Context: an optimization exercise on an open-source flow, tuned for small area, a short achievable clock period and few clock cycles per item. The choices shown serve that exercise and are no tape-out recipe.
RTL that was checked went through simulation tests only; none was proved equivalent to the original.
The series may have gaps, and a smaller design here may also do less where the tests do not look.
The RTL of runs 1, 2 and 15 to 17 was laid out without a check of its function.

Run 1, track usage over the die:
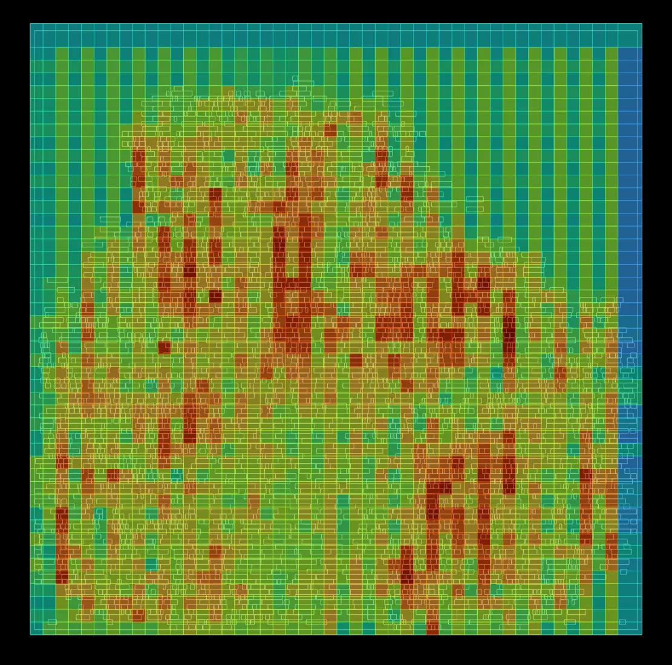
Run 1, M2 wires:
Drawn at 1.5 px/um.
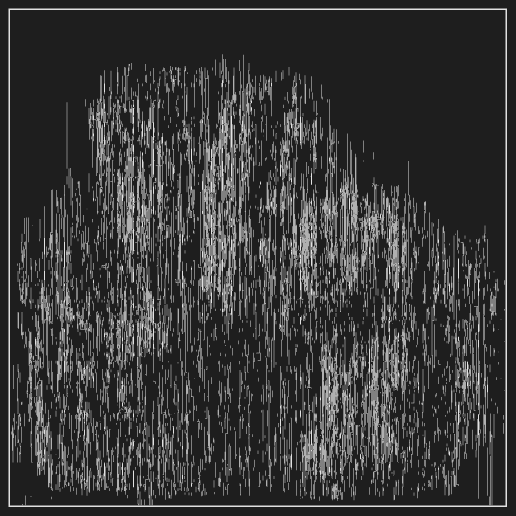
Run 1, clock wiring as the flow saved it:
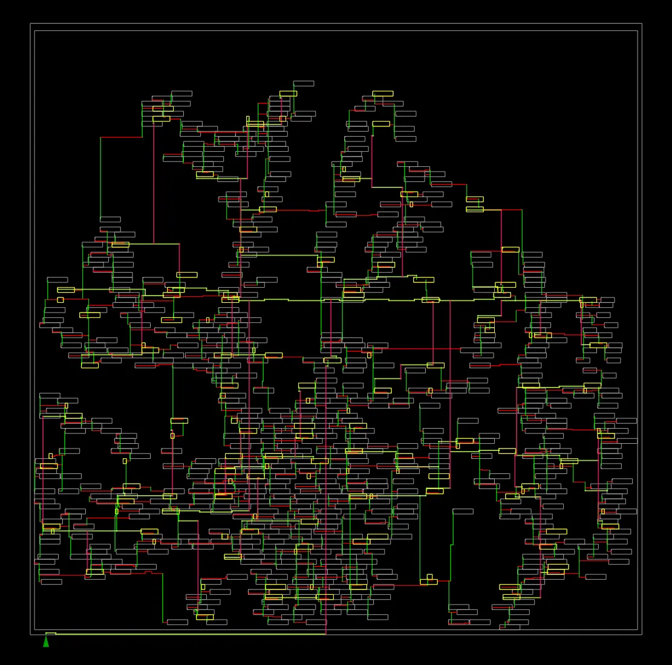
===== flow/config.mk =====
export PLATFORM = sky130hd
export DESIGN_NAME = tanh
export DESIGN_NICKNAME = tanh
export VERILOG_FILES = /design/flow/design.v
export SDC_FILE = /design/flow/constraint.sdc
export NUM_CORES = 4
export LEC_CHECK = 0
export CAP_MARGIN = 20
export CORE_MARGIN = 2
export CORE_UTILIZATION = 40
export SETUP_SLACK_MARGIN = 5
export SLEW_MARGIN = 20
export SYNTH_HIERARCHICAL = 1
export SYNTH_MINIMUM_KEEP_SIZE = 0

===== flow/constraint.sdc =====
create_clock -name core_clock -period 8.0 [get_ports {clk}]
set_input_delay 1.6000 -clock core_clock [delete_from_list [all_inputs] [get_ports {clk}]]
set_output_delay 1.6000 -clock core_clock [all_outputs]
set_load 0.01 [all_outputs]

===== flow/design.v =====
module tanh (
    input  clk,
    input  rst,
    input  [13:0] i_x,
    input  i_valid,
    output o_ready,
    output [13:0] o_fx,
    output o_valid,
    input  i_ready
);
logic        adv;
logic [13:0] x0;
logic [1:0]  cnt;
logic        ov_r;
logic [13:0] e0, e1;
logic [0:0] m1_hc;
logic [17:0] m1_ha;
logic [17:0] m1_hb;
logic [13:0] x_s1;
logic [13:0] q_s2;
logic [13:0] x_s2;
logic [4:0] d1_one;
logic [3:0] d1_two;
logic [3:0] d1_neg;
logic [13:0] q_s3;
logic [13:0] x_s3;
logic [0:0] m2_hc;
logic [17:0] m2_ha;
logic [17:0] m2_hb;
logic [13:0] x_s4;
logic [13:0] q_s4;
logic [5:0] d2_one;
logic [4:0] d2_two;
logic [4:0] d2_neg;
logic [13:0] x_s5;
logic [13:0] q_s5;
logic [0:0] m3_hc;
logic [17:0] m3_ha;
logic [17:0] m3_hb;
logic [13:0] x_s6;
logic [13:0] q_s6;
logic [5:0] d3_one;
logic [5:0] d3_two;
logic [4:0] d3_neg;
logic [13:0] x_s7;
logic [13:0] q_s7;
logic [0:0] m4_hc;
logic [17:0] m4_ha;
logic [17:0] m4_hb;
logic [13:0] x_s8;
logic [13:0] q_s8;
logic [6:0] d4_one;
logic [6:0] d4_two;
logic [5:0] d4_neg;
logic [13:0] x_s9;
logic [13:0] q_s9;
logic [1:0] m5_hc;
logic [17:0] m5_ha;
logic [17:0] m5_hb;
logic [17:0] m5_hd;
logic [13:0] x_s10;
logic [14:0] r5p;
logic [6:0] dx_one;
logic [6:0] dx_two;
logic [6:0] dx_neg;
logic [1:0] m6_hc;
logic [17:0] m6_ha;
logic [17:0] m6_hb;
logic [17:0] m6_hd;
logic v0, v1, v2, v3, v4, v5, v6, v7, v8, v9, v10, v11, v12;
wire deliver = ov_r & i_ready;
wire arrive  = adv & v12;
wire [1:0] cnt_n = cnt + {1'b0, arrive} - {1'b0, deliver};
wire m1_pp_1 = x0[0] & x0[1];
wire m1_pp_2 = x0[0] & x0[2];
wire m1_pp_3 = x0[0] & x0[3];
wire m1_pp_4 = x0[0] & x0[4];
wire m1_pp_5 = x0[0] & x0[5];
wire m1_pp_6 = x0[0] & x0[6];
wire m1_pp_7 = x0[0] & x0[7];
wire m1_pp_8 = x0[0] & x0[8];
wire m1_pp_9 = x0[0] & x0[9];
wire m1_pp_10 = x0[0] & x0[10];
wire m1_pp_11 = x0[0] & x0[11];
wire m1_pp_12 = x0[0] & x0[12];
wire m1_pp_13 = ~(x0[0] & x0[13]);
wire m1_pp_14 = x0[1] & x0[2];
wire m1_pp_15 = x0[1] & x0[3];
wire m1_pp_16 = x0[1] & x0[4];
wire m1_pp_17 = x0[1] & x0[5];
wire m1_pp_18 = x0[1] & x0[6];
wire m1_pp_19 = x0[1] & x0[7];
wire m1_pp_20 = x0[1] & x0[8];
wire m1_pp_21 = x0[1] & x0[9];
wire m1_pp_22 = x0[10] & x0[1];
wire m1_pp_23 = x0[11] & x0[1];
wire m1_pp_24 = x0[12] & x0[1];
wire m1_pp_25 = ~(x0[13] & x0[1]);
wire m1_pp_26 = x0[2] & x0[3];
wire m1_pp_27 = x0[2] & x0[4];
wire m1_pp_28 = x0[2] & x0[5];
wire m1_pp_29 = x0[2] & x0[6];
wire m1_pp_30 = x0[2] & x0[7];
wire m1_pp_31 = x0[2] & x0[8];
wire m1_pp_32 = x0[2] & x0[9];
wire m1_pp_33 = x0[10] & x0[2];
wire m1_pp_34 = x0[11] & x0[2];
wire m1_pp_35 = x0[12] & x0[2];
wire m1_pp_36 = ~(x0[13] & x0[2]);
wire m1_pp_37 = x0[3] & x0[4];
wire m1_pp_38 = x0[3] & x0[5];
wire m1_pp_39 = x0[3] & x0[6];
wire m1_pp_40 = x0[3] & x0[7];
wire m1_pp_41 = x0[3] & x0[8];
wire m1_pp_42 = x0[3] & x0[9];
wire m1_pp_43 = x0[10] & x0[3];
wire m1_pp_44 = x0[11] & x0[3];
wire m1_pp_45 = x0[12] & x0[3];
wire m1_pp_46 = ~(x0[13] & x0[3]);
wire m1_pp_47 = x0[4] & x0[5];
wire m1_pp_48 = x0[4] & x0[6];
wire m1_pp_49 = x0[4] & x0[7];
wire m1_pp_50 = x0[4] & x0[8];
wire m1_pp_51 = x0[4] & x0[9];
wire m1_pp_52 = x0[10] & x0[4];
wire m1_pp_53 = x0[11] & x0[4];
wire m1_pp_54 = x0[12] & x0[4];
wire m1_pp_55 = ~(x0[13] & x0[4]);
wire m1_pp_56 = x0[5] & x0[6];
wire m1_pp_57 = x0[5] & x0[7];
wire m1_pp_58 = x0[5] & x0[8];
wire m1_pp_59 = x0[5] & x0[9];
wire m1_pp_60 = x0[10] & x0[5];
wire m1_pp_61 = x0[11] & x0[5];
wire m1_pp_62 = x0[12] & x0[5];
wire m1_pp_63 = ~(x0[13] & x0[5]);
wire m1_pp_64 = x0[6] & x0[7];
wire m1_pp_65 = x0[6] & x0[8];
wire m1_pp_66 = x0[6] & x0[9];
wire m1_pp_67 = x0[10] & x0[6];
wire m1_pp_68 = x0[11] & x0[6];
wire m1_pp_69 = x0[12] & x0[6];
wire m1_pp_70 = ~(x0[13] & x0[6]);
wire m1_pp_71 = x0[7] & x0[8];
wire m1_pp_72 = x0[7] & x0[9];
wire m1_pp_73 = x0[10] & x0[7];
wire m1_pp_74 = x0[11] & x0[7];
wire m1_pp_75 = x0[12] & x0[7];
wire m1_pp_76 = ~(x0[13] & x0[7]);
wire m1_pp_77 = x0[8] & x0[9];
wire m1_pp_78 = x0[10] & x0[8];
wire m1_pp_79 = x0[11] & x0[8];
wire m1_pp_80 = x0[12] & x0[8];
wire m1_pp_81 = ~(x0[13] & x0[8]);
wire m1_pp_82 = x0[10] & x0[9];
wire m1_pp_83 = x0[11] & x0[9];
wire m1_pp_84 = x0[12] & x0[9];
wire m1_pp_85 = ~(x0[13] & x0[9]);
wire m1_pp_86 = x0[10] & x0[11];
wire m1_pp_87 = x0[10] & x0[12];
wire m1_pp_88 = ~(x0[10] & x0[13]);
wire m1_pp_89 = x0[11] & x0[12];
wire m1_pp_90 = ~(x0[11] & x0[13]);
wire m1_s_91, m1_c_91;
tanh_ha m1_ha_91 (.a(m1_pp_11), .b(m1_pp_22), .s(m1_s_91), .co(m1_c_91));
wire m1_s_92, m1_c_92;
tanh_ha m1_ha_92 (.a(m1_pp_12), .b(m1_pp_23), .s(m1_s_92), .co(m1_c_92));
wire m1_s_93, m1_c_93;
tanh_fa m1_fa_93 (.a(m1_pp_13), .b(m1_pp_24), .c(m1_pp_34), .s(m1_s_93), .co(m1_c_93));
wire m1_s_94, m1_c_94;
tanh_fa m1_fa_94 (.a(m1_pp_43), .b(m1_pp_51), .c(m1_pp_58), .s(m1_s_94), .co(m1_c_94));
wire m1_s_95, m1_c_95;
tanh_fa m1_fa_95 (.a(m1_pp_25), .b(m1_pp_35), .c(m1_pp_44), .s(m1_s_95), .co(m1_c_95));
wire m1_s_96, m1_c_96;
tanh_fa m1_fa_96 (.a(m1_pp_36), .b(m1_pp_45), .c(m1_pp_53), .s(m1_s_96), .co(m1_c_96));
wire m1_s_97, m1_c_97;
tanh_ha m1_ha_97 (.a(m1_pp_7), .b(m1_pp_18), .s(m1_s_97), .co(m1_c_97));
wire m1_s_98, m1_c_98;
tanh_ha m1_ha_98 (.a(m1_pp_8), .b(m1_pp_19), .s(m1_s_98), .co(m1_c_98));
wire m1_s_99, m1_c_99;
tanh_fa m1_fa_99 (.a(m1_pp_9), .b(m1_pp_20), .c(m1_pp_30), .s(m1_s_99), .co(m1_c_99));
wire m1_s_100, m1_c_100;
tanh_ha m1_ha_100 (.a(m1_pp_39), .b(m1_pp_47), .s(m1_s_100), .co(m1_c_100));
wire m1_s_101, m1_c_101;
tanh_fa m1_fa_101 (.a(m1_pp_10), .b(m1_pp_21), .c(m1_pp_31), .s(m1_s_101), .co(m1_c_101));
wire m1_s_102, m1_c_102;
tanh_ha m1_ha_102 (.a(m1_pp_40), .b(m1_pp_48), .s(m1_s_102), .co(m1_c_102));
wire m1_s_103, m1_c_103;
tanh_fa m1_fa_103 (.a(m1_s_91), .b(m1_pp_32), .c(m1_pp_41), .s(m1_s_103), .co(m1_c_103));
wire m1_s_104, m1_c_104;
tanh_fa m1_fa_104 (.a(m1_pp_49), .b(m1_pp_56), .c(x0[6]), .s(m1_s_104), .co(m1_c_104));
wire m1_s_105, m1_c_105;
tanh_fa m1_fa_105 (.a(m1_s_92), .b(m1_pp_33), .c(m1_pp_42), .s(m1_s_105), .co(m1_c_105));
wire m1_s_106, m1_c_106;
tanh_fa m1_fa_106 (.a(m1_pp_50), .b(m1_pp_57), .c(m1_c_91), .s(m1_s_106), .co(m1_c_106));
wire m1_s_107, m1_c_107;
tanh_fa m1_fa_107 (.a(m1_s_93), .b(m1_s_94), .c(m1_pp_64), .s(m1_s_107), .co(m1_c_107));
wire m1_s_108 = ~(x0[7] ^ m1_c_92);
wire m1_c_109 = x0[7] | m1_c_92;
wire m1_s_110, m1_c_110;
tanh_fa m1_fa_110 (.a(m1_s_95), .b(m1_pp_52), .c(m1_pp_59), .s(m1_s_110), .co(m1_c_110));
wire m1_s_111, m1_c_111;
tanh_fa m1_fa_111 (.a(m1_pp_65), .b(m1_c_93), .c(m1_c_94), .s(m1_s_111), .co(m1_c_111));
wire m1_s_112, m1_c_112;
tanh_fa m1_fa_112 (.a(m1_s_96), .b(m1_pp_60), .c(m1_pp_66), .s(m1_s_112), .co(m1_c_112));
wire m1_s_113, m1_c_113;
tanh_fa m1_fa_113 (.a(m1_pp_71), .b(x0[8]), .c(m1_c_95), .s(m1_s_113), .co(m1_c_113));
wire m1_s_114, m1_c_114;
tanh_fa m1_fa_114 (.a(m1_pp_46), .b(m1_pp_54), .c(m1_pp_61), .s(m1_s_114), .co(m1_c_114));
wire m1_s_115, m1_c_115;
tanh_fa m1_fa_115 (.a(m1_pp_67), .b(m1_pp_72), .c(m1_c_96), .s(m1_s_115), .co(m1_c_115));
wire m1_s_116, m1_c_116;
tanh_fa m1_fa_116 (.a(m1_pp_55), .b(m1_pp_62), .c(m1_pp_68), .s(m1_s_116), .co(m1_c_116));
wire m1_s_117, m1_c_117;
tanh_fa m1_fa_117 (.a(m1_pp_73), .b(m1_pp_77), .c(x0[9]), .s(m1_s_117), .co(m1_c_117));
wire m1_s_118, m1_c_118;
tanh_fa m1_fa_118 (.a(m1_pp_63), .b(m1_pp_69), .c(m1_pp_74), .s(m1_s_118), .co(m1_c_118));
wire m1_s_119, m1_c_119;
tanh_fa m1_fa_119 (.a(m1_pp_70), .b(m1_pp_75), .c(m1_pp_79), .s(m1_s_119), .co(m1_c_119));
wire m1_s_120, m1_c_120;
tanh_ha m1_ha_120 (.a(m1_pp_5), .b(m1_pp_16), .s(m1_s_120), .co(m1_c_120));
wire m1_s_121, m1_c_121;
tanh_ha m1_ha_121 (.a(m1_pp_6), .b(m1_pp_17), .s(m1_s_121), .co(m1_c_121));
wire m1_s_122, m1_c_122;
tanh_fa m1_fa_122 (.a(m1_s_97), .b(m1_pp_28), .c(m1_pp_37), .s(m1_s_122), .co(m1_c_122));
wire m1_s_123, m1_c_123;
tanh_fa m1_fa_123 (.a(m1_s_98), .b(m1_pp_29), .c(m1_pp_38), .s(m1_s_123), .co(m1_c_123));
wire m1_s_124, m1_c_124;
tanh_fa m1_fa_124 (.a(m1_s_99), .b(m1_s_100), .c(x0[5]), .s(m1_s_124), .co(m1_c_124));
wire m1_s_125, m1_c_125;
tanh_fa m1_fa_125 (.a(m1_s_101), .b(m1_s_102), .c(m1_c_99), .s(m1_s_125), .co(m1_c_125));
wire m1_s_126, m1_c_126;
tanh_fa m1_fa_126 (.a(m1_s_103), .b(m1_s_104), .c(m1_c_101), .s(m1_s_126), .co(m1_c_126));
wire m1_s_127, m1_c_127;
tanh_fa m1_fa_127 (.a(m1_s_105), .b(m1_s_106), .c(m1_c_103), .s(m1_s_127), .co(m1_c_127));
wire m1_s_128, m1_c_128;
tanh_fa m1_fa_128 (.a(m1_s_107), .b(m1_s_108), .c(m1_c_105), .s(m1_s_128), .co(m1_c_128));
wire m1_s_129, m1_c_129;
tanh_fa m1_fa_129 (.a(m1_s_110), .b(m1_s_111), .c(m1_c_107), .s(m1_s_129), .co(m1_c_129));
wire m1_s_130, m1_c_130;
tanh_fa m1_fa_130 (.a(m1_s_112), .b(m1_s_113), .c(m1_c_110), .s(m1_s_130), .co(m1_c_130));
wire m1_s_131, m1_c_131;
tanh_fa m1_fa_131 (.a(m1_s_114), .b(m1_s_115), .c(m1_c_112), .s(m1_s_131), .co(m1_c_131));
wire m1_s_132, m1_c_132;
tanh_fa m1_fa_132 (.a(m1_s_116), .b(m1_s_117), .c(m1_c_114), .s(m1_s_132), .co(m1_c_132));
wire m1_s_133, m1_c_133;
tanh_fa m1_fa_133 (.a(m1_s_118), .b(m1_pp_78), .c(m1_c_116), .s(m1_s_133), .co(m1_c_133));
wire m1_s_134, m1_c_134;
tanh_fa m1_fa_134 (.a(m1_s_119), .b(m1_pp_82), .c(x0[10]), .s(m1_s_134), .co(m1_c_134));
wire m1_s_135, m1_c_135;
tanh_fa m1_fa_135 (.a(m1_pp_76), .b(m1_pp_80), .c(m1_pp_83), .s(m1_s_135), .co(m1_c_135));
wire m1_s_136, m1_c_136;
tanh_fa m1_fa_136 (.a(m1_pp_81), .b(m1_pp_84), .c(m1_pp_86), .s(m1_s_136), .co(m1_c_136));
wire m1_s_137, m1_c_137;
tanh_ha m1_ha_137 (.a(m1_pp_3), .b(m1_pp_14), .s(m1_s_137), .co(m1_c_137));
wire m1_s_138, m1_c_138;
tanh_ha m1_ha_138 (.a(m1_pp_4), .b(m1_pp_15), .s(m1_s_138), .co(m1_c_138));
wire m1_s_139, m1_c_139;
tanh_fa m1_fa_139 (.a(m1_s_120), .b(m1_pp_26), .c(x0[3]), .s(m1_s_139), .co(m1_c_139));
wire m1_s_140, m1_c_140;
tanh_fa m1_fa_140 (.a(m1_s_121), .b(m1_pp_27), .c(m1_c_120), .s(m1_s_140), .co(m1_c_140));
wire m1_s_141, m1_c_141;
tanh_fa m1_fa_141 (.a(m1_s_122), .b(x0[4]), .c(m1_c_121), .s(m1_s_141), .co(m1_c_141));
wire m1_s_142, m1_c_142;
tanh_fa m1_fa_142 (.a(m1_s_123), .b(m1_c_97), .c(m1_c_122), .s(m1_s_142), .co(m1_c_142));
wire m1_s_143, m1_c_143;
tanh_fa m1_fa_143 (.a(m1_s_124), .b(m1_c_98), .c(m1_c_123), .s(m1_s_143), .co(m1_c_143));
wire m1_s_144, m1_c_144;
tanh_fa m1_fa_144 (.a(m1_s_125), .b(m1_c_100), .c(m1_c_124), .s(m1_s_144), .co(m1_c_144));
wire m1_s_145, m1_c_145;
tanh_fa m1_fa_145 (.a(m1_s_126), .b(m1_c_102), .c(m1_c_125), .s(m1_s_145), .co(m1_c_145));
wire m1_s_146, m1_c_146;
tanh_fa m1_fa_146 (.a(m1_s_127), .b(m1_c_104), .c(m1_c_126), .s(m1_s_146), .co(m1_c_146));
wire m1_s_147, m1_c_147;
tanh_fa m1_fa_147 (.a(m1_s_128), .b(m1_c_106), .c(m1_c_127), .s(m1_s_147), .co(m1_c_147));
wire m1_s_148, m1_c_148;
tanh_fa m1_fa_148 (.a(m1_s_129), .b(m1_c_109), .c(m1_c_128), .s(m1_s_148), .co(m1_c_148));
wire m1_s_149, m1_c_149;
tanh_fa m1_fa_149 (.a(m1_s_130), .b(m1_c_111), .c(m1_c_129), .s(m1_s_149), .co(m1_c_149));
wire m1_s_150, m1_c_150;
tanh_fa m1_fa_150 (.a(m1_s_131), .b(m1_c_113), .c(m1_c_130), .s(m1_s_150), .co(m1_c_150));
wire m1_s_151, m1_c_151;
tanh_fa m1_fa_151 (.a(m1_s_132), .b(m1_c_115), .c(m1_c_131), .s(m1_s_151), .co(m1_c_151));
wire m1_s_152, m1_c_152;
tanh_fa m1_fa_152 (.a(m1_s_133), .b(m1_c_117), .c(m1_c_132), .s(m1_s_152), .co(m1_c_152));
wire m1_s_153, m1_c_153;
tanh_fa m1_fa_153 (.a(m1_s_134), .b(m1_c_118), .c(m1_c_133), .s(m1_s_153), .co(m1_c_153));
wire m1_s_154, m1_c_154;
tanh_fa m1_fa_154 (.a(m1_s_135), .b(m1_c_119), .c(m1_c_134), .s(m1_s_154), .co(m1_c_154));
wire m1_s_155, m1_c_155;
tanh_fa m1_fa_155 (.a(m1_s_136), .b(x0[11]), .c(m1_c_135), .s(m1_s_155), .co(m1_c_155));
wire m1_s_156, m1_c_156;
tanh_fa m1_fa_156 (.a(m1_pp_85), .b(m1_pp_87), .c(m1_c_136), .s(m1_s_156), .co(m1_c_156));
wire m1_s_157, m1_c_157;
tanh_fa m1_fa_157 (.a(m1_pp_88), .b(m1_pp_89), .c(x0[12]), .s(m1_s_157), .co(m1_c_157));
wire [25:0] m1_ra = {m1_pp_90, m1_s_157, m1_s_156, m1_s_155, m1_s_154, m1_s_153, m1_s_152, m1_s_151, m1_s_150, m1_s_149, m1_s_148, m1_s_147, m1_s_146, m1_s_145, m1_s_144, m1_s_143, m1_s_142, m1_s_141, m1_s_140, m1_s_139, m1_s_138, m1_s_137, m1_pp_2, m1_pp_1, 1'b0, x0[0]};
wire [25:0] m1_rb = {m1_c_157, m1_c_156, m1_c_155, m1_c_154, m1_c_153, m1_c_152, m1_c_151, m1_c_150, m1_c_149, m1_c_148, m1_c_147, m1_c_146, m1_c_145, m1_c_144, m1_c_143, m1_c_142, m1_c_141, m1_c_140, m1_c_139, m1_c_138, m1_c_137, x0[2], 1'b0, x0[1], 1'b0, 1'b0};
wire [8:0] m1_lo = m1_ra[7:0] + m1_rb[7:0];
wire [17:0] m1_full = m1_ha + m1_hb + {17'd0, m1_hc};
wire [13:0] m1_sum = m1_full[17:4];
wire m2a_pp_158 = ~(q_s2[0]);
wire m2a_pp_159 = ~(q_s2[1]);
wire m2a_pp_160 = ~(q_s2[2]);
wire m2a_pp_161 = ~(q_s2[3]);
wire m2a_pp_162 = ~(q_s2[4]);
wire m2a_pp_163 = ~(q_s2[5]);
wire m2a_pp_164 = ~(q_s2[6]);
wire m2a_pp_165 = ~(q_s2[7]);
wire m2a_pp_166 = ~(q_s2[8]);
wire m2a_pp_167 = ~(q_s2[9]);
wire m2a_pp_168 = ~(q_s2[10]);
wire m2a_pp_169 = ~(q_s2[11]);
wire m2a_pp_170 = ~(q_s2[12]);
wire m2a_s_171, m2a_c_171;
tanh_ha m2a_ha_171 (.a(m2a_pp_158), .b(m2a_pp_161), .s(m2a_s_171), .co(m2a_c_171));
wire m2a_s_172, m2a_c_172;
tanh_ha m2a_ha_172 (.a(m2a_pp_159), .b(m2a_pp_162), .s(m2a_s_172), .co(m2a_c_172));
wire m2a_s_173, m2a_c_173;
tanh_ha m2a_ha_173 (.a(m2a_pp_160), .b(m2a_pp_163), .s(m2a_s_173), .co(m2a_c_173));
wire m2a_s_174, m2a_c_174;
tanh_ha m2a_ha_174 (.a(m2a_pp_161), .b(m2a_pp_164), .s(m2a_s_174), .co(m2a_c_174));
wire m2a_s_175, m2a_c_175;
tanh_ha m2a_ha_175 (.a(m2a_pp_162), .b(m2a_pp_165), .s(m2a_s_175), .co(m2a_c_175));
wire m2a_s_176, m2a_c_176;
tanh_ha m2a_ha_176 (.a(m2a_pp_163), .b(m2a_pp_166), .s(m2a_s_176), .co(m2a_c_176));
wire m2a_s_177, m2a_c_177;
tanh_ha m2a_ha_177 (.a(m2a_pp_164), .b(m2a_pp_167), .s(m2a_s_177), .co(m2a_c_177));
wire m2a_s_178 = ~(m2a_pp_165 ^ m2a_pp_168);
wire m2a_c_179 = m2a_pp_165 | m2a_pp_168;
wire m2a_s_180, m2a_c_180;
tanh_ha m2a_ha_180 (.a(m2a_pp_166), .b(m2a_pp_169), .s(m2a_s_180), .co(m2a_c_180));
wire m2a_s_181, m2a_c_181;
tanh_ha m2a_ha_181 (.a(m2a_pp_167), .b(m2a_pp_170), .s(m2a_s_181), .co(m2a_c_181));
wire m2a_s_182, m2a_c_182;
tanh_ha m2a_ha_182 (.a(m2a_pp_168), .b(q_s2[13]), .s(m2a_s_182), .co(m2a_c_182));
wire m2a_s_183 = ~m2a_pp_169;
wire [25:0] m2a_ra = {1'b0, 1'b0, 1'b0, 1'b0, 1'b0, 1'b0, 1'b0, q_s2[13], m2a_pp_170, m2a_s_183, m2a_s_182, m2a_s_181, m2a_s_180, m2a_s_178, m2a_s_177, m2a_s_176, m2a_s_175, m2a_s_174, m2a_s_173, m2a_s_172, m2a_s_171, m2a_pp_160, m2a_pp_159, m2a_pp_158, 1'b0, 1'b0};
wire [25:0] m2a_rb = {1'b0, 1'b0, 1'b0, 1'b0, 1'b0, 1'b0, 1'b0, 1'b0, m2a_pp_169, m2a_c_182, m2a_c_181, m2a_c_180, m2a_c_179, m2a_c_177, m2a_c_176, m2a_c_175, m2a_c_174, m2a_c_173, m2a_c_172, m2a_c_171, 1'b1, 1'b0, 1'b0, 1'b1, 1'b0, 1'b0};
wire [25:0] m2a_sum = m2a_ra + m2a_rb;
wire [7:0] r1 = m2a_sum[19:12];
wire [4:0] d1_one_w = {r1[7], (r1[6] ^ r1[5]), (r1[4] ^ r1[3]), (r1[2] ^ r1[1]), r1[0]};
wire [3:0] d1_two_w = {((r1[7] & (~r1[6] & ~r1[5])) | (~r1[7] & (r1[6] & r1[5]))), ((r1[5] & (~r1[4] & ~r1[3])) | (~r1[5] & (r1[4] & r1[3]))), ((r1[3] & (~r1[2] & ~r1[1])) | (~r1[3] & (r1[2] & r1[1]))), (r1[1] & ~r1[0])};
wire [3:0] d1_neg_w = {r1[7], r1[5], r1[3], r1[1]};
wire m2_pp_184 = ((d1_one[0] & q_s3[0]) ^ d1_neg[0]);
wire m2_pp_185 = (((d1_one[0] & q_s3[1]) | (d1_two[0] & q_s3[0])) ^ d1_neg[0]);
wire m2_pp_186 = (((d1_one[0] & q_s3[2]) | (d1_two[0] & q_s3[1])) ^ d1_neg[0]);
wire m2_pp_187 = (((d1_one[0] & q_s3[3]) | (d1_two[0] & q_s3[2])) ^ d1_neg[0]);
wire m2_pp_188 = (((d1_one[0] & q_s3[4]) | (d1_two[0] & q_s3[3])) ^ d1_neg[0]);
wire m2_pp_189 = (((d1_one[0] & q_s3[5]) | (d1_two[0] & q_s3[4])) ^ d1_neg[0]);
wire m2_pp_190 = (((d1_one[0] & q_s3[6]) | (d1_two[0] & q_s3[5])) ^ d1_neg[0]);
wire m2_pp_191 = (((d1_one[0] & q_s3[7]) | (d1_two[0] & q_s3[6])) ^ d1_neg[0]);
wire m2_pp_192 = (((d1_one[0] & q_s3[8]) | (d1_two[0] & q_s3[7])) ^ d1_neg[0]);
wire m2_pp_193 = (((d1_one[0] & q_s3[9]) | (d1_two[0] & q_s3[8])) ^ d1_neg[0]);
wire m2_pp_194 = (((d1_one[0] & q_s3[10]) | (d1_two[0] & q_s3[9])) ^ d1_neg[0]);
wire m2_pp_195 = (((d1_one[0] & q_s3[11]) | (d1_two[0] & q_s3[10])) ^ d1_neg[0]);
wire m2_pp_196 = (((d1_one[0] & q_s3[12]) | (d1_two[0] & q_s3[11])) ^ d1_neg[0]);
wire m2_pp_197 = (((d1_one[0] & q_s3[13]) | (d1_two[0] & q_s3[12])) ^ d1_neg[0]);
wire m2_pp_198 = ~((((d1_one[0] & q_s3[13]) | (d1_two[0] & q_s3[13])) ^ d1_neg[0]));
wire m2_pp_199 = ((d1_one[1] & q_s3[0]) ^ d1_neg[1]);
wire m2_pp_200 = (((d1_one[1] & q_s3[1]) | (d1_two[1] & q_s3[0])) ^ d1_neg[1]);
wire m2_pp_201 = (((d1_one[1] & q_s3[2]) | (d1_two[1] & q_s3[1])) ^ d1_neg[1]);
wire m2_pp_202 = (((d1_one[1] & q_s3[3]) | (d1_two[1] & q_s3[2])) ^ d1_neg[1]);
wire m2_pp_203 = (((d1_one[1] & q_s3[4]) | (d1_two[1] & q_s3[3])) ^ d1_neg[1]);
wire m2_pp_204 = (((d1_one[1] & q_s3[5]) | (d1_two[1] & q_s3[4])) ^ d1_neg[1]);
wire m2_pp_205 = (((d1_one[1] & q_s3[6]) | (d1_two[1] & q_s3[5])) ^ d1_neg[1]);
wire m2_pp_206 = (((d1_one[1] & q_s3[7]) | (d1_two[1] & q_s3[6])) ^ d1_neg[1]);
wire m2_pp_207 = (((d1_one[1] & q_s3[8]) | (d1_two[1] & q_s3[7])) ^ d1_neg[1]);
wire m2_pp_208 = (((d1_one[1] & q_s3[9]) | (d1_two[1] & q_s3[8])) ^ d1_neg[1]);
wire m2_pp_209 = (((d1_one[1] & q_s3[10]) | (d1_two[1] & q_s3[9])) ^ d1_neg[1]);
wire m2_pp_210 = (((d1_one[1] & q_s3[11]) | (d1_two[1] & q_s3[10])) ^ d1_neg[1]);
wire m2_pp_211 = (((d1_one[1] & q_s3[12]) | (d1_two[1] & q_s3[11])) ^ d1_neg[1]);
wire m2_pp_212 = (((d1_one[1] & q_s3[13]) | (d1_two[1] & q_s3[12])) ^ d1_neg[1]);
wire m2_pp_213 = ~((((d1_one[1] & q_s3[13]) | (d1_two[1] & q_s3[13])) ^ d1_neg[1]));
wire m2_pp_214 = ((d1_one[2] & q_s3[0]) ^ d1_neg[2]);
wire m2_pp_215 = (((d1_one[2] & q_s3[1]) | (d1_two[2] & q_s3[0])) ^ d1_neg[2]);
wire m2_pp_216 = (((d1_one[2] & q_s3[2]) | (d1_two[2] & q_s3[1])) ^ d1_neg[2]);
wire m2_pp_217 = (((d1_one[2] & q_s3[3]) | (d1_two[2] & q_s3[2])) ^ d1_neg[2]);
wire m2_pp_218 = (((d1_one[2] & q_s3[4]) | (d1_two[2] & q_s3[3])) ^ d1_neg[2]);
wire m2_pp_219 = (((d1_one[2] & q_s3[5]) | (d1_two[2] & q_s3[4])) ^ d1_neg[2]);
wire m2_pp_220 = (((d1_one[2] & q_s3[6]) | (d1_two[2] & q_s3[5])) ^ d1_neg[2]);
wire m2_pp_221 = (((d1_one[2] & q_s3[7]) | (d1_two[2] & q_s3[6])) ^ d1_neg[2]);
wire m2_pp_222 = (((d1_one[2] & q_s3[8]) | (d1_two[2] & q_s3[7])) ^ d1_neg[2]);
wire m2_pp_223 = (((d1_one[2] & q_s3[9]) | (d1_two[2] & q_s3[8])) ^ d1_neg[2]);
wire m2_pp_224 = (((d1_one[2] & q_s3[10]) | (d1_two[2] & q_s3[9])) ^ d1_neg[2]);
wire m2_pp_225 = (((d1_one[2] & q_s3[11]) | (d1_two[2] & q_s3[10])) ^ d1_neg[2]);
wire m2_pp_226 = (((d1_one[2] & q_s3[12]) | (d1_two[2] & q_s3[11])) ^ d1_neg[2]);
wire m2_pp_227 = (((d1_one[2] & q_s3[13]) | (d1_two[2] & q_s3[12])) ^ d1_neg[2]);
wire m2_pp_228 = ~((((d1_one[2] & q_s3[13]) | (d1_two[2] & q_s3[13])) ^ d1_neg[2]));
wire m2_pp_229 = ((d1_one[3] & q_s3[0]) ^ d1_neg[3]);
wire m2_pp_230 = (((d1_one[3] & q_s3[1]) | (d1_two[3] & q_s3[0])) ^ d1_neg[3]);
wire m2_pp_231 = (((d1_one[3] & q_s3[2]) | (d1_two[3] & q_s3[1])) ^ d1_neg[3]);
wire m2_pp_232 = (((d1_one[3] & q_s3[3]) | (d1_two[3] & q_s3[2])) ^ d1_neg[3]);
wire m2_pp_233 = (((d1_one[3] & q_s3[4]) | (d1_two[3] & q_s3[3])) ^ d1_neg[3]);
wire m2_pp_234 = (((d1_one[3] & q_s3[5]) | (d1_two[3] & q_s3[4])) ^ d1_neg[3]);
wire m2_pp_235 = (((d1_one[3] & q_s3[6]) | (d1_two[3] & q_s3[5])) ^ d1_neg[3]);
wire m2_pp_236 = (((d1_one[3] & q_s3[7]) | (d1_two[3] & q_s3[6])) ^ d1_neg[3]);
wire m2_pp_237 = (((d1_one[3] & q_s3[8]) | (d1_two[3] & q_s3[7])) ^ d1_neg[3]);
wire m2_pp_238 = (((d1_one[3] & q_s3[9]) | (d1_two[3] & q_s3[8])) ^ d1_neg[3]);
wire m2_pp_239 = (((d1_one[3] & q_s3[10]) | (d1_two[3] & q_s3[9])) ^ d1_neg[3]);
wire m2_pp_240 = (((d1_one[3] & q_s3[11]) | (d1_two[3] & q_s3[10])) ^ d1_neg[3]);
wire m2_pp_241 = (((d1_one[3] & q_s3[12]) | (d1_two[3] & q_s3[11])) ^ d1_neg[3]);
wire m2_pp_242 = (((d1_one[3] & q_s3[13]) | (d1_two[3] & q_s3[12])) ^ d1_neg[3]);
wire m2_pp_243 = ~((((d1_one[3] & q_s3[13]) | (d1_two[3] & q_s3[13])) ^ d1_neg[3]));
wire m2_pp_244 = (d1_one[4] & q_s3[0]);
wire m2_pp_245 = (d1_one[4] & q_s3[1]);
wire m2_pp_246 = (d1_one[4] & q_s3[2]);
wire m2_pp_247 = (d1_one[4] & q_s3[3]);
wire m2_pp_248 = (d1_one[4] & q_s3[4]);
wire m2_pp_249 = (d1_one[4] & q_s3[5]);
wire m2_pp_250 = (d1_one[4] & q_s3[6]);
wire m2_pp_251 = (d1_one[4] & q_s3[7]);
wire m2_pp_252 = (d1_one[4] & q_s3[8]);
wire m2_pp_253 = (d1_one[4] & q_s3[9]);
wire m2_pp_254 = (d1_one[4] & q_s3[10]);
wire m2_pp_255 = (d1_one[4] & q_s3[11]);
wire m2_pp_256 = (d1_one[4] & q_s3[12]);
wire m2_pp_257 = ~((d1_one[4] & q_s3[13]));
wire m2_s_258, m2_c_258;
tanh_ha m2_ha_258 (.a(m2_pp_190), .b(m2_pp_203), .s(m2_s_258), .co(m2_c_258));
wire m2_s_259, m2_c_259;
tanh_ha m2_ha_259 (.a(m2_pp_191), .b(m2_pp_204), .s(m2_s_259), .co(m2_c_259));
wire m2_s_260, m2_c_260;
tanh_fa m2_fa_260 (.a(m2_pp_192), .b(m2_pp_205), .c(m2_pp_218), .s(m2_s_260), .co(m2_c_260));
wire m2_s_261, m2_c_261;
tanh_fa m2_fa_261 (.a(m2_pp_193), .b(m2_pp_206), .c(m2_pp_219), .s(m2_s_261), .co(m2_c_261));
wire m2_s_262, m2_c_262;
tanh_fa m2_fa_262 (.a(m2_pp_194), .b(m2_pp_207), .c(m2_pp_220), .s(m2_s_262), .co(m2_c_262));
wire m2_s_263, m2_c_263;
tanh_fa m2_fa_263 (.a(m2_pp_195), .b(m2_pp_208), .c(m2_pp_221), .s(m2_s_263), .co(m2_c_263));
wire m2_s_264, m2_c_264;
tanh_fa m2_fa_264 (.a(m2_pp_196), .b(m2_pp_209), .c(m2_pp_222), .s(m2_s_264), .co(m2_c_264));
wire m2_s_265, m2_c_265;
tanh_ha m2_ha_265 (.a(m2_pp_235), .b(m2_pp_248), .s(m2_s_265), .co(m2_c_265));
wire m2_s_266, m2_c_266;
tanh_fa m2_fa_266 (.a(m2_pp_197), .b(m2_pp_210), .c(m2_pp_223), .s(m2_s_266), .co(m2_c_266));
wire m2_s_267 = ~(m2_pp_236 ^ m2_pp_249);
wire m2_c_268 = m2_pp_236 | m2_pp_249;
wire m2_s_269, m2_c_269;
tanh_fa m2_fa_269 (.a(m2_pp_198), .b(m2_pp_211), .c(m2_pp_224), .s(m2_s_269), .co(m2_c_269));
wire m2_s_270 = ~(m2_pp_237 ^ m2_pp_250);
wire m2_c_271 = m2_pp_237 | m2_pp_250;
wire m2_s_272, m2_c_272;
tanh_fa m2_fa_272 (.a(m2_pp_212), .b(m2_pp_225), .c(m2_pp_238), .s(m2_s_272), .co(m2_c_272));
wire m2_s_273 = ~m2_pp_251;
wire m2_s_274, m2_c_274;
tanh_fa m2_fa_274 (.a(m2_pp_213), .b(m2_pp_226), .c(m2_pp_239), .s(m2_s_274), .co(m2_c_274));
wire m2_s_275, m2_c_275;
tanh_ha m2_ha_275 (.a(m2_pp_188), .b(m2_pp_201), .s(m2_s_275), .co(m2_c_275));
wire m2_s_276, m2_c_276;
tanh_ha m2_ha_276 (.a(m2_pp_189), .b(m2_pp_202), .s(m2_s_276), .co(m2_c_276));
wire m2_s_277, m2_c_277;
tanh_fa m2_fa_277 (.a(m2_s_258), .b(m2_pp_216), .c(m2_pp_229), .s(m2_s_277), .co(m2_c_277));
wire m2_s_278, m2_c_278;
tanh_fa m2_fa_278 (.a(m2_s_259), .b(m2_pp_217), .c(m2_pp_230), .s(m2_s_278), .co(m2_c_278));
wire m2_s_279, m2_c_279;
tanh_fa m2_fa_279 (.a(m2_s_260), .b(m2_pp_231), .c(m2_pp_244), .s(m2_s_279), .co(m2_c_279));
wire m2_s_280, m2_c_280;
tanh_fa m2_fa_280 (.a(m2_s_261), .b(m2_pp_232), .c(m2_pp_245), .s(m2_s_280), .co(m2_c_280));
wire m2_s_281, m2_c_281;
tanh_fa m2_fa_281 (.a(m2_s_262), .b(m2_pp_233), .c(m2_pp_246), .s(m2_s_281), .co(m2_c_281));
wire m2_s_282, m2_c_282;
tanh_fa m2_fa_282 (.a(m2_s_263), .b(m2_pp_234), .c(m2_pp_247), .s(m2_s_282), .co(m2_c_282));
wire m2_s_283 = ~(m2_s_264 ^ m2_s_265);
wire m2_c_284 = m2_s_264 | m2_s_265;
wire m2_s_285, m2_c_285;
tanh_fa m2_fa_285 (.a(m2_s_266), .b(m2_s_267), .c(m2_c_264), .s(m2_s_285), .co(m2_c_285));
wire m2_s_286, m2_c_286;
tanh_fa m2_fa_286 (.a(m2_s_269), .b(m2_s_270), .c(m2_c_266), .s(m2_s_286), .co(m2_c_286));
wire m2_s_287, m2_c_287;
tanh_fa m2_fa_287 (.a(m2_s_272), .b(m2_s_273), .c(m2_c_269), .s(m2_s_287), .co(m2_c_287));
wire m2_s_288, m2_c_288;
tanh_fa m2_fa_288 (.a(m2_s_274), .b(m2_pp_252), .c(m2_c_272), .s(m2_s_288), .co(m2_c_288));
wire m2_s_289, m2_c_289;
tanh_fa m2_fa_289 (.a(m2_pp_227), .b(m2_pp_240), .c(m2_pp_253), .s(m2_s_289), .co(m2_c_289));
wire m2_s_290, m2_c_290;
tanh_fa m2_fa_290 (.a(m2_pp_228), .b(m2_pp_241), .c(m2_pp_254), .s(m2_s_290), .co(m2_c_290));
wire m2_s_291, m2_c_291;
tanh_ha m2_ha_291 (.a(m2_pp_242), .b(m2_pp_255), .s(m2_s_291), .co(m2_c_291));
wire m2_s_292, m2_c_292;
tanh_ha m2_ha_292 (.a(m2_pp_243), .b(m2_pp_256), .s(m2_s_292), .co(m2_c_292));
wire m2_s_293, m2_c_293;
tanh_ha m2_ha_293 (.a(m2_pp_186), .b(m2_pp_199), .s(m2_s_293), .co(m2_c_293));
wire m2_s_294, m2_c_294;
tanh_ha m2_ha_294 (.a(m2_pp_187), .b(m2_pp_200), .s(m2_s_294), .co(m2_c_294));
wire m2_s_295, m2_c_295;
tanh_fa m2_fa_295 (.a(m2_s_275), .b(m2_pp_214), .c(d1_neg[2]), .s(m2_s_295), .co(m2_c_295));
wire m2_s_296, m2_c_296;
tanh_fa m2_fa_296 (.a(m2_s_276), .b(m2_pp_215), .c(m2_c_275), .s(m2_s_296), .co(m2_c_296));
wire m2_s_297, m2_c_297;
tanh_fa m2_fa_297 (.a(m2_s_277), .b(d1_neg[3]), .c(m2_c_276), .s(m2_s_297), .co(m2_c_297));
wire m2_s_298, m2_c_298;
tanh_fa m2_fa_298 (.a(m2_s_278), .b(m2_c_258), .c(m2_c_277), .s(m2_s_298), .co(m2_c_298));
wire m2_s_299, m2_c_299;
tanh_fa m2_fa_299 (.a(m2_s_279), .b(m2_c_259), .c(m2_c_278), .s(m2_s_299), .co(m2_c_299));
wire m2_s_300, m2_c_300;
tanh_fa m2_fa_300 (.a(m2_s_280), .b(m2_c_260), .c(m2_c_279), .s(m2_s_300), .co(m2_c_300));
wire m2_s_301, m2_c_301;
tanh_fa m2_fa_301 (.a(m2_s_281), .b(m2_c_261), .c(m2_c_280), .s(m2_s_301), .co(m2_c_301));
wire m2_s_302, m2_c_302;
tanh_fa m2_fa_302 (.a(m2_s_282), .b(m2_c_262), .c(m2_c_281), .s(m2_s_302), .co(m2_c_302));
wire m2_s_303, m2_c_303;
tanh_fa m2_fa_303 (.a(m2_s_283), .b(m2_c_263), .c(m2_c_282), .s(m2_s_303), .co(m2_c_303));
wire m2_s_304, m2_c_304;
tanh_fa m2_fa_304 (.a(m2_s_285), .b(m2_c_265), .c(m2_c_284), .s(m2_s_304), .co(m2_c_304));
wire m2_s_305, m2_c_305;
tanh_fa m2_fa_305 (.a(m2_s_286), .b(m2_c_268), .c(m2_c_285), .s(m2_s_305), .co(m2_c_305));
wire m2_s_306, m2_c_306;
tanh_fa m2_fa_306 (.a(m2_s_287), .b(m2_c_271), .c(m2_c_286), .s(m2_s_306), .co(m2_c_306));
wire m2_s_307, m2_c_307;
tanh_fa m2_fa_307 (.a(m2_s_288), .b(m2_pp_251), .c(m2_c_287), .s(m2_s_307), .co(m2_c_307));
wire m2_s_308, m2_c_308;
tanh_fa m2_fa_308 (.a(m2_s_289), .b(m2_c_274), .c(m2_c_288), .s(m2_s_308), .co(m2_c_308));
wire m2_s_309 = ~(m2_s_290 ^ m2_c_289);
wire m2_c_310 = m2_s_290 | m2_c_289;
wire m2_s_311 = ~(m2_s_291 ^ m2_c_290);
wire m2_c_312 = m2_s_291 | m2_c_290;
wire m2_s_313 = ~(m2_s_292 ^ m2_c_291);
wire m2_c_314 = m2_s_292 | m2_c_291;
wire m2_s_315 = ~(m2_pp_257 ^ m2_c_292);
wire m2_c_316 = m2_pp_257 | m2_c_292;
wire [25:0] m2_ra = {1'b1, 1'b1, 1'b1, m2_c_316, m2_s_315, m2_s_313, m2_s_311, m2_s_309, m2_s_308, m2_s_307, m2_s_306, m2_s_305, m2_s_304, m2_s_303, m2_s_302, m2_s_301, m2_s_300, m2_s_299, m2_s_298, m2_s_297, m2_s_296, m2_s_295, m2_s_294, m2_s_293, m2_pp_185, m2_pp_184};
wire [25:0] m2_rb = {1'b0, 1'b0, 1'b0, 1'b0, m2_c_314, m2_c_312, m2_c_310, m2_c_308, m2_c_307, m2_c_306, m2_c_305, m2_c_304, m2_c_303, m2_c_302, m2_c_301, m2_c_300, m2_c_299, m2_c_298, m2_c_297, m2_c_296, m2_c_295, m2_c_294, m2_c_293, d1_neg[1], 1'b0, d1_neg[0]};
wire [8:0] m2_lo = m2_ra[7:0] + m2_rb[7:0];
wire [17:0] m2_full = m2_ha + m2_hb + {17'd0, m2_hc};
wire [13:0] m2_sum = m2_full[17:4];
wire [9:0] m2_r = m2_sum[9:0];
wire [5:0] d2_one_w = {~m2_r[9], (m2_r[8] ^ m2_r[7]), (m2_r[6] ^ m2_r[5]), (m2_r[4] ^ m2_r[3]), (m2_r[2] ^ m2_r[1]), m2_r[0]};
wire [4:0] d2_two_w = {((m2_r[9] & (~m2_r[8] & ~m2_r[7])) | (~m2_r[9] & (m2_r[8] & m2_r[7]))), ((m2_r[7] & (~m2_r[6] & ~m2_r[5])) | (~m2_r[7] & (m2_r[6] & m2_r[5]))), ((m2_r[5] & (~m2_r[4] & ~m2_r[3])) | (~m2_r[5] & (m2_r[4] & m2_r[3]))), ((m2_r[3] & (~m2_r[2] & ~m2_r[1])) | (~m2_r[3] & (m2_r[2] & m2_r[1]))), (m2_r[1] & ~m2_r[0])};
wire [4:0] d2_neg_w = {m2_r[9], m2_r[7], m2_r[5], m2_r[3], m2_r[1]};
wire m3_pp_317 = ((d2_one[0] & q_s5[0]) ^ d2_neg[0]);
wire m3_pp_318 = (((d2_one[0] & q_s5[1]) | (d2_two[0] & q_s5[0])) ^ d2_neg[0]);
wire m3_pp_319 = (((d2_one[0] & q_s5[2]) | (d2_two[0] & q_s5[1])) ^ d2_neg[0]);
wire m3_pp_320 = (((d2_one[0] & q_s5[3]) | (d2_two[0] & q_s5[2])) ^ d2_neg[0]);
wire m3_pp_321 = (((d2_one[0] & q_s5[4]) | (d2_two[0] & q_s5[3])) ^ d2_neg[0]);
wire m3_pp_322 = (((d2_one[0] & q_s5[5]) | (d2_two[0] & q_s5[4])) ^ d2_neg[0]);
wire m3_pp_323 = (((d2_one[0] & q_s5[6]) | (d2_two[0] & q_s5[5])) ^ d2_neg[0]);
wire m3_pp_324 = (((d2_one[0] & q_s5[7]) | (d2_two[0] & q_s5[6])) ^ d2_neg[0]);
wire m3_pp_325 = (((d2_one[0] & q_s5[8]) | (d2_two[0] & q_s5[7])) ^ d2_neg[0]);
wire m3_pp_326 = (((d2_one[0] & q_s5[9]) | (d2_two[0] & q_s5[8])) ^ d2_neg[0]);
wire m3_pp_327 = (((d2_one[0] & q_s5[10]) | (d2_two[0] & q_s5[9])) ^ d2_neg[0]);
wire m3_pp_328 = (((d2_one[0] & q_s5[11]) | (d2_two[0] & q_s5[10])) ^ d2_neg[0]);
wire m3_pp_329 = (((d2_one[0] & q_s5[12]) | (d2_two[0] & q_s5[11])) ^ d2_neg[0]);
wire m3_pp_330 = (((d2_one[0] & q_s5[13]) | (d2_two[0] & q_s5[12])) ^ d2_neg[0]);
wire m3_pp_331 = ~((((d2_one[0] & q_s5[13]) | (d2_two[0] & q_s5[13])) ^ d2_neg[0]));
wire m3_pp_332 = ((d2_one[1] & q_s5[0]) ^ d2_neg[1]);
wire m3_pp_333 = (((d2_one[1] & q_s5[1]) | (d2_two[1] & q_s5[0])) ^ d2_neg[1]);
wire m3_pp_334 = (((d2_one[1] & q_s5[2]) | (d2_two[1] & q_s5[1])) ^ d2_neg[1]);
wire m3_pp_335 = (((d2_one[1] & q_s5[3]) | (d2_two[1] & q_s5[2])) ^ d2_neg[1]);
wire m3_pp_336 = (((d2_one[1] & q_s5[4]) | (d2_two[1] & q_s5[3])) ^ d2_neg[1]);
wire m3_pp_337 = (((d2_one[1] & q_s5[5]) | (d2_two[1] & q_s5[4])) ^ d2_neg[1]);
wire m3_pp_338 = (((d2_one[1] & q_s5[6]) | (d2_two[1] & q_s5[5])) ^ d2_neg[1]);
wire m3_pp_339 = (((d2_one[1] & q_s5[7]) | (d2_two[1] & q_s5[6])) ^ d2_neg[1]);
wire m3_pp_340 = (((d2_one[1] & q_s5[8]) | (d2_two[1] & q_s5[7])) ^ d2_neg[1]);
wire m3_pp_341 = (((d2_one[1] & q_s5[9]) | (d2_two[1] & q_s5[8])) ^ d2_neg[1]);
wire m3_pp_342 = (((d2_one[1] & q_s5[10]) | (d2_two[1] & q_s5[9])) ^ d2_neg[1]);
wire m3_pp_343 = (((d2_one[1] & q_s5[11]) | (d2_two[1] & q_s5[10])) ^ d2_neg[1]);
wire m3_pp_344 = (((d2_one[1] & q_s5[12]) | (d2_two[1] & q_s5[11])) ^ d2_neg[1]);
wire m3_pp_345 = (((d2_one[1] & q_s5[13]) | (d2_two[1] & q_s5[12])) ^ d2_neg[1]);
wire m3_pp_346 = ~((((d2_one[1] & q_s5[13]) | (d2_two[1] & q_s5[13])) ^ d2_neg[1]));
wire m3_pp_347 = ((d2_one[2] & q_s5[0]) ^ d2_neg[2]);
wire m3_pp_348 = (((d2_one[2] & q_s5[1]) | (d2_two[2] & q_s5[0])) ^ d2_neg[2]);
wire m3_pp_349 = (((d2_one[2] & q_s5[2]) | (d2_two[2] & q_s5[1])) ^ d2_neg[2]);
wire m3_pp_350 = (((d2_one[2] & q_s5[3]) | (d2_two[2] & q_s5[2])) ^ d2_neg[2]);
wire m3_pp_351 = (((d2_one[2] & q_s5[4]) | (d2_two[2] & q_s5[3])) ^ d2_neg[2]);
wire m3_pp_352 = (((d2_one[2] & q_s5[5]) | (d2_two[2] & q_s5[4])) ^ d2_neg[2]);
wire m3_pp_353 = (((d2_one[2] & q_s5[6]) | (d2_two[2] & q_s5[5])) ^ d2_neg[2]);
wire m3_pp_354 = (((d2_one[2] & q_s5[7]) | (d2_two[2] & q_s5[6])) ^ d2_neg[2]);
wire m3_pp_355 = (((d2_one[2] & q_s5[8]) | (d2_two[2] & q_s5[7])) ^ d2_neg[2]);
wire m3_pp_356 = (((d2_one[2] & q_s5[9]) | (d2_two[2] & q_s5[8])) ^ d2_neg[2]);
wire m3_pp_357 = (((d2_one[2] & q_s5[10]) | (d2_two[2] & q_s5[9])) ^ d2_neg[2]);
wire m3_pp_358 = (((d2_one[2] & q_s5[11]) | (d2_two[2] & q_s5[10])) ^ d2_neg[2]);
wire m3_pp_359 = (((d2_one[2] & q_s5[12]) | (d2_two[2] & q_s5[11])) ^ d2_neg[2]);
wire m3_pp_360 = (((d2_one[2] & q_s5[13]) | (d2_two[2] & q_s5[12])) ^ d2_neg[2]);
wire m3_pp_361 = ~((((d2_one[2] & q_s5[13]) | (d2_two[2] & q_s5[13])) ^ d2_neg[2]));
wire m3_pp_362 = ((d2_one[3] & q_s5[0]) ^ d2_neg[3]);
wire m3_pp_363 = (((d2_one[3] & q_s5[1]) | (d2_two[3] & q_s5[0])) ^ d2_neg[3]);
wire m3_pp_364 = (((d2_one[3] & q_s5[2]) | (d2_two[3] & q_s5[1])) ^ d2_neg[3]);
wire m3_pp_365 = (((d2_one[3] & q_s5[3]) | (d2_two[3] & q_s5[2])) ^ d2_neg[3]);
wire m3_pp_366 = (((d2_one[3] & q_s5[4]) | (d2_two[3] & q_s5[3])) ^ d2_neg[3]);
wire m3_pp_367 = (((d2_one[3] & q_s5[5]) | (d2_two[3] & q_s5[4])) ^ d2_neg[3]);
wire m3_pp_368 = (((d2_one[3] & q_s5[6]) | (d2_two[3] & q_s5[5])) ^ d2_neg[3]);
wire m3_pp_369 = (((d2_one[3] & q_s5[7]) | (d2_two[3] & q_s5[6])) ^ d2_neg[3]);
wire m3_pp_370 = (((d2_one[3] & q_s5[8]) | (d2_two[3] & q_s5[7])) ^ d2_neg[3]);
wire m3_pp_371 = (((d2_one[3] & q_s5[9]) | (d2_two[3] & q_s5[8])) ^ d2_neg[3]);
wire m3_pp_372 = (((d2_one[3] & q_s5[10]) | (d2_two[3] & q_s5[9])) ^ d2_neg[3]);
wire m3_pp_373 = (((d2_one[3] & q_s5[11]) | (d2_two[3] & q_s5[10])) ^ d2_neg[3]);
wire m3_pp_374 = (((d2_one[3] & q_s5[12]) | (d2_two[3] & q_s5[11])) ^ d2_neg[3]);
wire m3_pp_375 = (((d2_one[3] & q_s5[13]) | (d2_two[3] & q_s5[12])) ^ d2_neg[3]);
wire m3_pp_376 = ~((((d2_one[3] & q_s5[13]) | (d2_two[3] & q_s5[13])) ^ d2_neg[3]));
wire m3_pp_377 = ((d2_one[4] & q_s5[0]) ^ d2_neg[4]);
wire m3_pp_378 = (((d2_one[4] & q_s5[1]) | (d2_two[4] & q_s5[0])) ^ d2_neg[4]);
wire m3_pp_379 = (((d2_one[4] & q_s5[2]) | (d2_two[4] & q_s5[1])) ^ d2_neg[4]);
wire m3_pp_380 = (((d2_one[4] & q_s5[3]) | (d2_two[4] & q_s5[2])) ^ d2_neg[4]);
wire m3_pp_381 = (((d2_one[4] & q_s5[4]) | (d2_two[4] & q_s5[3])) ^ d2_neg[4]);
wire m3_pp_382 = (((d2_one[4] & q_s5[5]) | (d2_two[4] & q_s5[4])) ^ d2_neg[4]);
wire m3_pp_383 = (((d2_one[4] & q_s5[6]) | (d2_two[4] & q_s5[5])) ^ d2_neg[4]);
wire m3_pp_384 = (((d2_one[4] & q_s5[7]) | (d2_two[4] & q_s5[6])) ^ d2_neg[4]);
wire m3_pp_385 = (((d2_one[4] & q_s5[8]) | (d2_two[4] & q_s5[7])) ^ d2_neg[4]);
wire m3_pp_386 = (((d2_one[4] & q_s5[9]) | (d2_two[4] & q_s5[8])) ^ d2_neg[4]);
wire m3_pp_387 = (((d2_one[4] & q_s5[10]) | (d2_two[4] & q_s5[9])) ^ d2_neg[4]);
wire m3_pp_388 = (((d2_one[4] & q_s5[11]) | (d2_two[4] & q_s5[10])) ^ d2_neg[4]);
wire m3_pp_389 = (((d2_one[4] & q_s5[12]) | (d2_two[4] & q_s5[11])) ^ d2_neg[4]);
wire m3_pp_390 = (((d2_one[4] & q_s5[13]) | (d2_two[4] & q_s5[12])) ^ d2_neg[4]);
wire m3_pp_391 = ~((((d2_one[4] & q_s5[13]) | (d2_two[4] & q_s5[13])) ^ d2_neg[4]));
wire m3_pp_392 = ~(d2_one[5] & q_s5[0]);
wire m3_pp_393 = ~(d2_one[5] & q_s5[1]);
wire m3_pp_394 = ~(d2_one[5] & q_s5[2]);
wire m3_pp_395 = ~(d2_one[5] & q_s5[3]);
wire m3_pp_396 = ~(d2_one[5] & q_s5[4]);
wire m3_pp_397 = ~(d2_one[5] & q_s5[5]);
wire m3_pp_398 = ~(d2_one[5] & q_s5[6]);
wire m3_pp_399 = ~(d2_one[5] & q_s5[7]);
wire m3_pp_400 = ~(d2_one[5] & q_s5[8]);
wire m3_pp_401 = ~(d2_one[5] & q_s5[9]);
wire m3_pp_402 = ~(d2_one[5] & q_s5[10]);
wire m3_pp_403 = ~(d2_one[5] & q_s5[11]);
wire m3_pp_404 = ~(d2_one[5] & q_s5[12]);
wire m3_pp_405 = ~(~(d2_one[5] & q_s5[13]));
wire m3_s_406, m3_c_406;
tanh_ha m3_ha_406 (.a(m3_pp_323), .b(m3_pp_336), .s(m3_s_406), .co(m3_c_406));
wire m3_s_407, m3_c_407;
tanh_ha m3_ha_407 (.a(m3_pp_324), .b(m3_pp_337), .s(m3_s_407), .co(m3_c_407));
wire m3_s_408, m3_c_408;
tanh_fa m3_fa_408 (.a(m3_pp_325), .b(m3_pp_338), .c(m3_pp_351), .s(m3_s_408), .co(m3_c_408));
wire m3_s_409, m3_c_409;
tanh_ha m3_ha_409 (.a(m3_pp_364), .b(m3_pp_377), .s(m3_s_409), .co(m3_c_409));
wire m3_s_410, m3_c_410;
tanh_fa m3_fa_410 (.a(m3_pp_326), .b(m3_pp_339), .c(m3_pp_352), .s(m3_s_410), .co(m3_c_410));
wire m3_s_411, m3_c_411;
tanh_ha m3_ha_411 (.a(m3_pp_365), .b(m3_pp_378), .s(m3_s_411), .co(m3_c_411));
wire m3_s_412, m3_c_412;
tanh_fa m3_fa_412 (.a(m3_pp_327), .b(m3_pp_340), .c(m3_pp_353), .s(m3_s_412), .co(m3_c_412));
wire m3_s_413, m3_c_413;
tanh_fa m3_fa_413 (.a(m3_pp_366), .b(m3_pp_379), .c(m3_pp_392), .s(m3_s_413), .co(m3_c_413));
wire m3_s_414, m3_c_414;
tanh_fa m3_fa_414 (.a(m3_pp_328), .b(m3_pp_341), .c(m3_pp_354), .s(m3_s_414), .co(m3_c_414));
wire m3_s_415, m3_c_415;
tanh_fa m3_fa_415 (.a(m3_pp_367), .b(m3_pp_380), .c(m3_pp_393), .s(m3_s_415), .co(m3_c_415));
wire m3_s_416, m3_c_416;
tanh_fa m3_fa_416 (.a(m3_pp_329), .b(m3_pp_342), .c(m3_pp_355), .s(m3_s_416), .co(m3_c_416));
wire m3_s_417, m3_c_417;
tanh_fa m3_fa_417 (.a(m3_pp_368), .b(m3_pp_381), .c(m3_pp_394), .s(m3_s_417), .co(m3_c_417));
wire m3_s_418, m3_c_418;
tanh_fa m3_fa_418 (.a(m3_pp_330), .b(m3_pp_343), .c(m3_pp_356), .s(m3_s_418), .co(m3_c_418));
wire m3_s_419, m3_c_419;
tanh_fa m3_fa_419 (.a(m3_pp_369), .b(m3_pp_382), .c(m3_pp_395), .s(m3_s_419), .co(m3_c_419));
wire m3_s_420, m3_c_420;
tanh_fa m3_fa_420 (.a(m3_pp_331), .b(m3_pp_344), .c(m3_pp_357), .s(m3_s_420), .co(m3_c_420));
wire m3_s_421, m3_c_421;
tanh_fa m3_fa_421 (.a(m3_pp_370), .b(m3_pp_383), .c(m3_pp_396), .s(m3_s_421), .co(m3_c_421));
wire m3_s_422, m3_c_422;
tanh_fa m3_fa_422 (.a(m3_pp_345), .b(m3_pp_358), .c(m3_pp_371), .s(m3_s_422), .co(m3_c_422));
wire m3_s_423, m3_c_423;
tanh_ha m3_ha_423 (.a(m3_pp_384), .b(m3_pp_397), .s(m3_s_423), .co(m3_c_423));
wire m3_s_424, m3_c_424;
tanh_fa m3_fa_424 (.a(m3_pp_346), .b(m3_pp_359), .c(m3_pp_372), .s(m3_s_424), .co(m3_c_424));
wire m3_s_425, m3_c_425;
tanh_ha m3_ha_425 (.a(m3_pp_385), .b(m3_pp_398), .s(m3_s_425), .co(m3_c_425));
wire m3_s_426, m3_c_426;
tanh_fa m3_fa_426 (.a(m3_pp_360), .b(m3_pp_373), .c(m3_pp_386), .s(m3_s_426), .co(m3_c_426));
wire m3_s_427, m3_c_427;
tanh_ha m3_ha_427 (.a(m3_pp_361), .b(m3_pp_374), .s(m3_s_427), .co(m3_c_427));
wire m3_s_428, m3_c_428;
tanh_ha m3_ha_428 (.a(m3_pp_321), .b(m3_pp_334), .s(m3_s_428), .co(m3_c_428));
wire m3_s_429, m3_c_429;
tanh_ha m3_ha_429 (.a(m3_pp_322), .b(m3_pp_335), .s(m3_s_429), .co(m3_c_429));
wire m3_s_430, m3_c_430;
tanh_fa m3_fa_430 (.a(m3_s_406), .b(m3_pp_349), .c(m3_pp_362), .s(m3_s_430), .co(m3_c_430));
wire m3_s_431, m3_c_431;
tanh_fa m3_fa_431 (.a(m3_s_407), .b(m3_pp_350), .c(m3_pp_363), .s(m3_s_431), .co(m3_c_431));
wire m3_s_432, m3_c_432;
tanh_fa m3_fa_432 (.a(m3_s_408), .b(m3_s_409), .c(d2_neg[4]), .s(m3_s_432), .co(m3_c_432));
wire m3_s_433, m3_c_433;
tanh_fa m3_fa_433 (.a(m3_s_410), .b(m3_s_411), .c(m3_c_408), .s(m3_s_433), .co(m3_c_433));
wire m3_s_434, m3_c_434;
tanh_fa m3_fa_434 (.a(m3_s_412), .b(m3_s_413), .c(m3_c_410), .s(m3_s_434), .co(m3_c_434));
wire m3_s_435, m3_c_435;
tanh_fa m3_fa_435 (.a(m3_s_414), .b(m3_s_415), .c(m3_c_412), .s(m3_s_435), .co(m3_c_435));
wire m3_s_436, m3_c_436;
tanh_fa m3_fa_436 (.a(m3_s_416), .b(m3_s_417), .c(m3_c_414), .s(m3_s_436), .co(m3_c_436));
wire m3_s_437, m3_c_437;
tanh_fa m3_fa_437 (.a(m3_s_418), .b(m3_s_419), .c(m3_c_416), .s(m3_s_437), .co(m3_c_437));
wire m3_s_438, m3_c_438;
tanh_fa m3_fa_438 (.a(m3_s_420), .b(m3_s_421), .c(m3_c_418), .s(m3_s_438), .co(m3_c_438));
wire m3_s_439, m3_c_439;
tanh_fa m3_fa_439 (.a(m3_s_422), .b(m3_s_423), .c(m3_c_420), .s(m3_s_439), .co(m3_c_439));
wire m3_s_440, m3_c_440;
tanh_fa m3_fa_440 (.a(m3_s_424), .b(m3_s_425), .c(m3_c_422), .s(m3_s_440), .co(m3_c_440));
wire m3_s_441, m3_c_441;
tanh_fa m3_fa_441 (.a(m3_s_426), .b(m3_pp_399), .c(m3_c_424), .s(m3_s_441), .co(m3_c_441));
wire m3_s_442, m3_c_442;
tanh_fa m3_fa_442 (.a(m3_s_427), .b(m3_pp_387), .c(m3_pp_400), .s(m3_s_442), .co(m3_c_442));
wire m3_s_443, m3_c_443;
tanh_fa m3_fa_443 (.a(m3_pp_375), .b(m3_pp_388), .c(m3_pp_401), .s(m3_s_443), .co(m3_c_443));
wire m3_s_444, m3_c_444;
tanh_ha m3_ha_444 (.a(m3_pp_376), .b(m3_pp_389), .s(m3_s_444), .co(m3_c_444));
wire m3_s_445, m3_c_445;
tanh_ha m3_ha_445 (.a(m3_pp_319), .b(m3_pp_332), .s(m3_s_445), .co(m3_c_445));
wire m3_s_446, m3_c_446;
tanh_ha m3_ha_446 (.a(m3_pp_320), .b(m3_pp_333), .s(m3_s_446), .co(m3_c_446));
wire m3_s_447, m3_c_447;
tanh_fa m3_fa_447 (.a(m3_s_428), .b(m3_pp_347), .c(d2_neg[2]), .s(m3_s_447), .co(m3_c_447));
wire m3_s_448, m3_c_448;
tanh_fa m3_fa_448 (.a(m3_s_429), .b(m3_pp_348), .c(m3_c_428), .s(m3_s_448), .co(m3_c_448));
wire m3_s_449, m3_c_449;
tanh_fa m3_fa_449 (.a(m3_s_430), .b(d2_neg[3]), .c(m3_c_429), .s(m3_s_449), .co(m3_c_449));
wire m3_s_450, m3_c_450;
tanh_fa m3_fa_450 (.a(m3_s_431), .b(m3_c_406), .c(m3_c_430), .s(m3_s_450), .co(m3_c_450));
wire m3_s_451, m3_c_451;
tanh_fa m3_fa_451 (.a(m3_s_432), .b(m3_c_407), .c(m3_c_431), .s(m3_s_451), .co(m3_c_451));
wire m3_s_452, m3_c_452;
tanh_fa m3_fa_452 (.a(m3_s_433), .b(m3_c_409), .c(m3_c_432), .s(m3_s_452), .co(m3_c_452));
wire m3_s_453, m3_c_453;
tanh_fa m3_fa_453 (.a(m3_s_434), .b(m3_c_411), .c(m3_c_433), .s(m3_s_453), .co(m3_c_453));
wire m3_s_454, m3_c_454;
tanh_fa m3_fa_454 (.a(m3_s_435), .b(m3_c_413), .c(m3_c_434), .s(m3_s_454), .co(m3_c_454));
wire m3_s_455, m3_c_455;
tanh_fa m3_fa_455 (.a(m3_s_436), .b(m3_c_415), .c(m3_c_435), .s(m3_s_455), .co(m3_c_455));
wire m3_s_456, m3_c_456;
tanh_fa m3_fa_456 (.a(m3_s_437), .b(m3_c_417), .c(m3_c_436), .s(m3_s_456), .co(m3_c_456));
wire m3_s_457, m3_c_457;
tanh_fa m3_fa_457 (.a(m3_s_438), .b(m3_c_419), .c(m3_c_437), .s(m3_s_457), .co(m3_c_457));
wire m3_s_458, m3_c_458;
tanh_fa m3_fa_458 (.a(m3_s_439), .b(m3_c_421), .c(m3_c_438), .s(m3_s_458), .co(m3_c_458));
wire m3_s_459, m3_c_459;
tanh_fa m3_fa_459 (.a(m3_s_440), .b(m3_c_423), .c(m3_c_439), .s(m3_s_459), .co(m3_c_459));
wire m3_s_460, m3_c_460;
tanh_fa m3_fa_460 (.a(m3_s_441), .b(m3_c_425), .c(m3_c_440), .s(m3_s_460), .co(m3_c_460));
wire m3_s_461, m3_c_461;
tanh_fa m3_fa_461 (.a(m3_s_442), .b(m3_c_426), .c(m3_c_441), .s(m3_s_461), .co(m3_c_461));
wire m3_s_462, m3_c_462;
tanh_fa m3_fa_462 (.a(m3_s_443), .b(m3_c_427), .c(m3_c_442), .s(m3_s_462), .co(m3_c_462));
wire m3_s_463, m3_c_463;
tanh_fa m3_fa_463 (.a(m3_s_444), .b(m3_pp_402), .c(m3_c_443), .s(m3_s_463), .co(m3_c_463));
wire m3_s_464, m3_c_464;
tanh_fa m3_fa_464 (.a(m3_pp_390), .b(m3_pp_403), .c(m3_c_444), .s(m3_s_464), .co(m3_c_464));
wire m3_s_465, m3_c_465;
tanh_ha m3_ha_465 (.a(m3_pp_391), .b(m3_pp_404), .s(m3_s_465), .co(m3_c_465));
wire [25:0] m3_ra = {1'b0, 1'b0, m3_pp_405, m3_s_465, m3_s_464, m3_s_463, m3_s_462, m3_s_461, m3_s_460, m3_s_459, m3_s_458, m3_s_457, m3_s_456, m3_s_455, m3_s_454, m3_s_453, m3_s_452, m3_s_451, m3_s_450, m3_s_449, m3_s_448, m3_s_447, m3_s_446, m3_s_445, m3_pp_318, m3_pp_317};
wire [25:0] m3_rb = {1'b0, 1'b0, m3_c_465, m3_c_464, m3_c_463, m3_c_462, m3_c_461, m3_c_460, m3_c_459, m3_c_458, m3_c_457, m3_c_456, m3_c_455, m3_c_454, m3_c_453, m3_c_452, m3_c_451, m3_c_450, m3_c_449, m3_c_448, m3_c_447, m3_c_446, m3_c_445, d2_neg[1], 1'b0, d2_neg[0]};
wire [8:0] m3_lo = m3_ra[7:0] + m3_rb[7:0];
wire [17:0] m3_full = m3_ha + m3_hb + 18'd216292 + {17'd0, m3_hc};
wire [13:0] m3_sum = m3_full[17:4];
wire [10:0] m3_r = m3_sum[10:0];
wire [5:0] d3_one_w = {(m3_r[10] ^ m3_r[9]), (m3_r[8] ^ m3_r[7]), (m3_r[6] ^ m3_r[5]), (m3_r[4] ^ m3_r[3]), (m3_r[2] ^ m3_r[1]), m3_r[0]};
wire [5:0] d3_two_w = {(m3_r[10] & m3_r[9]), ((m3_r[9] & (~m3_r[8] & ~m3_r[7])) | (~m3_r[9] & (m3_r[8] & m3_r[7]))), ((m3_r[7] & (~m3_r[6] & ~m3_r[5])) | (~m3_r[7] & (m3_r[6] & m3_r[5]))), ((m3_r[5] & (~m3_r[4] & ~m3_r[3])) | (~m3_r[5] & (m3_r[4] & m3_r[3]))), ((m3_r[3] & (~m3_r[2] & ~m3_r[1])) | (~m3_r[3] & (m3_r[2] & m3_r[1]))), (m3_r[1] & ~m3_r[0])};
wire [4:0] d3_neg_w = {m3_r[9], m3_r[7], m3_r[5], m3_r[3], m3_r[1]};
wire m4_pp_466 = ((d3_one[0] & q_s7[0]) ^ d3_neg[0]);
wire m4_pp_467 = (((d3_one[0] & q_s7[1]) | (d3_two[0] & q_s7[0])) ^ d3_neg[0]);
wire m4_pp_468 = (((d3_one[0] & q_s7[2]) | (d3_two[0] & q_s7[1])) ^ d3_neg[0]);
wire m4_pp_469 = (((d3_one[0] & q_s7[3]) | (d3_two[0] & q_s7[2])) ^ d3_neg[0]);
wire m4_pp_470 = (((d3_one[0] & q_s7[4]) | (d3_two[0] & q_s7[3])) ^ d3_neg[0]);
wire m4_pp_471 = (((d3_one[0] & q_s7[5]) | (d3_two[0] & q_s7[4])) ^ d3_neg[0]);
wire m4_pp_472 = (((d3_one[0] & q_s7[6]) | (d3_two[0] & q_s7[5])) ^ d3_neg[0]);
wire m4_pp_473 = (((d3_one[0] & q_s7[7]) | (d3_two[0] & q_s7[6])) ^ d3_neg[0]);
wire m4_pp_474 = (((d3_one[0] & q_s7[8]) | (d3_two[0] & q_s7[7])) ^ d3_neg[0]);
wire m4_pp_475 = (((d3_one[0] & q_s7[9]) | (d3_two[0] & q_s7[8])) ^ d3_neg[0]);
wire m4_pp_476 = (((d3_one[0] & q_s7[10]) | (d3_two[0] & q_s7[9])) ^ d3_neg[0]);
wire m4_pp_477 = (((d3_one[0] & q_s7[11]) | (d3_two[0] & q_s7[10])) ^ d3_neg[0]);
wire m4_pp_478 = (((d3_one[0] & q_s7[12]) | (d3_two[0] & q_s7[11])) ^ d3_neg[0]);
wire m4_pp_479 = (((d3_one[0] & q_s7[13]) | (d3_two[0] & q_s7[12])) ^ d3_neg[0]);
wire m4_pp_480 = ~((((d3_one[0] & q_s7[13]) | (d3_two[0] & q_s7[13])) ^ d3_neg[0]));
wire m4_pp_481 = ((d3_one[1] & q_s7[0]) ^ d3_neg[1]);
wire m4_pp_482 = (((d3_one[1] & q_s7[1]) | (d3_two[1] & q_s7[0])) ^ d3_neg[1]);
wire m4_pp_483 = (((d3_one[1] & q_s7[2]) | (d3_two[1] & q_s7[1])) ^ d3_neg[1]);
wire m4_pp_484 = (((d3_one[1] & q_s7[3]) | (d3_two[1] & q_s7[2])) ^ d3_neg[1]);
wire m4_pp_485 = (((d3_one[1] & q_s7[4]) | (d3_two[1] & q_s7[3])) ^ d3_neg[1]);
wire m4_pp_486 = (((d3_one[1] & q_s7[5]) | (d3_two[1] & q_s7[4])) ^ d3_neg[1]);
wire m4_pp_487 = (((d3_one[1] & q_s7[6]) | (d3_two[1] & q_s7[5])) ^ d3_neg[1]);
wire m4_pp_488 = (((d3_one[1] & q_s7[7]) | (d3_two[1] & q_s7[6])) ^ d3_neg[1]);
wire m4_pp_489 = (((d3_one[1] & q_s7[8]) | (d3_two[1] & q_s7[7])) ^ d3_neg[1]);
wire m4_pp_490 = (((d3_one[1] & q_s7[9]) | (d3_two[1] & q_s7[8])) ^ d3_neg[1]);
wire m4_pp_491 = (((d3_one[1] & q_s7[10]) | (d3_two[1] & q_s7[9])) ^ d3_neg[1]);
wire m4_pp_492 = (((d3_one[1] & q_s7[11]) | (d3_two[1] & q_s7[10])) ^ d3_neg[1]);
wire m4_pp_493 = (((d3_one[1] & q_s7[12]) | (d3_two[1] & q_s7[11])) ^ d3_neg[1]);
wire m4_pp_494 = (((d3_one[1] & q_s7[13]) | (d3_two[1] & q_s7[12])) ^ d3_neg[1]);
wire m4_pp_495 = ~((((d3_one[1] & q_s7[13]) | (d3_two[1] & q_s7[13])) ^ d3_neg[1]));
wire m4_pp_496 = ((d3_one[2] & q_s7[0]) ^ d3_neg[2]);
wire m4_pp_497 = (((d3_one[2] & q_s7[1]) | (d3_two[2] & q_s7[0])) ^ d3_neg[2]);
wire m4_pp_498 = (((d3_one[2] & q_s7[2]) | (d3_two[2] & q_s7[1])) ^ d3_neg[2]);
wire m4_pp_499 = (((d3_one[2] & q_s7[3]) | (d3_two[2] & q_s7[2])) ^ d3_neg[2]);
wire m4_pp_500 = (((d3_one[2] & q_s7[4]) | (d3_two[2] & q_s7[3])) ^ d3_neg[2]);
wire m4_pp_501 = (((d3_one[2] & q_s7[5]) | (d3_two[2] & q_s7[4])) ^ d3_neg[2]);
wire m4_pp_502 = (((d3_one[2] & q_s7[6]) | (d3_two[2] & q_s7[5])) ^ d3_neg[2]);
wire m4_pp_503 = (((d3_one[2] & q_s7[7]) | (d3_two[2] & q_s7[6])) ^ d3_neg[2]);
wire m4_pp_504 = (((d3_one[2] & q_s7[8]) | (d3_two[2] & q_s7[7])) ^ d3_neg[2]);
wire m4_pp_505 = (((d3_one[2] & q_s7[9]) | (d3_two[2] & q_s7[8])) ^ d3_neg[2]);
wire m4_pp_506 = (((d3_one[2] & q_s7[10]) | (d3_two[2] & q_s7[9])) ^ d3_neg[2]);
wire m4_pp_507 = (((d3_one[2] & q_s7[11]) | (d3_two[2] & q_s7[10])) ^ d3_neg[2]);
wire m4_pp_508 = (((d3_one[2] & q_s7[12]) | (d3_two[2] & q_s7[11])) ^ d3_neg[2]);
wire m4_pp_509 = (((d3_one[2] & q_s7[13]) | (d3_two[2] & q_s7[12])) ^ d3_neg[2]);
wire m4_pp_510 = ~((((d3_one[2] & q_s7[13]) | (d3_two[2] & q_s7[13])) ^ d3_neg[2]));
wire m4_pp_511 = ((d3_one[3] & q_s7[0]) ^ d3_neg[3]);
wire m4_pp_512 = (((d3_one[3] & q_s7[1]) | (d3_two[3] & q_s7[0])) ^ d3_neg[3]);
wire m4_pp_513 = (((d3_one[3] & q_s7[2]) | (d3_two[3] & q_s7[1])) ^ d3_neg[3]);
wire m4_pp_514 = (((d3_one[3] & q_s7[3]) | (d3_two[3] & q_s7[2])) ^ d3_neg[3]);
wire m4_pp_515 = (((d3_one[3] & q_s7[4]) | (d3_two[3] & q_s7[3])) ^ d3_neg[3]);
wire m4_pp_516 = (((d3_one[3] & q_s7[5]) | (d3_two[3] & q_s7[4])) ^ d3_neg[3]);
wire m4_pp_517 = (((d3_one[3] & q_s7[6]) | (d3_two[3] & q_s7[5])) ^ d3_neg[3]);
wire m4_pp_518 = (((d3_one[3] & q_s7[7]) | (d3_two[3] & q_s7[6])) ^ d3_neg[3]);
wire m4_pp_519 = (((d3_one[3] & q_s7[8]) | (d3_two[3] & q_s7[7])) ^ d3_neg[3]);
wire m4_pp_520 = (((d3_one[3] & q_s7[9]) | (d3_two[3] & q_s7[8])) ^ d3_neg[3]);
wire m4_pp_521 = (((d3_one[3] & q_s7[10]) | (d3_two[3] & q_s7[9])) ^ d3_neg[3]);
wire m4_pp_522 = (((d3_one[3] & q_s7[11]) | (d3_two[3] & q_s7[10])) ^ d3_neg[3]);
wire m4_pp_523 = (((d3_one[3] & q_s7[12]) | (d3_two[3] & q_s7[11])) ^ d3_neg[3]);
wire m4_pp_524 = (((d3_one[3] & q_s7[13]) | (d3_two[3] & q_s7[12])) ^ d3_neg[3]);
wire m4_pp_525 = ~((((d3_one[3] & q_s7[13]) | (d3_two[3] & q_s7[13])) ^ d3_neg[3]));
wire m4_pp_526 = ((d3_one[4] & q_s7[0]) ^ d3_neg[4]);
wire m4_pp_527 = (((d3_one[4] & q_s7[1]) | (d3_two[4] & q_s7[0])) ^ d3_neg[4]);
wire m4_pp_528 = (((d3_one[4] & q_s7[2]) | (d3_two[4] & q_s7[1])) ^ d3_neg[4]);
wire m4_pp_529 = (((d3_one[4] & q_s7[3]) | (d3_two[4] & q_s7[2])) ^ d3_neg[4]);
wire m4_pp_530 = (((d3_one[4] & q_s7[4]) | (d3_two[4] & q_s7[3])) ^ d3_neg[4]);
wire m4_pp_531 = (((d3_one[4] & q_s7[5]) | (d3_two[4] & q_s7[4])) ^ d3_neg[4]);
wire m4_pp_532 = (((d3_one[4] & q_s7[6]) | (d3_two[4] & q_s7[5])) ^ d3_neg[4]);
wire m4_pp_533 = (((d3_one[4] & q_s7[7]) | (d3_two[4] & q_s7[6])) ^ d3_neg[4]);
wire m4_pp_534 = (((d3_one[4] & q_s7[8]) | (d3_two[4] & q_s7[7])) ^ d3_neg[4]);
wire m4_pp_535 = (((d3_one[4] & q_s7[9]) | (d3_two[4] & q_s7[8])) ^ d3_neg[4]);
wire m4_pp_536 = (((d3_one[4] & q_s7[10]) | (d3_two[4] & q_s7[9])) ^ d3_neg[4]);
wire m4_pp_537 = (((d3_one[4] & q_s7[11]) | (d3_two[4] & q_s7[10])) ^ d3_neg[4]);
wire m4_pp_538 = (((d3_one[4] & q_s7[12]) | (d3_two[4] & q_s7[11])) ^ d3_neg[4]);
wire m4_pp_539 = (((d3_one[4] & q_s7[13]) | (d3_two[4] & q_s7[12])) ^ d3_neg[4]);
wire m4_pp_540 = ~((((d3_one[4] & q_s7[13]) | (d3_two[4] & q_s7[13])) ^ d3_neg[4]));
wire m4_pp_541 = (d3_one[5] & q_s7[0]);
wire m4_pp_542 = ((d3_one[5] & q_s7[1]) | (d3_two[5] & q_s7[0]));
wire m4_pp_543 = ((d3_one[5] & q_s7[2]) | (d3_two[5] & q_s7[1]));
wire m4_pp_544 = ((d3_one[5] & q_s7[3]) | (d3_two[5] & q_s7[2]));
wire m4_pp_545 = ((d3_one[5] & q_s7[4]) | (d3_two[5] & q_s7[3]));
wire m4_pp_546 = ((d3_one[5] & q_s7[5]) | (d3_two[5] & q_s7[4]));
wire m4_pp_547 = ((d3_one[5] & q_s7[6]) | (d3_two[5] & q_s7[5]));
wire m4_pp_548 = ((d3_one[5] & q_s7[7]) | (d3_two[5] & q_s7[6]));
wire m4_pp_549 = ((d3_one[5] & q_s7[8]) | (d3_two[5] & q_s7[7]));
wire m4_pp_550 = ((d3_one[5] & q_s7[9]) | (d3_two[5] & q_s7[8]));
wire m4_pp_551 = ((d3_one[5] & q_s7[10]) | (d3_two[5] & q_s7[9]));
wire m4_pp_552 = ((d3_one[5] & q_s7[11]) | (d3_two[5] & q_s7[10]));
wire m4_pp_553 = ((d3_one[5] & q_s7[12]) | (d3_two[5] & q_s7[11]));
wire m4_pp_554 = ((d3_one[5] & q_s7[13]) | (d3_two[5] & q_s7[12]));
wire m4_pp_555 = ~(((d3_one[5] & q_s7[13]) | (d3_two[5] & q_s7[13])));
wire m4_s_556, m4_c_556;
tanh_ha m4_ha_556 (.a(m4_pp_472), .b(m4_pp_485), .s(m4_s_556), .co(m4_c_556));
wire m4_s_557, m4_c_557;
tanh_ha m4_ha_557 (.a(m4_pp_473), .b(m4_pp_486), .s(m4_s_557), .co(m4_c_557));
wire m4_s_558, m4_c_558;
tanh_fa m4_fa_558 (.a(m4_pp_474), .b(m4_pp_487), .c(m4_pp_500), .s(m4_s_558), .co(m4_c_558));
wire m4_s_559, m4_c_559;
tanh_ha m4_ha_559 (.a(m4_pp_513), .b(m4_pp_526), .s(m4_s_559), .co(m4_c_559));
wire m4_s_560, m4_c_560;
tanh_fa m4_fa_560 (.a(m4_pp_475), .b(m4_pp_488), .c(m4_pp_501), .s(m4_s_560), .co(m4_c_560));
wire m4_s_561, m4_c_561;
tanh_ha m4_ha_561 (.a(m4_pp_514), .b(m4_pp_527), .s(m4_s_561), .co(m4_c_561));
wire m4_s_562, m4_c_562;
tanh_fa m4_fa_562 (.a(m4_pp_476), .b(m4_pp_489), .c(m4_pp_502), .s(m4_s_562), .co(m4_c_562));
wire m4_s_563, m4_c_563;
tanh_fa m4_fa_563 (.a(m4_pp_515), .b(m4_pp_528), .c(m4_pp_541), .s(m4_s_563), .co(m4_c_563));
wire m4_s_564, m4_c_564;
tanh_fa m4_fa_564 (.a(m4_pp_477), .b(m4_pp_490), .c(m4_pp_503), .s(m4_s_564), .co(m4_c_564));
wire m4_s_565, m4_c_565;
tanh_fa m4_fa_565 (.a(m4_pp_516), .b(m4_pp_529), .c(m4_pp_542), .s(m4_s_565), .co(m4_c_565));
wire m4_s_566, m4_c_566;
tanh_fa m4_fa_566 (.a(m4_pp_478), .b(m4_pp_491), .c(m4_pp_504), .s(m4_s_566), .co(m4_c_566));
wire m4_s_567, m4_c_567;
tanh_fa m4_fa_567 (.a(m4_pp_517), .b(m4_pp_530), .c(m4_pp_543), .s(m4_s_567), .co(m4_c_567));
wire m4_s_568, m4_c_568;
tanh_fa m4_fa_568 (.a(m4_pp_479), .b(m4_pp_492), .c(m4_pp_505), .s(m4_s_568), .co(m4_c_568));
wire m4_s_569, m4_c_569;
tanh_fa m4_fa_569 (.a(m4_pp_518), .b(m4_pp_531), .c(m4_pp_544), .s(m4_s_569), .co(m4_c_569));
wire m4_s_570, m4_c_570;
tanh_fa m4_fa_570 (.a(m4_pp_480), .b(m4_pp_493), .c(m4_pp_506), .s(m4_s_570), .co(m4_c_570));
wire m4_s_571, m4_c_571;
tanh_fa m4_fa_571 (.a(m4_pp_519), .b(m4_pp_532), .c(m4_pp_545), .s(m4_s_571), .co(m4_c_571));
wire m4_s_572, m4_c_572;
tanh_fa m4_fa_572 (.a(m4_pp_494), .b(m4_pp_507), .c(m4_pp_520), .s(m4_s_572), .co(m4_c_572));
wire m4_s_573, m4_c_573;
tanh_ha m4_ha_573 (.a(m4_pp_533), .b(m4_pp_546), .s(m4_s_573), .co(m4_c_573));
wire m4_s_574, m4_c_574;
tanh_fa m4_fa_574 (.a(m4_pp_495), .b(m4_pp_508), .c(m4_pp_521), .s(m4_s_574), .co(m4_c_574));
wire m4_s_575, m4_c_575;
tanh_ha m4_ha_575 (.a(m4_pp_534), .b(m4_pp_547), .s(m4_s_575), .co(m4_c_575));
wire m4_s_576, m4_c_576;
tanh_fa m4_fa_576 (.a(m4_pp_509), .b(m4_pp_522), .c(m4_pp_535), .s(m4_s_576), .co(m4_c_576));
wire m4_s_577, m4_c_577;
tanh_ha m4_ha_577 (.a(m4_pp_510), .b(m4_pp_523), .s(m4_s_577), .co(m4_c_577));
wire m4_s_578, m4_c_578;
tanh_ha m4_ha_578 (.a(m4_pp_470), .b(m4_pp_483), .s(m4_s_578), .co(m4_c_578));
wire m4_s_579, m4_c_579;
tanh_ha m4_ha_579 (.a(m4_pp_471), .b(m4_pp_484), .s(m4_s_579), .co(m4_c_579));
wire m4_s_580, m4_c_580;
tanh_fa m4_fa_580 (.a(m4_s_556), .b(m4_pp_498), .c(m4_pp_511), .s(m4_s_580), .co(m4_c_580));
wire m4_s_581, m4_c_581;
tanh_fa m4_fa_581 (.a(m4_s_557), .b(m4_pp_499), .c(m4_pp_512), .s(m4_s_581), .co(m4_c_581));
wire m4_s_582, m4_c_582;
tanh_fa m4_fa_582 (.a(m4_s_558), .b(m4_s_559), .c(d3_neg[4]), .s(m4_s_582), .co(m4_c_582));
wire m4_s_583, m4_c_583;
tanh_fa m4_fa_583 (.a(m4_s_560), .b(m4_s_561), .c(m4_c_558), .s(m4_s_583), .co(m4_c_583));
wire m4_s_584, m4_c_584;
tanh_fa m4_fa_584 (.a(m4_s_562), .b(m4_s_563), .c(m4_c_560), .s(m4_s_584), .co(m4_c_584));
wire m4_s_585, m4_c_585;
tanh_fa m4_fa_585 (.a(m4_s_564), .b(m4_s_565), .c(m4_c_562), .s(m4_s_585), .co(m4_c_585));
wire m4_s_586, m4_c_586;
tanh_fa m4_fa_586 (.a(m4_s_566), .b(m4_s_567), .c(m4_c_564), .s(m4_s_586), .co(m4_c_586));
wire m4_s_587, m4_c_587;
tanh_fa m4_fa_587 (.a(m4_s_568), .b(m4_s_569), .c(m4_c_566), .s(m4_s_587), .co(m4_c_587));
wire m4_s_588, m4_c_588;
tanh_fa m4_fa_588 (.a(m4_s_570), .b(m4_s_571), .c(m4_c_568), .s(m4_s_588), .co(m4_c_588));
wire m4_s_589, m4_c_589;
tanh_fa m4_fa_589 (.a(m4_s_572), .b(m4_s_573), .c(m4_c_570), .s(m4_s_589), .co(m4_c_589));
wire m4_s_590, m4_c_590;
tanh_fa m4_fa_590 (.a(m4_s_574), .b(m4_s_575), .c(m4_c_572), .s(m4_s_590), .co(m4_c_590));
wire m4_s_591, m4_c_591;
tanh_fa m4_fa_591 (.a(m4_s_576), .b(m4_pp_548), .c(m4_c_574), .s(m4_s_591), .co(m4_c_591));
wire m4_s_592, m4_c_592;
tanh_fa m4_fa_592 (.a(m4_s_577), .b(m4_pp_536), .c(m4_pp_549), .s(m4_s_592), .co(m4_c_592));
wire m4_s_593, m4_c_593;
tanh_fa m4_fa_593 (.a(m4_pp_524), .b(m4_pp_537), .c(m4_pp_550), .s(m4_s_593), .co(m4_c_593));
wire m4_s_594, m4_c_594;
tanh_ha m4_ha_594 (.a(m4_pp_525), .b(m4_pp_538), .s(m4_s_594), .co(m4_c_594));
wire m4_s_595, m4_c_595;
tanh_ha m4_ha_595 (.a(m4_pp_468), .b(m4_pp_481), .s(m4_s_595), .co(m4_c_595));
wire m4_s_596, m4_c_596;
tanh_ha m4_ha_596 (.a(m4_pp_469), .b(m4_pp_482), .s(m4_s_596), .co(m4_c_596));
wire m4_s_597, m4_c_597;
tanh_fa m4_fa_597 (.a(m4_s_578), .b(m4_pp_496), .c(d3_neg[2]), .s(m4_s_597), .co(m4_c_597));
wire m4_s_598, m4_c_598;
tanh_fa m4_fa_598 (.a(m4_s_579), .b(m4_pp_497), .c(m4_c_578), .s(m4_s_598), .co(m4_c_598));
wire m4_s_599, m4_c_599;
tanh_fa m4_fa_599 (.a(m4_s_580), .b(d3_neg[3]), .c(m4_c_579), .s(m4_s_599), .co(m4_c_599));
wire m4_s_600, m4_c_600;
tanh_fa m4_fa_600 (.a(m4_s_581), .b(m4_c_556), .c(m4_c_580), .s(m4_s_600), .co(m4_c_600));
wire m4_s_601, m4_c_601;
tanh_fa m4_fa_601 (.a(m4_s_582), .b(m4_c_557), .c(m4_c_581), .s(m4_s_601), .co(m4_c_601));
wire m4_s_602, m4_c_602;
tanh_fa m4_fa_602 (.a(m4_s_583), .b(m4_c_559), .c(m4_c_582), .s(m4_s_602), .co(m4_c_602));
wire m4_s_603, m4_c_603;
tanh_fa m4_fa_603 (.a(m4_s_584), .b(m4_c_561), .c(m4_c_583), .s(m4_s_603), .co(m4_c_603));
wire m4_s_604, m4_c_604;
tanh_fa m4_fa_604 (.a(m4_s_585), .b(m4_c_563), .c(m4_c_584), .s(m4_s_604), .co(m4_c_604));
wire m4_s_605, m4_c_605;
tanh_fa m4_fa_605 (.a(m4_s_586), .b(m4_c_565), .c(m4_c_585), .s(m4_s_605), .co(m4_c_605));
wire m4_s_606, m4_c_606;
tanh_fa m4_fa_606 (.a(m4_s_587), .b(m4_c_567), .c(m4_c_586), .s(m4_s_606), .co(m4_c_606));
wire m4_s_607, m4_c_607;
tanh_fa m4_fa_607 (.a(m4_s_588), .b(m4_c_569), .c(m4_c_587), .s(m4_s_607), .co(m4_c_607));
wire m4_s_608, m4_c_608;
tanh_fa m4_fa_608 (.a(m4_s_589), .b(m4_c_571), .c(m4_c_588), .s(m4_s_608), .co(m4_c_608));
wire m4_s_609, m4_c_609;
tanh_fa m4_fa_609 (.a(m4_s_590), .b(m4_c_573), .c(m4_c_589), .s(m4_s_609), .co(m4_c_609));
wire m4_s_610, m4_c_610;
tanh_fa m4_fa_610 (.a(m4_s_591), .b(m4_c_575), .c(m4_c_590), .s(m4_s_610), .co(m4_c_610));
wire m4_s_611, m4_c_611;
tanh_fa m4_fa_611 (.a(m4_s_592), .b(m4_c_576), .c(m4_c_591), .s(m4_s_611), .co(m4_c_611));
wire m4_s_612, m4_c_612;
tanh_fa m4_fa_612 (.a(m4_s_593), .b(m4_c_577), .c(m4_c_592), .s(m4_s_612), .co(m4_c_612));
wire m4_s_613, m4_c_613;
tanh_fa m4_fa_613 (.a(m4_s_594), .b(m4_pp_551), .c(m4_c_593), .s(m4_s_613), .co(m4_c_613));
wire m4_s_614, m4_c_614;
tanh_fa m4_fa_614 (.a(m4_pp_539), .b(m4_pp_552), .c(m4_c_594), .s(m4_s_614), .co(m4_c_614));
wire m4_s_615, m4_c_615;
tanh_ha m4_ha_615 (.a(m4_pp_540), .b(m4_pp_553), .s(m4_s_615), .co(m4_c_615));
wire [25:0] m4_ra = {1'b0, m4_pp_555, m4_pp_554, m4_s_615, m4_s_614, m4_s_613, m4_s_612, m4_s_611, m4_s_610, m4_s_609, m4_s_608, m4_s_607, m4_s_606, m4_s_605, m4_s_604, m4_s_603, m4_s_602, m4_s_601, m4_s_600, m4_s_599, m4_s_598, m4_s_597, m4_s_596, m4_s_595, m4_pp_467, m4_pp_466};
wire [25:0] m4_rb = {1'b0, 1'b0, m4_c_615, m4_c_614, m4_c_613, m4_c_612, m4_c_611, m4_c_610, m4_c_609, m4_c_608, m4_c_607, m4_c_606, m4_c_605, m4_c_604, m4_c_603, m4_c_602, m4_c_601, m4_c_600, m4_c_599, m4_c_598, m4_c_597, m4_c_596, m4_c_595, d3_neg[1], 1'b0, d3_neg[0]};
wire [8:0] m4_lo = m4_ra[7:0] + m4_rb[7:0];
wire [17:0] m4_full = m4_ha + m4_hb + 18'd152944 + {17'd0, m4_hc};
wire [13:0] m4_sum = m4_full[17:4];
wire [12:0] m4_r = m4_sum[12:0];
wire [6:0] d4_one_w = {(m4_r[12] ^ m4_r[11]), (m4_r[10] ^ m4_r[9]), (m4_r[8] ^ m4_r[7]), (m4_r[6] ^ m4_r[5]), (m4_r[4] ^ m4_r[3]), (m4_r[2] ^ m4_r[1]), m4_r[0]};
wire [6:0] d4_two_w = {(~m4_r[12] & ~m4_r[11]), ((m4_r[11] & (~m4_r[10] & ~m4_r[9])) | (~m4_r[11] & (m4_r[10] & m4_r[9]))), ((m4_r[9] & (~m4_r[8] & ~m4_r[7])) | (~m4_r[9] & (m4_r[8] & m4_r[7]))), ((m4_r[7] & (~m4_r[6] & ~m4_r[5])) | (~m4_r[7] & (m4_r[6] & m4_r[5]))), ((m4_r[5] & (~m4_r[4] & ~m4_r[3])) | (~m4_r[5] & (m4_r[4] & m4_r[3]))), ((m4_r[3] & (~m4_r[2] & ~m4_r[1])) | (~m4_r[3] & (m4_r[2] & m4_r[1]))), (m4_r[1] & ~m4_r[0])};
wire [5:0] d4_neg_w = {m4_r[11], m4_r[9], m4_r[7], m4_r[5], m4_r[3], m4_r[1]};
wire m5_pp_616 = ((d4_one[0] & q_s9[0]) ^ d4_neg[0]);
wire m5_pp_617 = (((d4_one[0] & q_s9[1]) | (d4_two[0] & q_s9[0])) ^ d4_neg[0]);
wire m5_pp_618 = (((d4_one[0] & q_s9[2]) | (d4_two[0] & q_s9[1])) ^ d4_neg[0]);
wire m5_pp_619 = (((d4_one[0] & q_s9[3]) | (d4_two[0] & q_s9[2])) ^ d4_neg[0]);
wire m5_pp_620 = (((d4_one[0] & q_s9[4]) | (d4_two[0] & q_s9[3])) ^ d4_neg[0]);
wire m5_pp_621 = (((d4_one[0] & q_s9[5]) | (d4_two[0] & q_s9[4])) ^ d4_neg[0]);
wire m5_pp_622 = (((d4_one[0] & q_s9[6]) | (d4_two[0] & q_s9[5])) ^ d4_neg[0]);
wire m5_pp_623 = (((d4_one[0] & q_s9[7]) | (d4_two[0] & q_s9[6])) ^ d4_neg[0]);
wire m5_pp_624 = (((d4_one[0] & q_s9[8]) | (d4_two[0] & q_s9[7])) ^ d4_neg[0]);
wire m5_pp_625 = (((d4_one[0] & q_s9[9]) | (d4_two[0] & q_s9[8])) ^ d4_neg[0]);
wire m5_pp_626 = (((d4_one[0] & q_s9[10]) | (d4_two[0] & q_s9[9])) ^ d4_neg[0]);
wire m5_pp_627 = (((d4_one[0] & q_s9[11]) | (d4_two[0] & q_s9[10])) ^ d4_neg[0]);
wire m5_pp_628 = (((d4_one[0] & q_s9[12]) | (d4_two[0] & q_s9[11])) ^ d4_neg[0]);
wire m5_pp_629 = (((d4_one[0] & q_s9[13]) | (d4_two[0] & q_s9[12])) ^ d4_neg[0]);
wire m5_pp_630 = ~((((d4_one[0] & q_s9[13]) | (d4_two[0] & q_s9[13])) ^ d4_neg[0]));
wire m5_pp_631 = ((d4_one[1] & q_s9[0]) ^ d4_neg[1]);
wire m5_pp_632 = (((d4_one[1] & q_s9[1]) | (d4_two[1] & q_s9[0])) ^ d4_neg[1]);
wire m5_pp_633 = (((d4_one[1] & q_s9[2]) | (d4_two[1] & q_s9[1])) ^ d4_neg[1]);
wire m5_pp_634 = (((d4_one[1] & q_s9[3]) | (d4_two[1] & q_s9[2])) ^ d4_neg[1]);
wire m5_pp_635 = (((d4_one[1] & q_s9[4]) | (d4_two[1] & q_s9[3])) ^ d4_neg[1]);
wire m5_pp_636 = (((d4_one[1] & q_s9[5]) | (d4_two[1] & q_s9[4])) ^ d4_neg[1]);
wire m5_pp_637 = (((d4_one[1] & q_s9[6]) | (d4_two[1] & q_s9[5])) ^ d4_neg[1]);
wire m5_pp_638 = (((d4_one[1] & q_s9[7]) | (d4_two[1] & q_s9[6])) ^ d4_neg[1]);
wire m5_pp_639 = (((d4_one[1] & q_s9[8]) | (d4_two[1] & q_s9[7])) ^ d4_neg[1]);
wire m5_pp_640 = (((d4_one[1] & q_s9[9]) | (d4_two[1] & q_s9[8])) ^ d4_neg[1]);
wire m5_pp_641 = (((d4_one[1] & q_s9[10]) | (d4_two[1] & q_s9[9])) ^ d4_neg[1]);
wire m5_pp_642 = (((d4_one[1] & q_s9[11]) | (d4_two[1] & q_s9[10])) ^ d4_neg[1]);
wire m5_pp_643 = (((d4_one[1] & q_s9[12]) | (d4_two[1] & q_s9[11])) ^ d4_neg[1]);
wire m5_pp_644 = (((d4_one[1] & q_s9[13]) | (d4_two[1] & q_s9[12])) ^ d4_neg[1]);
wire m5_pp_645 = ~((((d4_one[1] & q_s9[13]) | (d4_two[1] & q_s9[13])) ^ d4_neg[1]));
wire m5_pp_646 = ((d4_one[2] & q_s9[0]) ^ d4_neg[2]);
wire m5_pp_647 = (((d4_one[2] & q_s9[1]) | (d4_two[2] & q_s9[0])) ^ d4_neg[2]);
wire m5_pp_648 = (((d4_one[2] & q_s9[2]) | (d4_two[2] & q_s9[1])) ^ d4_neg[2]);
wire m5_pp_649 = (((d4_one[2] & q_s9[3]) | (d4_two[2] & q_s9[2])) ^ d4_neg[2]);
wire m5_pp_650 = (((d4_one[2] & q_s9[4]) | (d4_two[2] & q_s9[3])) ^ d4_neg[2]);
wire m5_pp_651 = (((d4_one[2] & q_s9[5]) | (d4_two[2] & q_s9[4])) ^ d4_neg[2]);
wire m5_pp_652 = (((d4_one[2] & q_s9[6]) | (d4_two[2] & q_s9[5])) ^ d4_neg[2]);
wire m5_pp_653 = (((d4_one[2] & q_s9[7]) | (d4_two[2] & q_s9[6])) ^ d4_neg[2]);
wire m5_pp_654 = (((d4_one[2] & q_s9[8]) | (d4_two[2] & q_s9[7])) ^ d4_neg[2]);
wire m5_pp_655 = (((d4_one[2] & q_s9[9]) | (d4_two[2] & q_s9[8])) ^ d4_neg[2]);
wire m5_pp_656 = (((d4_one[2] & q_s9[10]) | (d4_two[2] & q_s9[9])) ^ d4_neg[2]);
wire m5_pp_657 = (((d4_one[2] & q_s9[11]) | (d4_two[2] & q_s9[10])) ^ d4_neg[2]);
wire m5_pp_658 = (((d4_one[2] & q_s9[12]) | (d4_two[2] & q_s9[11])) ^ d4_neg[2]);
wire m5_pp_659 = (((d4_one[2] & q_s9[13]) | (d4_two[2] & q_s9[12])) ^ d4_neg[2]);
wire m5_pp_660 = ~((((d4_one[2] & q_s9[13]) | (d4_two[2] & q_s9[13])) ^ d4_neg[2]));
wire m5_pp_661 = ((d4_one[3] & q_s9[0]) ^ d4_neg[3]);
wire m5_pp_662 = (((d4_one[3] & q_s9[1]) | (d4_two[3] & q_s9[0])) ^ d4_neg[3]);
wire m5_pp_663 = (((d4_one[3] & q_s9[2]) | (d4_two[3] & q_s9[1])) ^ d4_neg[3]);
wire m5_pp_664 = (((d4_one[3] & q_s9[3]) | (d4_two[3] & q_s9[2])) ^ d4_neg[3]);
wire m5_pp_665 = (((d4_one[3] & q_s9[4]) | (d4_two[3] & q_s9[3])) ^ d4_neg[3]);
wire m5_pp_666 = (((d4_one[3] & q_s9[5]) | (d4_two[3] & q_s9[4])) ^ d4_neg[3]);
wire m5_pp_667 = (((d4_one[3] & q_s9[6]) | (d4_two[3] & q_s9[5])) ^ d4_neg[3]);
wire m5_pp_668 = (((d4_one[3] & q_s9[7]) | (d4_two[3] & q_s9[6])) ^ d4_neg[3]);
wire m5_pp_669 = (((d4_one[3] & q_s9[8]) | (d4_two[3] & q_s9[7])) ^ d4_neg[3]);
wire m5_pp_670 = (((d4_one[3] & q_s9[9]) | (d4_two[3] & q_s9[8])) ^ d4_neg[3]);
wire m5_pp_671 = (((d4_one[3] & q_s9[10]) | (d4_two[3] & q_s9[9])) ^ d4_neg[3]);
wire m5_pp_672 = (((d4_one[3] & q_s9[11]) | (d4_two[3] & q_s9[10])) ^ d4_neg[3]);
wire m5_pp_673 = (((d4_one[3] & q_s9[12]) | (d4_two[3] & q_s9[11])) ^ d4_neg[3]);
wire m5_pp_674 = (((d4_one[3] & q_s9[13]) | (d4_two[3] & q_s9[12])) ^ d4_neg[3]);
wire m5_pp_675 = ~((((d4_one[3] & q_s9[13]) | (d4_two[3] & q_s9[13])) ^ d4_neg[3]));
wire m5_pp_676 = ((d4_one[4] & q_s9[0]) ^ d4_neg[4]);
wire m5_pp_677 = (((d4_one[4] & q_s9[1]) | (d4_two[4] & q_s9[0])) ^ d4_neg[4]);
wire m5_pp_678 = (((d4_one[4] & q_s9[2]) | (d4_two[4] & q_s9[1])) ^ d4_neg[4]);
wire m5_pp_679 = (((d4_one[4] & q_s9[3]) | (d4_two[4] & q_s9[2])) ^ d4_neg[4]);
wire m5_pp_680 = (((d4_one[4] & q_s9[4]) | (d4_two[4] & q_s9[3])) ^ d4_neg[4]);
wire m5_pp_681 = (((d4_one[4] & q_s9[5]) | (d4_two[4] & q_s9[4])) ^ d4_neg[4]);
wire m5_pp_682 = (((d4_one[4] & q_s9[6]) | (d4_two[4] & q_s9[5])) ^ d4_neg[4]);
wire m5_pp_683 = (((d4_one[4] & q_s9[7]) | (d4_two[4] & q_s9[6])) ^ d4_neg[4]);
wire m5_pp_684 = (((d4_one[4] & q_s9[8]) | (d4_two[4] & q_s9[7])) ^ d4_neg[4]);
wire m5_pp_685 = (((d4_one[4] & q_s9[9]) | (d4_two[4] & q_s9[8])) ^ d4_neg[4]);
wire m5_pp_686 = (((d4_one[4] & q_s9[10]) | (d4_two[4] & q_s9[9])) ^ d4_neg[4]);
wire m5_pp_687 = (((d4_one[4] & q_s9[11]) | (d4_two[4] & q_s9[10])) ^ d4_neg[4]);
wire m5_pp_688 = (((d4_one[4] & q_s9[12]) | (d4_two[4] & q_s9[11])) ^ d4_neg[4]);
wire m5_pp_689 = (((d4_one[4] & q_s9[13]) | (d4_two[4] & q_s9[12])) ^ d4_neg[4]);
wire m5_pp_690 = ~((((d4_one[4] & q_s9[13]) | (d4_two[4] & q_s9[13])) ^ d4_neg[4]));
wire m5_pp_691 = ((d4_one[5] & q_s9[0]) ^ d4_neg[5]);
wire m5_pp_692 = (((d4_one[5] & q_s9[1]) | (d4_two[5] & q_s9[0])) ^ d4_neg[5]);
wire m5_pp_693 = (((d4_one[5] & q_s9[2]) | (d4_two[5] & q_s9[1])) ^ d4_neg[5]);
wire m5_pp_694 = (((d4_one[5] & q_s9[3]) | (d4_two[5] & q_s9[2])) ^ d4_neg[5]);
wire m5_pp_695 = (((d4_one[5] & q_s9[4]) | (d4_two[5] & q_s9[3])) ^ d4_neg[5]);
wire m5_pp_696 = (((d4_one[5] & q_s9[5]) | (d4_two[5] & q_s9[4])) ^ d4_neg[5]);
wire m5_pp_697 = (((d4_one[5] & q_s9[6]) | (d4_two[5] & q_s9[5])) ^ d4_neg[5]);
wire m5_pp_698 = (((d4_one[5] & q_s9[7]) | (d4_two[5] & q_s9[6])) ^ d4_neg[5]);
wire m5_pp_699 = (((d4_one[5] & q_s9[8]) | (d4_two[5] & q_s9[7])) ^ d4_neg[5]);
wire m5_pp_700 = (((d4_one[5] & q_s9[9]) | (d4_two[5] & q_s9[8])) ^ d4_neg[5]);
wire m5_pp_701 = (((d4_one[5] & q_s9[10]) | (d4_two[5] & q_s9[9])) ^ d4_neg[5]);
wire m5_pp_702 = (((d4_one[5] & q_s9[11]) | (d4_two[5] & q_s9[10])) ^ d4_neg[5]);
wire m5_pp_703 = (((d4_one[5] & q_s9[12]) | (d4_two[5] & q_s9[11])) ^ d4_neg[5]);
wire m5_pp_704 = (((d4_one[5] & q_s9[13]) | (d4_two[5] & q_s9[12])) ^ d4_neg[5]);
wire m5_pp_705 = ~((((d4_one[5] & q_s9[13]) | (d4_two[5] & q_s9[13])) ^ d4_neg[5]));
wire m5_pp_706 = ~(d4_one[6] & q_s9[0]);
wire m5_pp_707 = ~((d4_one[6] & q_s9[1]) | (d4_two[6] & q_s9[0]));
wire m5_pp_708 = ~((d4_one[6] & q_s9[2]) | (d4_two[6] & q_s9[1]));
wire m5_pp_709 = ~((d4_one[6] & q_s9[3]) | (d4_two[6] & q_s9[2]));
wire m5_pp_710 = ~((d4_one[6] & q_s9[4]) | (d4_two[6] & q_s9[3]));
wire m5_pp_711 = ~((d4_one[6] & q_s9[5]) | (d4_two[6] & q_s9[4]));
wire m5_pp_712 = ~((d4_one[6] & q_s9[6]) | (d4_two[6] & q_s9[5]));
wire m5_pp_713 = ~((d4_one[6] & q_s9[7]) | (d4_two[6] & q_s9[6]));
wire m5_pp_714 = ~((d4_one[6] & q_s9[8]) | (d4_two[6] & q_s9[7]));
wire m5_pp_715 = ~((d4_one[6] & q_s9[9]) | (d4_two[6] & q_s9[8]));
wire m5_pp_716 = ~((d4_one[6] & q_s9[10]) | (d4_two[6] & q_s9[9]));
wire m5_pp_717 = ~((d4_one[6] & q_s9[11]) | (d4_two[6] & q_s9[10]));
wire m5_pp_718 = ~((d4_one[6] & q_s9[12]) | (d4_two[6] & q_s9[11]));
wire m5_pp_719 = ~((d4_one[6] & q_s9[13]) | (d4_two[6] & q_s9[12]));
wire m5_s_720, m5_c_720;
tanh_ha m5_ha_720 (.a(m5_pp_626), .b(m5_pp_639), .s(m5_s_720), .co(m5_c_720));
wire m5_s_721, m5_c_721;
tanh_ha m5_ha_721 (.a(m5_pp_627), .b(m5_pp_640), .s(m5_s_721), .co(m5_c_721));
wire m5_s_722, m5_c_722;
tanh_fa m5_fa_722 (.a(m5_pp_628), .b(m5_pp_641), .c(m5_pp_654), .s(m5_s_722), .co(m5_c_722));
wire m5_s_723, m5_c_723;
tanh_ha m5_ha_723 (.a(m5_pp_667), .b(m5_pp_680), .s(m5_s_723), .co(m5_c_723));
wire m5_s_724, m5_c_724;
tanh_fa m5_fa_724 (.a(m5_pp_629), .b(m5_pp_642), .c(m5_pp_655), .s(m5_s_724), .co(m5_c_724));
wire m5_s_725, m5_c_725;
tanh_ha m5_ha_725 (.a(m5_pp_668), .b(m5_pp_681), .s(m5_s_725), .co(m5_c_725));
wire m5_s_726, m5_c_726;
tanh_fa m5_fa_726 (.a(m5_pp_630), .b(m5_pp_643), .c(m5_pp_656), .s(m5_s_726), .co(m5_c_726));
wire m5_s_727, m5_c_727;
tanh_fa m5_fa_727 (.a(m5_pp_669), .b(m5_pp_682), .c(m5_pp_695), .s(m5_s_727), .co(m5_c_727));
wire m5_s_728, m5_c_728;
tanh_fa m5_fa_728 (.a(m5_pp_644), .b(m5_pp_657), .c(m5_pp_670), .s(m5_s_728), .co(m5_c_728));
wire m5_s_729, m5_c_729;
tanh_ha m5_ha_729 (.a(m5_pp_683), .b(m5_pp_696), .s(m5_s_729), .co(m5_c_729));
wire m5_s_730, m5_c_730;
tanh_fa m5_fa_730 (.a(m5_pp_645), .b(m5_pp_658), .c(m5_pp_671), .s(m5_s_730), .co(m5_c_730));
wire m5_s_731, m5_c_731;
tanh_ha m5_ha_731 (.a(m5_pp_659), .b(m5_pp_672), .s(m5_s_731), .co(m5_c_731));
wire m5_s_732, m5_c_732;
tanh_ha m5_ha_732 (.a(m5_pp_622), .b(m5_pp_635), .s(m5_s_732), .co(m5_c_732));
wire m5_s_733, m5_c_733;
tanh_ha m5_ha_733 (.a(m5_pp_623), .b(m5_pp_636), .s(m5_s_733), .co(m5_c_733));
wire m5_s_734, m5_c_734;
tanh_fa m5_fa_734 (.a(m5_pp_624), .b(m5_pp_637), .c(m5_pp_650), .s(m5_s_734), .co(m5_c_734));
wire m5_s_735, m5_c_735;
tanh_ha m5_ha_735 (.a(m5_pp_663), .b(m5_pp_676), .s(m5_s_735), .co(m5_c_735));
wire m5_s_736, m5_c_736;
tanh_fa m5_fa_736 (.a(m5_pp_625), .b(m5_pp_638), .c(m5_pp_651), .s(m5_s_736), .co(m5_c_736));
wire m5_s_737, m5_c_737;
tanh_ha m5_ha_737 (.a(m5_pp_664), .b(m5_pp_677), .s(m5_s_737), .co(m5_c_737));
wire m5_s_738, m5_c_738;
tanh_fa m5_fa_738 (.a(m5_s_720), .b(m5_pp_652), .c(m5_pp_665), .s(m5_s_738), .co(m5_c_738));
wire m5_s_739, m5_c_739;
tanh_fa m5_fa_739 (.a(m5_pp_678), .b(m5_pp_691), .c(d4_neg[5]), .s(m5_s_739), .co(m5_c_739));
wire m5_s_740, m5_c_740;
tanh_fa m5_fa_740 (.a(m5_s_721), .b(m5_pp_653), .c(m5_pp_666), .s(m5_s_740), .co(m5_c_740));
wire m5_s_741, m5_c_741;
tanh_fa m5_fa_741 (.a(m5_pp_679), .b(m5_pp_692), .c(m5_c_720), .s(m5_s_741), .co(m5_c_741));
wire m5_s_742, m5_c_742;
tanh_fa m5_fa_742 (.a(m5_s_722), .b(m5_s_723), .c(m5_pp_693), .s(m5_s_742), .co(m5_c_742));
wire m5_s_743 = ~(m5_pp_706 ^ m5_c_721);
wire m5_c_744 = m5_pp_706 | m5_c_721;
wire m5_s_745, m5_c_745;
tanh_fa m5_fa_745 (.a(m5_s_724), .b(m5_s_725), .c(m5_pp_694), .s(m5_s_745), .co(m5_c_745));
wire m5_s_746, m5_c_746;
tanh_fa m5_fa_746 (.a(m5_pp_707), .b(m5_c_722), .c(m5_c_723), .s(m5_s_746), .co(m5_c_746));
wire m5_s_747, m5_c_747;
tanh_fa m5_fa_747 (.a(m5_s_726), .b(m5_s_727), .c(m5_pp_708), .s(m5_s_747), .co(m5_c_747));
wire m5_s_748 = ~(m5_c_724 ^ m5_c_725);
wire m5_c_749 = m5_c_724 | m5_c_725;
wire m5_s_750, m5_c_750;
tanh_fa m5_fa_750 (.a(m5_s_728), .b(m5_s_729), .c(m5_pp_709), .s(m5_s_750), .co(m5_c_750));
wire m5_s_751 = ~(m5_c_726 ^ m5_c_727);
wire m5_c_752 = m5_c_726 | m5_c_727;
wire m5_s_753, m5_c_753;
tanh_fa m5_fa_753 (.a(m5_s_730), .b(m5_pp_684), .c(m5_pp_697), .s(m5_s_753), .co(m5_c_753));
wire m5_s_754, m5_c_754;
tanh_fa m5_fa_754 (.a(m5_pp_710), .b(m5_c_728), .c(m5_c_729), .s(m5_s_754), .co(m5_c_754));
wire m5_s_755, m5_c_755;
tanh_fa m5_fa_755 (.a(m5_s_731), .b(m5_pp_685), .c(m5_pp_698), .s(m5_s_755), .co(m5_c_755));
wire m5_s_756 = ~(m5_pp_711 ^ m5_c_730);
wire m5_c_757 = m5_pp_711 | m5_c_730;
wire m5_s_758, m5_c_758;
tanh_fa m5_fa_758 (.a(m5_pp_660), .b(m5_pp_673), .c(m5_pp_686), .s(m5_s_758), .co(m5_c_758));
wire m5_s_759, m5_c_759;
tanh_fa m5_fa_759 (.a(m5_pp_699), .b(m5_pp_712), .c(m5_c_731), .s(m5_s_759), .co(m5_c_759));
wire m5_s_760, m5_c_760;
tanh_fa m5_fa_760 (.a(m5_pp_674), .b(m5_pp_687), .c(m5_pp_700), .s(m5_s_760), .co(m5_c_760));
wire m5_s_761 = ~m5_pp_713;
wire m5_s_762, m5_c_762;
tanh_fa m5_fa_762 (.a(m5_pp_675), .b(m5_pp_688), .c(m5_pp_701), .s(m5_s_762), .co(m5_c_762));
wire m5_s_763, m5_c_763;
tanh_ha m5_ha_763 (.a(m5_pp_689), .b(m5_pp_702), .s(m5_s_763), .co(m5_c_763));
wire m5_s_764, m5_c_764;
tanh_ha m5_ha_764 (.a(m5_pp_620), .b(m5_pp_633), .s(m5_s_764), .co(m5_c_764));
wire m5_s_765, m5_c_765;
tanh_ha m5_ha_765 (.a(m5_pp_621), .b(m5_pp_634), .s(m5_s_765), .co(m5_c_765));
wire m5_s_766, m5_c_766;
tanh_fa m5_fa_766 (.a(m5_s_732), .b(m5_pp_648), .c(m5_pp_661), .s(m5_s_766), .co(m5_c_766));
wire m5_s_767, m5_c_767;
tanh_fa m5_fa_767 (.a(m5_s_733), .b(m5_pp_649), .c(m5_pp_662), .s(m5_s_767), .co(m5_c_767));
wire m5_s_768, m5_c_768;
tanh_fa m5_fa_768 (.a(m5_s_734), .b(m5_s_735), .c(d4_neg[4]), .s(m5_s_768), .co(m5_c_768));
wire m5_s_769, m5_c_769;
tanh_fa m5_fa_769 (.a(m5_s_736), .b(m5_s_737), .c(m5_c_734), .s(m5_s_769), .co(m5_c_769));
wire m5_s_770, m5_c_770;
tanh_fa m5_fa_770 (.a(m5_s_738), .b(m5_s_739), .c(m5_c_736), .s(m5_s_770), .co(m5_c_770));
wire m5_s_771, m5_c_771;
tanh_fa m5_fa_771 (.a(m5_s_740), .b(m5_s_741), .c(m5_c_738), .s(m5_s_771), .co(m5_c_771));
wire m5_s_772, m5_c_772;
tanh_fa m5_fa_772 (.a(m5_s_742), .b(m5_s_743), .c(m5_c_740), .s(m5_s_772), .co(m5_c_772));
wire m5_s_773, m5_c_773;
tanh_fa m5_fa_773 (.a(m5_s_745), .b(m5_s_746), .c(m5_c_742), .s(m5_s_773), .co(m5_c_773));
wire m5_s_774, m5_c_774;
tanh_fa m5_fa_774 (.a(m5_s_747), .b(m5_s_748), .c(m5_c_745), .s(m5_s_774), .co(m5_c_774));
wire m5_s_775, m5_c_775;
tanh_fa m5_fa_775 (.a(m5_s_750), .b(m5_s_751), .c(m5_c_747), .s(m5_s_775), .co(m5_c_775));
wire m5_s_776, m5_c_776;
tanh_fa m5_fa_776 (.a(m5_s_753), .b(m5_s_754), .c(m5_c_750), .s(m5_s_776), .co(m5_c_776));
wire m5_s_777, m5_c_777;
tanh_fa m5_fa_777 (.a(m5_s_755), .b(m5_s_756), .c(m5_c_753), .s(m5_s_777), .co(m5_c_777));
wire m5_s_778, m5_c_778;
tanh_fa m5_fa_778 (.a(m5_s_758), .b(m5_s_759), .c(m5_c_755), .s(m5_s_778), .co(m5_c_778));
wire m5_s_779, m5_c_779;
tanh_fa m5_fa_779 (.a(m5_s_760), .b(m5_s_761), .c(m5_c_758), .s(m5_s_779), .co(m5_c_779));
wire m5_s_780, m5_c_780;
tanh_fa m5_fa_780 (.a(m5_s_762), .b(m5_pp_714), .c(m5_c_760), .s(m5_s_780), .co(m5_c_780));
wire m5_s_781 = ~(m5_s_763 ^ m5_pp_715);
wire m5_c_782 = m5_s_763 | m5_pp_715;
wire m5_s_783, m5_c_783;
tanh_fa m5_fa_783 (.a(m5_pp_690), .b(m5_pp_703), .c(m5_pp_716), .s(m5_s_783), .co(m5_c_783));
wire m5_s_784, m5_c_784;
tanh_ha m5_ha_784 (.a(m5_pp_704), .b(m5_pp_717), .s(m5_s_784), .co(m5_c_784));
wire [25:0] m5_ra = {m5_pp_719, m5_pp_705, m5_s_784, m5_s_783, m5_s_781, m5_s_780, m5_s_779, m5_s_778, m5_s_777, m5_s_776, m5_s_775, m5_s_774, m5_s_773, m5_s_772, m5_s_771, m5_s_770, m5_s_769, m5_s_768, m5_s_767, m5_s_766, m5_s_765, m5_s_764, m5_pp_619, m5_pp_618, m5_pp_617, m5_pp_616};
wire [25:0] m5_rb = {1'b1, m5_pp_718, 1'b1, m5_c_763, m5_c_762, m5_pp_713, m5_c_759, m5_c_757, m5_c_754, m5_c_752, m5_c_749, m5_c_746, m5_c_744, m5_c_741, m5_c_739, m5_c_737, m5_c_735, m5_c_733, m5_c_732, d4_neg[3], m5_pp_647, m5_pp_646, m5_pp_632, m5_pp_631, 1'b0, d4_neg[0]};
wire [25:0] m5_rc = {1'b0, m5_c_784, m5_c_783, m5_c_782, m5_c_780, m5_c_779, m5_c_778, m5_c_777, m5_c_776, m5_c_775, m5_c_774, m5_c_773, m5_c_772, m5_c_771, m5_c_770, m5_c_769, m5_c_768, m5_c_767, m5_c_766, m5_c_765, m5_c_764, d4_neg[2], 1'b0, d4_neg[1], 1'b0, 1'b0};
wire [9:0] m5_lo = m5_ra[7:0] + m5_rb[7:0] + m5_rc[7:0];
wire [17:0] m5_full = m5_ha + m5_hb + m5_hd + {16'd0, m5_hc};
wire [13:0] m5_sum = m5_full[17:4];
wire [13:0] m5_r = m5_sum[13:0];
wire [14:0] r5p_w = {m5_r[13], m5_r} + 15'd4096;
wire [6:0] dx_one_w = {(x_s10[12] ^ x_s10[11]), (x_s10[10] ^ x_s10[9]), (x_s10[8] ^ x_s10[7]), (x_s10[6] ^ x_s10[5]), (x_s10[4] ^ x_s10[3]), (x_s10[2] ^ x_s10[1]), x_s10[0]};
wire [6:0] dx_two_w = {((x_s10[13] & (~x_s10[12] & ~x_s10[11])) | (~x_s10[13] & (x_s10[12] & x_s10[11]))), ((x_s10[11] & (~x_s10[10] & ~x_s10[9])) | (~x_s10[11] & (x_s10[10] & x_s10[9]))), ((x_s10[9] & (~x_s10[8] & ~x_s10[7])) | (~x_s10[9] & (x_s10[8] & x_s10[7]))), ((x_s10[7] & (~x_s10[6] & ~x_s10[5])) | (~x_s10[7] & (x_s10[6] & x_s10[5]))), ((x_s10[5] & (~x_s10[4] & ~x_s10[3])) | (~x_s10[5] & (x_s10[4] & x_s10[3]))), ((x_s10[3] & (~x_s10[2] & ~x_s10[1])) | (~x_s10[3] & (x_s10[2] & x_s10[1]))), (x_s10[1] & ~x_s10[0])};
wire [6:0] dx_neg_w = {x_s10[13], x_s10[11], x_s10[9], x_s10[7], x_s10[5], x_s10[3], x_s10[1]};
wire m6_pp_785 = ((dx_one[0] & r5p[0]) ^ dx_neg[0]);
wire m6_pp_786 = (((dx_one[0] & r5p[1]) | (dx_two[0] & r5p[0])) ^ dx_neg[0]);
wire m6_pp_787 = (((dx_one[0] & r5p[2]) | (dx_two[0] & r5p[1])) ^ dx_neg[0]);
wire m6_pp_788 = (((dx_one[0] & r5p[3]) | (dx_two[0] & r5p[2])) ^ dx_neg[0]);
wire m6_pp_789 = (((dx_one[0] & r5p[4]) | (dx_two[0] & r5p[3])) ^ dx_neg[0]);
wire m6_pp_790 = (((dx_one[0] & r5p[5]) | (dx_two[0] & r5p[4])) ^ dx_neg[0]);
wire m6_pp_791 = (((dx_one[0] & r5p[6]) | (dx_two[0] & r5p[5])) ^ dx_neg[0]);
wire m6_pp_792 = (((dx_one[0] & r5p[7]) | (dx_two[0] & r5p[6])) ^ dx_neg[0]);
wire m6_pp_793 = (((dx_one[0] & r5p[8]) | (dx_two[0] & r5p[7])) ^ dx_neg[0]);
wire m6_pp_794 = (((dx_one[0] & r5p[9]) | (dx_two[0] & r5p[8])) ^ dx_neg[0]);
wire m6_pp_795 = (((dx_one[0] & r5p[10]) | (dx_two[0] & r5p[9])) ^ dx_neg[0]);
wire m6_pp_796 = (((dx_one[0] & r5p[11]) | (dx_two[0] & r5p[10])) ^ dx_neg[0]);
wire m6_pp_797 = (((dx_one[0] & r5p[12]) | (dx_two[0] & r5p[11])) ^ dx_neg[0]);
wire m6_pp_798 = (((dx_one[0] & r5p[13]) | (dx_two[0] & r5p[12])) ^ dx_neg[0]);
wire m6_pp_799 = (((dx_one[0] & r5p[14]) | (dx_two[0] & r5p[13])) ^ dx_neg[0]);
wire m6_pp_800 = ~((((dx_one[0] & r5p[14]) | (dx_two[0] & r5p[14])) ^ dx_neg[0]));
wire m6_pp_801 = ((dx_one[1] & r5p[0]) ^ dx_neg[1]);
wire m6_pp_802 = (((dx_one[1] & r5p[1]) | (dx_two[1] & r5p[0])) ^ dx_neg[1]);
wire m6_pp_803 = (((dx_one[1] & r5p[2]) | (dx_two[1] & r5p[1])) ^ dx_neg[1]);
wire m6_pp_804 = (((dx_one[1] & r5p[3]) | (dx_two[1] & r5p[2])) ^ dx_neg[1]);
wire m6_pp_805 = (((dx_one[1] & r5p[4]) | (dx_two[1] & r5p[3])) ^ dx_neg[1]);
wire m6_pp_806 = (((dx_one[1] & r5p[5]) | (dx_two[1] & r5p[4])) ^ dx_neg[1]);
wire m6_pp_807 = (((dx_one[1] & r5p[6]) | (dx_two[1] & r5p[5])) ^ dx_neg[1]);
wire m6_pp_808 = (((dx_one[1] & r5p[7]) | (dx_two[1] & r5p[6])) ^ dx_neg[1]);
wire m6_pp_809 = (((dx_one[1] & r5p[8]) | (dx_two[1] & r5p[7])) ^ dx_neg[1]);
wire m6_pp_810 = (((dx_one[1] & r5p[9]) | (dx_two[1] & r5p[8])) ^ dx_neg[1]);
wire m6_pp_811 = (((dx_one[1] & r5p[10]) | (dx_two[1] & r5p[9])) ^ dx_neg[1]);
wire m6_pp_812 = (((dx_one[1] & r5p[11]) | (dx_two[1] & r5p[10])) ^ dx_neg[1]);
wire m6_pp_813 = (((dx_one[1] & r5p[12]) | (dx_two[1] & r5p[11])) ^ dx_neg[1]);
wire m6_pp_814 = (((dx_one[1] & r5p[13]) | (dx_two[1] & r5p[12])) ^ dx_neg[1]);
wire m6_pp_815 = (((dx_one[1] & r5p[14]) | (dx_two[1] & r5p[13])) ^ dx_neg[1]);
wire m6_pp_816 = ~((((dx_one[1] & r5p[14]) | (dx_two[1] & r5p[14])) ^ dx_neg[1]));
wire m6_pp_817 = ((dx_one[2] & r5p[0]) ^ dx_neg[2]);
wire m6_pp_818 = (((dx_one[2] & r5p[1]) | (dx_two[2] & r5p[0])) ^ dx_neg[2]);
wire m6_pp_819 = (((dx_one[2] & r5p[2]) | (dx_two[2] & r5p[1])) ^ dx_neg[2]);
wire m6_pp_820 = (((dx_one[2] & r5p[3]) | (dx_two[2] & r5p[2])) ^ dx_neg[2]);
wire m6_pp_821 = (((dx_one[2] & r5p[4]) | (dx_two[2] & r5p[3])) ^ dx_neg[2]);
wire m6_pp_822 = (((dx_one[2] & r5p[5]) | (dx_two[2] & r5p[4])) ^ dx_neg[2]);
wire m6_pp_823 = (((dx_one[2] & r5p[6]) | (dx_two[2] & r5p[5])) ^ dx_neg[2]);
wire m6_pp_824 = (((dx_one[2] & r5p[7]) | (dx_two[2] & r5p[6])) ^ dx_neg[2]);
wire m6_pp_825 = (((dx_one[2] & r5p[8]) | (dx_two[2] & r5p[7])) ^ dx_neg[2]);
wire m6_pp_826 = (((dx_one[2] & r5p[9]) | (dx_two[2] & r5p[8])) ^ dx_neg[2]);
wire m6_pp_827 = (((dx_one[2] & r5p[10]) | (dx_two[2] & r5p[9])) ^ dx_neg[2]);
wire m6_pp_828 = (((dx_one[2] & r5p[11]) | (dx_two[2] & r5p[10])) ^ dx_neg[2]);
wire m6_pp_829 = (((dx_one[2] & r5p[12]) | (dx_two[2] & r5p[11])) ^ dx_neg[2]);
wire m6_pp_830 = (((dx_one[2] & r5p[13]) | (dx_two[2] & r5p[12])) ^ dx_neg[2]);
wire m6_pp_831 = (((dx_one[2] & r5p[14]) | (dx_two[2] & r5p[13])) ^ dx_neg[2]);
wire m6_pp_832 = ~((((dx_one[2] & r5p[14]) | (dx_two[2] & r5p[14])) ^ dx_neg[2]));
wire m6_pp_833 = ((dx_one[3] & r5p[0]) ^ dx_neg[3]);
wire m6_pp_834 = (((dx_one[3] & r5p[1]) | (dx_two[3] & r5p[0])) ^ dx_neg[3]);
wire m6_pp_835 = (((dx_one[3] & r5p[2]) | (dx_two[3] & r5p[1])) ^ dx_neg[3]);
wire m6_pp_836 = (((dx_one[3] & r5p[3]) | (dx_two[3] & r5p[2])) ^ dx_neg[3]);
wire m6_pp_837 = (((dx_one[3] & r5p[4]) | (dx_two[3] & r5p[3])) ^ dx_neg[3]);
wire m6_pp_838 = (((dx_one[3] & r5p[5]) | (dx_two[3] & r5p[4])) ^ dx_neg[3]);
wire m6_pp_839 = (((dx_one[3] & r5p[6]) | (dx_two[3] & r5p[5])) ^ dx_neg[3]);
wire m6_pp_840 = (((dx_one[3] & r5p[7]) | (dx_two[3] & r5p[6])) ^ dx_neg[3]);
wire m6_pp_841 = (((dx_one[3] & r5p[8]) | (dx_two[3] & r5p[7])) ^ dx_neg[3]);
wire m6_pp_842 = (((dx_one[3] & r5p[9]) | (dx_two[3] & r5p[8])) ^ dx_neg[3]);
wire m6_pp_843 = (((dx_one[3] & r5p[10]) | (dx_two[3] & r5p[9])) ^ dx_neg[3]);
wire m6_pp_844 = (((dx_one[3] & r5p[11]) | (dx_two[3] & r5p[10])) ^ dx_neg[3]);
wire m6_pp_845 = (((dx_one[3] & r5p[12]) | (dx_two[3] & r5p[11])) ^ dx_neg[3]);
wire m6_pp_846 = (((dx_one[3] & r5p[13]) | (dx_two[3] & r5p[12])) ^ dx_neg[3]);
wire m6_pp_847 = (((dx_one[3] & r5p[14]) | (dx_two[3] & r5p[13])) ^ dx_neg[3]);
wire m6_pp_848 = ~((((dx_one[3] & r5p[14]) | (dx_two[3] & r5p[14])) ^ dx_neg[3]));
wire m6_pp_849 = ((dx_one[4] & r5p[0]) ^ dx_neg[4]);
wire m6_pp_850 = (((dx_one[4] & r5p[1]) | (dx_two[4] & r5p[0])) ^ dx_neg[4]);
wire m6_pp_851 = (((dx_one[4] & r5p[2]) | (dx_two[4] & r5p[1])) ^ dx_neg[4]);
wire m6_pp_852 = (((dx_one[4] & r5p[3]) | (dx_two[4] & r5p[2])) ^ dx_neg[4]);
wire m6_pp_853 = (((dx_one[4] & r5p[4]) | (dx_two[4] & r5p[3])) ^ dx_neg[4]);
wire m6_pp_854 = (((dx_one[4] & r5p[5]) | (dx_two[4] & r5p[4])) ^ dx_neg[4]);
wire m6_pp_855 = (((dx_one[4] & r5p[6]) | (dx_two[4] & r5p[5])) ^ dx_neg[4]);
wire m6_pp_856 = (((dx_one[4] & r5p[7]) | (dx_two[4] & r5p[6])) ^ dx_neg[4]);
wire m6_pp_857 = (((dx_one[4] & r5p[8]) | (dx_two[4] & r5p[7])) ^ dx_neg[4]);
wire m6_pp_858 = (((dx_one[4] & r5p[9]) | (dx_two[4] & r5p[8])) ^ dx_neg[4]);
wire m6_pp_859 = (((dx_one[4] & r5p[10]) | (dx_two[4] & r5p[9])) ^ dx_neg[4]);
wire m6_pp_860 = (((dx_one[4] & r5p[11]) | (dx_two[4] & r5p[10])) ^ dx_neg[4]);
wire m6_pp_861 = (((dx_one[4] & r5p[12]) | (dx_two[4] & r5p[11])) ^ dx_neg[4]);
wire m6_pp_862 = (((dx_one[4] & r5p[13]) | (dx_two[4] & r5p[12])) ^ dx_neg[4]);
wire m6_pp_863 = (((dx_one[4] & r5p[14]) | (dx_two[4] & r5p[13])) ^ dx_neg[4]);
wire m6_pp_864 = ~((((dx_one[4] & r5p[14]) | (dx_two[4] & r5p[14])) ^ dx_neg[4]));
wire m6_pp_865 = ((dx_one[5] & r5p[0]) ^ dx_neg[5]);
wire m6_pp_866 = (((dx_one[5] & r5p[1]) | (dx_two[5] & r5p[0])) ^ dx_neg[5]);
wire m6_pp_867 = (((dx_one[5] & r5p[2]) | (dx_two[5] & r5p[1])) ^ dx_neg[5]);
wire m6_pp_868 = (((dx_one[5] & r5p[3]) | (dx_two[5] & r5p[2])) ^ dx_neg[5]);
wire m6_pp_869 = (((dx_one[5] & r5p[4]) | (dx_two[5] & r5p[3])) ^ dx_neg[5]);
wire m6_pp_870 = (((dx_one[5] & r5p[5]) | (dx_two[5] & r5p[4])) ^ dx_neg[5]);
wire m6_pp_871 = (((dx_one[5] & r5p[6]) | (dx_two[5] & r5p[5])) ^ dx_neg[5]);
wire m6_pp_872 = (((dx_one[5] & r5p[7]) | (dx_two[5] & r5p[6])) ^ dx_neg[5]);
wire m6_pp_873 = (((dx_one[5] & r5p[8]) | (dx_two[5] & r5p[7])) ^ dx_neg[5]);
wire m6_pp_874 = (((dx_one[5] & r5p[9]) | (dx_two[5] & r5p[8])) ^ dx_neg[5]);
wire m6_pp_875 = (((dx_one[5] & r5p[10]) | (dx_two[5] & r5p[9])) ^ dx_neg[5]);
wire m6_pp_876 = (((dx_one[5] & r5p[11]) | (dx_two[5] & r5p[10])) ^ dx_neg[5]);
wire m6_pp_877 = (((dx_one[5] & r5p[12]) | (dx_two[5] & r5p[11])) ^ dx_neg[5]);
wire m6_pp_878 = (((dx_one[5] & r5p[13]) | (dx_two[5] & r5p[12])) ^ dx_neg[5]);
wire m6_pp_879 = (((dx_one[5] & r5p[14]) | (dx_two[5] & r5p[13])) ^ dx_neg[5]);
wire m6_pp_880 = ~((((dx_one[5] & r5p[14]) | (dx_two[5] & r5p[14])) ^ dx_neg[5]));
wire m6_pp_881 = ((dx_one[6] & r5p[0]) ^ dx_neg[6]);
wire m6_pp_882 = (((dx_one[6] & r5p[1]) | (dx_two[6] & r5p[0])) ^ dx_neg[6]);
wire m6_pp_883 = (((dx_one[6] & r5p[2]) | (dx_two[6] & r5p[1])) ^ dx_neg[6]);
wire m6_pp_884 = (((dx_one[6] & r5p[3]) | (dx_two[6] & r5p[2])) ^ dx_neg[6]);
wire m6_pp_885 = (((dx_one[6] & r5p[4]) | (dx_two[6] & r5p[3])) ^ dx_neg[6]);
wire m6_pp_886 = (((dx_one[6] & r5p[5]) | (dx_two[6] & r5p[4])) ^ dx_neg[6]);
wire m6_pp_887 = (((dx_one[6] & r5p[6]) | (dx_two[6] & r5p[5])) ^ dx_neg[6]);
wire m6_pp_888 = (((dx_one[6] & r5p[7]) | (dx_two[6] & r5p[6])) ^ dx_neg[6]);
wire m6_pp_889 = (((dx_one[6] & r5p[8]) | (dx_two[6] & r5p[7])) ^ dx_neg[6]);
wire m6_pp_890 = (((dx_one[6] & r5p[9]) | (dx_two[6] & r5p[8])) ^ dx_neg[6]);
wire m6_pp_891 = (((dx_one[6] & r5p[10]) | (dx_two[6] & r5p[9])) ^ dx_neg[6]);
wire m6_pp_892 = (((dx_one[6] & r5p[11]) | (dx_two[6] & r5p[10])) ^ dx_neg[6]);
wire m6_pp_893 = (((dx_one[6] & r5p[12]) | (dx_two[6] & r5p[11])) ^ dx_neg[6]);
wire m6_pp_894 = (((dx_one[6] & r5p[13]) | (dx_two[6] & r5p[12])) ^ dx_neg[6]);
wire m6_s_895, m6_c_895;
tanh_ha m6_ha_895 (.a(m6_pp_795), .b(m6_pp_809), .s(m6_s_895), .co(m6_c_895));
wire m6_s_896, m6_c_896;
tanh_ha m6_ha_896 (.a(m6_pp_796), .b(m6_pp_810), .s(m6_s_896), .co(m6_c_896));
wire m6_s_897, m6_c_897;
tanh_fa m6_fa_897 (.a(m6_pp_797), .b(m6_pp_811), .c(m6_pp_825), .s(m6_s_897), .co(m6_c_897));
wire m6_s_898, m6_c_898;
tanh_ha m6_ha_898 (.a(m6_pp_839), .b(m6_pp_853), .s(m6_s_898), .co(m6_c_898));
wire m6_s_899, m6_c_899;
tanh_fa m6_fa_899 (.a(m6_pp_798), .b(m6_pp_812), .c(m6_pp_826), .s(m6_s_899), .co(m6_c_899));
wire m6_s_900, m6_c_900;
tanh_ha m6_ha_900 (.a(m6_pp_840), .b(m6_pp_854), .s(m6_s_900), .co(m6_c_900));
wire m6_s_901, m6_c_901;
tanh_fa m6_fa_901 (.a(m6_pp_799), .b(m6_pp_813), .c(m6_pp_827), .s(m6_s_901), .co(m6_c_901));
wire m6_s_902, m6_c_902;
tanh_ha m6_ha_902 (.a(m6_pp_841), .b(m6_pp_855), .s(m6_s_902), .co(m6_c_902));
wire m6_s_903, m6_c_903;
tanh_fa m6_fa_903 (.a(m6_pp_800), .b(m6_pp_814), .c(m6_pp_828), .s(m6_s_903), .co(m6_c_903));
wire m6_s_904, m6_c_904;
tanh_fa m6_fa_904 (.a(m6_pp_842), .b(m6_pp_856), .c(m6_pp_870), .s(m6_s_904), .co(m6_c_904));
wire m6_s_905, m6_c_905;
tanh_fa m6_fa_905 (.a(m6_pp_815), .b(m6_pp_829), .c(m6_pp_843), .s(m6_s_905), .co(m6_c_905));
wire m6_s_906, m6_c_906;
tanh_ha m6_ha_906 (.a(m6_pp_857), .b(m6_pp_871), .s(m6_s_906), .co(m6_c_906));
wire m6_s_907, m6_c_907;
tanh_fa m6_fa_907 (.a(m6_pp_816), .b(m6_pp_830), .c(m6_pp_844), .s(m6_s_907), .co(m6_c_907));
wire m6_s_908, m6_c_908;
tanh_ha m6_ha_908 (.a(m6_pp_831), .b(m6_pp_845), .s(m6_s_908), .co(m6_c_908));
wire m6_s_909, m6_c_909;
tanh_ha m6_ha_909 (.a(m6_pp_791), .b(m6_pp_805), .s(m6_s_909), .co(m6_c_909));
wire m6_s_910, m6_c_910;
tanh_ha m6_ha_910 (.a(m6_pp_792), .b(m6_pp_806), .s(m6_s_910), .co(m6_c_910));
wire m6_s_911, m6_c_911;
tanh_fa m6_fa_911 (.a(m6_pp_793), .b(m6_pp_807), .c(m6_pp_821), .s(m6_s_911), .co(m6_c_911));
wire m6_s_912, m6_c_912;
tanh_ha m6_ha_912 (.a(m6_pp_835), .b(m6_pp_849), .s(m6_s_912), .co(m6_c_912));
wire m6_s_913, m6_c_913;
tanh_fa m6_fa_913 (.a(m6_pp_794), .b(m6_pp_808), .c(m6_pp_822), .s(m6_s_913), .co(m6_c_913));
wire m6_s_914, m6_c_914;
tanh_ha m6_ha_914 (.a(m6_pp_836), .b(m6_pp_850), .s(m6_s_914), .co(m6_c_914));
wire m6_s_915, m6_c_915;
tanh_fa m6_fa_915 (.a(m6_s_895), .b(m6_pp_823), .c(m6_pp_837), .s(m6_s_915), .co(m6_c_915));
wire m6_s_916, m6_c_916;
tanh_fa m6_fa_916 (.a(m6_pp_851), .b(m6_pp_865), .c(dx_neg[5]), .s(m6_s_916), .co(m6_c_916));
wire m6_s_917, m6_c_917;
tanh_fa m6_fa_917 (.a(m6_s_896), .b(m6_pp_824), .c(m6_pp_838), .s(m6_s_917), .co(m6_c_917));
wire m6_s_918, m6_c_918;
tanh_fa m6_fa_918 (.a(m6_pp_852), .b(m6_pp_866), .c(m6_c_895), .s(m6_s_918), .co(m6_c_918));
wire m6_s_919, m6_c_919;
tanh_fa m6_fa_919 (.a(m6_s_897), .b(m6_s_898), .c(m6_pp_867), .s(m6_s_919), .co(m6_c_919));
wire m6_s_920, m6_c_920;
tanh_fa m6_fa_920 (.a(m6_pp_881), .b(dx_neg[6]), .c(m6_c_896), .s(m6_s_920), .co(m6_c_920));
wire m6_s_921, m6_c_921;
tanh_fa m6_fa_921 (.a(m6_s_899), .b(m6_s_900), .c(m6_pp_868), .s(m6_s_921), .co(m6_c_921));
wire m6_s_922, m6_c_922;
tanh_fa m6_fa_922 (.a(m6_pp_882), .b(m6_c_897), .c(m6_c_898), .s(m6_s_922), .co(m6_c_922));
wire m6_s_923, m6_c_923;
tanh_fa m6_fa_923 (.a(m6_s_901), .b(m6_s_902), .c(m6_pp_869), .s(m6_s_923), .co(m6_c_923));
wire m6_s_924, m6_c_924;
tanh_fa m6_fa_924 (.a(m6_pp_883), .b(m6_c_899), .c(m6_c_900), .s(m6_s_924), .co(m6_c_924));
wire m6_s_925, m6_c_925;
tanh_fa m6_fa_925 (.a(m6_s_903), .b(m6_s_904), .c(m6_pp_884), .s(m6_s_925), .co(m6_c_925));
wire m6_s_926 = ~(m6_c_901 ^ m6_c_902);
wire m6_c_927 = m6_c_901 | m6_c_902;
wire m6_s_928, m6_c_928;
tanh_fa m6_fa_928 (.a(m6_s_905), .b(m6_s_906), .c(m6_pp_885), .s(m6_s_928), .co(m6_c_928));
wire m6_s_929 = ~(m6_c_903 ^ m6_c_904);
wire m6_c_930 = m6_c_903 | m6_c_904;
wire m6_s_931, m6_c_931;
tanh_fa m6_fa_931 (.a(m6_s_907), .b(m6_pp_858), .c(m6_pp_872), .s(m6_s_931), .co(m6_c_931));
wire m6_s_932, m6_c_932;
tanh_fa m6_fa_932 (.a(m6_pp_886), .b(m6_c_905), .c(m6_c_906), .s(m6_s_932), .co(m6_c_932));
wire m6_s_933, m6_c_933;
tanh_fa m6_fa_933 (.a(m6_s_908), .b(m6_pp_859), .c(m6_pp_873), .s(m6_s_933), .co(m6_c_933));
wire m6_s_934 = ~(m6_pp_887 ^ m6_c_907);
wire m6_c_935 = m6_pp_887 | m6_c_907;
wire m6_s_936, m6_c_936;
tanh_fa m6_fa_936 (.a(m6_pp_832), .b(m6_pp_846), .c(m6_pp_860), .s(m6_s_936), .co(m6_c_936));
wire m6_s_937, m6_c_937;
tanh_fa m6_fa_937 (.a(m6_pp_874), .b(m6_pp_888), .c(m6_c_908), .s(m6_s_937), .co(m6_c_937));
wire m6_s_938, m6_c_938;
tanh_fa m6_fa_938 (.a(m6_pp_847), .b(m6_pp_861), .c(m6_pp_875), .s(m6_s_938), .co(m6_c_938));
wire m6_s_939 = ~m6_pp_889;
wire m6_s_940, m6_c_940;
tanh_fa m6_fa_940 (.a(m6_pp_848), .b(m6_pp_862), .c(m6_pp_876), .s(m6_s_940), .co(m6_c_940));
wire m6_s_941, m6_c_941;
tanh_ha m6_ha_941 (.a(m6_pp_863), .b(m6_pp_877), .s(m6_s_941), .co(m6_c_941));
wire m6_s_942, m6_c_942;
tanh_ha m6_ha_942 (.a(m6_pp_789), .b(m6_pp_803), .s(m6_s_942), .co(m6_c_942));
wire m6_s_943, m6_c_943;
tanh_ha m6_ha_943 (.a(m6_pp_790), .b(m6_pp_804), .s(m6_s_943), .co(m6_c_943));
wire m6_s_944, m6_c_944;
tanh_fa m6_fa_944 (.a(m6_s_909), .b(m6_pp_819), .c(m6_pp_833), .s(m6_s_944), .co(m6_c_944));
wire m6_s_945, m6_c_945;
tanh_fa m6_fa_945 (.a(m6_s_910), .b(m6_pp_820), .c(m6_pp_834), .s(m6_s_945), .co(m6_c_945));
wire m6_s_946, m6_c_946;
tanh_fa m6_fa_946 (.a(m6_s_911), .b(m6_s_912), .c(dx_neg[4]), .s(m6_s_946), .co(m6_c_946));
wire m6_s_947, m6_c_947;
tanh_fa m6_fa_947 (.a(m6_s_913), .b(m6_s_914), .c(m6_c_911), .s(m6_s_947), .co(m6_c_947));
wire m6_s_948, m6_c_948;
tanh_fa m6_fa_948 (.a(m6_s_915), .b(m6_s_916), .c(m6_c_913), .s(m6_s_948), .co(m6_c_948));
wire m6_s_949, m6_c_949;
tanh_fa m6_fa_949 (.a(m6_s_917), .b(m6_s_918), .c(m6_c_915), .s(m6_s_949), .co(m6_c_949));
wire m6_s_950, m6_c_950;
tanh_fa m6_fa_950 (.a(m6_s_919), .b(m6_s_920), .c(m6_c_917), .s(m6_s_950), .co(m6_c_950));
wire m6_s_951, m6_c_951;
tanh_fa m6_fa_951 (.a(m6_s_921), .b(m6_s_922), .c(m6_c_919), .s(m6_s_951), .co(m6_c_951));
wire m6_s_952, m6_c_952;
tanh_fa m6_fa_952 (.a(m6_s_923), .b(m6_s_924), .c(m6_c_921), .s(m6_s_952), .co(m6_c_952));
wire m6_s_953, m6_c_953;
tanh_fa m6_fa_953 (.a(m6_s_925), .b(m6_s_926), .c(m6_c_923), .s(m6_s_953), .co(m6_c_953));
wire m6_s_954, m6_c_954;
tanh_fa m6_fa_954 (.a(m6_s_928), .b(m6_s_929), .c(m6_c_925), .s(m6_s_954), .co(m6_c_954));
wire m6_s_955, m6_c_955;
tanh_fa m6_fa_955 (.a(m6_s_931), .b(m6_s_932), .c(m6_c_928), .s(m6_s_955), .co(m6_c_955));
wire m6_s_956, m6_c_956;
tanh_fa m6_fa_956 (.a(m6_s_933), .b(m6_s_934), .c(m6_c_931), .s(m6_s_956), .co(m6_c_956));
wire m6_s_957, m6_c_957;
tanh_fa m6_fa_957 (.a(m6_s_936), .b(m6_s_937), .c(m6_c_933), .s(m6_s_957), .co(m6_c_957));
wire m6_s_958, m6_c_958;
tanh_fa m6_fa_958 (.a(m6_s_938), .b(m6_s_939), .c(m6_c_936), .s(m6_s_958), .co(m6_c_958));
wire m6_s_959, m6_c_959;
tanh_fa m6_fa_959 (.a(m6_s_940), .b(m6_pp_890), .c(m6_c_938), .s(m6_s_959), .co(m6_c_959));
wire m6_s_960 = ~(m6_s_941 ^ m6_pp_891);
wire m6_c_961 = m6_s_941 | m6_pp_891;
wire m6_s_962, m6_c_962;
tanh_fa m6_fa_962 (.a(m6_pp_864), .b(m6_pp_878), .c(m6_pp_892), .s(m6_s_962), .co(m6_c_962));
wire m6_s_963, m6_c_963;
tanh_ha m6_ha_963 (.a(m6_pp_879), .b(m6_pp_893), .s(m6_s_963), .co(m6_c_963));
wire [25:0] m6_ra = {m6_pp_880, m6_s_963, m6_s_962, m6_s_960, m6_s_959, m6_s_958, m6_s_957, m6_s_956, m6_s_955, m6_s_954, m6_s_953, m6_s_952, m6_s_951, m6_s_950, m6_s_949, m6_s_948, m6_s_947, m6_s_946, m6_s_945, m6_s_944, m6_s_943, m6_s_942, m6_pp_788, m6_pp_787, m6_pp_786, m6_pp_785};
wire [25:0] m6_rb = {m6_pp_894, 1'b1, m6_c_941, m6_c_940, m6_pp_889, m6_c_937, m6_c_935, m6_c_932, m6_c_930, m6_c_927, m6_c_924, m6_c_922, m6_c_920, m6_c_918, m6_c_916, m6_c_914, m6_c_912, m6_c_910, m6_c_909, dx_neg[3], m6_pp_818, m6_pp_817, m6_pp_802, m6_pp_801, 1'b0, dx_neg[0]};
wire [25:0] m6_rc = {m6_c_963, m6_c_962, m6_c_961, m6_c_959, m6_c_958, m6_c_957, m6_c_956, m6_c_955, m6_c_954, m6_c_953, m6_c_952, m6_c_951, m6_c_950, m6_c_949, m6_c_948, m6_c_947, m6_c_946, m6_c_945, m6_c_944, m6_c_943, m6_c_942, dx_neg[2], 1'b0, dx_neg[1], 1'b0, 1'b0};
wire [9:0] m6_lo = m6_ra[7:0] + m6_rb[7:0] + m6_rc[7:0];
wire [17:0] m6_full = m6_ha + m6_hb + m6_hd + {16'd0, m6_hc};
wire [13:0] m6_sum = m6_full[17:4];
wire [13:0] fres = m6_sum;
always_ff @(posedge clk) begin
    if (rst) begin
        adv    <= 1'b1;
        cnt    <= 2'd0;
        ov_r   <= 1'b0;
        v0 <= 1'b0; v1 <= 1'b0; v2 <= 1'b0; v3 <= 1'b0; v4 <= 1'b0; v5 <= 1'b0; v6 <= 1'b0; v7 <= 1'b0; v8 <= 1'b0; v9 <= 1'b0; v10 <= 1'b0; v11 <= 1'b0; v12 <= 1'b0;
    end else begin
        cnt  <= cnt_n;
        ov_r <= cnt_n != 2'd0;
        adv  <= cnt_n[1] == 1'b0;
        if (adv) begin
            v0 <= i_valid;
            v1 <= v0; v2 <= v1; v3 <= v2; v4 <= v3; v5 <= v4; v6 <= v5; v7 <= v6; v8 <= v7; v9 <= v8; v10 <= v9; v11 <= v10; v12 <= v11;
        end
    end
end
always_ff @(posedge clk) begin
    if (adv) begin
        x0 <= i_x;
        m1_hc <= m1_lo[8:8];
        m1_ha <= m1_ra[25:8];
        m1_hb <= m1_rb[25:8];
        x_s1 <= x0;
        q_s2 <= m1_sum;
        x_s2 <= x_s1;
        d1_one <= d1_one_w;
        d1_two <= d1_two_w;
        d1_neg <= d1_neg_w;
        q_s3 <= q_s2;
        x_s3 <= x_s2;
        m2_hc <= m2_lo[8:8];
        m2_ha <= m2_ra[25:8];
        m2_hb <= m2_rb[25:8];
        x_s4 <= x_s3;
        q_s4 <= q_s3;
        d2_one <= d2_one_w;
        d2_two <= d2_two_w;
        d2_neg <= d2_neg_w;
        x_s5 <= x_s4;
        q_s5 <= q_s4;
        m3_hc <= m3_lo[8:8];
        m3_ha <= m3_ra[25:8];
        m3_hb <= m3_rb[25:8];
        x_s6 <= x_s5;
        q_s6 <= q_s5;
        d3_one <= d3_one_w;
        d3_two <= d3_two_w;
        d3_neg <= d3_neg_w;
        x_s7 <= x_s6;
        q_s7 <= q_s6;
        m4_hc <= m4_lo[8:8];
        m4_ha <= m4_ra[25:8];
        m4_hb <= m4_rb[25:8];
        x_s8 <= x_s7;
        q_s8 <= q_s7;
        d4_one <= d4_one_w;
        d4_two <= d4_two_w;
        d4_neg <= d4_neg_w;
        x_s9 <= x_s8;
        q_s9 <= q_s8;
        m5_hc <= m5_lo[9:8];
        m5_ha <= m5_ra[25:8];
        m5_hb <= m5_rb[25:8];
        m5_hd <= m5_rc[25:8];
        x_s10 <= x_s9;
        r5p <= r5p_w;
        dx_one <= dx_one_w;
        dx_two <= dx_two_w;
        dx_neg <= dx_neg_w;
        m6_hc <= m6_lo[9:8];
        m6_ha <= m6_ra[25:8];
        m6_hb <= m6_rb[25:8];
        m6_hd <= m6_rc[25:8];
    end
end
always_ff @(posedge clk) begin
    if ((arrive && (cnt == 2'd0 || (cnt == 2'd1 && deliver))))
        e0 <= fres;
    else if (deliver && cnt == 2'd2)
        e0 <= e1;
    if (arrive && ((cnt == 2'd1 && !deliver) || (cnt == 2'd2 && deliver)))
        e1 <= fres;
end
assign o_ready = adv;
assign o_valid = ov_r;
assign o_fx    = e0;
endmodule
module tanh_fa (input a, input b, input c, output s, output co);
assign s  = a ^ b ^ c;
assign co = (a & b) | (a & c) | (b & c);
endmodule
module tanh_ha (input a, input b, output s, output co);
assign s  = a ^ b;
assign co = a & b;
endmodule

===== flow/run.sh =====
#!/bin/bash
# synth_recipe.tcl (not shown) runs the flow's synth.tcl, then flattens the netlist and writes it again
# the make line also repeats each setting of config.mk as NAME=value (left out here)
make -C /OpenROAD-flow-scripts/flow DESIGN_CONFIG=/design/flow/config.mk WORK_HOME=/design/flow/orfs CLKGATE_MAP_FILE= SYNTH_SCRIPT=/design/flow/synth_recipe.tcl finish

==> impl_results.md, run 1 <==
- Status: complete, no violations
- Slew @ Worst Pin: ~1.1 ns
- Cell variety after synth: 63
- Vias in the first global route: between 20,000 and 30,000
- PortBufs: 33
- Setup ws final: around 4.5 ns
- Cts bufs inserted: 76
- Worst path depth: 12
- Slowest cell on crit path: fa_1
- Top achievable clock speed: 0.284 GHz
- Core Region: ~110,000 um^2
- Warnings, synthesis: 7
- CP dominant cell by count: inv_2
- Minimum clock period: 3.52 ns
- Critical path required time: 8.40 ns
- Max FO, Critical Path: 3
- Root Driver: clkbuf_16
- Total iterations of the first detailed-routing run: 16
- CTS H-tree depth: 3
- Synth top cells by count: edfxtp_1 (634), xnor2_1 (424), a22oi_1 (364)
- Synth Area in Adders: 24.6%
- Max Transition Viols Final: 0
- Compound-gate portion of the synthesized area: 10.5%
- Final Cycle Share: approximately 44%
- Layout-stage area growth over the synthesis result: 20.5%
- Worst r2r dst: e0[12]
- Main synth FF type: edfxtp_1
- Mux share of post-synthesis cell area: 1.40%
- Vias/cell: 5.19
- Buf+Inv Stages, Crit Path: 2
- Synth async-reset ratio: 0%
- FF-to-FF path depth: 12
- Critical Path AT: 3.93 ns
- CP Capture Point: e0[12]
- Chip Width: 330 um
- Largest cells by area after synthesis: edfxtp_1 (45%), fa_1 (15%), ha_1 (10%)
- Sequential area share after synthesis: between 40 and 50%
- Critical path endpoint category: flip-flop
- #FFs+latches synth: 651
- Slew Limit Headroom: 24.8%
- First-pass GRT wire length: around 140 mm
- Largest net degree at the start of global routing: 205
- Max Cap Viol: 0
- Place WS: around 4.2 ns
- Reg-to-reg startpoint: m6_hc[1]
- Commonest cells after routing, fill and taps aside: edfxtp_1 (634), xnor2_1 (416), a22oi_1 (330)
- Total die area: about 110,000 um^2
- CTS resizes: between 100 and 150
## Picture notes: 'track usage over the die'
GRT Total Usage: 16.2%
grt met2 use: 27.4%
final core occ: 48.7%
grt met1 use: 21.7%
GR Util met3: 2.13%

## Picture notes: 'M2 wires'
The layer holds 50% of the routed length. The longest straight run is 63.9 um. 3,569 nets have wire on it. The layer carries 43.8 mm of wire.
drt total wl: 88.3 mm
Vias: 25,969

## Picture notes: 'clock wiring as the flow saved it'
CLK BUF: 88
sequential cells: 651
Worst Skew: 0.0539 ns

run 1: per-layer routing:
metal / track usage, % / wire (um) / share of wire [%] / vias to the layer above
met2: 27.4 / 43800 / 50 / 563
met3: 2.13 / 3570 / 4.0 / 128
met4: 4.91 / 1910 / 2.2 / 0
met1: 21.7 / 39100 / 44 / 13112
li1: - / - / - / 12166
met5: 0 / 0 / 0 / -
run 1: stage by stage:
stage / instance area (um^2) / std cells
4_1_cts: 49200 / 4854
3_5_place_dp: 44200 / 4502
2_1_floorplan: 43000 / 3269
5_1_grt: 51300 / 5003
6_report: 51300 / 5003
3_3_place_gp: 44200 / 4502
run 1: layout make-up:
class	instances	area (um^2)
fill	9126	54100
multi-input combinational	2123	22800
sequential	651	19400
timing repair buffer	404	3650
clock buffer	88	1980
tap	1391	1740
inverter	292	1100
clock inverter	54	723
run 1: state kept, by name, indices dropped and copies added (netlist names), 17 cells and up:
signal	count
m4_ha	17
m5_ha	18
m6_hb	17
m6_hd	18
m5_hd	17
m1_ha	18
m6_ha	18
m1_hb	18
==> run 2, diff against run 1 <==
--- a/flow/config.mk
+++ b/flow/config.mk
@@ -9,5 +9,5 @@
 export CORE_MARGIN = 2
 export CORE_UTILIZATION = 40
-export SETUP_SLACK_MARGIN = 5
+export SETUP_SLACK_MARGIN = 4.5
 export SLEW_MARGIN = 20
 export SYNTH_HIERARCHICAL = 1
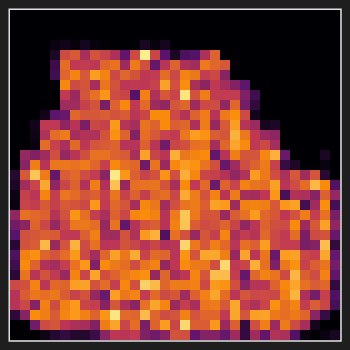
Run 2: placement density heat map
Drawn at 1 px/um. 33 x 33 tiles, from black (low) to pale yellow (high), 0 to 100% covered.
The fullest tile reaches 96%. 24% of the tiles are nearly empty. 8.6% of the tiles are over 75% full. The mean over all tiles is 42%. The emptiest ninth of the die: upper right.

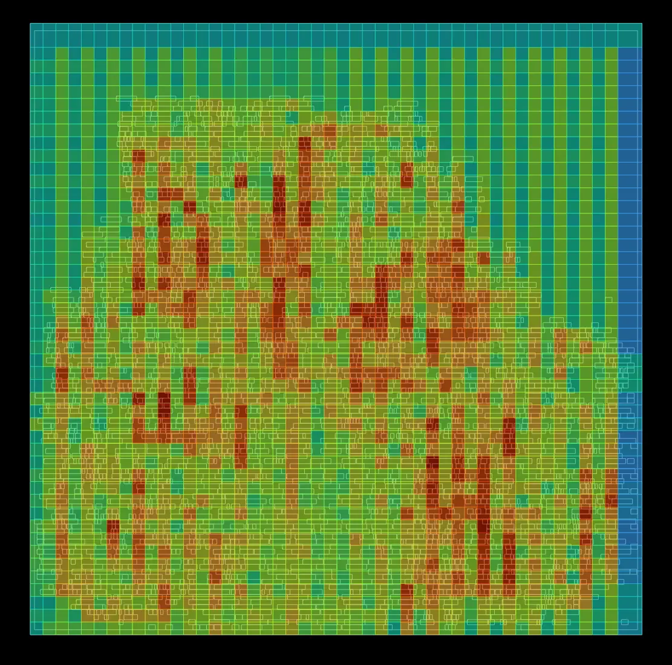
Run 2: track usage over the die
GRT busiest layer: met2
grt met2 use: 26.2%

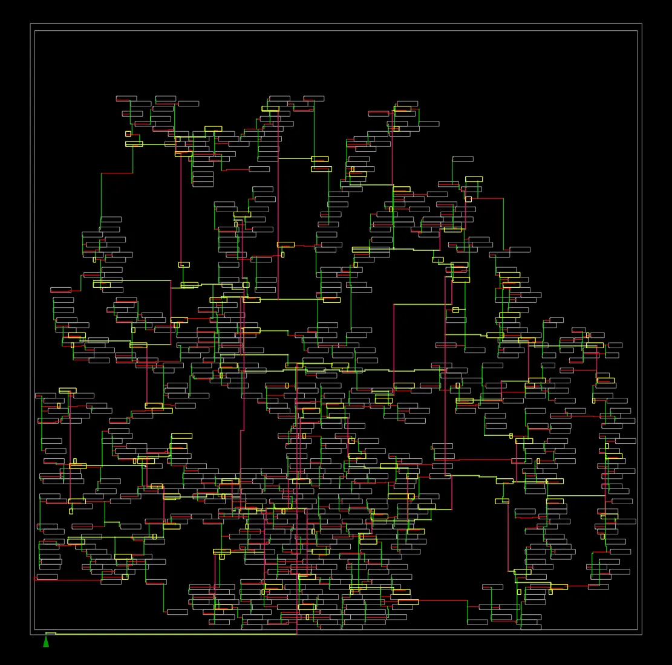
Run 2: clock wiring as the flow saved it
clk sink count: 651
cts bufs inserted: 74
CLK BUF: 87

==> impl_results.md, run 2 <==
- Status: complete, no violations
- Max Cap Viol: 0 (unchanged)
- CP Capture Point: e0[13]
- Multi-input combinational cell area: 21,600 um^2 (-4.9%)
- Max Transition Viols Final: 0 (unchanged)
- Synth top cells by count: edfxtp_1 (634), xnor2_1 (424), a22oi_1 (364)
- Critical path endpoint category: flip-flop
- Total die area: 109,000 um^2 (unchanged)
- Cell variety after synth: 63 (unchanged)
- Synth async-reset ratio: 0% (unchanged)
- CTS H-tree depth: 3 (unchanged)
- Vias: 24,495 (-5.7%)
- Minimum clock period: 3.49 ns (-0.0303 ns)
- Largest net degree at the start of global routing: 184 (-10%)
- Max FO, Critical Path: 3 (unchanged)
- Sequential cells: 651 (unchanged)
- WL met1: 36.5 mm (-6.5%)
- Worst Skew: 0.0305 ns (-0.0234 ns)
- Vias/cell: 5.21 (+0.30%)
- Reg-to-reg startpoint: m6_hb[1]
- Slew @ Worst Pin: 1.01 ns (-0.116 ns)
- PortBufs: 33 (unchanged)
- Clk tree area frac: 5.12% (-0.15 points)
- Design Area, Final: 47,300 um^2 (-7.8%)
- Grt met1 use: 20.3% (-1.4 points)
- First-pass GRT wire length: 135 mm (-4.6%)
- Multi-input logic portion of the cell area: 45.7% (+1.4 points)
- Setup ws final: 4.51 ns (+0.0303 ns)
- Worst r2r dst: e0[13]
- Sequential Area: 19,400 um^2 (unchanged)
- Largest cells by area after synthesis: edfxtp_1 (45%), fa_1 (15%), ha_1 (10%)
- Vias in the first global route: 25,364 (-3.8%)
- Final core occ: 44.9% (-3.8 points)
- Register fraction of the total cell area: 40.9% (+3.2 points)
- Commonest cells after routing, fill and taps aside: edfxtp_1 (634), xnor2_1 (423), a22oi_1 (361)
- Warnings, synthesis: 7 (unchanged)
- Met2 Wirelength: 40.3 mm (-8.0%)
- Main synth FF type: edfxtp_1
- Cell Area, Placed: 44,100 um^2 (-0.21%)
- Drt total wl: 81.3 mm (-7.9%)
- Inverter count: 292 (unchanged)
- Layout-stage area growth over the synthesis result: 11.1%
- Place WS: 3.93 ns (-0.289 ns)
- Core Region: 105,000 um^2 (unchanged)
- Root Driver: clkbuf_16
- Buffers excl. clock: 115 (-72%)
- #FFs+latches synth: 651 (unchanged)
- Tap cell count: 1,391 (unchanged)
- Critical path required time: 8.37 ns (-0.03 ns)
- Chip Width: 330 um (unchanged)
- Non-Filler Instances: 4,705 (-6.0%)
- Top achievable clock speed: 0.286 GHz (+0.87%)
- Total iterations of the first detailed-routing run: 16 (unchanged)
[run 2: cell counts after synthesis]
Identical to the previous run, type by type.
[run 2: logic make-up (layout without fill, tap and decap cells)]
group           count (synthesis)  in the layout  synth area share (%)
mux                            54             54                  1.40
xor+xnor                      483            483                  9.93
buf+inv                       495            540                  4.36
simple gates                  310            310                  3.69
flops                         651            651                  45.5
compound gates                623            623                  10.5
fa+ha+maj                     653            653                  24.6
[run 2: critical path: stages, from the launching register on]
cell and delay [ns]:
edfxtp_1 0.33, inv_2 0.04, fa_1 0.53, inv_1 0.05, fa_2 0.36, ha_4 0.27
nand4b_1 0.17, a221oi_4 0.37, a311oi_2 0.19, o31ai_2 0.37, a31oi_1 0.15, xnor2_1 0.15
mux2_2 0.26
[run 2: what timing repair did]
action                                  in CTS  in global routing
hold endpoints to repair                     0                  0
pin swaps                                   14                 11
setup buffers                               45                 20
endpoints found under the setup margin      99                101
gates resized for setup                     17                 31
==> run 3: too many edits to list; what changed since run 2 <==
flow/design.v: 1541 -> 1640 lines; modules unchanged: 2
  tanh: edited, 1533 -> 1632 lines
--- a/flow/config.mk
+++ b/flow/config.mk
@@ -9,5 +9,5 @@
 export CORE_MARGIN = 2
 export CORE_UTILIZATION = 40
-export SETUP_SLACK_MARGIN = 4.5
+export SETUP_SLACK_MARGIN = 5
 export SLEW_MARGIN = 20
 export SYNTH_HIERARCHICAL = 1
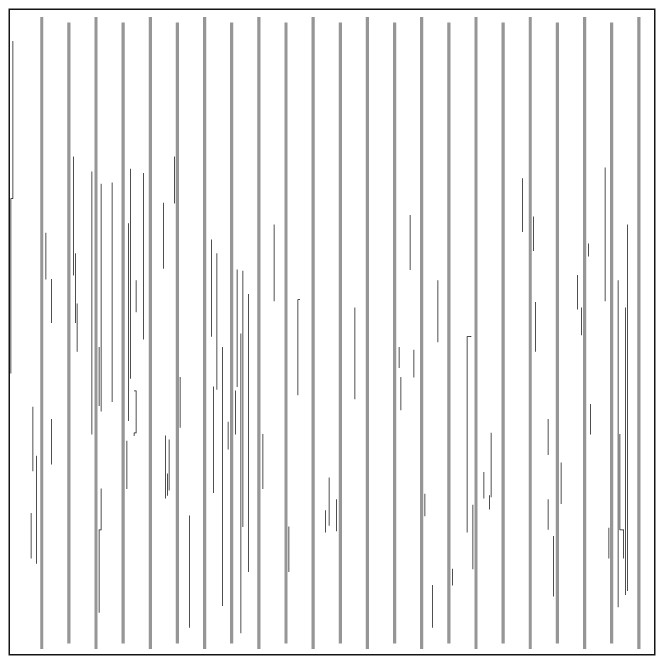
Run 3: met4 routing
Drawn at 2 px/um. Supply wires on this layer in gray.
The longest straight run is 183 um. The layer carries 3,660 um of wire. 50 nets have wire on it.
Vias: 24,900
drt total wl: 87.9 mm

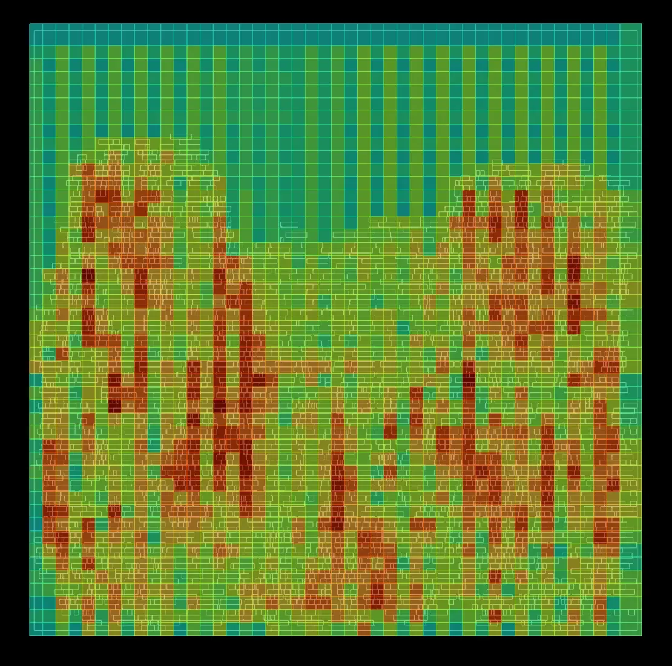
Run 3: track usage over the die
GRT Total Usage: 16.8%
grt met1 use: 20.5%
GR Util met3: 2.18%
grt met2 use: 29.8%

==> impl_results.md, run 3 <==
- #FFs+latches synth: 617 (-5.2%)
- Top achievable clock speed: 0.322 GHz (+12%)
- Warnings, synthesis: 7 (unchanged)
- Largest cells by area after synthesis: edfxtp_1 (45%), fa_1 (16%), ha_1 (8.9%)
- Final Cycle Share: 38.8%
- CTS H-tree depth: 3 (unchanged)
- Inverter count: 132 (-55%)
- PortBufs: 33 (unchanged)
- Tap cell count: 1,298 (-6.7%)
- GRT busiest layer: met2
- Crit path cell chain: buf_4, a22oi_2, xnor2_2, fa_2, fa_2, fa_2, fa_2
- Max FO, Critical Path: 6 (+3)
- Status: complete, no violations
- Place WS: 4.20 ns (+0.268 ns)
- Critical path required time: 8.35 ns (-0.02 ns)
- WL met1: 35.6 mm (-2.6%)
- Sequential Area: 18,400 um^2 (-5.3%)
- Largest family of logic cells by synthesized area: adder cells
- Critical path endpoint category: flip-flop
- Non-Filler Instances: 4,653 (-1.1%)
- Final hold vios: 0
- Buffers excl. clock: 429 (+270%)
- Cell variety after synth: 76 (+21%)
- Synth Area in Adders: 24.7% (+0.047 points)
- Met2 Wirelength: 45.1 mm (+12%)
- Compound-gate portion of the synthesized area: 11.4% (+0.89 points)
- Total iterations of the first detailed-routing run: 6 (-10)
- Buf+Inv Stages, Crit Path: 1 (-1)
- Antenna cells: 1
- Cell Area, Placed: 41,800 um^2 (-5.2%)
- Synth Area in Simple Gates: 3.52% (-0.18 points)
- Minimum clock period: 3.11 ns (-0.387 ns)
- Commonest cells after routing, fill and taps aside: edfxtp_1 (600), xnor2_1 (393), buf_4 (337)
- Slew @ Worst Pin: 1.04 ns (+0.0267 ns)
- Root Driver: clkbuf_16
- Delay-heaviest family, CP: adder cells
- Register fraction of the total cell area: 38.1% (-2.9 points)
- Max Transition Viols Final: 0 (unchanged)
- Synth async-reset ratio: 0% (unchanged)
- Mux share of post-synthesis cell area: 1.42% (+0.025 points)
- Multi-input logic portion of the cell area: 44.9% (-0.83 points)
- Synth top cells by count: edfxtp_1 (600), xnor2_1 (408), a22oi_1 (365)
- Chip Width: 322 um (-2.5%)
- Most common cell after layout, fill and taps aside: edfxtp_1
- Multi-input combinational cell area: 21,700 um^2 (about the same)
- Delay of the slowest critical-path stage: 0.54 ns (about the same)
- Design Area, Final: 48,300 um^2 (+1.9%)
- Core Region: 100,000 um^2 (-5.0%)
- Vias in the first global route: 26,059 (+2.7%)
- Slowest cell on crit path: fa_2
- Layout-stage area growth over the synthesis result: 19.3%
- Largest net degree at the start of global routing: 155 (-16%)
Testbench counts for the RTL of run 3, summed over its fixed seeds: cycles 16,112, items 16,000.
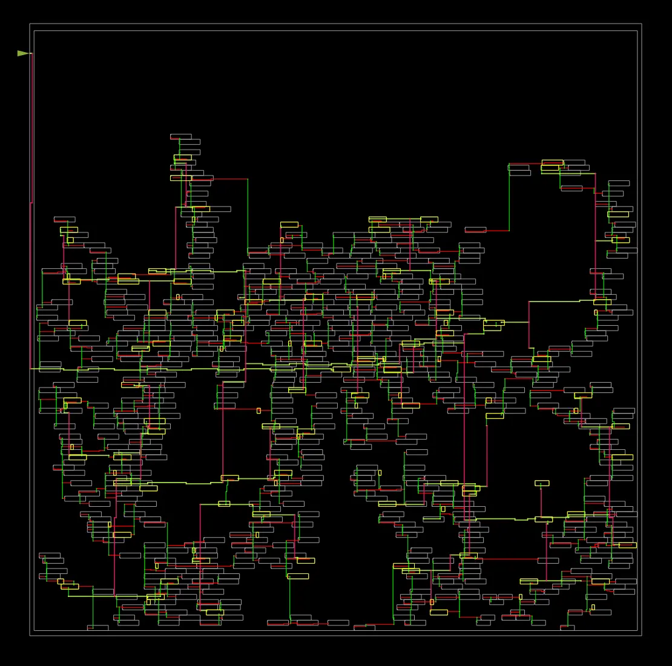
Run 3: clock wiring as the flow saved it
cts bufs inserted: 68
sequential cells: 617
Worst Skew: 0.0235 ns
CLK BUF: 80

==> run 3: cell count changes after synthesis, sizes merged, moves of 10 or more <==
cell,change
xnor2,-16
edfxtp,-34
ha,-57
xor2,+16
inv,-160
nor2,-15
fa,+10
==> run 3: per-module statistics from Yosys, one instance, submodules excluded <==
module	flops+latches	cells inside	cell area [um^2]
tanh_ha	0	1	12.5
tanh	617	2619	33100
tanh_fa	0	1	20.0
==> run 3: worst paths after layout <==
| kind | startpoint | end | slack [ns] | depth (start not counted) |
|---|---|---|---|---|
| min reg2reg | x_s7[12] | x_s8[12] | 0.41 | 0 |
| max reg2reg | r5p[12] | m6_ha[6] | 4.89 | 7 |
| min | x_s7[12] | x_s8[12] | 0.41 | 0 |
| max | r5p[12] | m6_ha[6] | 4.89 | 7 |
==> run 3: metrics by stage <==
stage                     utilization [%]
after floorplan                         -
after global placement               41.8
after detailed placement             41.8
after CTS                            46.1
after global routing                 48.2
final                                48.2
==> run 3: what timing repair did <==
action                                  CTS  global route
setup buffers                           229           159
hold buffers                              0             0
pin swaps                                25            69
gates cloned                              0             1
endpoints found under the setup margin   94           152
gates resized for setup                  57           148
==> run 4, diff against run 3 <==
--- a/flow/config.mk
+++ b/flow/config.mk
@@ -9,5 +9,5 @@
 export CORE_MARGIN = 2
 export CORE_UTILIZATION = 40
-export SETUP_SLACK_MARGIN = 5
+export SETUP_SLACK_MARGIN = 4.5
 export SLEW_MARGIN = 20
 export SYNTH_HIERARCHICAL = 1
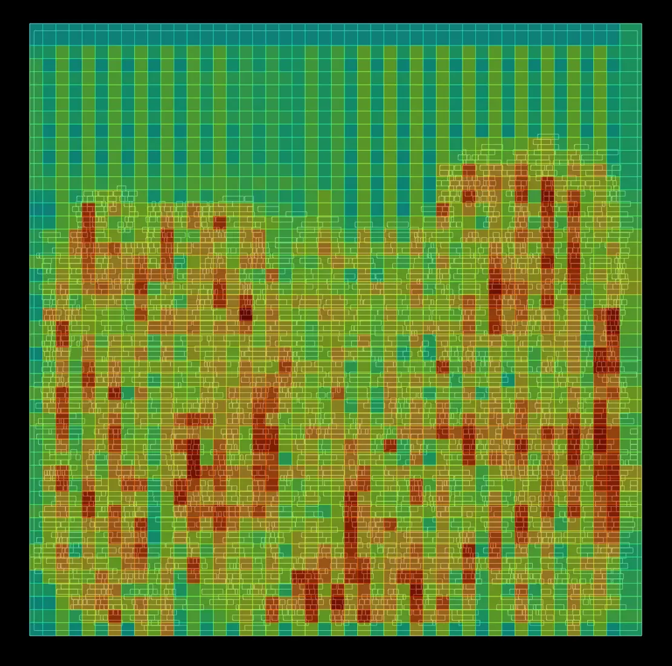
Run 4: track usage over the die
GRT Total Usage: 16.2%
Avg WL per Cell: 19.3 um
grt met1 use: 20.7%

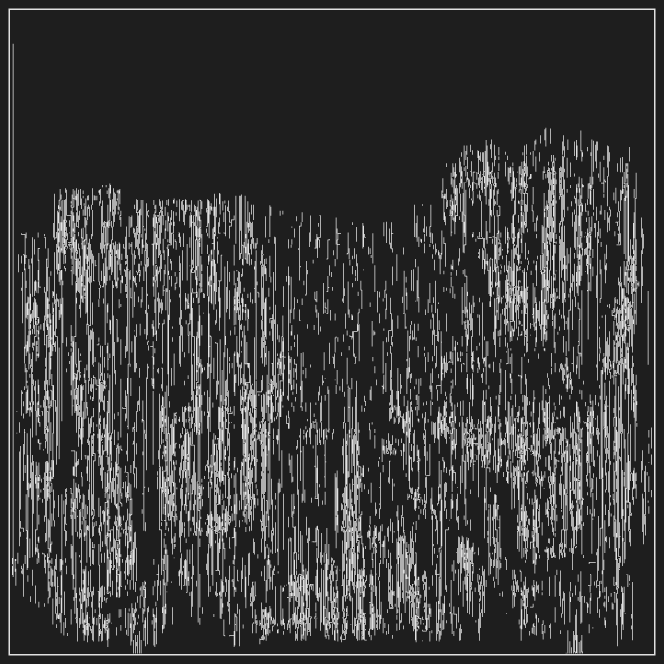
Run 4: M2 wires
Drawn at 2 px/um.
3,039 nets have wire on it. The layer carries 41.6 mm of wire. The longest straight run is 266 um. The wires run mostly vertical. The layer holds 50% of the routed length.

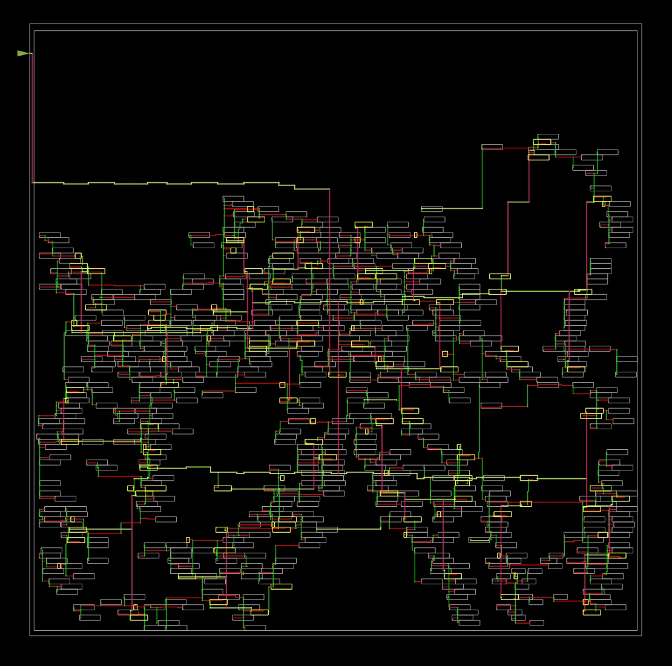
Run 4: clock wiring as the flow saved it
Clk Latency, worst-skew pair: 0.62 ns
Worst Skew: 0.0260 ns

==> impl_results.md, run 4 <==
- Tap cell count: 1,298 (unchanged)
- Vias: 23,206 (-6.8%)
- Place WS: 4.19 ns (-0.00651 ns)
- Design Area, Final: 44,300 um^2 (-8.1%)
- WL met1: 34.8 mm (-2.2%)
- Cell Area, Placed: 41,800 um^2 (about the same)
- CTS H-tree depth: 3 (unchanged)
- Most common cell after layout, fill and taps aside: edfxtp_1
- Status: complete, no violations
- Worst min-delay path startpoint: x_s4[2]
- Setup bufs post-CTS: 0 (-100%)
- Delay of the slowest critical-path stage: 0.96 ns (+0.42 ns)
- Cts bufs inserted: 68 (unchanged)
- #FFs+latches synth: 617 (unchanged)
- Reg-to-reg startpoint: d4_neg[2]
- WHS Endpoint: x_s5[2]
- Reg-to-reg slack, setup: 4.67 ns (-0.23 ns)
- Met2 Wirelength: 41.6 mm (-7.9%)
- Commonest cells after routing, fill and taps aside: edfxtp_1 (600), xnor2_1 (407), a22oi_1 (365)
- Multi-input combinational cell area: 20,900 um^2 (-3.4%)
- Buf+Inv Stages, Crit Path: 0 (-1)
- Max Transition Viols Final: 0 (unchanged)
- Largest cells by area after synthesis: edfxtp_1 (45%), fa_1 (16%), ha_1 (8.9%)
- Antenna cells: 0 (-1)
- CLK BUF: 77 (-3.8%)
- Core Region: 100,000 um^2 (unchanged)
- Sequential Area: 18,400 um^2 (unchanged)
- Final core occ: 44.3% (-3.9 points)
- Register fraction of the total cell area: 41.4% (+3.4 points)
- Synth async-reset ratio: 0% (unchanged)
- PortBufs: 33 (unchanged)
- Cell variety after synth: 76 (unchanged)
- Inverter count: 132 (unchanged)
- Grt met2 use: 28.2% (-1.6 points)
- Synthesized Nets: 3,636
- GR Util met3: 2.41% (+0.24 points)
- Critical path endpoint category: flip-flop
- Largest net degree at the start of global routing: 174 (+12%)
- Root Driver: clkbuf_16
- Slowest cell on crit path: edfxtp_1
- Worst Hold Depth: 0 (unchanged)
- Drt total wl: 82.5 mm (-6.2%)
- Delay-heaviest family, CP: adder cells
- Final hold vios: 0 (unchanged)
- Warnings, synthesis: 7 (unchanged)
- Max FO, Critical Path: 16 (+10)
- Crit path cell chain: xnor2_1, fa_1, fa_1, fa_1, fa_1
- Final Cycle Share: 41.7% (+2.8 points)
- Vias in the first global route: 24,673 (-5.3%)
- Critical path required time: 8.35 ns (about the same)
- Non-Filler Instances: 4,274 (-8.1%)
- Layout-stage area growth over the synthesis result: 9.59%
- Top achievable clock speed: 0.300 GHz (-6.8%)
- CTS resizes: 5 (-91%)
- Chip Width: 322 um (unchanged)
- Buffers excl. clock: 47 (-89%)
- Minimum clock period: 3.33 ns (+0.227 ns)
==> run 4: how the worst max path moves through the flow <==
stage                          from        to  slack, ns  cells past startpoint
after CTS                       adv  x_s3[13]       4.45                      3
after detailed placement        adv  m2_ha[8]       4.19                      3
after floorplan                 adv      ov_r       2.25                     10
after global placement      i_ready     e0[5]       4.28                      4
after global routing      dx_neg[3]  m6_ha[8]       4.50                      5
final                     d4_neg[2]  m5_ha[7]       4.67                      5
==> run 4: kinds of logic (layout without fill, tap and decap cells) <==
kind of cell / after synthesis / count (layout) / share of synthesized area, %
fa+ha+maj: 606 / 606 / 24.7
simple gates: 279 / 279 / 3.52
mux: 52 / 52 / 1.42
xor+xnor: 483 / 483 / 10.5
buf+inv: 338 / 302 / 3.14
compound gates: 637 / 637 / 11.4
flops: 617 / 617 / 45.4
==> run 4: modules after synthesis, one instance, submodules excluded <==
module / times used / area, um^2
tanh: 1 / 33100
tanh_fa: 319 / 20.0
tanh_ha: 74 / 12.5
==> run 5, diff against run 4 <==
--- a/flow/config.mk
+++ b/flow/config.mk
@@ -9,5 +9,5 @@
 export CORE_MARGIN = 2
 export CORE_UTILIZATION = 40
-export SETUP_SLACK_MARGIN = 4.5
+export SETUP_SLACK_MARGIN = 4.85
 export SLEW_MARGIN = 20
 export SYNTH_HIERARCHICAL = 1
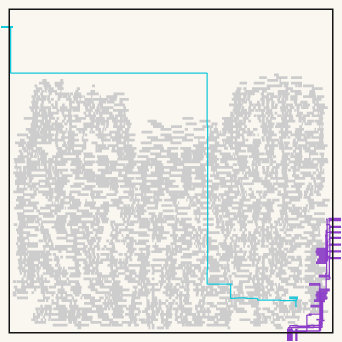
Run 5: nets reached from selected ports
Drawn at 1 px/um.
Key: `o_fx` = purple [bits 14, direction output, edge 8 right, 6 bottom, end cells 14, buffers 14, wire 669 um]; `o_ready` = cyan [bits 1, direction output, edge left, end cells 1, buffers 1, wire 573 um]
# IOs: 34
PortBufs: 33

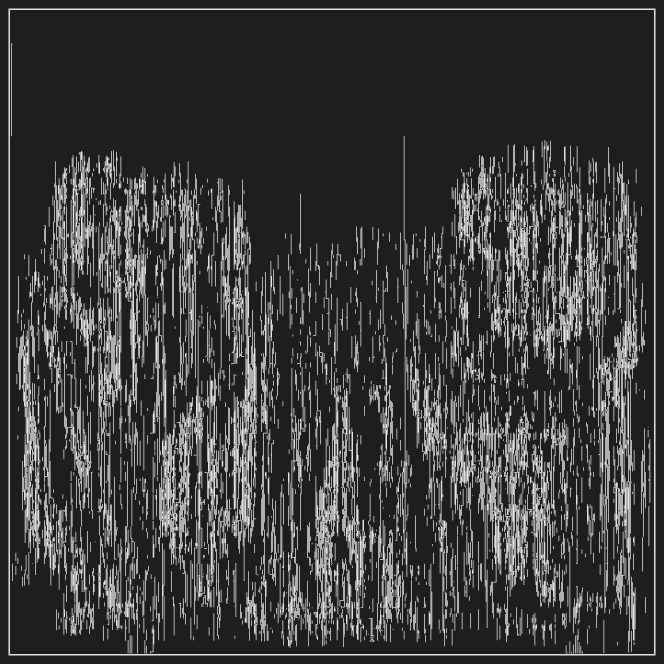
Run 5: M2 wires
Drawn at 2 px/um.
The wires run mostly vertical. 3,291 nets have wire on it. The layer holds 52% of the routed length. The longest straight run is 145 um.
grt met2 use: 29.2%
Vias: 24,243
drt total wl: 84.6 mm

==> impl_results.md, run 5 <==
- Cell Area, Placed: 41,800 um^2 (about the same)
- Cell variety after synth: 76 (unchanged)
- Synth Area in Adders: 24.7% (unchanged)
- Non-Filler Instances: 4,499 (+5.3%)
- Final Cycle Share: 39.0% (-2.6 points)
- Reg-to-reg startpoint: m4_hb[0]
- Met2 Wirelength: 43.7 mm (+5.2%)
- Status: complete, no violations
- Cts bufs inserted: 68 (unchanged)
- Slowest cell on crit path: a2111oi_4
- Clk Latency, worst-skew pair: 0.63 ns (about the same)
- Final core occ: 46.1% (+1.9 points)
- Synth Area in Simple Gates: 3.52% (unchanged)
- Compound-gate portion of the synthesized area: 11.4% (unchanged)
- CP Capture Point: d4_two[4]
- Synthesized Nets: 3,636 (unchanged)
- Reg-to-reg slack, setup: 4.88 ns (+0.21 ns)
- Delay of the slowest critical-path stage: 0.49 ns (-0.47 ns)
- Setup crit start: m4_hb[0]
- Synth async-reset ratio: 0% (unchanged)
- Max Transition Viols Final: 0 (unchanged)
- Grt met1 use: 20.0% (-0.65 points)
- Commonest cells after routing, fill and taps aside: edfxtp_1 (600), xnor2_1 (407), a22oi_1 (363)
- Worst min-delay path startpoint: x_s9[13]
- #FFs+latches synth: 617 (unchanged)
- Critical path endpoint category: flip-flop
- Xor/xnor share of the synthesized area: 10.5% (unchanged)
- Avg WL per Cell: 18.8 um (-2.5%)
- Worst path depth: 10 (+5)
- Largest cells by area after synthesis: edfxtp_1 (45%), fa_1 (16%), ha_1 (8.9%)
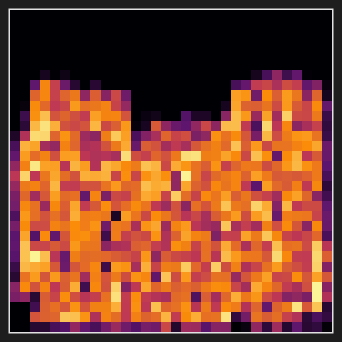
Run 5: placement density heat map
Drawn at 1 px/um. 32 x 32 tiles, from black (low) to pale yellow (high), 0 to 100% covered.
16% of the tiles are over 75% full. The mean over all tiles is 43%. The fullest tile reaches 98%. The emptiest ninth of the die: top center. 26% of the tiles are nearly empty.

run 5: changes by cell type in the layout (fill, tap and decap cells not counted), sizes merged, moves of 4 or more:
| cell | before | now |
|---|---|---|
| buf | 14 | 239 |
| bufinv | 13 | 7 |
| clkdlybuf4s50 | 32 | 22 |
| clkinv | 21 | 26 |
| clkinvlp | 8 | 3 |
| dlygate4sd2 | 0 | 8 |
| inv | 136 | 140 |
run 5: repair_timing:
action | in CTS | in global routing
setup endpoints to repair | 39 | 62
buffers inserted | 113 | 117
pin swaps | 15 | 24
gates cloned | 0 | 0
gates resized for setup | 26 | 45
run 5: area by class of cell:
type,instances,area [um^2],area share [%]
well taps,1298,1620,3.51
inverters,132,495,1.07
clock inverters,44,468,1.01
flip-flops and latches,617,18400,39.7
repair buffers,273,2330,5.05
multi-input cells,2057,21200,45.9
clock buffers,78,1740,3.76
run 5: Yosys stat by module, one instance, submodules excluded:
module	cells	flops+latches
tanh	2619	617
tanh_fa	1	0
tanh_ha	1	0
Run 5, clock wiring as the flow saved it:
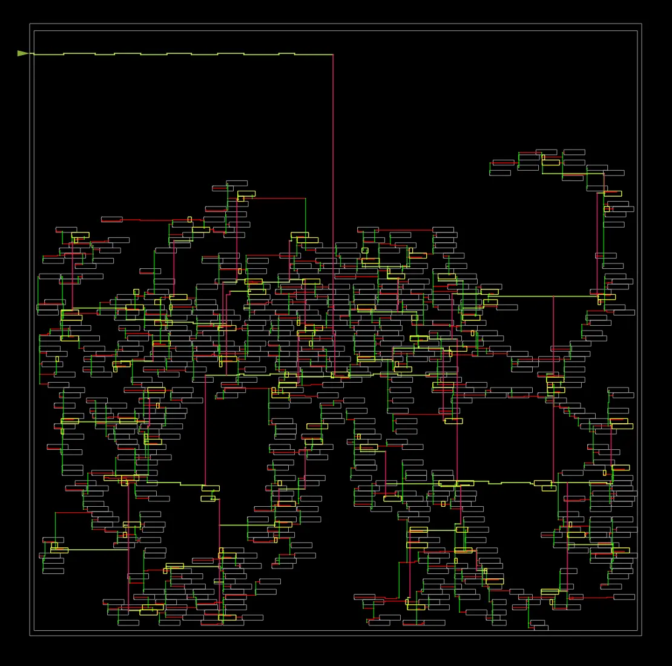

==> run 6, diff against run 5 <==
--- a/flow/config.mk
+++ b/flow/config.mk
@@ -9,5 +9,6 @@
 export CORE_MARGIN = 2
 export CORE_UTILIZATION = 40
-export SETUP_SLACK_MARGIN = 4.85
+export GPL_ROUTABILITY_DRIVEN = 0
+export SETUP_SLACK_MARGIN = 4.7
 export SLEW_MARGIN = 20
 export SYNTH_HIERARCHICAL = 1
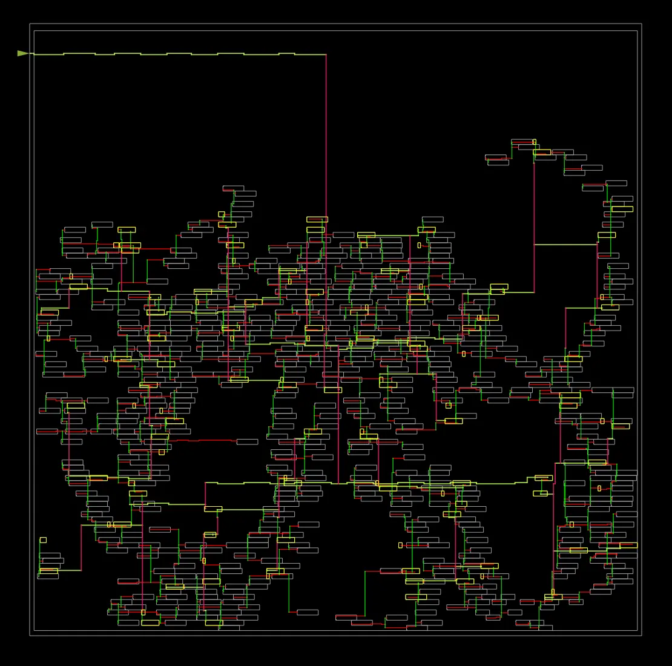
Run 6: clock wiring as the flow saved it
Worst Skew: 0.0234 ns
cts bufs inserted: 69

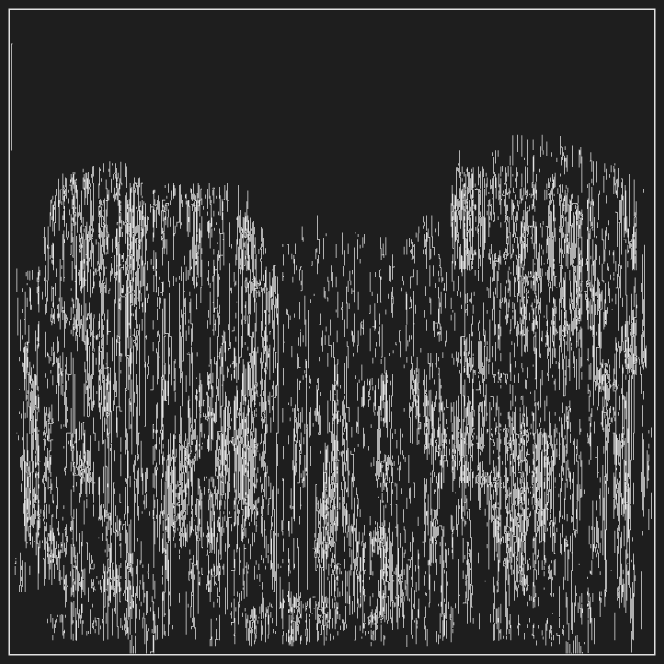
Run 6: M2 wires
Drawn at 2 px/um.
The layer holds 52% of the routed length. The longest straight run is 96.3 um. 3,174 nets have wire on it.

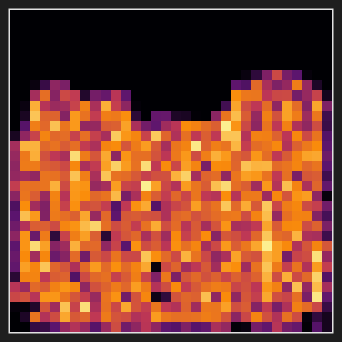
Run 6: placement density heat map
Drawn at 1 px/um. 32 x 32 tiles, from black (low) to pale yellow (high), 0 to 100% covered.
The emptiest ninth of the die: top center. The fullest tile reaches 97%. 27% of the tiles are nearly empty. 13% of the tiles are over 75% full.

==> impl_results.md, run 6 <==
- Status: complete, no violations
- CTS resizes: 8 (-69%)
- Delay of the slowest critical-path stage: 0.39 ns (-0.10 ns)
- # IOs: 34 (unchanged)
- Critical path endpoint category: flip-flop
- Grt met2 use: 28.3% (-0.91 points)
- CP Capture Point: d2_two[4]
- Crit path cell chain: ha_1, a211oi_4, o21ai_2, a311oi_2, buf_4, o21ba_2, a21oi_2, xor2_1, inv_1, ha_4, nand2_1, a21oi_1, a311oi_2, nand2_1
- Drt total wl: 82.7 mm (-2.3%)
- Final core occ: 45.3% (-0.85 points)
- Worst min-delay path startpoint: q_s8[9]
- PortBufs: 33 (unchanged)
- Largest cells by area after synthesis: edfxtp_1 (45%), fa_1 (16%), ha_1 (8.9%)
- Avg WL per Cell: 18.8 um (-0.28%)
- Setup bufs post-CTS: 25 (-78%)
- Reg-to-reg startpoint: m2_hc
- Setup crit start: m2_hc
- Top achievable clock speed: around 0.31 GHz
- Final Cycle Share: 40.7% (+1.6 points)
- Vias: 23,812 (-1.8%)
- Cell Area, Placed: 41,800 um^2 (about the same)
- Max Transition Viols Final: 0 (unchanged)
- Synth async-reset ratio: 0% (unchanged)
- Cell variety after synth: 76 (unchanged)
- Reg-to-reg slack, setup: 4.74 ns (-0.13 ns)
- #FFs+latches synth: 617 (unchanged)
- Design Area, Final: 45,400 um^2
- Grt met1 use: 19.6% (-0.36 points)
run 6: cell families (layout without fill, tap and decap cells):
kind of cell	count (synthesis)	count (layout)	synth area share, %
AOI/OAI and AO/OA	637	637	11.4
DFF	617	617	45.4
adders and majority gates	606	606	24.7
xor gates and xnor gates	483	483	10.5
buffers and inverters	338	434	3.14
and+or+nand+nor	279	279	3.52
muxes	52	52	1.42
run 6: worst max-delay path: cells and delay by family, from the launching register on:
kind / cells / cell delay (ns)
simple gates: 2 / 0.15
buf+inv: 2 / 0.28
flops: 1 / 0.37
fa+ha+maj: 2 / 0.53
compound gates: 7 / 1.41
xor+xnor: 1 / 0.25
run 6: Yosys stat by module, one instance, submodules excluded:
module   flip-flops and latches  cells inside
tanh_fa                       0             1
tanh                        617          2619
tanh_ha                       0             1
run 6: final cells by class:
| class | instances | area [um^2] |
|---|---|---|
| fill | 8921 | 54800 |
| tap | 1298 | 1620 |
| inverter | 132 | 495 |
| clock inverter | 36 | 375 |
| clock buffer | 86 | 1810 |
| sequential | 617 | 18400 |
| multi-input combinational | 2057 | 21000 |
| timing repair buffer | 180 | 1660 |
==> run 7, diff against run 6 <==
--- a/flow/config.mk
+++ b/flow/config.mk
@@ -9,5 +9,4 @@
 export CORE_MARGIN = 2
 export CORE_UTILIZATION = 40
-export GPL_ROUTABILITY_DRIVEN = 0
 export SETUP_SLACK_MARGIN = 4.7
 export SLEW_MARGIN = 20
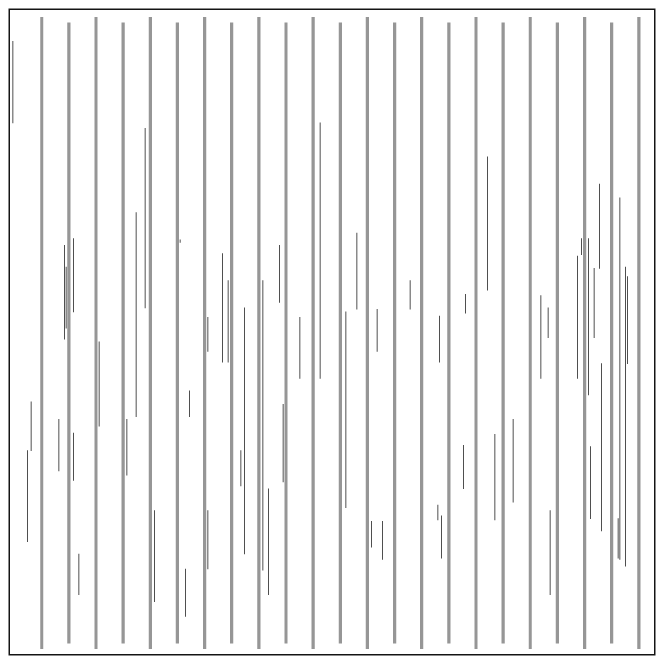
Run 7: met4 routing
Drawn at 2 px/um. Supply wires on this layer in gray.
The wires run mostly vertical. The layer carries 2,620 um of wire. The layer holds 3.3% of the routed length. 34 nets have wire on it.

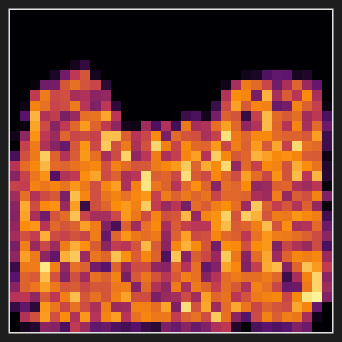
Run 7: placement density heat map
Drawn at 1 px/um. 32 x 32 tiles, from black (low) to pale yellow (high), 0 to 100% covered.
12% of the tiles are over 75% full. The mean over all tiles is 42%. The fullest tile reaches 98%. The emptiest ninth of the die: top center.

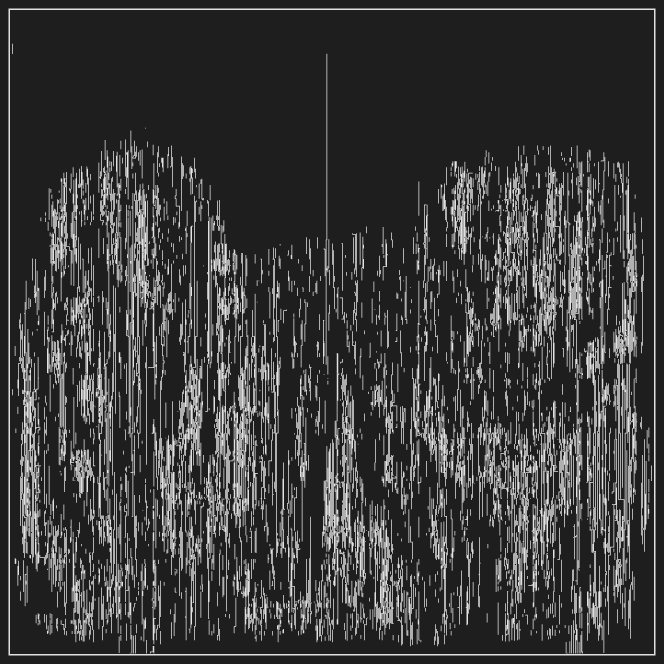
Run 7: M2 wires
Drawn at 2 px/um.
The layer holds 51% of the routed length. The longest straight run is 120 um. 3,144 nets have wire on it. The wires run mostly vertical. The layer carries 41.1 mm of wire.

==> impl_results.md, run 7 <==
- Delay-heaviest family, CP: adder cells
- DRT iter0 DRCs: 1,471
- Largest cells by area after synthesis: edfxtp_1 (45%), fa_1 (16%), ha_1 (8.9%)
- Cell Area, Placed: 41,800 um^2 (about the same)
- Grt met2 use: 27.6% (-0.63 points)
- Crit path cell chain: nand2_1, fa_1, fa_1, fa_1, fa_1
- Worst-path clk slew: 0.06 ns
- Setup crit start: x0[13]
- GRT Total Usage: 15.6%
- PortBufs: 33 (unchanged)
- Vias: 23,538 (-1.2%)
- Final core occ: 45.0% (-0.25 points)
- Max Transition Viols Final: 0 (unchanged)
- Main synth FF type: edfxtp_1
- Minimum clock period: 3.20 ns
- Setup TNS: 0 ns
- Largest net degree at the start of global routing: 190
- Worst Skew: 0.0240 ns (+0.000545 ns)
- Status: complete, no violations
- Buf+Inv Stages, Crit Path: 0 (-2)
- # IOs: 34 (unchanged)
- Delay of the slowest critical-path stage: 0.89 ns (+0.50 ns)
- Cell variety after synth: 76 (unchanged)
- Total die area: between 100,000 and 150,000 um^2
- CP Capture Point: m1_ha[9]
- Drt total wl: 80.4 mm (-2.7%)
- Layout cells sized above 1: 9.69%
- Top achievable clock speed: 0.313 GHz (+1.8%)
- Critical path endpoint category: flip-flop
- Startpoint Class: flip-flop
- Worst min-delay path startpoint: x_s3[2]
- Root Driver: clkbuf_16
- Top cell type's share of synthesized area: 44.5%
- Synth top cells by count: edfxtp_1 (600), xnor2_1 (408), a22oi_1 (365)
- Max Cap Viol: 0
- Overflow after GRT: 0
- #FFs+latches synth: 617 (unchanged)
- Worst path depth: 5 (-9)
- Cts bufs inserted: 68 (-1.4%)
- Worst hold path class: reg -> reg
- Avg WL per Cell: 18.3 um (-2.2%)
- Hold buffers post-CTS: 0
- Post-route ant nets: 0
- Final #Nets: 3,657
- Reg-to-reg slack, setup: 4.80 ns (+0.06 ns)
- Synth async-reset ratio: 0% (unchanged)
- Reg-to-reg startpoint: x0[13]
- Final Cycle Share: 40.0% (-0.73 points)
- Grt met1 use: 19.4% (-0.21 points)
- Design Area, Final: 45,100 um^2 (-0.56%)
- Max layer used: met4
run 7: stage by stage:
step	setup WS (ns)	cells	hold WS [ns]
2_1_floorplan	2.25	3012	0.400
3_3_place_gp	4.29	4143	0.401
3_5_place_dp	4.23	4143	0.405
4_1_cts	4.70	4276	0.410
5_1_grt	4.65	4384	0.417
6_report	4.80	4384	0.410
run 7: timing repair:
item,in CTS,in global routing
endpoints found under the setup margin,7,18
setup buffers,10,108
resized for setup,6,6
pin swaps,1,3
run 7: area by class of cell:
cell class	instances	area, um^2
timing repair buffer	157	1510
multi-input combinational	2057	21000
clock buffer	79	1810
tap	1298	1620
clock inverter	44	344
sequential	617	18400
inverter	132	495
fill	8840	55000
run 7: logic make-up (layout without fill, tap and decap cells):
family                   after synthesis  after routing  synth area share (%)
multiplexers                          52             52                  1.42
adder cells (fa/ha/maj)              606            606                  24.7
AO/OA/AOI/OAI                        637            637                  11.4
XOR/XNOR                             483            483                  10.5
flip-flops                           617            617                  45.4
buffers and inverters                338            412                  3.14
AND/OR/NAND/NOR                      279            279                  3.52
==> run 8, diff against run 7 <==
--- a/flow/config.mk
+++ b/flow/config.mk
@@ -9,4 +9,6 @@
 export CORE_MARGIN = 2
 export CORE_UTILIZATION = 40
+export CTS_CLUSTER_DIAMETER = 150
+export CTS_CLUSTER_SIZE = 30
 export SETUP_SLACK_MARGIN = 4.7
 export SLEW_MARGIN = 20
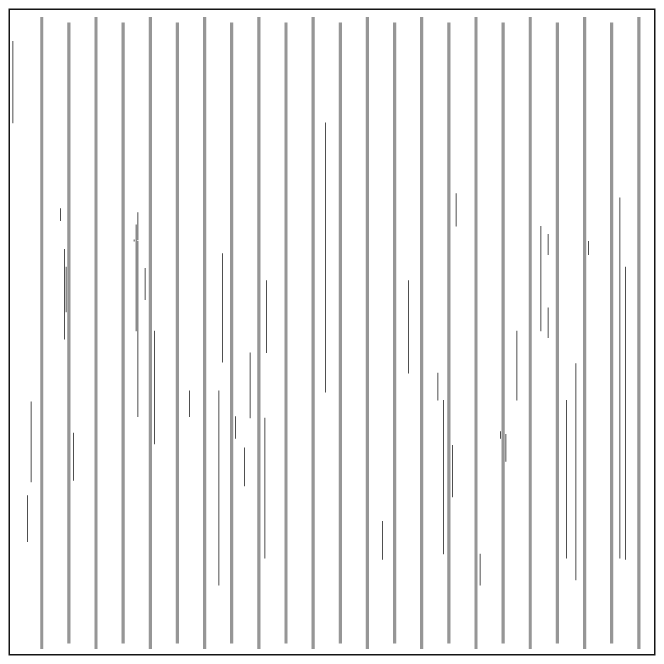
Run 8: met4 routing
Drawn at 2 px/um. Supply wires on this layer in gray.
The wires run mostly vertical. 24 nets have wire on it. The layer holds 2.2% of the routed length.

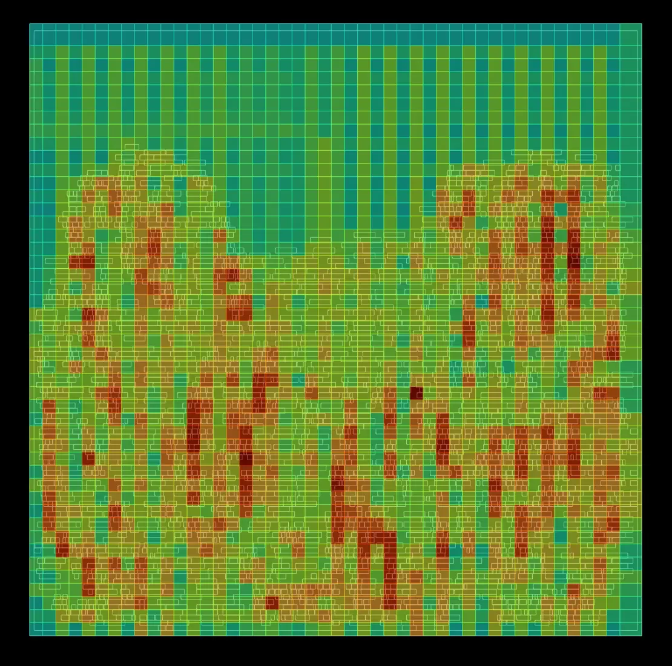
Run 8: track usage over the die
GR Util met3: 1.33%
grt met1 use: 19.4%
grt met2 use: 27.8%
final core occ: 43.5%

==> impl_results.md, run 8 <==
- Design Area, Final: 43,600 um^2 (-3.4%)
- Post-Place Cells: 4,143 (unchanged)
- Synth top cells by count: edfxtp_1 (600), xnor2_1 (408), a22oi_1 (365)
- Largest cells by area after synthesis: edfxtp_1 (45%), fa_1 (16%), ha_1 (8.9%)
- Avg WL per Cell: 18.5 um (+0.73%)
- Final Cycle Share: 40.6% (+0.63 points)
- Minimum clock period: 3.25 ns (+0.0501 ns)
- Non-Filler Instances: 4,290 (-2.1%)
- Root Driver: clkbuf_16
- Critical path endpoint category: flip-flop
- Buf+Inv Stages, Crit Path: 0 (unchanged)
- Total die area: 104,000 um^2 (unchanged)
- Worst Skew: 0.0255 ns (+0.00157 ns)
- Max Transition Viols Final: 0 (unchanged)
- Final #Nets: 3,608 (-1.3%)
- Synth async-reset ratio: 0% (unchanged)
- Status: complete, no violations
- Setup TNS: 0 ns (unchanged)
- Max Cap Viol: 0 (unchanged)
- DRT iter0 DRCs: 1,384 (-5.9%)
- Top cell type's share of synthesized area: 44.5% (unchanged)
- Main synth FF type: edfxtp_1
- Delay-heaviest family, CP: adder cells
- Startpoint Class: flip-flop
- Worst-path clk slew: 0.12 ns (+0.06 ns)
- Place WS: 4.23 ns (unchanged)
- Buffers excl. clock: 152 (-3.2%)
- Top class by area: multi-input combinational cells
- Hold buffers post-CTS: 0 (unchanged)
- PortBufs: 33 (unchanged)
- NonClk Buf Share: 3.32% (-0.022 points)
- Overflow after GRT: 0 (unchanged)
- Hold WS: 0.420 ns (+0.0103 ns)
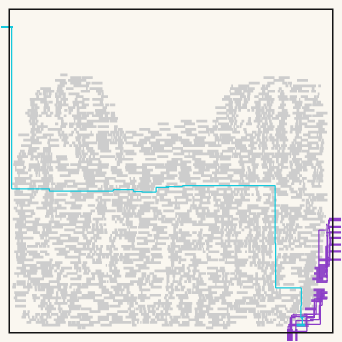
Run 8: nets reached from selected ports
Drawn at 1 px/um.
Key: `o_fx` = purple [bits 14, direction output, edge 8 right, 6 bottom, end cells 14, buffers 14, wire 726 um]; `o_ready` = cyan [bits 1, direction output, edge left, end cells 1, buffers 1, wire 614 um]

run 8: cell types whose count changed in the layout (fill, tap and decap cells not counted), sizes merged:
cell           change
clkinv            -30
clkdlybuf4s18      -1
inv                -4
clkdlybuf4s15      +1
clkinvlp           -3
clkbuf            -48
buf                -5
bufinv             -4
run 8: kinds of logic after synthesis:
family | Yosys count | synth area share (%)
buf+inv | 338 | 3.14
simple gates | 279 | 3.52
compound gates | 637 | 11.4
xor+xnor | 483 | 10.5
fa+ha+maj | 606 | 24.7
mux | 52 | 1.42
flops | 617 | 45.4
run 8: layer usage:
| metal | part of all wire, % | wire, um |
|---|---|---|
| met1 | 43 | 33800 |
| met2 | 52 | 41300 |
| met3 | 3.0 | 2390 |
| met4 | 2.2 | 1760 |
| met5 | 0 | 0 |
run 8: worst paths after layout:
path                               from       end  slack, ns  depth (start not counted)
worst max-delay path            q_s9[6]  m5_ha[7]       4.75                          6
worst min-delay path            x_s9[8]  x_s10[8]       0.42                          0
worst max register to register  q_s9[6]  m5_ha[7]       4.75                          6
worst min register to register  x_s9[8]  x_s10[8]       0.42                          0
==> run 9, diff against run 8 <==
--- a/flow/config.mk
+++ b/flow/config.mk
@@ -7,8 +7,8 @@
 export LEC_CHECK = 0
 export CAP_MARGIN = 20
+export CELL_PAD_IN_SITES_DETAIL_PLACEMENT = 0
+export CELL_PAD_IN_SITES_GLOBAL_PLACEMENT = 0
 export CORE_MARGIN = 2
 export CORE_UTILIZATION = 40
-export CTS_CLUSTER_DIAMETER = 150
-export CTS_CLUSTER_SIZE = 30
 export SETUP_SLACK_MARGIN = 4.7
 export SLEW_MARGIN = 20
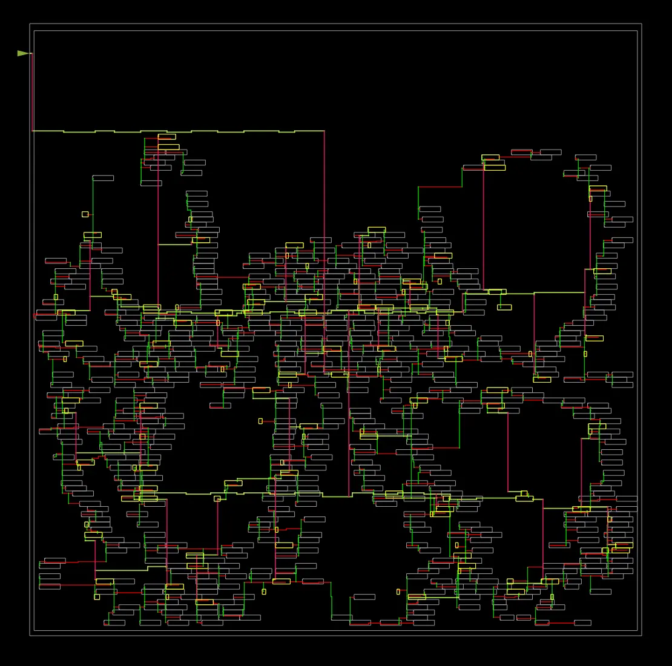
Run 9: clock wiring as the flow saved it
clk sink count: 617
cts bufs inserted: 68

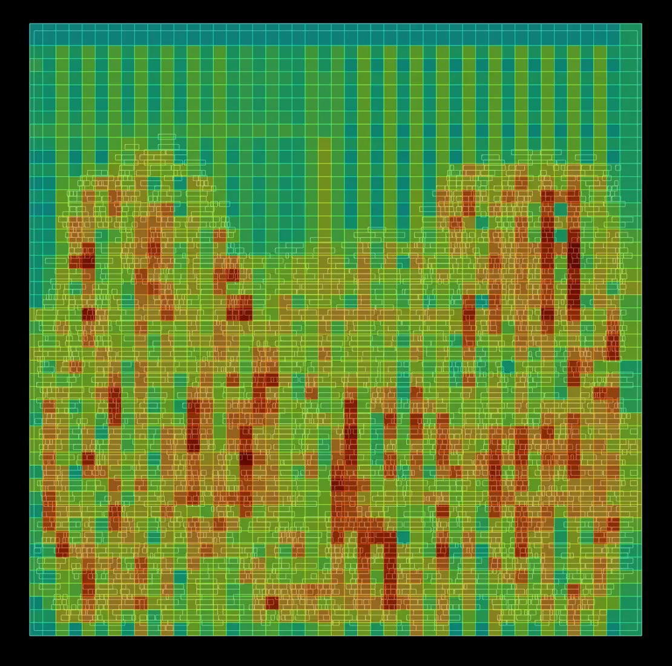
Run 9: track usage over the die
Avg WL per Cell: 18.3 um
GRT Total Usage: 15.6%

==> impl_results.md, run 9 <==
- Status: complete, no violations
- PortBufs: 33 (unchanged)
- Largest cells by area after synthesis: edfxtp_1 (45%), fa_1 (16%), ha_1 (8.9%)
- Top cell type's share of synthesized area: 44.5% (unchanged)
- Minimum clock period: 3.20 ns (-0.0501 ns)
- Synth async-reset ratio: 0% (unchanged)
- Buffers excl. clock: 157 (+3.3%)
- Startpoint Class: flip-flop
- Met3 WL post-DR: 2.65 mm (+11%)
- Mux share of post-synthesis cell area: 1.42% (unchanged)
- Compound-gate portion of the synthesized area: 11.4% (unchanged)
- FF-to-FF path depth: 5 (-1)
- Critical path endpoint category: flip-flop
- Setup crit start: x0[13]
- Max Cap Viol: 0 (unchanged)
- Xor/xnor share of the synthesized area: 10.5% (unchanged)
- Buf+Inv Stages, Crit Path: 0 (unchanged)
- Worst Skew: 0.0240 ns (-0.00157 ns)
- Reg-to-reg slack, setup: 4.80 ns (+0.05 ns)
- Delay-heaviest family, CP: adder cells
- Largest family of logic cells by synthesized area: adder cells
- Setup bufs post-CTS: 10
- Total die area: 104,000 um^2 (unchanged)
- Worst-path clk slew: 0.06 ns (-0.06 ns)
- Post-Place Cells: 4,143 (unchanged)
- Worst path depth: 5 (-1)
- Synth Area in Simple Gates: 3.52% (unchanged)
- Hold buffers post-CTS: 0 (unchanged)
- Root Driver: clkbuf_16
- RSZ-0062 raised after global routing: true
- Worst r2r dst: m1_ha[9]
- Main synth FF type: edfxtp_1
- Sequential area share after synthesis: between 40% and 50%
- Max Transition Viols Final: 0 (unchanged)
- Final #Nets: 3,657 (+1.4%)
- DRT iter0 DRCs: 1,471 (+6.3%)
- Non-Filler Instances: 4,384 (+2.2%)
- Synth Area in Adders: 24.7% (unchanged)
- Max layer used: met4
- Multi-input combinational cell area: 21,000 um^2
- Synth top cells by count: edfxtp_1 (600), xnor2_1 (408), a22oi_1 (365)
- NonClk Buf Share: 3.34% (+0.022 points)
- Met2 Wirelength: 41.1 mm (-0.55%)
- Reg-to-reg startpoint: x0[13]
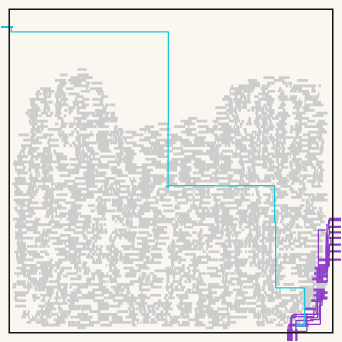
Run 9: nets reached from selected ports
Drawn at 1 px/um.
Key: `o_fx` = purple [bits 14, direction output, edge 8 right, 6 bottom, end cells 14, buffers 14, wire 727 um]; `o_ready` = cyan [bits 1, direction output, edge left, end cells 1, buffers 1, wire 601 um]

[run 9: cell counts after synthesis]
No cell type changed its count.
[run 9: through the flow]
stage / utilization (%) / worst slack, ns / instance area, um^2
3_3_place_gp: 41.8 / 4.29 / 41800
5_1_grt: 45.0 / 4.65 / 45100
4_1_cts: 44.0 / 4.70 / 44100
6_report: 45.0 / 4.80 / 45100
2_1_floorplan: - / 2.25 / 40600
3_5_place_dp: 41.8 / 4.23 / 41800
[run 9: cells by family after synthesis]
kind of cell	count (synthesis)
DFF	617
buffers and inverters	338
xor gates and xnor gates	483
AOI/OAI and AO/OA	637
and+or+nand+nor	279
adders and majority gates	606
muxes	52
[run 9: worst min path at each step]
stage	startpoint	endpoint	slack, ns	depth (start not counted)
final	x_s3[2]	x_s4[2]	0.41	0
after global routing	q_s6[1]	q_s7[1]	0.42	0
after CTS	x_s3[2]	x_s4[2]	0.41	0
after detailed placement	q_s8[10]	q_s9[10]	0.40	0
after global placement	x_s8[8]	x_s9[8]	0.40	0
after floorplan	q_s4[0]	q_s5[0]	0.40	0
==> run 10, diff against run 9 <==
--- a/flow/config.mk
+++ b/flow/config.mk
@@ -7,8 +7,8 @@
 export LEC_CHECK = 0
 export CAP_MARGIN = 20
-export CELL_PAD_IN_SITES_DETAIL_PLACEMENT = 0
-export CELL_PAD_IN_SITES_GLOBAL_PLACEMENT = 0
 export CORE_MARGIN = 2
 export CORE_UTILIZATION = 40
+export CTS_CLUSTER_DIAMETER = 100
+export CTS_CLUSTER_SIZE = 26
 export SETUP_SLACK_MARGIN = 4.7
 export SLEW_MARGIN = 20
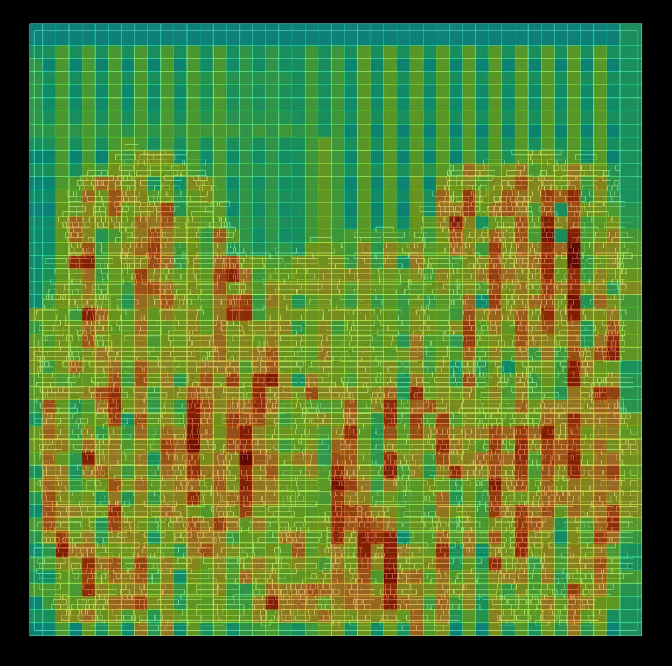
Run 10: track usage over the die
GRT Total Usage: 15.3%
Avg WL per Cell: 18.4 um
final core occ: 43.8%
grt met2 use: 27.8%

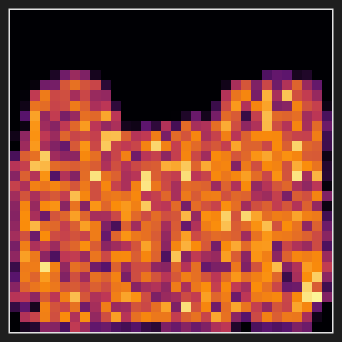
Run 10: placement density heat map
Drawn at 1 px/um. 32 x 32 tiles, from black (low) to pale yellow (high), 0 to 100% covered.
The fullest tile reaches 98%. 26% of the tiles are nearly empty. The mean over all tiles is 41%. The emptiest ninth of the die: top center. 10% of the tiles are over 75% full.
Initial Util: 40.4%
Core Region: 100,000 um^2

==> impl_results.md, run 10 <==
- Multi-input combinational cell area: 21,000 um^2 (about the same)
- Met3 WL post-DR: 2.20 mm (-17%)
- FF-to-FF path depth: 12 (+7)
- Vias in the first global route: 24,200
- Final #Nets: 3,632 (-0.68%)
- Cts bufs inserted: 29 (-57%)
- Reg-to-reg startpoint: q_s2[4]
- Place WS: 4.23 ns (unchanged)
- Main synth FF type: edfxtp_1
- Top cell type's share of synthesized area: 44.5% (unchanged)
- Largest cells by area after synthesis: edfxtp_1 (45%), fa_1 (16%), ha_1 (8.9%)
- Root Driver: clkbuf_16
- Total die area: 104,000 um^2 (unchanged)
- Synthesized Nets: 3,636
- Setup ws final: 4.80 ns (-0.00136 ns)
- Met2 Wirelength: 41.2 mm (+0.34%)
- Critical path endpoint category: flip-flop
- Setup bufs post-CTS: 14 (+4)
- Xor/xnor share of the synthesized area: 10.5% (unchanged)
- NonClk Buf Share: 3.67% (+0.33 points)
- Delay-heaviest family, CP: compound AO/OA/AOI/OAI gates
- Worst-path clk slew: 0.10 ns (+0.04 ns)
- Compound-gate portion of the synthesized area: 11.4% (unchanged)
- Status: complete, no violations
- Buf+Inv Stages, Crit Path: 2 (+2)
- RSZ-0062 raised after global routing: true
- Hold buffers post-CTS: 0 (unchanged)
- Max Cap Viol: 0 (unchanged)
- Minimum clock period: 3.20 ns (+0.00136 ns)
- Worst r2r dst: d1_two[3]
- Mux share of post-synthesis cell area: 1.42% (unchanged)
- Sequential area share after synthesis: 45.4% (unchanged)
- Synth Area in Simple Gates: 3.52% (unchanged)
- Post-Place Cells: 4,143 (unchanged)
- Synth async-reset ratio: 0% (unchanged)
- Synth Area in Adders: 24.7% (unchanged)
- Worst min-delay path startpoint: x_s1[2]
- Top class by area: multi-input combinational cells
- PortBufs: 33 (unchanged)
- WHS Endpoint: x_s2[2]
- Synth top cells by count: edfxtp_1 (600), xnor2_1 (408), a22oi_1 (365)
- Max layer used: met4
- Buffers excl. clock: 171 (+8.9%)
- Reg-to-reg slack, setup: 4.80 ns (about the same)
- Startpoint Class: flip-flop
- Non-Filler Instances: 4,320 (-1.5%)
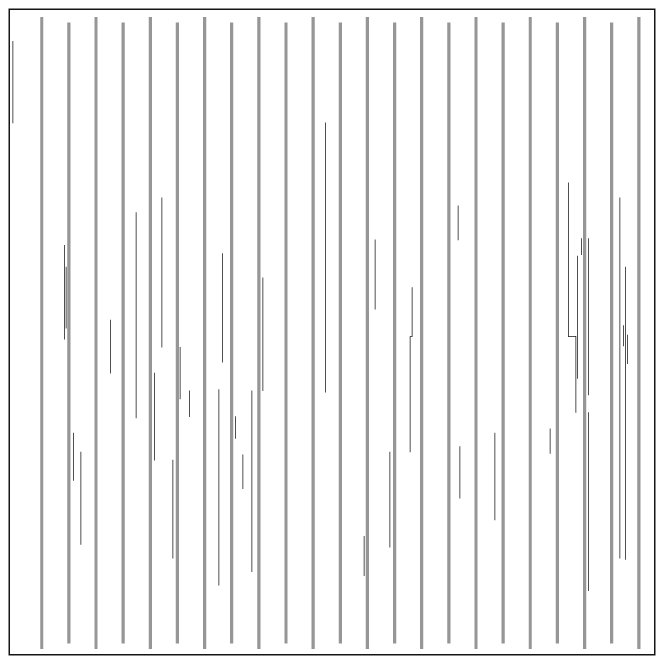
Run 10: met4 routing
Drawn at 2 px/um. Supply wires on this layer in gray.
The layer holds 2.5% of the routed length. The longest straight run is 180 um.

-- run 10: cell types whose count changed in the layout (fill, tap and decap cells not counted), sizes merged --
| cell | previous run | this run |
|---|---|---|
| clkbuf | 79 | 39 |
| clkinv | 32 | 4 |
| buf | 124 | 138 |
| bufinv | 4 | 0 |
| clkinvlp | 3 | 0 |
| inv | 137 | 134 |
| clkdlybuf4s15 | 0 | 1 |
| clkdlybuf4s18 | 1 | 0 |
-- run 10: logic make-up after synthesis --
group,count (synthesis)
simple gates,279
xor+xnor,483
mux,52
buf+inv,338
compound gates,637
flops,617
fa+ha+maj,606
-- run 10: how the worst max path moves through the flow --
stage                           end    start  depth (start not counted)
after detailed placement     e0[10]  i_ready                          4
after global routing      d1_two[3]  q_s2[4]                         12
after CTS                 d1_two[2]  q_s2[6]                         12
after global placement       e0[10]  i_ready                          4
after floorplan                ov_r      adv                         10
final                     d1_two[3]  q_s2[4]                         12
Run 10, nets reached from selected ports:
Drawn at 1 px/um.
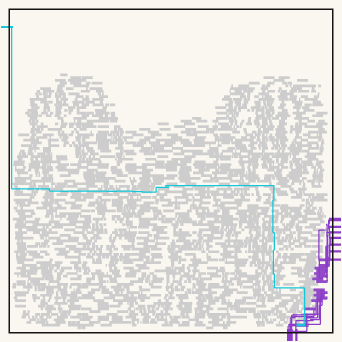

==> run 11, diff against run 10 <==
--- a/flow/config.mk
+++ b/flow/config.mk
@@ -9,6 +9,6 @@
 export CORE_MARGIN = 2
 export CORE_UTILIZATION = 40
-export CTS_CLUSTER_DIAMETER = 100
-export CTS_CLUSTER_SIZE = 26
+export CTS_CLUSTER_DIAMETER = 110
+export CTS_CLUSTER_SIZE = 18
 export SETUP_SLACK_MARGIN = 4.7
 export SLEW_MARGIN = 20
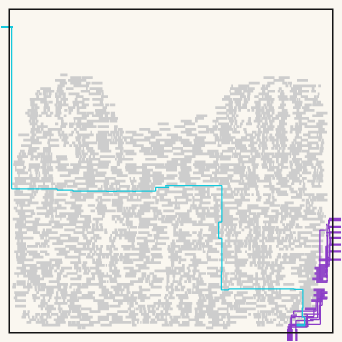
Run 11: nets reached from selected ports
Drawn at 1 px/um.
Key: `o_ready` = cyan [bits 1, direction output, edge left, end cells 1, buffers 1, wire 617 um]; `o_fx` = purple [bits 14, direction output, edge 8 right, 6 bottom, end cells 14, buffers 14, wire 724 um]

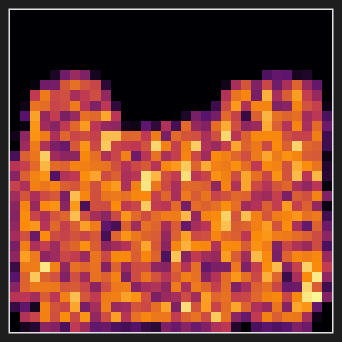
Run 11: placement density heat map
Drawn at 1 px/um. 32 x 32 tiles, from black (low) to pale yellow (high), 0 to 100% covered.
The emptiest ninth of the die: top center. 10% of the tiles are over 75% full. 26% of the tiles are nearly empty. The mean over all tiles is 41%. The fullest tile reaches 98%.
final core occ: 43.9%

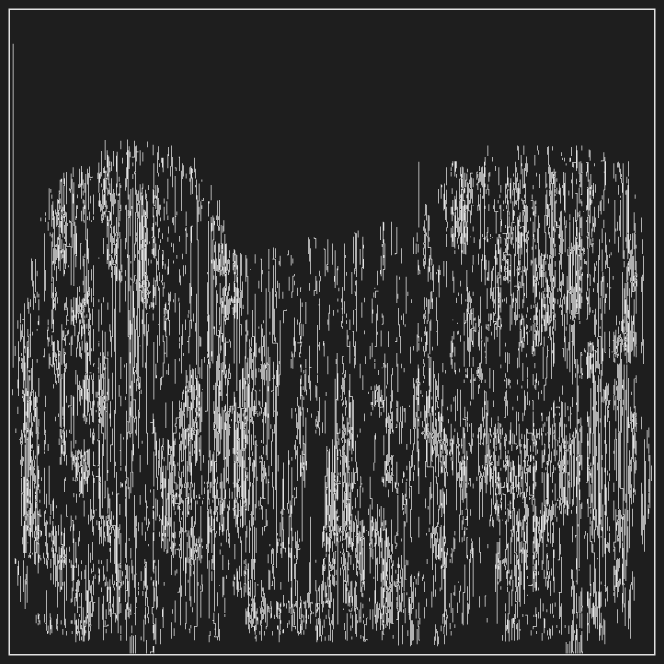
Run 11: M2 wires
Drawn at 2 px/um.
The wires run mostly vertical. The layer carries 41.1 mm of wire. 3,115 nets have wire on it. The longest straight run is 162 um.
grt met2 use: 27.8%
Vias: 23,234

==> impl_results.md, run 11 <==
- Synth top cells by count: edfxtp_1 (600), xnor2_1 (408), a22oi_1 (365)
- Core Region: 100,000 um^2 (unchanged)
- Hold buffers post-CTS: 0 (unchanged)
- Buffers excl. clock: 151 (-12%)
- Minimum clock period: 3.19 ns (-0.00493 ns)
- Compound-gate portion of the synthesized area: 11.4% (unchanged)
- NonClk Buf Share: 3.18% (-0.49 points)
- Vias in the first global route: 24,396 (+0.81%)
- Cts bufs inserted: 40 (+38%)
- Place WS: 4.23 ns (unchanged)
- Buf+Inv Stages, Crit Path: 0 (-2)
- Synth Area in Adders: 24.7% (unchanged)
- Mux share of post-synthesis cell area: 1.42% (unchanged)
- Synth async-reset ratio: 0% (unchanged)
- Synth Area in Simple Gates: 3.52% (unchanged)
- Post-Place Cells: 4,143 (unchanged)
- Worst-path clk slew: 0.08 ns (-0.02 ns)
- Main synth FF type: edfxtp_1
- Top cell type's share of synthesized area: 44.5% (unchanged)
- Total die area: 104,000 um^2 (unchanged)
- Final #Nets: 3,623 (-0.25%)
- Top class by area: multi-input combinational cells
- Startpoint Class: flip-flop
- Synthesized Nets: 3,636 (unchanged)
- Sequential area share after synthesis: 45.4% (unchanged)
- Setup bufs post-CTS: 15 (+1)
- Avg WL per Cell: 18.5 um (+0.43%)
- PortBufs: 33 (unchanged)
- Critical path endpoint category: flip-flop
- Delay-heaviest family, CP: adder cells
- Root Driver: clkbuf_16
- Status: complete, no violations
run 11: cell counts after synthesis:
No cell type changed its count.
run 11: Yosys stat by module, one instance, submodules excluded:
module / copies in the design / area [um^2] / flops+latches
tanh: 1 / 33100 / 617
tanh_fa: 319 / 20.0 / 0
tanh_ha: 74 / 12.5 / 0
run 11: cell families after synthesis:
family,Yosys count
AOI/OAI and AO/OA,637
DFF,617
adders and majority gates,606
xor gates and xnor gates,483
buffers and inverters,338
and+or+nand+nor,279
muxes,52
run 11: routing by layer:
layer | global-route usage [%] | vias up | share of wire, %
li1 | - | 10803 | -
met1 | 19.5 | 11839 | 42
met2 | 27.8 | 478 | 52
met3 | 1.70 | 114 | 3.5
met4 | 4.91 | 0 | 2.6
met5 | 0 | - | 0
run 11: final timing paths:
kind,from,to,cells after the start
hold reg to reg,x_s9[9],x_s10[9],0
hold / removal,x_s9[9],x_s10[9],0
setup reg to reg,x0[13],m1_ha[9],5
setup / recovery,x0[13],m1_ha[9],5
==> run 12, diff against run 11 <==
--- a/flow/config.mk
+++ b/flow/config.mk
@@ -9,8 +9,9 @@
 export CORE_MARGIN = 2
 export CORE_UTILIZATION = 40
-export CTS_CLUSTER_DIAMETER = 110
-export CTS_CLUSTER_SIZE = 18
+export CTS_CLUSTER_DIAMETER = 120
+export CTS_CLUSTER_SIZE = 22
 export SETUP_SLACK_MARGIN = 4.7
 export SLEW_MARGIN = 20
 export SYNTH_HIERARCHICAL = 1
 export SYNTH_MINIMUM_KEEP_SIZE = 0
+export TNS_END_PERCENT = 20
==> impl_results.md, run 12 <==
- Top cell type's share of synthesized area: 44.5% (unchanged)
- Synthesized Nets: 3,636 (unchanged)
- Status: complete, no violations
- Final core occ: 43.4% (-0.51 points)
- Synth top cells by count: edfxtp_1 (600), xnor2_1 (408), a22oi_1 (365)
- Worst-path clk slew: 0.09 ns (about the same)
- Hold buffers post-CTS: 0 (unchanged)
- Synth async-reset ratio: 0% (unchanged)
- Total die area: 104,000 um^2 (unchanged)
- Root Driver: clkbuf_16
- Vias: 23,216 (-0.077%)
- PortBufs: 33 (unchanged)
- Sequential area share after synthesis: 45.4% (unchanged)
- Place WS: 4.19 ns (-0.0421 ns)
- Post-Place Cells: 4,144 (+0.024%)
- Final #Nets: 3,581 (-1.2%)
- Setup crit start: d4_neg[2]
- Reg-to-reg startpoint: d4_neg[2]
- Avg WL per Cell: 19.3 um (+4.4%)
- Vias in the first global route: 24,351 (-0.18%)
- Minimum clock period: 3.33 ns (+0.136 ns)
- Critical path endpoint category: flip-flop
[run 12: cell counts after synthesis]
No cell type changed its count.
[run 12: cell families after synthesis]
group / share of synthesized area [%]
compound gates: 11.4
mux: 1.42
xor+xnor: 10.5
buf+inv: 3.14
fa+ha+maj: 24.7
simple gates: 3.52
flops: 45.4
[run 12: per-layer routing]
layer,global-route usage [%],vias up,routed length (um)
li1,-,10704,-
met5,0,-,0
met4,5.28,0,2360
met3,1.92,97,3330
met2,28.1,532,41700
met1,20.5,11883,34900
[run 12: worst paths after layout]
path,to,slack [ns],depth (start not counted)
max,m5_ha[7],4.67,5
min,x_s9[12],0.40,0
max reg2reg,m5_ha[7],4.67,5
min reg2reg,x_s9[12],0.40,0
[run 12: cell type report]
cell class,instances,share of cell area (%)
Clock buffer,41,2.07
Clock inverter,4,0.0835
Inverter,132,1.14
Multi-Input combinational cell,2057,48.2
Sequential cell,617,42.3
Tap cell,1298,3.74
Timing Repair Buffer,115,2.55
[run 12: critical path, cell delays in order, from the launching register on]
cell and delay, ns:
edfxtp_1 0.99, xnor2_1 0.21, fa_1 0.53, fa_1 0.41
fa_1 0.52, fa_1 0.42
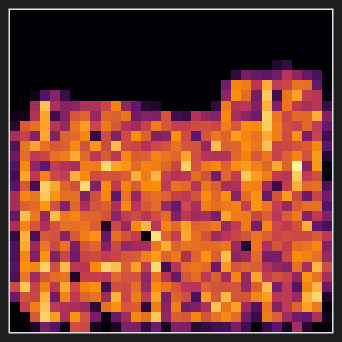
Run 12: placement density heat map
Drawn at 1 px/um. 32 x 32 tiles, from black (low) to pale yellow (high), 0 to 100% covered.
26% of the tiles are nearly empty. The emptiest ninth of the die: top center. The fullest tile reaches 98%. The mean over all tiles is 40%.

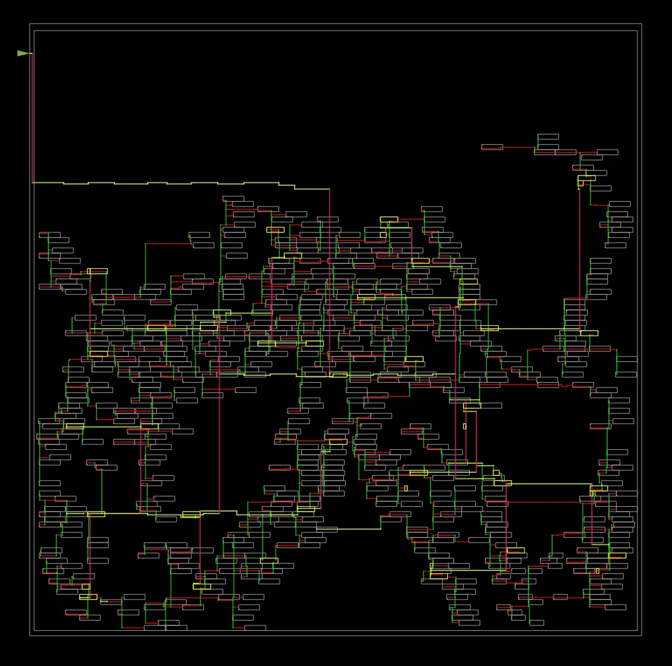
Run 12: clock wiring as the flow saved it
CLK BUF: 41
Worst Skew: 0.0333 ns
cts bufs inserted: 34
Clk Latency, worst-skew pair: 0.60 ns

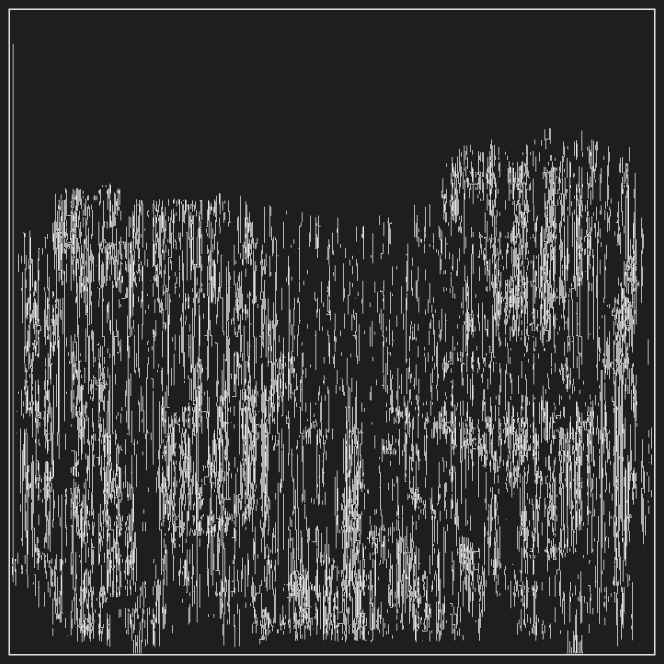
Run 12: M2 wires
Drawn at 2 px/um.
3,068 nets have wire on it. The layer carries 41.7 mm of wire.

Run 12, met4 routing:
Drawn at 2 px/um. Supply wires on this layer in gray.
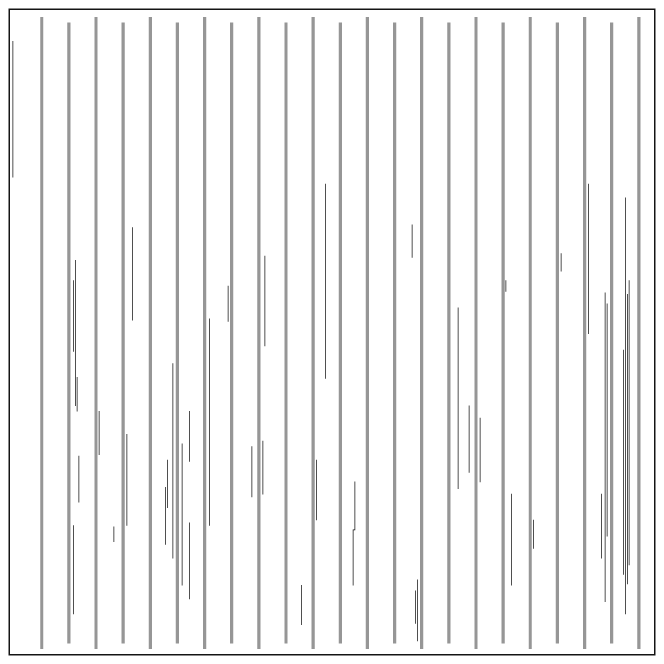

==> run 13, diff against run 12 <==
--- a/flow/config.mk
+++ b/flow/config.mk
@@ -15,3 +15,2 @@
 export SYNTH_HIERARCHICAL = 1
 export SYNTH_MINIMUM_KEEP_SIZE = 0
-export TNS_END_PERCENT = 20
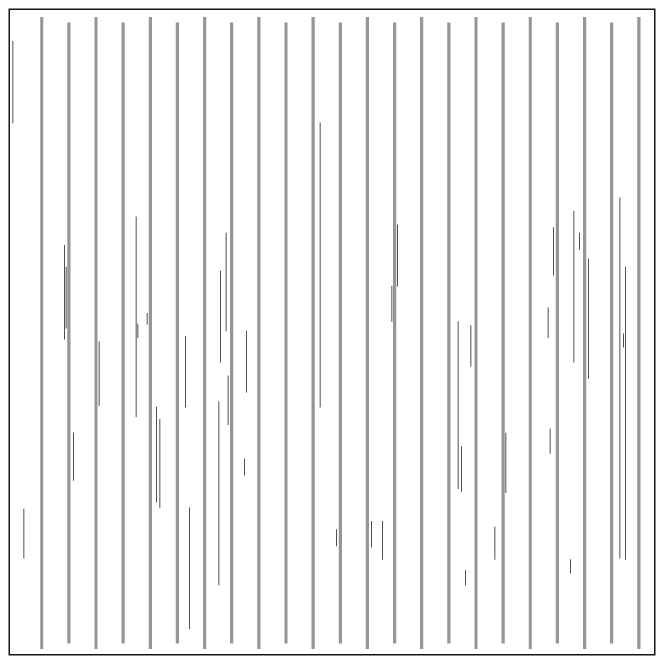
Run 13: met4 routing
Drawn at 2 px/um. Supply wires on this layer in gray.
The layer holds 2.1% of the routed length. The wires run mostly vertical.

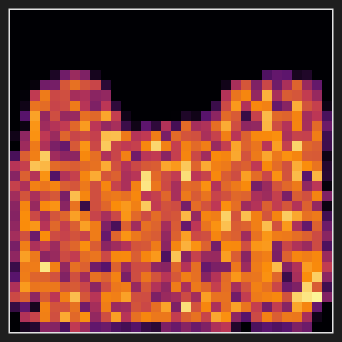
Run 13: placement density heat map
Drawn at 1 px/um. 32 x 32 tiles, from black (low) to pale yellow (high), 0 to 100% covered.
The emptiest ninth of the die: top center. The mean over all tiles is 41%. 10% of the tiles are over 75% full.

==> impl_results.md, run 13 <==
- Status: complete, no violations
- Crit path cell chain: ha_1, a211oi_2, o21ai_1, a311oi_2, o21bai_1, o31ai_2, xor2_1, inv_1, ha_1, nand2_1, a21oi_1, a311oi_1, nand2_1
- Buffers excl. clock: 153 (+33%)
- Worst path depth: 13 (+8)
- Worst r2r dst: d2_two[4]
- Synth async-reset ratio: 0% (unchanged)
- WHS Endpoint: x_s4[2]
- Slew Limit Headroom: 25.0%
- Buf+Inv Stages, Crit Path: 1 (+1)
- PortBufs: 33 (unchanged)
- Register fraction of the total cell area: 41.9% (-0.37 points)
- Worst Skew: 0.0271 ns (-0.00617 ns)
- Clk tree area frac: 2.11% (-0.036 points)
- Multi-input logic portion of the cell area: 47.8% (-0.35 points)
- Reg-to-reg slack, setup: 4.83 ns (+0.16 ns)
- Vias in the first global route: 24,318 (-0.14%)
- FF-to-FF path depth: 13 (+8)
- Final GP Congestion: 0.827
- Layout cells sized above 1: between 7 and 8%
- Slowest cell on crit path: edfxtp_1
- Sequential cells: 617 (unchanged)
- Multi-In Gates: 2,057 (unchanged)
- Root Driver: clkbuf_16
- Warnings, synthesis: 7
- Tap cell count: 1,298 (unchanged)
- Cts bufs inserted: 34 (unchanged)
- Clk Latency, worst-skew pair: 0.59 ns (about the same)
- CTS tree: yes
- Post-Place Cells: 4,143 (-0.024%)
- Worst Hold Depth: 0 (unchanged)
- Layout-stage area growth over the synthesis result: 8.39%
- Cell Area, Synth: 40,400 um^2
- Sequential area share after synthesis: 45.4% (unchanged)
- CP Capture Point: d2_two[4]
- Commonest cells after routing, fill and taps aside: edfxtp_1 (600), xnor2_1 (407), a22oi_1 (365)
- NonClk Buf Share: 3.34% (+0.79 points)
- Worst-path clk slew: 0.10 ns (about the same)
- Inverter count: 132 (unchanged)
- Synth top cells by count: edfxtp_1 (600), xnor2_1 (408), a22oi_1 (365)
- Hold buffers post-CTS: 0 (unchanged)
- Clk sink count: 617
- Slew @ Worst Pin: 1.13 ns
- Top class by area: multi-input combinational cells
- Reg-to-reg startpoint: m2_hc
- Top cell type's share of synthesized area: 44.5% (unchanged)
- Setup crit start: m2_hc
- Delay of the slowest critical-path stage: 0.38 ns (-0.61 ns)
- Avg WL per Cell: 18.6 um (-3.8%)
- Delay-heaviest family, CP: compound AO/OA/AOI/OAI gates
- Final #Nets: 3,619 (+1.1%)
- Hold WS: 0.408 ns
- Final core occ: 43.8% (+0.38 points)
- Synthesized Nets: 3,636 (unchanged)
- Minimum clock period: 3.17 ns (-0.155 ns)
- CLK BUF: 41 (unchanged)
- Total die area: 104,000 um^2 (unchanged)
- Critical path endpoint category: flip-flop
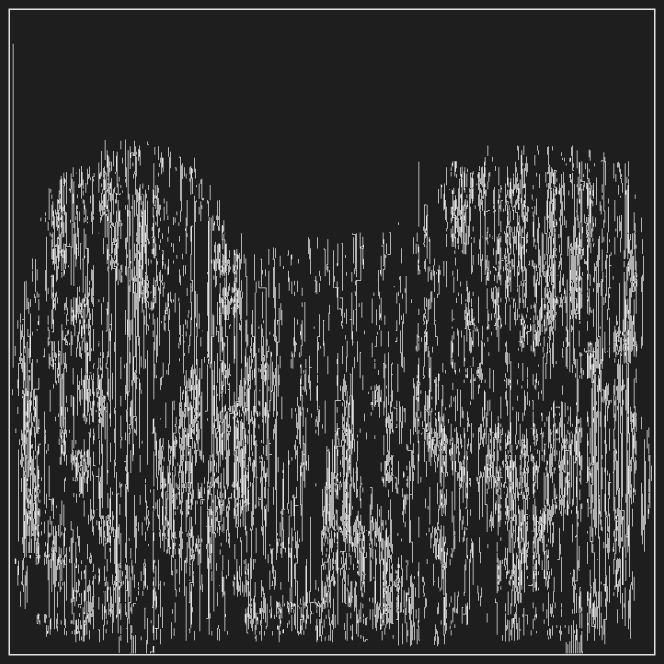
Run 13: M2 wires
Drawn at 2 px/um.
The layer holds 52% of the routed length. The longest straight run is 162 um. The layer carries 41.6 mm of wire. The wires run mostly vertical. 3,106 nets have wire on it.
drt total wl: 79.8 mm
Vias: 23,172
grt met2 use: 27.9%

run 13: logic make-up (layout without fill, tap and decap cells):
group,count (synthesis),count (layout),share of synthesized area (%)
AO/OA/AOI/OAI,637,637,11.4
buffers and inverters,338,328,3.14
AND/OR/NAND/NOR,279,279,3.52
multiplexers,52,52,1.42
flip-flops,617,617,45.4
adder cells (fa/ha/maj),606,606,24.7
XOR/XNOR,483,483,10.5
run 13: repair_timing:
item | CTS | global route
pin swaps | 2 | 5
setup buffers | 16 | 98
endpoints found under the setup margin | 8 | 23
resized for setup | 5 | 7
run 13: per-layer routing:
metal  track usage, %  part of all wire, %
met1             19.5                   42
met2             27.9                   52
met5                0                    0
met3             1.79                  3.3
met4             4.50                  2.1
run 13: metrics by stage:
stage	setup WS [ns]
floorplan	2.25
global placement	4.29
detailed placement	4.23
CTS	4.72
global route	4.65
finish	4.83
==> run 14, diff against run 13 <==
--- a/flow/config.mk
+++ b/flow/config.mk
@@ -11,5 +11,5 @@
 export CTS_CLUSTER_DIAMETER = 120
 export CTS_CLUSTER_SIZE = 22
-export SETUP_SLACK_MARGIN = 4.7
+export SETUP_SLACK_MARGIN = 4.8
 export SLEW_MARGIN = 20
 export SYNTH_HIERARCHICAL = 1
==> impl_results.md, run 14 <==
- Setup bufs post-CTS: 59 (+43)
- Post-Place Cells: 4,147 (+0.097%)
- Status: complete, no violations
- Final GP Congestion: 0.871 (+5.2%)
- Delay of the slowest critical-path stage: 0.38 ns (about the same)
- PortBufs: 33 (unchanged)
- Compound-gate portion of the synthesized area: 11.4% (unchanged)
- Warnings, synthesis: 7 (unchanged)
- Buf+Inv Stages, Crit Path: 2 (+1)
- Max layer used: met4
- Clk tree area frac: 2.18% (+0.066 points)
- Top class by area: multi-input combinational cells
- Clk Latency, worst-skew pair: 0.59 ns (about the same)
- CLK BUF: 43 (+4.9%)
- Buffers excl. clock: 231 (+51%)
- Clk sink count: 617 (unchanged)
- Worst-path clk slew: 0.09 ns (about the same)
- Commonest cells after routing, fill and taps aside: edfxtp_1 (600), xnor2_1 (406), a22oi_1 (365)
- Layout-stage area growth over the synthesis result: 10.4%
- Root Driver: clkbuf_16
- Hold WS: 0.410 ns (+0.00257 ns)
- Xor/xnor share of the synthesized area: 10.5% (unchanged)
- Sequential area share after synthesis: 45.4% (unchanged)
- Multi-input logic portion of the cell area: 47.2% (-0.58 points)
- Met3 WL post-DR: 2.88 mm (+8.5%)
- Hold buffers post-CTS: 0 (unchanged)
- Mux share of post-synthesis cell area: 1.42% (unchanged)
- Tap cell count: 1,298 (unchanged)
- Final #Nets: 3,697 (+2.2%)
- CP Capture Point: d2_two[4]
- Worst path depth: 14 (+1)
- Synth async-reset ratio: 0% (unchanged)
- Setup crit start: m2_ha[0]
- WL met1: 34.5 mm (+2.1%)
- Inverter count: 132 (unchanged)
- Reg-to-reg slack, setup: 4.85 ns (+0.02 ns)
- Minimum clock period: 3.15 ns (-0.0211 ns)
- Reg-to-reg startpoint: m2_ha[0]
- Critical path endpoint category: flip-flop
- Slew @ Worst Pin: 1.14 ns (+0.0143 ns)
## run 14: cell counts after synthesis
Identical to the previous run, type by type.
## run 14: per-module statistics from Yosys, one instance, submodules excluded
module,cells inside,flops+latches,area (um^2),copies in the design
tanh,2619,617,33100,1
tanh_fa,1,0,20.0,319
tanh_ha,1,0,12.5,74
## run 14: worst min-delay path by stage
stage | cells past startpoint | endpoint | slack, ns | from
global placement | 0 | x_s7[11] | 0.40 | x_s6[11]
global route | 0 | x_s8[12] | 0.42 | x_s7[12]
CTS | 0 | x_s8[11] | 0.41 | x_s7[11]
finish | 0 | x_s8[11] | 0.41 | x_s7[11]
floorplan | 0 | q_s5[0] | 0.40 | q_s4[0]
detailed placement | 0 | q_s5[10] | 0.40 | q_s4[10]
## run 14: cells by family (layout without fill, tap and decap cells)
kind of cell               Yosys count  in the layout
muxes                               52             52
DFF                                617            617
xor gates and xnor gates           483            483
AOI/OAI and AO/OA                  637            637
buffers and inverters              338            408
and+or+nand+nor                    279            279
adders and majority gates          606            606
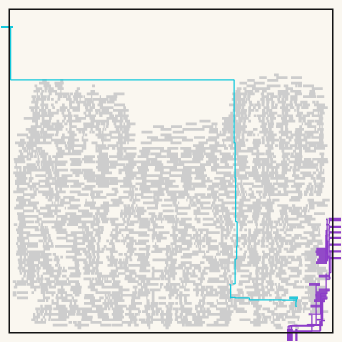
Run 14: nets reached from selected ports
Drawn at 1 px/um.
Key: `o_ready` = cyan [bits 1, direction output, edge left, end cells 1, buffers 1, wire 580 um]; `o_fx` = purple [bits 14, direction output, edge 8 right, 6 bottom, end cells 14, buffers 14, wire 659 um]

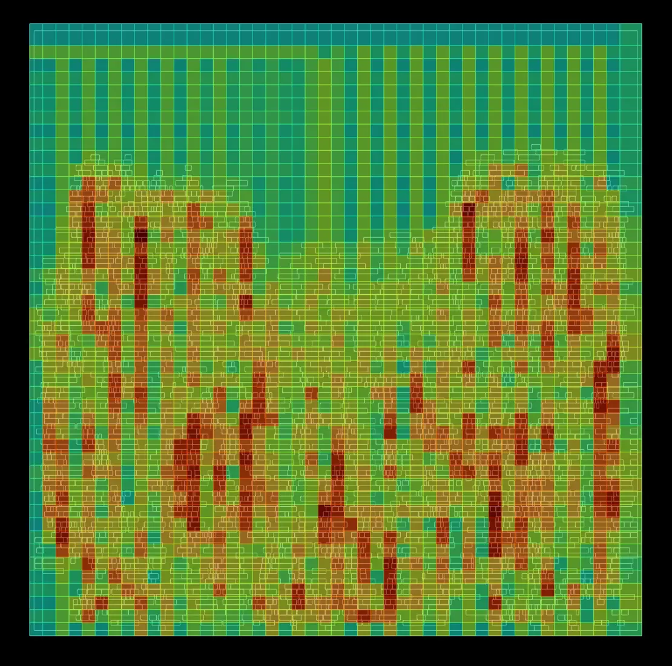
Run 14: track usage over the die
Avg WL per Cell: 18.8 um
GR Util met3: 1.83%
grt met1 use: 19.8%
final core occ: 44.6%

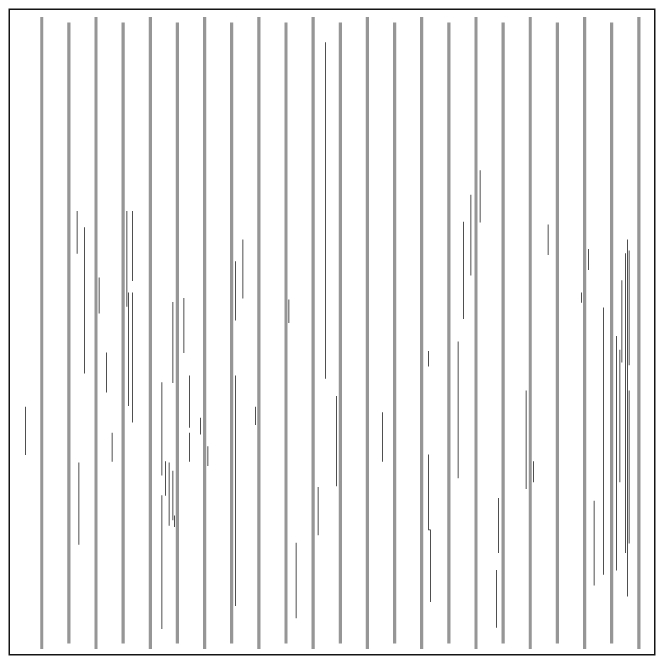
Run 14: met4 routing
Drawn at 2 px/um. Supply wires on this layer in gray.
The longest straight run is 178 um. The layer holds 3.0% of the routed length. The wires run mostly vertical.

==> run 15, diff against run 14 <==
--- a/flow/design.v
+++ b/flow/design.v
@@ -26,6 +26,6 @@
 logic [13:0] x_s3;
 logic [0:0] m2_hc;
-logic [17:0] m2_ha;
-logic [17:0] m2_hb;
+logic [15:0] m2_ha;
+logic [15:0] m2_hb;
 logic [13:0] x_s4;
 logic [13:0] q_s4;
@@ -517,7 +517,7 @@
 wire [25:0] m2_ra = {1'b1, 1'b1, 1'b1, m2_c_315, m2_s_314, m2_s_313, m2_s_312, m2_s_311, m2_s_310, m2_s_309, m2_s_308, m2_s_307, m2_s_306, m2_s_305, m2_s_304, m2_s_303, m2_s_302, m2_s_301, m2_s_300, m2_s_299, m2_s_298, m2_s_297, m2_s_296, m2_s_295, m2_pp_185, m2_pp_184};
 wire [25:0] m2_rb = {1'b0, 1'b0, 1'b0, 1'b0, m2_c_313, m2_c_312, m2_c_311, m2_c_310, m2_c_309, m2_c_308, m2_c_307, m2_c_306, m2_c_305, m2_c_304, m2_c_303, m2_c_302, m2_c_301, m2_c_300, m2_c_299, m2_c_298, m2_c_297, m2_c_296, m2_c_295, d1_neg[1], 1'b0, d1_neg[0]};
-wire [8:0] m2_lo = m2_ra[7:0] + m2_rb[7:0];
-wire [17:0] m2_full = m2_ha + m2_hb + {17'd0, m2_hc};
-wire [13:0] m2_sum = m2_full[17:4];
+wire [10:0] m2_lo = m2_ra[9:0] + m2_rb[9:0];
+wire [15:0] m2_full = m2_ha + m2_hb + {15'd0, m2_hc};
+wire [13:0] m2_sum = m2_full[15:2];
 wire [9:0] m2_r = m2_sum[9:0];
 wire [5:0] d2_one_w = {~m2_r[9], (m2_r[8] ^ m2_r[7]), (m2_r[6] ^ m2_r[5]), (m2_r[4] ^ m2_r[3]), (m2_r[2] ^ m2_r[1]), m2_r[0]};
@@ -1576,7 +1576,7 @@
         q_s3 <= q_s2;
         x_s3 <= x_s2;
-        m2_hc <= m2_lo[8:8];
-        m2_ha <= m2_ra[25:8];
-        m2_hb <= m2_rb[25:8];
+        m2_hc <= m2_lo[10:10];
+        m2_ha <= m2_ra[25:10];
+        m2_hb <= m2_rb[25:10];
         x_s4 <= x_s3;
         q_s4 <= q_s3;
--- a/flow/config.mk
+++ b/flow/config.mk
@@ -9,7 +9,5 @@
 export CORE_MARGIN = 2
 export CORE_UTILIZATION = 40
-export CTS_CLUSTER_DIAMETER = 120
-export CTS_CLUSTER_SIZE = 22
-export SETUP_SLACK_MARGIN = 4.8
+export SETUP_SLACK_MARGIN = 4.7
 export SLEW_MARGIN = 20
 export SYNTH_HIERARCHICAL = 1
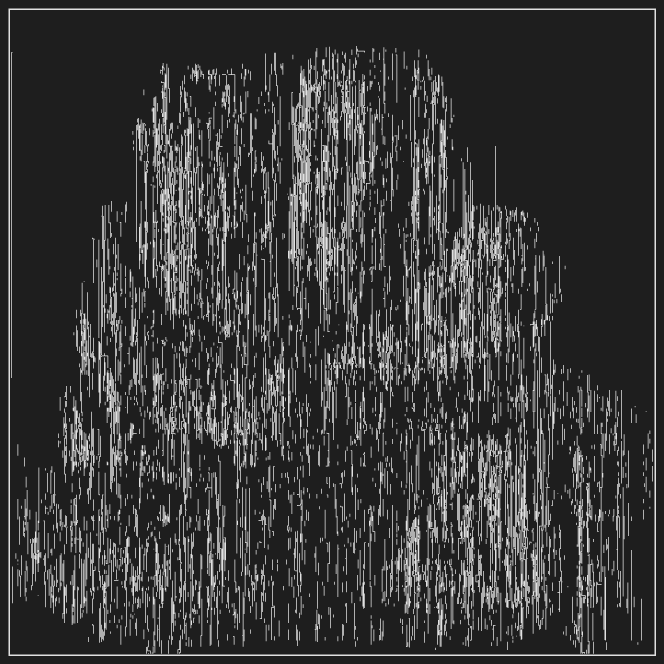
Run 15: M2 wires
Drawn at 2 px/um.
3,044 nets have wire on it. The longest straight run is 163 um. The layer carries 37.4 mm of wire. The layer holds 48% of the routed length.
grt met2 use: 25.4%
drt total wl: 77.4 mm
Vias: 23,452

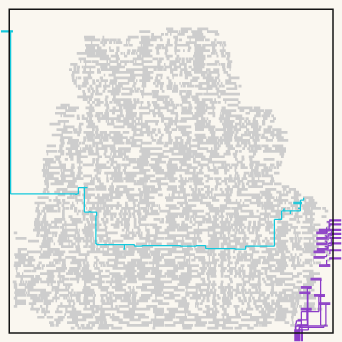
Run 15: nets reached from selected ports
Drawn at 1 px/um.
Key: `o_ready` = cyan [bits 1, direction output, edge left, end cells 1, buffers 1, wire 597 um]; `o_fx` = purple [bits 14, direction output, edge 8 right, 6 bottom, end cells 14, buffers 14, wire 451 um]

==> impl_results.md, run 15 <==
- Sequential area share after synthesis: 45.0% (-0.36 points)
- Reg-to-reg slack, setup: 4.83 ns (-0.02 ns)
- Post-Place Cells: 4,236 (+2.1%)
- Hold WS: 0.405 ns (-0.00517 ns)
- Final core occ: 45.1% (+0.52 points)
- Hold buffers post-CTS: 0 (unchanged)
- Avg WL per Cell: 17.3 um (-8.1%)
- Final GP Congestion: 0.785 (-9.9%)
- Layout-stage area growth over the synthesis result: 11.7%
- Minimum clock period: 3.17 ns (+0.0201 ns)
- Root Driver: clkbuf_16
- Clk Latency, worst-skew pair: 0.62 ns (+0.03 ns)
- Max layer used: met4
- Status: complete, no violations
- Synth async-reset ratio: 0% (unchanged)
- Met3 WL post-DR: 3.15 mm (+9.6%)
- Worst Hold Depth: 0 (unchanged)
- Slew @ Worst Pin: 1.01 ns (-0.132 ns)
- GR Util met3: 2.35% (+0.52 points)
- WL met1: 35.4 mm (+2.5%)
- Worst min-delay path startpoint: x_s9[13]
- PortBufs: 33 (unchanged)
- Clk sink count: 613 (-0.65%)
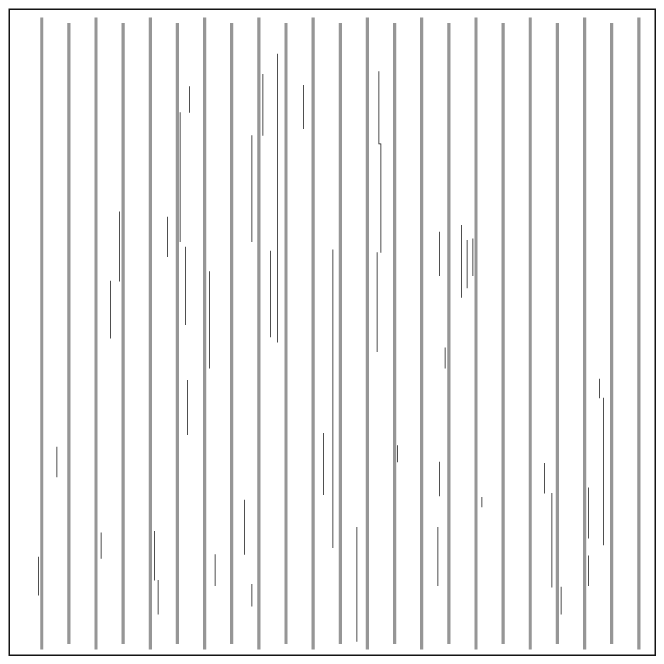
Run 15: met4 routing
Drawn at 2 px/um. Supply wires on this layer in gray.
The layer holds 1.9% of the routed length. The wires run mostly vertical. The layer carries 1,450 um of wire. The longest straight run is 149 um.

run 15: changes by cell type in the layout (fill, tap and decap cells not counted), moves of 11 or more:
cell,before,now
clkbuf_16,37,71
inv_1,130,119
clkinv_1,0,15
buf_4,175,104
o21ai_0,61,72
clkinv_2,0,13
run 15: cell type report:
type	count	area (um^2)	area share, %
timing repair buffer	155	1450	3.21
clock buffer	82	1840	4.06
multi-input combinational	2100	21200	46.8
clock inverter	46	383	0.847
inverter	120	450	0.996
tap	1357	1700	3.75
sequential	613	18200	40.3
run 15: kinds of logic (layout without fill, tap and decap cells):
| logic type | count (synthesis) | count (layout) | share of synthesized area, % |
|---|---|---|---|
| flops | 613 | 613 | 45.0 |
| xor+xnor | 484 | 484 | 10.5 |
| compound gates | 643 | 643 | 11.4 |
| simple gates | 318 | 318 | 4.14 |
| fa+ha+maj | 606 | 606 | 24.6 |
| buf+inv | 329 | 403 | 3.05 |
| mux | 49 | 49 | 1.31 |
run 15: critical path, cell delays in order (launching register included):
cell and delay (ns):
edfxtp_1 0.74, a22oi_1 0.21, xnor2_1 0.18, fa_1 0.43, fa_1 0.46, fa_1 0.51, fa_1 0.41
Run 15, placement density heat map:
Drawn at 1 px/um. 32 x 32 tiles, from black (low) to pale yellow (high), 0 to 100% covered.
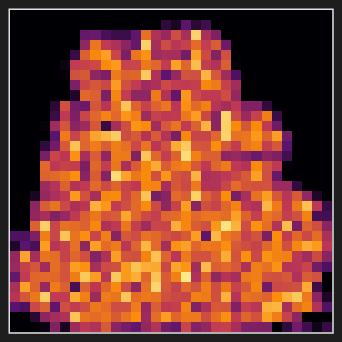

--- run 16: outline of the changes from run 15 ---
flow/design.v: 1640 -> 1640 lines; modules unchanged: 2
  tanh: edited, 1632 -> 1632 lines
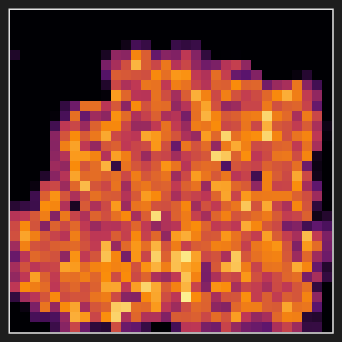
Run 16: placement density heat map
Drawn at 1 px/um. 32 x 32 tiles, from black (low) to pale yellow (high), 0 to 100% covered.
The emptiest ninth of the die: upper left. 9.8% of the tiles are over 75% full. 25% of the tiles are nearly empty. The mean over all tiles is 42%.

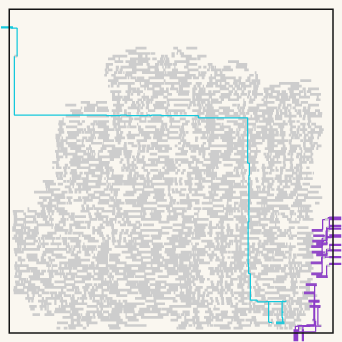
Run 16: nets reached from selected ports
Drawn at 1 px/um.
Key: `o_fx` = purple [bits 14, direction output, edge 10 right, 4 bottom, end cells 14, buffers 14, wire 405 um]; `o_ready` = cyan [bits 1, direction output, edge left, end cells 1, buffers 2, wire 607 um]

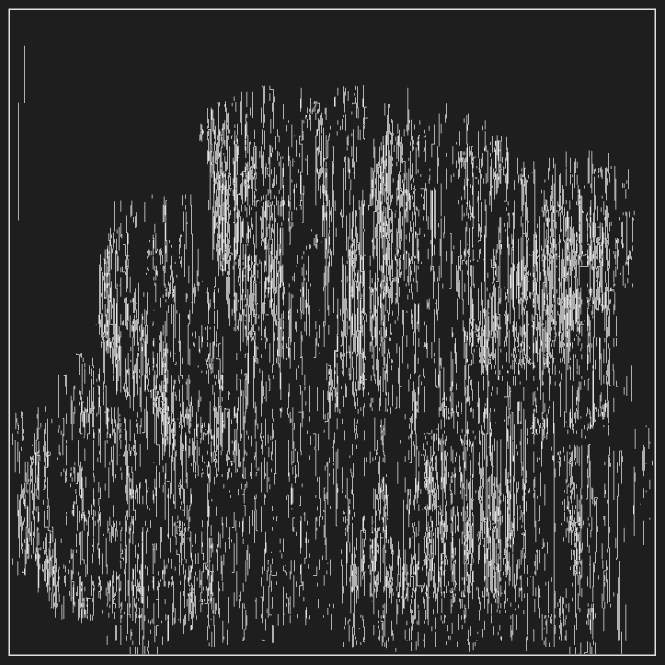
Run 16: M2 wires
Drawn at 2 px/um.
The layer holds 49% of the routed length. 3,022 nets have wire on it. The wires run mostly vertical. The longest straight run is 85.3 um. The layer carries 37.7 mm of wire.
grt met2 use: 25.4%
drt total wl: 77.5 mm
Vias: 23,257

==> impl_results.md, run 16 <==
- Max Transition Viols Final: 0
- # IOs: 34
- Max layer used: met4
- Reg-to-reg slack, setup: 4.76 ns (-0.07 ns)
- Met3 WL post-DR: 2.95 mm (-6.3%)
- Minimum clock period: 3.24 ns (+0.0667 ns)
- Vias/cell: around 5.2
- Worst min-delay path startpoint: q_s6[11]
- Layout-stage area growth over the synthesis result: 12.4%
- GR Util met3: 2.27% (-0.082 points)
- Slew @ Worst Pin: 1.09 ns (+0.0819 ns)
- Avg WL per Cell: 17.3 um (+0.14%)
- Status: complete, no violations
- Final GP Congestion: 0.804 (+2.4%)
- Final #Nets: 3,687
- Worst Hold Depth: 0 (unchanged)
- Synth async-reset ratio: 0% (unchanged)
- Final core occ: 45.4% (+0.32 points)
- Cell Area, Placed: roughly 42,000 um^2
- GRT busiest layer: met2
- Post-synthesis cell count: 3,045
- Clk Latency, worst-skew pair: 0.64 ns (+0.02 ns)
- GRT Total Usage: 15.2%
- Synthesized Nets: 3,669
- Initial antenna violation count: 0
- Clk sink count: 617 (+0.65%)
- Total iterations of the first detailed-routing run: 7
- Total die area: 104,000 um^2
- Root Driver: clkbuf_16
- Sequential area share after synthesis: 45.3% (+0.27 points)
- PortBufs: 33 (unchanged)
- Synth Area per Inst: 13.3 um^2
- WL met1: 35.1 mm (-0.91%)
- Sequential Area: 18,400 um^2 (+0.66%)
- Setup TNS: 0 ns
- Hold buffers post-CTS: 0 (unchanged)
- Place WS: a little over 4 ns
- Post-Place Cells: 4,237 (+0.024%)
- Hold WS: 0.406 ns (+0.00111 ns)
- Multi-input combinational cell area: 21,000 um^2 (-0.52%)
- Overflow after GRT: 0
-- run 16: cell count changes after synthesis, moves of 7 or more --
cell     change
xnor2_1     +10
o21ai_0     -23
mux2_1      +10
inv_1       +17
xor2_1      -10
mux2_2      -10
o21a_1       -7
nand3_1      +8
-- run 16: logic make-up (layout without fill, tap and decap cells) --
logic type	Yosys count	after routing	share of synthesized area, %
compound gates	625	625	11.0
flops	617	617	45.3
fa+ha+maj	606	606	24.6
xor+xnor	486	486	10.5
buf+inv	346	419	3.21
simple gates	316	316	3.96
mux	49	49	1.32
other cells	0	1	0
-- run 16: layout make-up --
type                            instances  share of cell area [%]
Antenna cell                            1                 0.00549
Multi-Input combinational cell       2082                    46.2
Tap cell                             1357                    3.73
Clock inverter                         45                    1.39
Clock buffer                           83                    4.00
Timing Repair Buffer                  153                    3.20
Inverter                              138                    1.14
Sequential cell                       617                    40.3
-- run 16: worst max-delay path, stage by stage (launching register included) --
cell	delay (ns)
edfxtp_1	0.72
a22oi_1	0.18
xnor2_1	0.25
fa_1	0.47
fa_1	0.42
fa_1	0.51
fa_1	0.41
## Run 17: large edit since run 16, in outline
flow/design.v: 1640 -> 1867 lines; modules unchanged: 2
  tanh: edited, 1632 -> 1859 lines
--- a/flow/config.mk
+++ b/flow/config.mk
@@ -9,5 +9,5 @@
 export CORE_MARGIN = 2
 export CORE_UTILIZATION = 40
-export SETUP_SLACK_MARGIN = 4.7
+export SETUP_SLACK_MARGIN = 4
 export SLEW_MARGIN = 20
 export SYNTH_HIERARCHICAL = 1
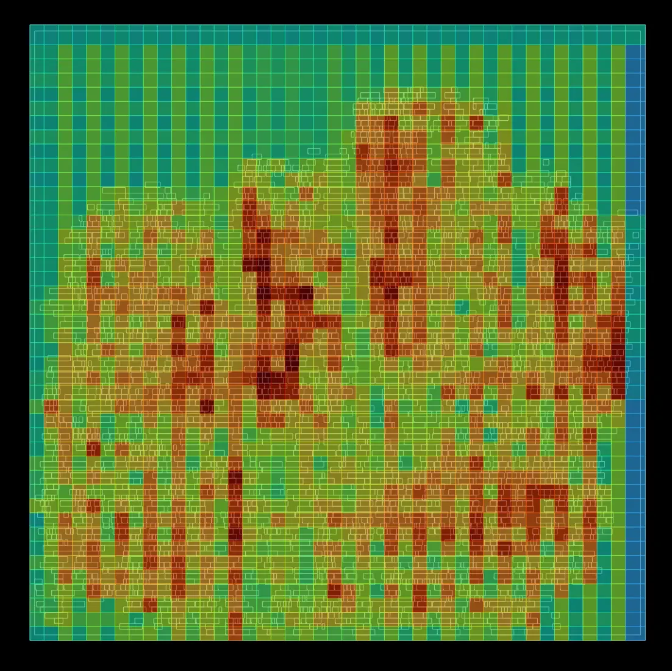
Run 17: track usage over the die
Avg WL per Cell: 18.7 um
final core occ: 50.7%
grt met1 use: 25.9%
GR Util met3: 2.49%
grt met2 use: 32.2%

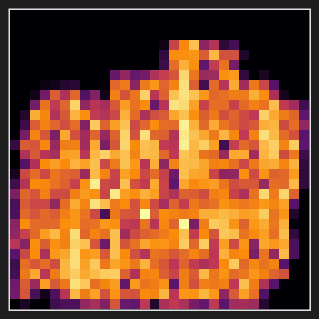
Run 17: placement density heat map
Drawn at 1 px/um. 30 x 30 tiles, from black (low) to pale yellow (high), 0 to 100% covered.
The fullest tile reaches 100%. 24% of the tiles are over 75% full. The densest ninth of the die: center. The mean over all tiles is 47%.
Initial Util: 40.3%
Core Region: 86,600 um^2

==> impl_results.md, run 17 <==
- Synthesized Nets: 3,746 (+2.1%)
- Crit path cell chain: buf_6, buf_4, a22oi_2, xnor2_2, fa_2, fa_2, fa_2, fa_1, fa_2, ha_2, nand3_1, nand2_1, a41oi_4, buf_4, nand2b_4, a31oi_1, xnor2_1
- Synth Area per Inst: 11.7 um^2 (-12%)
- Sequential area share after synthesis: 28.3% (-17 points)
- Place WS: 2.03 ns (-2.11 ns)
- Post-Place Cells: 3,985 (-5.9%)
- # IOs: 34 (unchanged)
- Vias: 24,674 (+6.1%)
- Clk Latency, worst-skew pair: 0.58 ns (-0.06 ns)
- Setup TNS: 0 ns (unchanged)
- Synth Area in Simple Gates: 5.12% (+1.2 points)
- Synth async-reset ratio: 0% (unchanged)
- Mux share of post-synthesis cell area: 1.28% (-0.045 points)
- Final GP Congestion: 0.860 (+7.1%)
- Clk tree area frac: 2.74% (-2.7 points)
- Overflow after GRT: 0 (unchanged)
- Reg-to-reg slack, setup: 2.69 ns (-2.07 ns)
- Xor/xnor share of the synthesized area: 12.6% (+2.1 points)
- Sequential cells: 333 (-46%)
- Register fraction of the total cell area: 22.5% (-18 points)
- Status: complete, no violations
- Multi-input combinational cell area: 25,500 um^2 (+21%)
- Hold WS: 0.414 ns (+0.00834 ns)
- CP dominant cell by count: fa_2
- Hold buffers post-CTS: 0 (unchanged)
- Worst path depth: 17 (+11)
- Initial antenna violation count: 1 (+1)
- Max Transition Viols Final: 0 (unchanged)
- Layout-stage area growth over the synthesis result: 25.8%
- Inverter count: 210 (+52%)
- CLK BUF: 41 (-51%)
- Slew @ Worst Pin: 1.11 ns (+0.0219 ns)
- Multi-input logic portion of the cell area: 58.1% (+12 points)
- Slowest cell on crit path: fa_2
- Post-synthesis cell count: 2,990 (-1.8%)
- Total die area: 89,700 um^2 (-14%)
- NonClk Buf Share: 11.5% (+8.3 points)
- Buf+Inv Stages, Crit Path: 3 (+3)
- Root Driver: clkbuf_16
- Buffers excl. clock: 563 (+270%)
- Vias/cell: 5.40 (+3.8%)
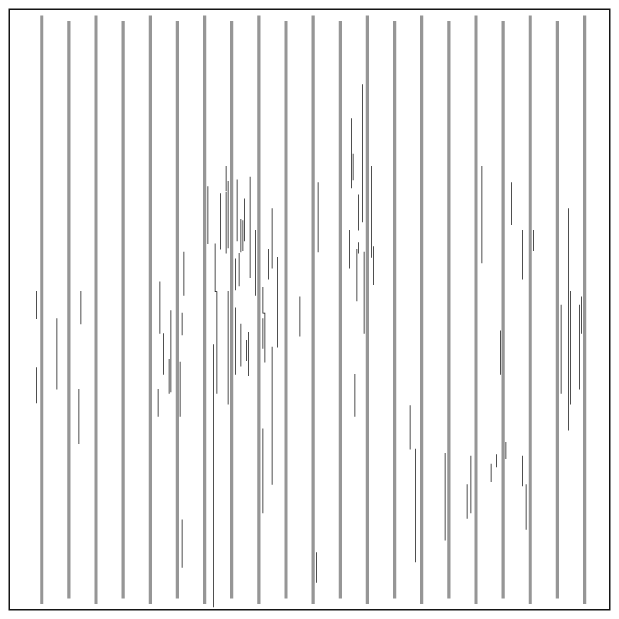
Run 17: met4 routing
Drawn at 2 px/um. Supply wires on this layer in gray.
The layer carries 2,250 um of wire. The longest straight run is 131 um. 58 nets have wire on it.

## run 17: cell count changes after synthesis, sizes merged, moves of 21 or more
cell | before | now
edfxtp | 600 | 320
fa | 319 | 441
inv | 138 | 210
xnor2 | 419 | 456
nor2 | 53 | 80
nand2 | 86 | 107
xor2 | 67 | 46
## run 17: metal layers
layer  vias up  routed length [um]  GRT usage [%]
met5         -                  18              0
met4         2                2250           5.74
met1     12578               36800           25.9
met2       690               42300           32.2
li1      11239                   -              -
met3       165                4230           2.49
## run 17: worst min-delay path by stage
| stage | startpoint | to | slack [ns] | cells past startpoint |
|---|---|---|---|---|
| after global routing | xe_one_s5[2] | xe_one_s6[2] | 0.42 | 0 |
| final | xe_one_s5[4] | xe_one_s6[4] | 0.41 | 0 |
| after global placement | x_s1[9] | x_s2[9] | 0.40 | 0 |
| after detailed placement | x_s1[11] | x_s2[11] | 0.40 | 0 |
| after CTS | xe_one_s5[4] | xe_one_s6[4] | 0.42 | 0 |
| after floorplan | x_s1[0] | x_s2[0] | 0.40 | 0 |

separate check: timing with driven ports:
How much do the figures lean on ideal ports? The routed layouts below were timed once more, with nothing changed but the port constraints.
Step 1 (the two cells are an assumption about what drives the block):
set clk [get_ports {clk}]
set_driving_cell -lib_cell sky130_fd_sc_hd__clkbuf_16 $clk
set_driving_cell -lib_cell sky130_fd_sc_hd__buf_2 [delete_from_list [all_inputs] $clk]
Step 2 moves the port delays by t, midway between the first and last clock arrival at a register: inputs arrive t later, outputs are due t later. That takes back most of the time a late clock gives input paths.
Slacks: ideal / step 1 / step 2; pairs: ideal / step 1.
run | shift t [ns] | setup WS [ns] | worst slew at a driven data input, ns
run 1 | 0.696 | 4.476 / 4.476 / 4.476 | 0.04
run 2 | 0.688 | 4.506 / 4.506 / 4.384 | 0.04
run 3 | 0.681 | 4.892 / 4.892 / 4.467 | 0.03
run 4 | 0.673 | 4.665 / 4.604 / 4.223 | 0.04
run 5 | 0.680 | 4.876 / 4.853 / 4.507 | 0.04
run 6 | 0.684 | 4.744 / 4.744 / 4.230 | 0.04
run 7 | 0.671 | 4.803 / 4.782 / 4.262 | 0.04
run 8 | 0.667 | 4.753 / 4.753 / 4.257 | 0.04
run 9 | 0.671 | 4.803 / 4.782 / 4.262 | 0.04
run 10 | 0.683 | 4.802 / 4.761 / 4.259 | 0.04
run 11 | 0.655 | 4.806 / 4.802 / 4.250 | 0.04
run 12 | 0.643 | 4.670 / 4.636 / 4.222 | 0.04
run 13 | 0.647 | 4.825 / 4.811 / 4.251 | 0.04
run 14 | 0.639 | 4.846 / 4.802 / 4.512 | 0.04
run 15 | 0.669 | 4.826 / 4.789 / 4.264 | 0.03
run 16 | 0.684 | 4.760 / 4.760 / 4.238 | 0.04
run 17 | 0.627 | 2.694 / 2.694 / 2.694 | 0.04
After both steps every run listed still meets setup and hold. For run 13, which loses most, drivers alone change the setup slack by -0.014 ns; drivers and shift together by -0.574 ns.
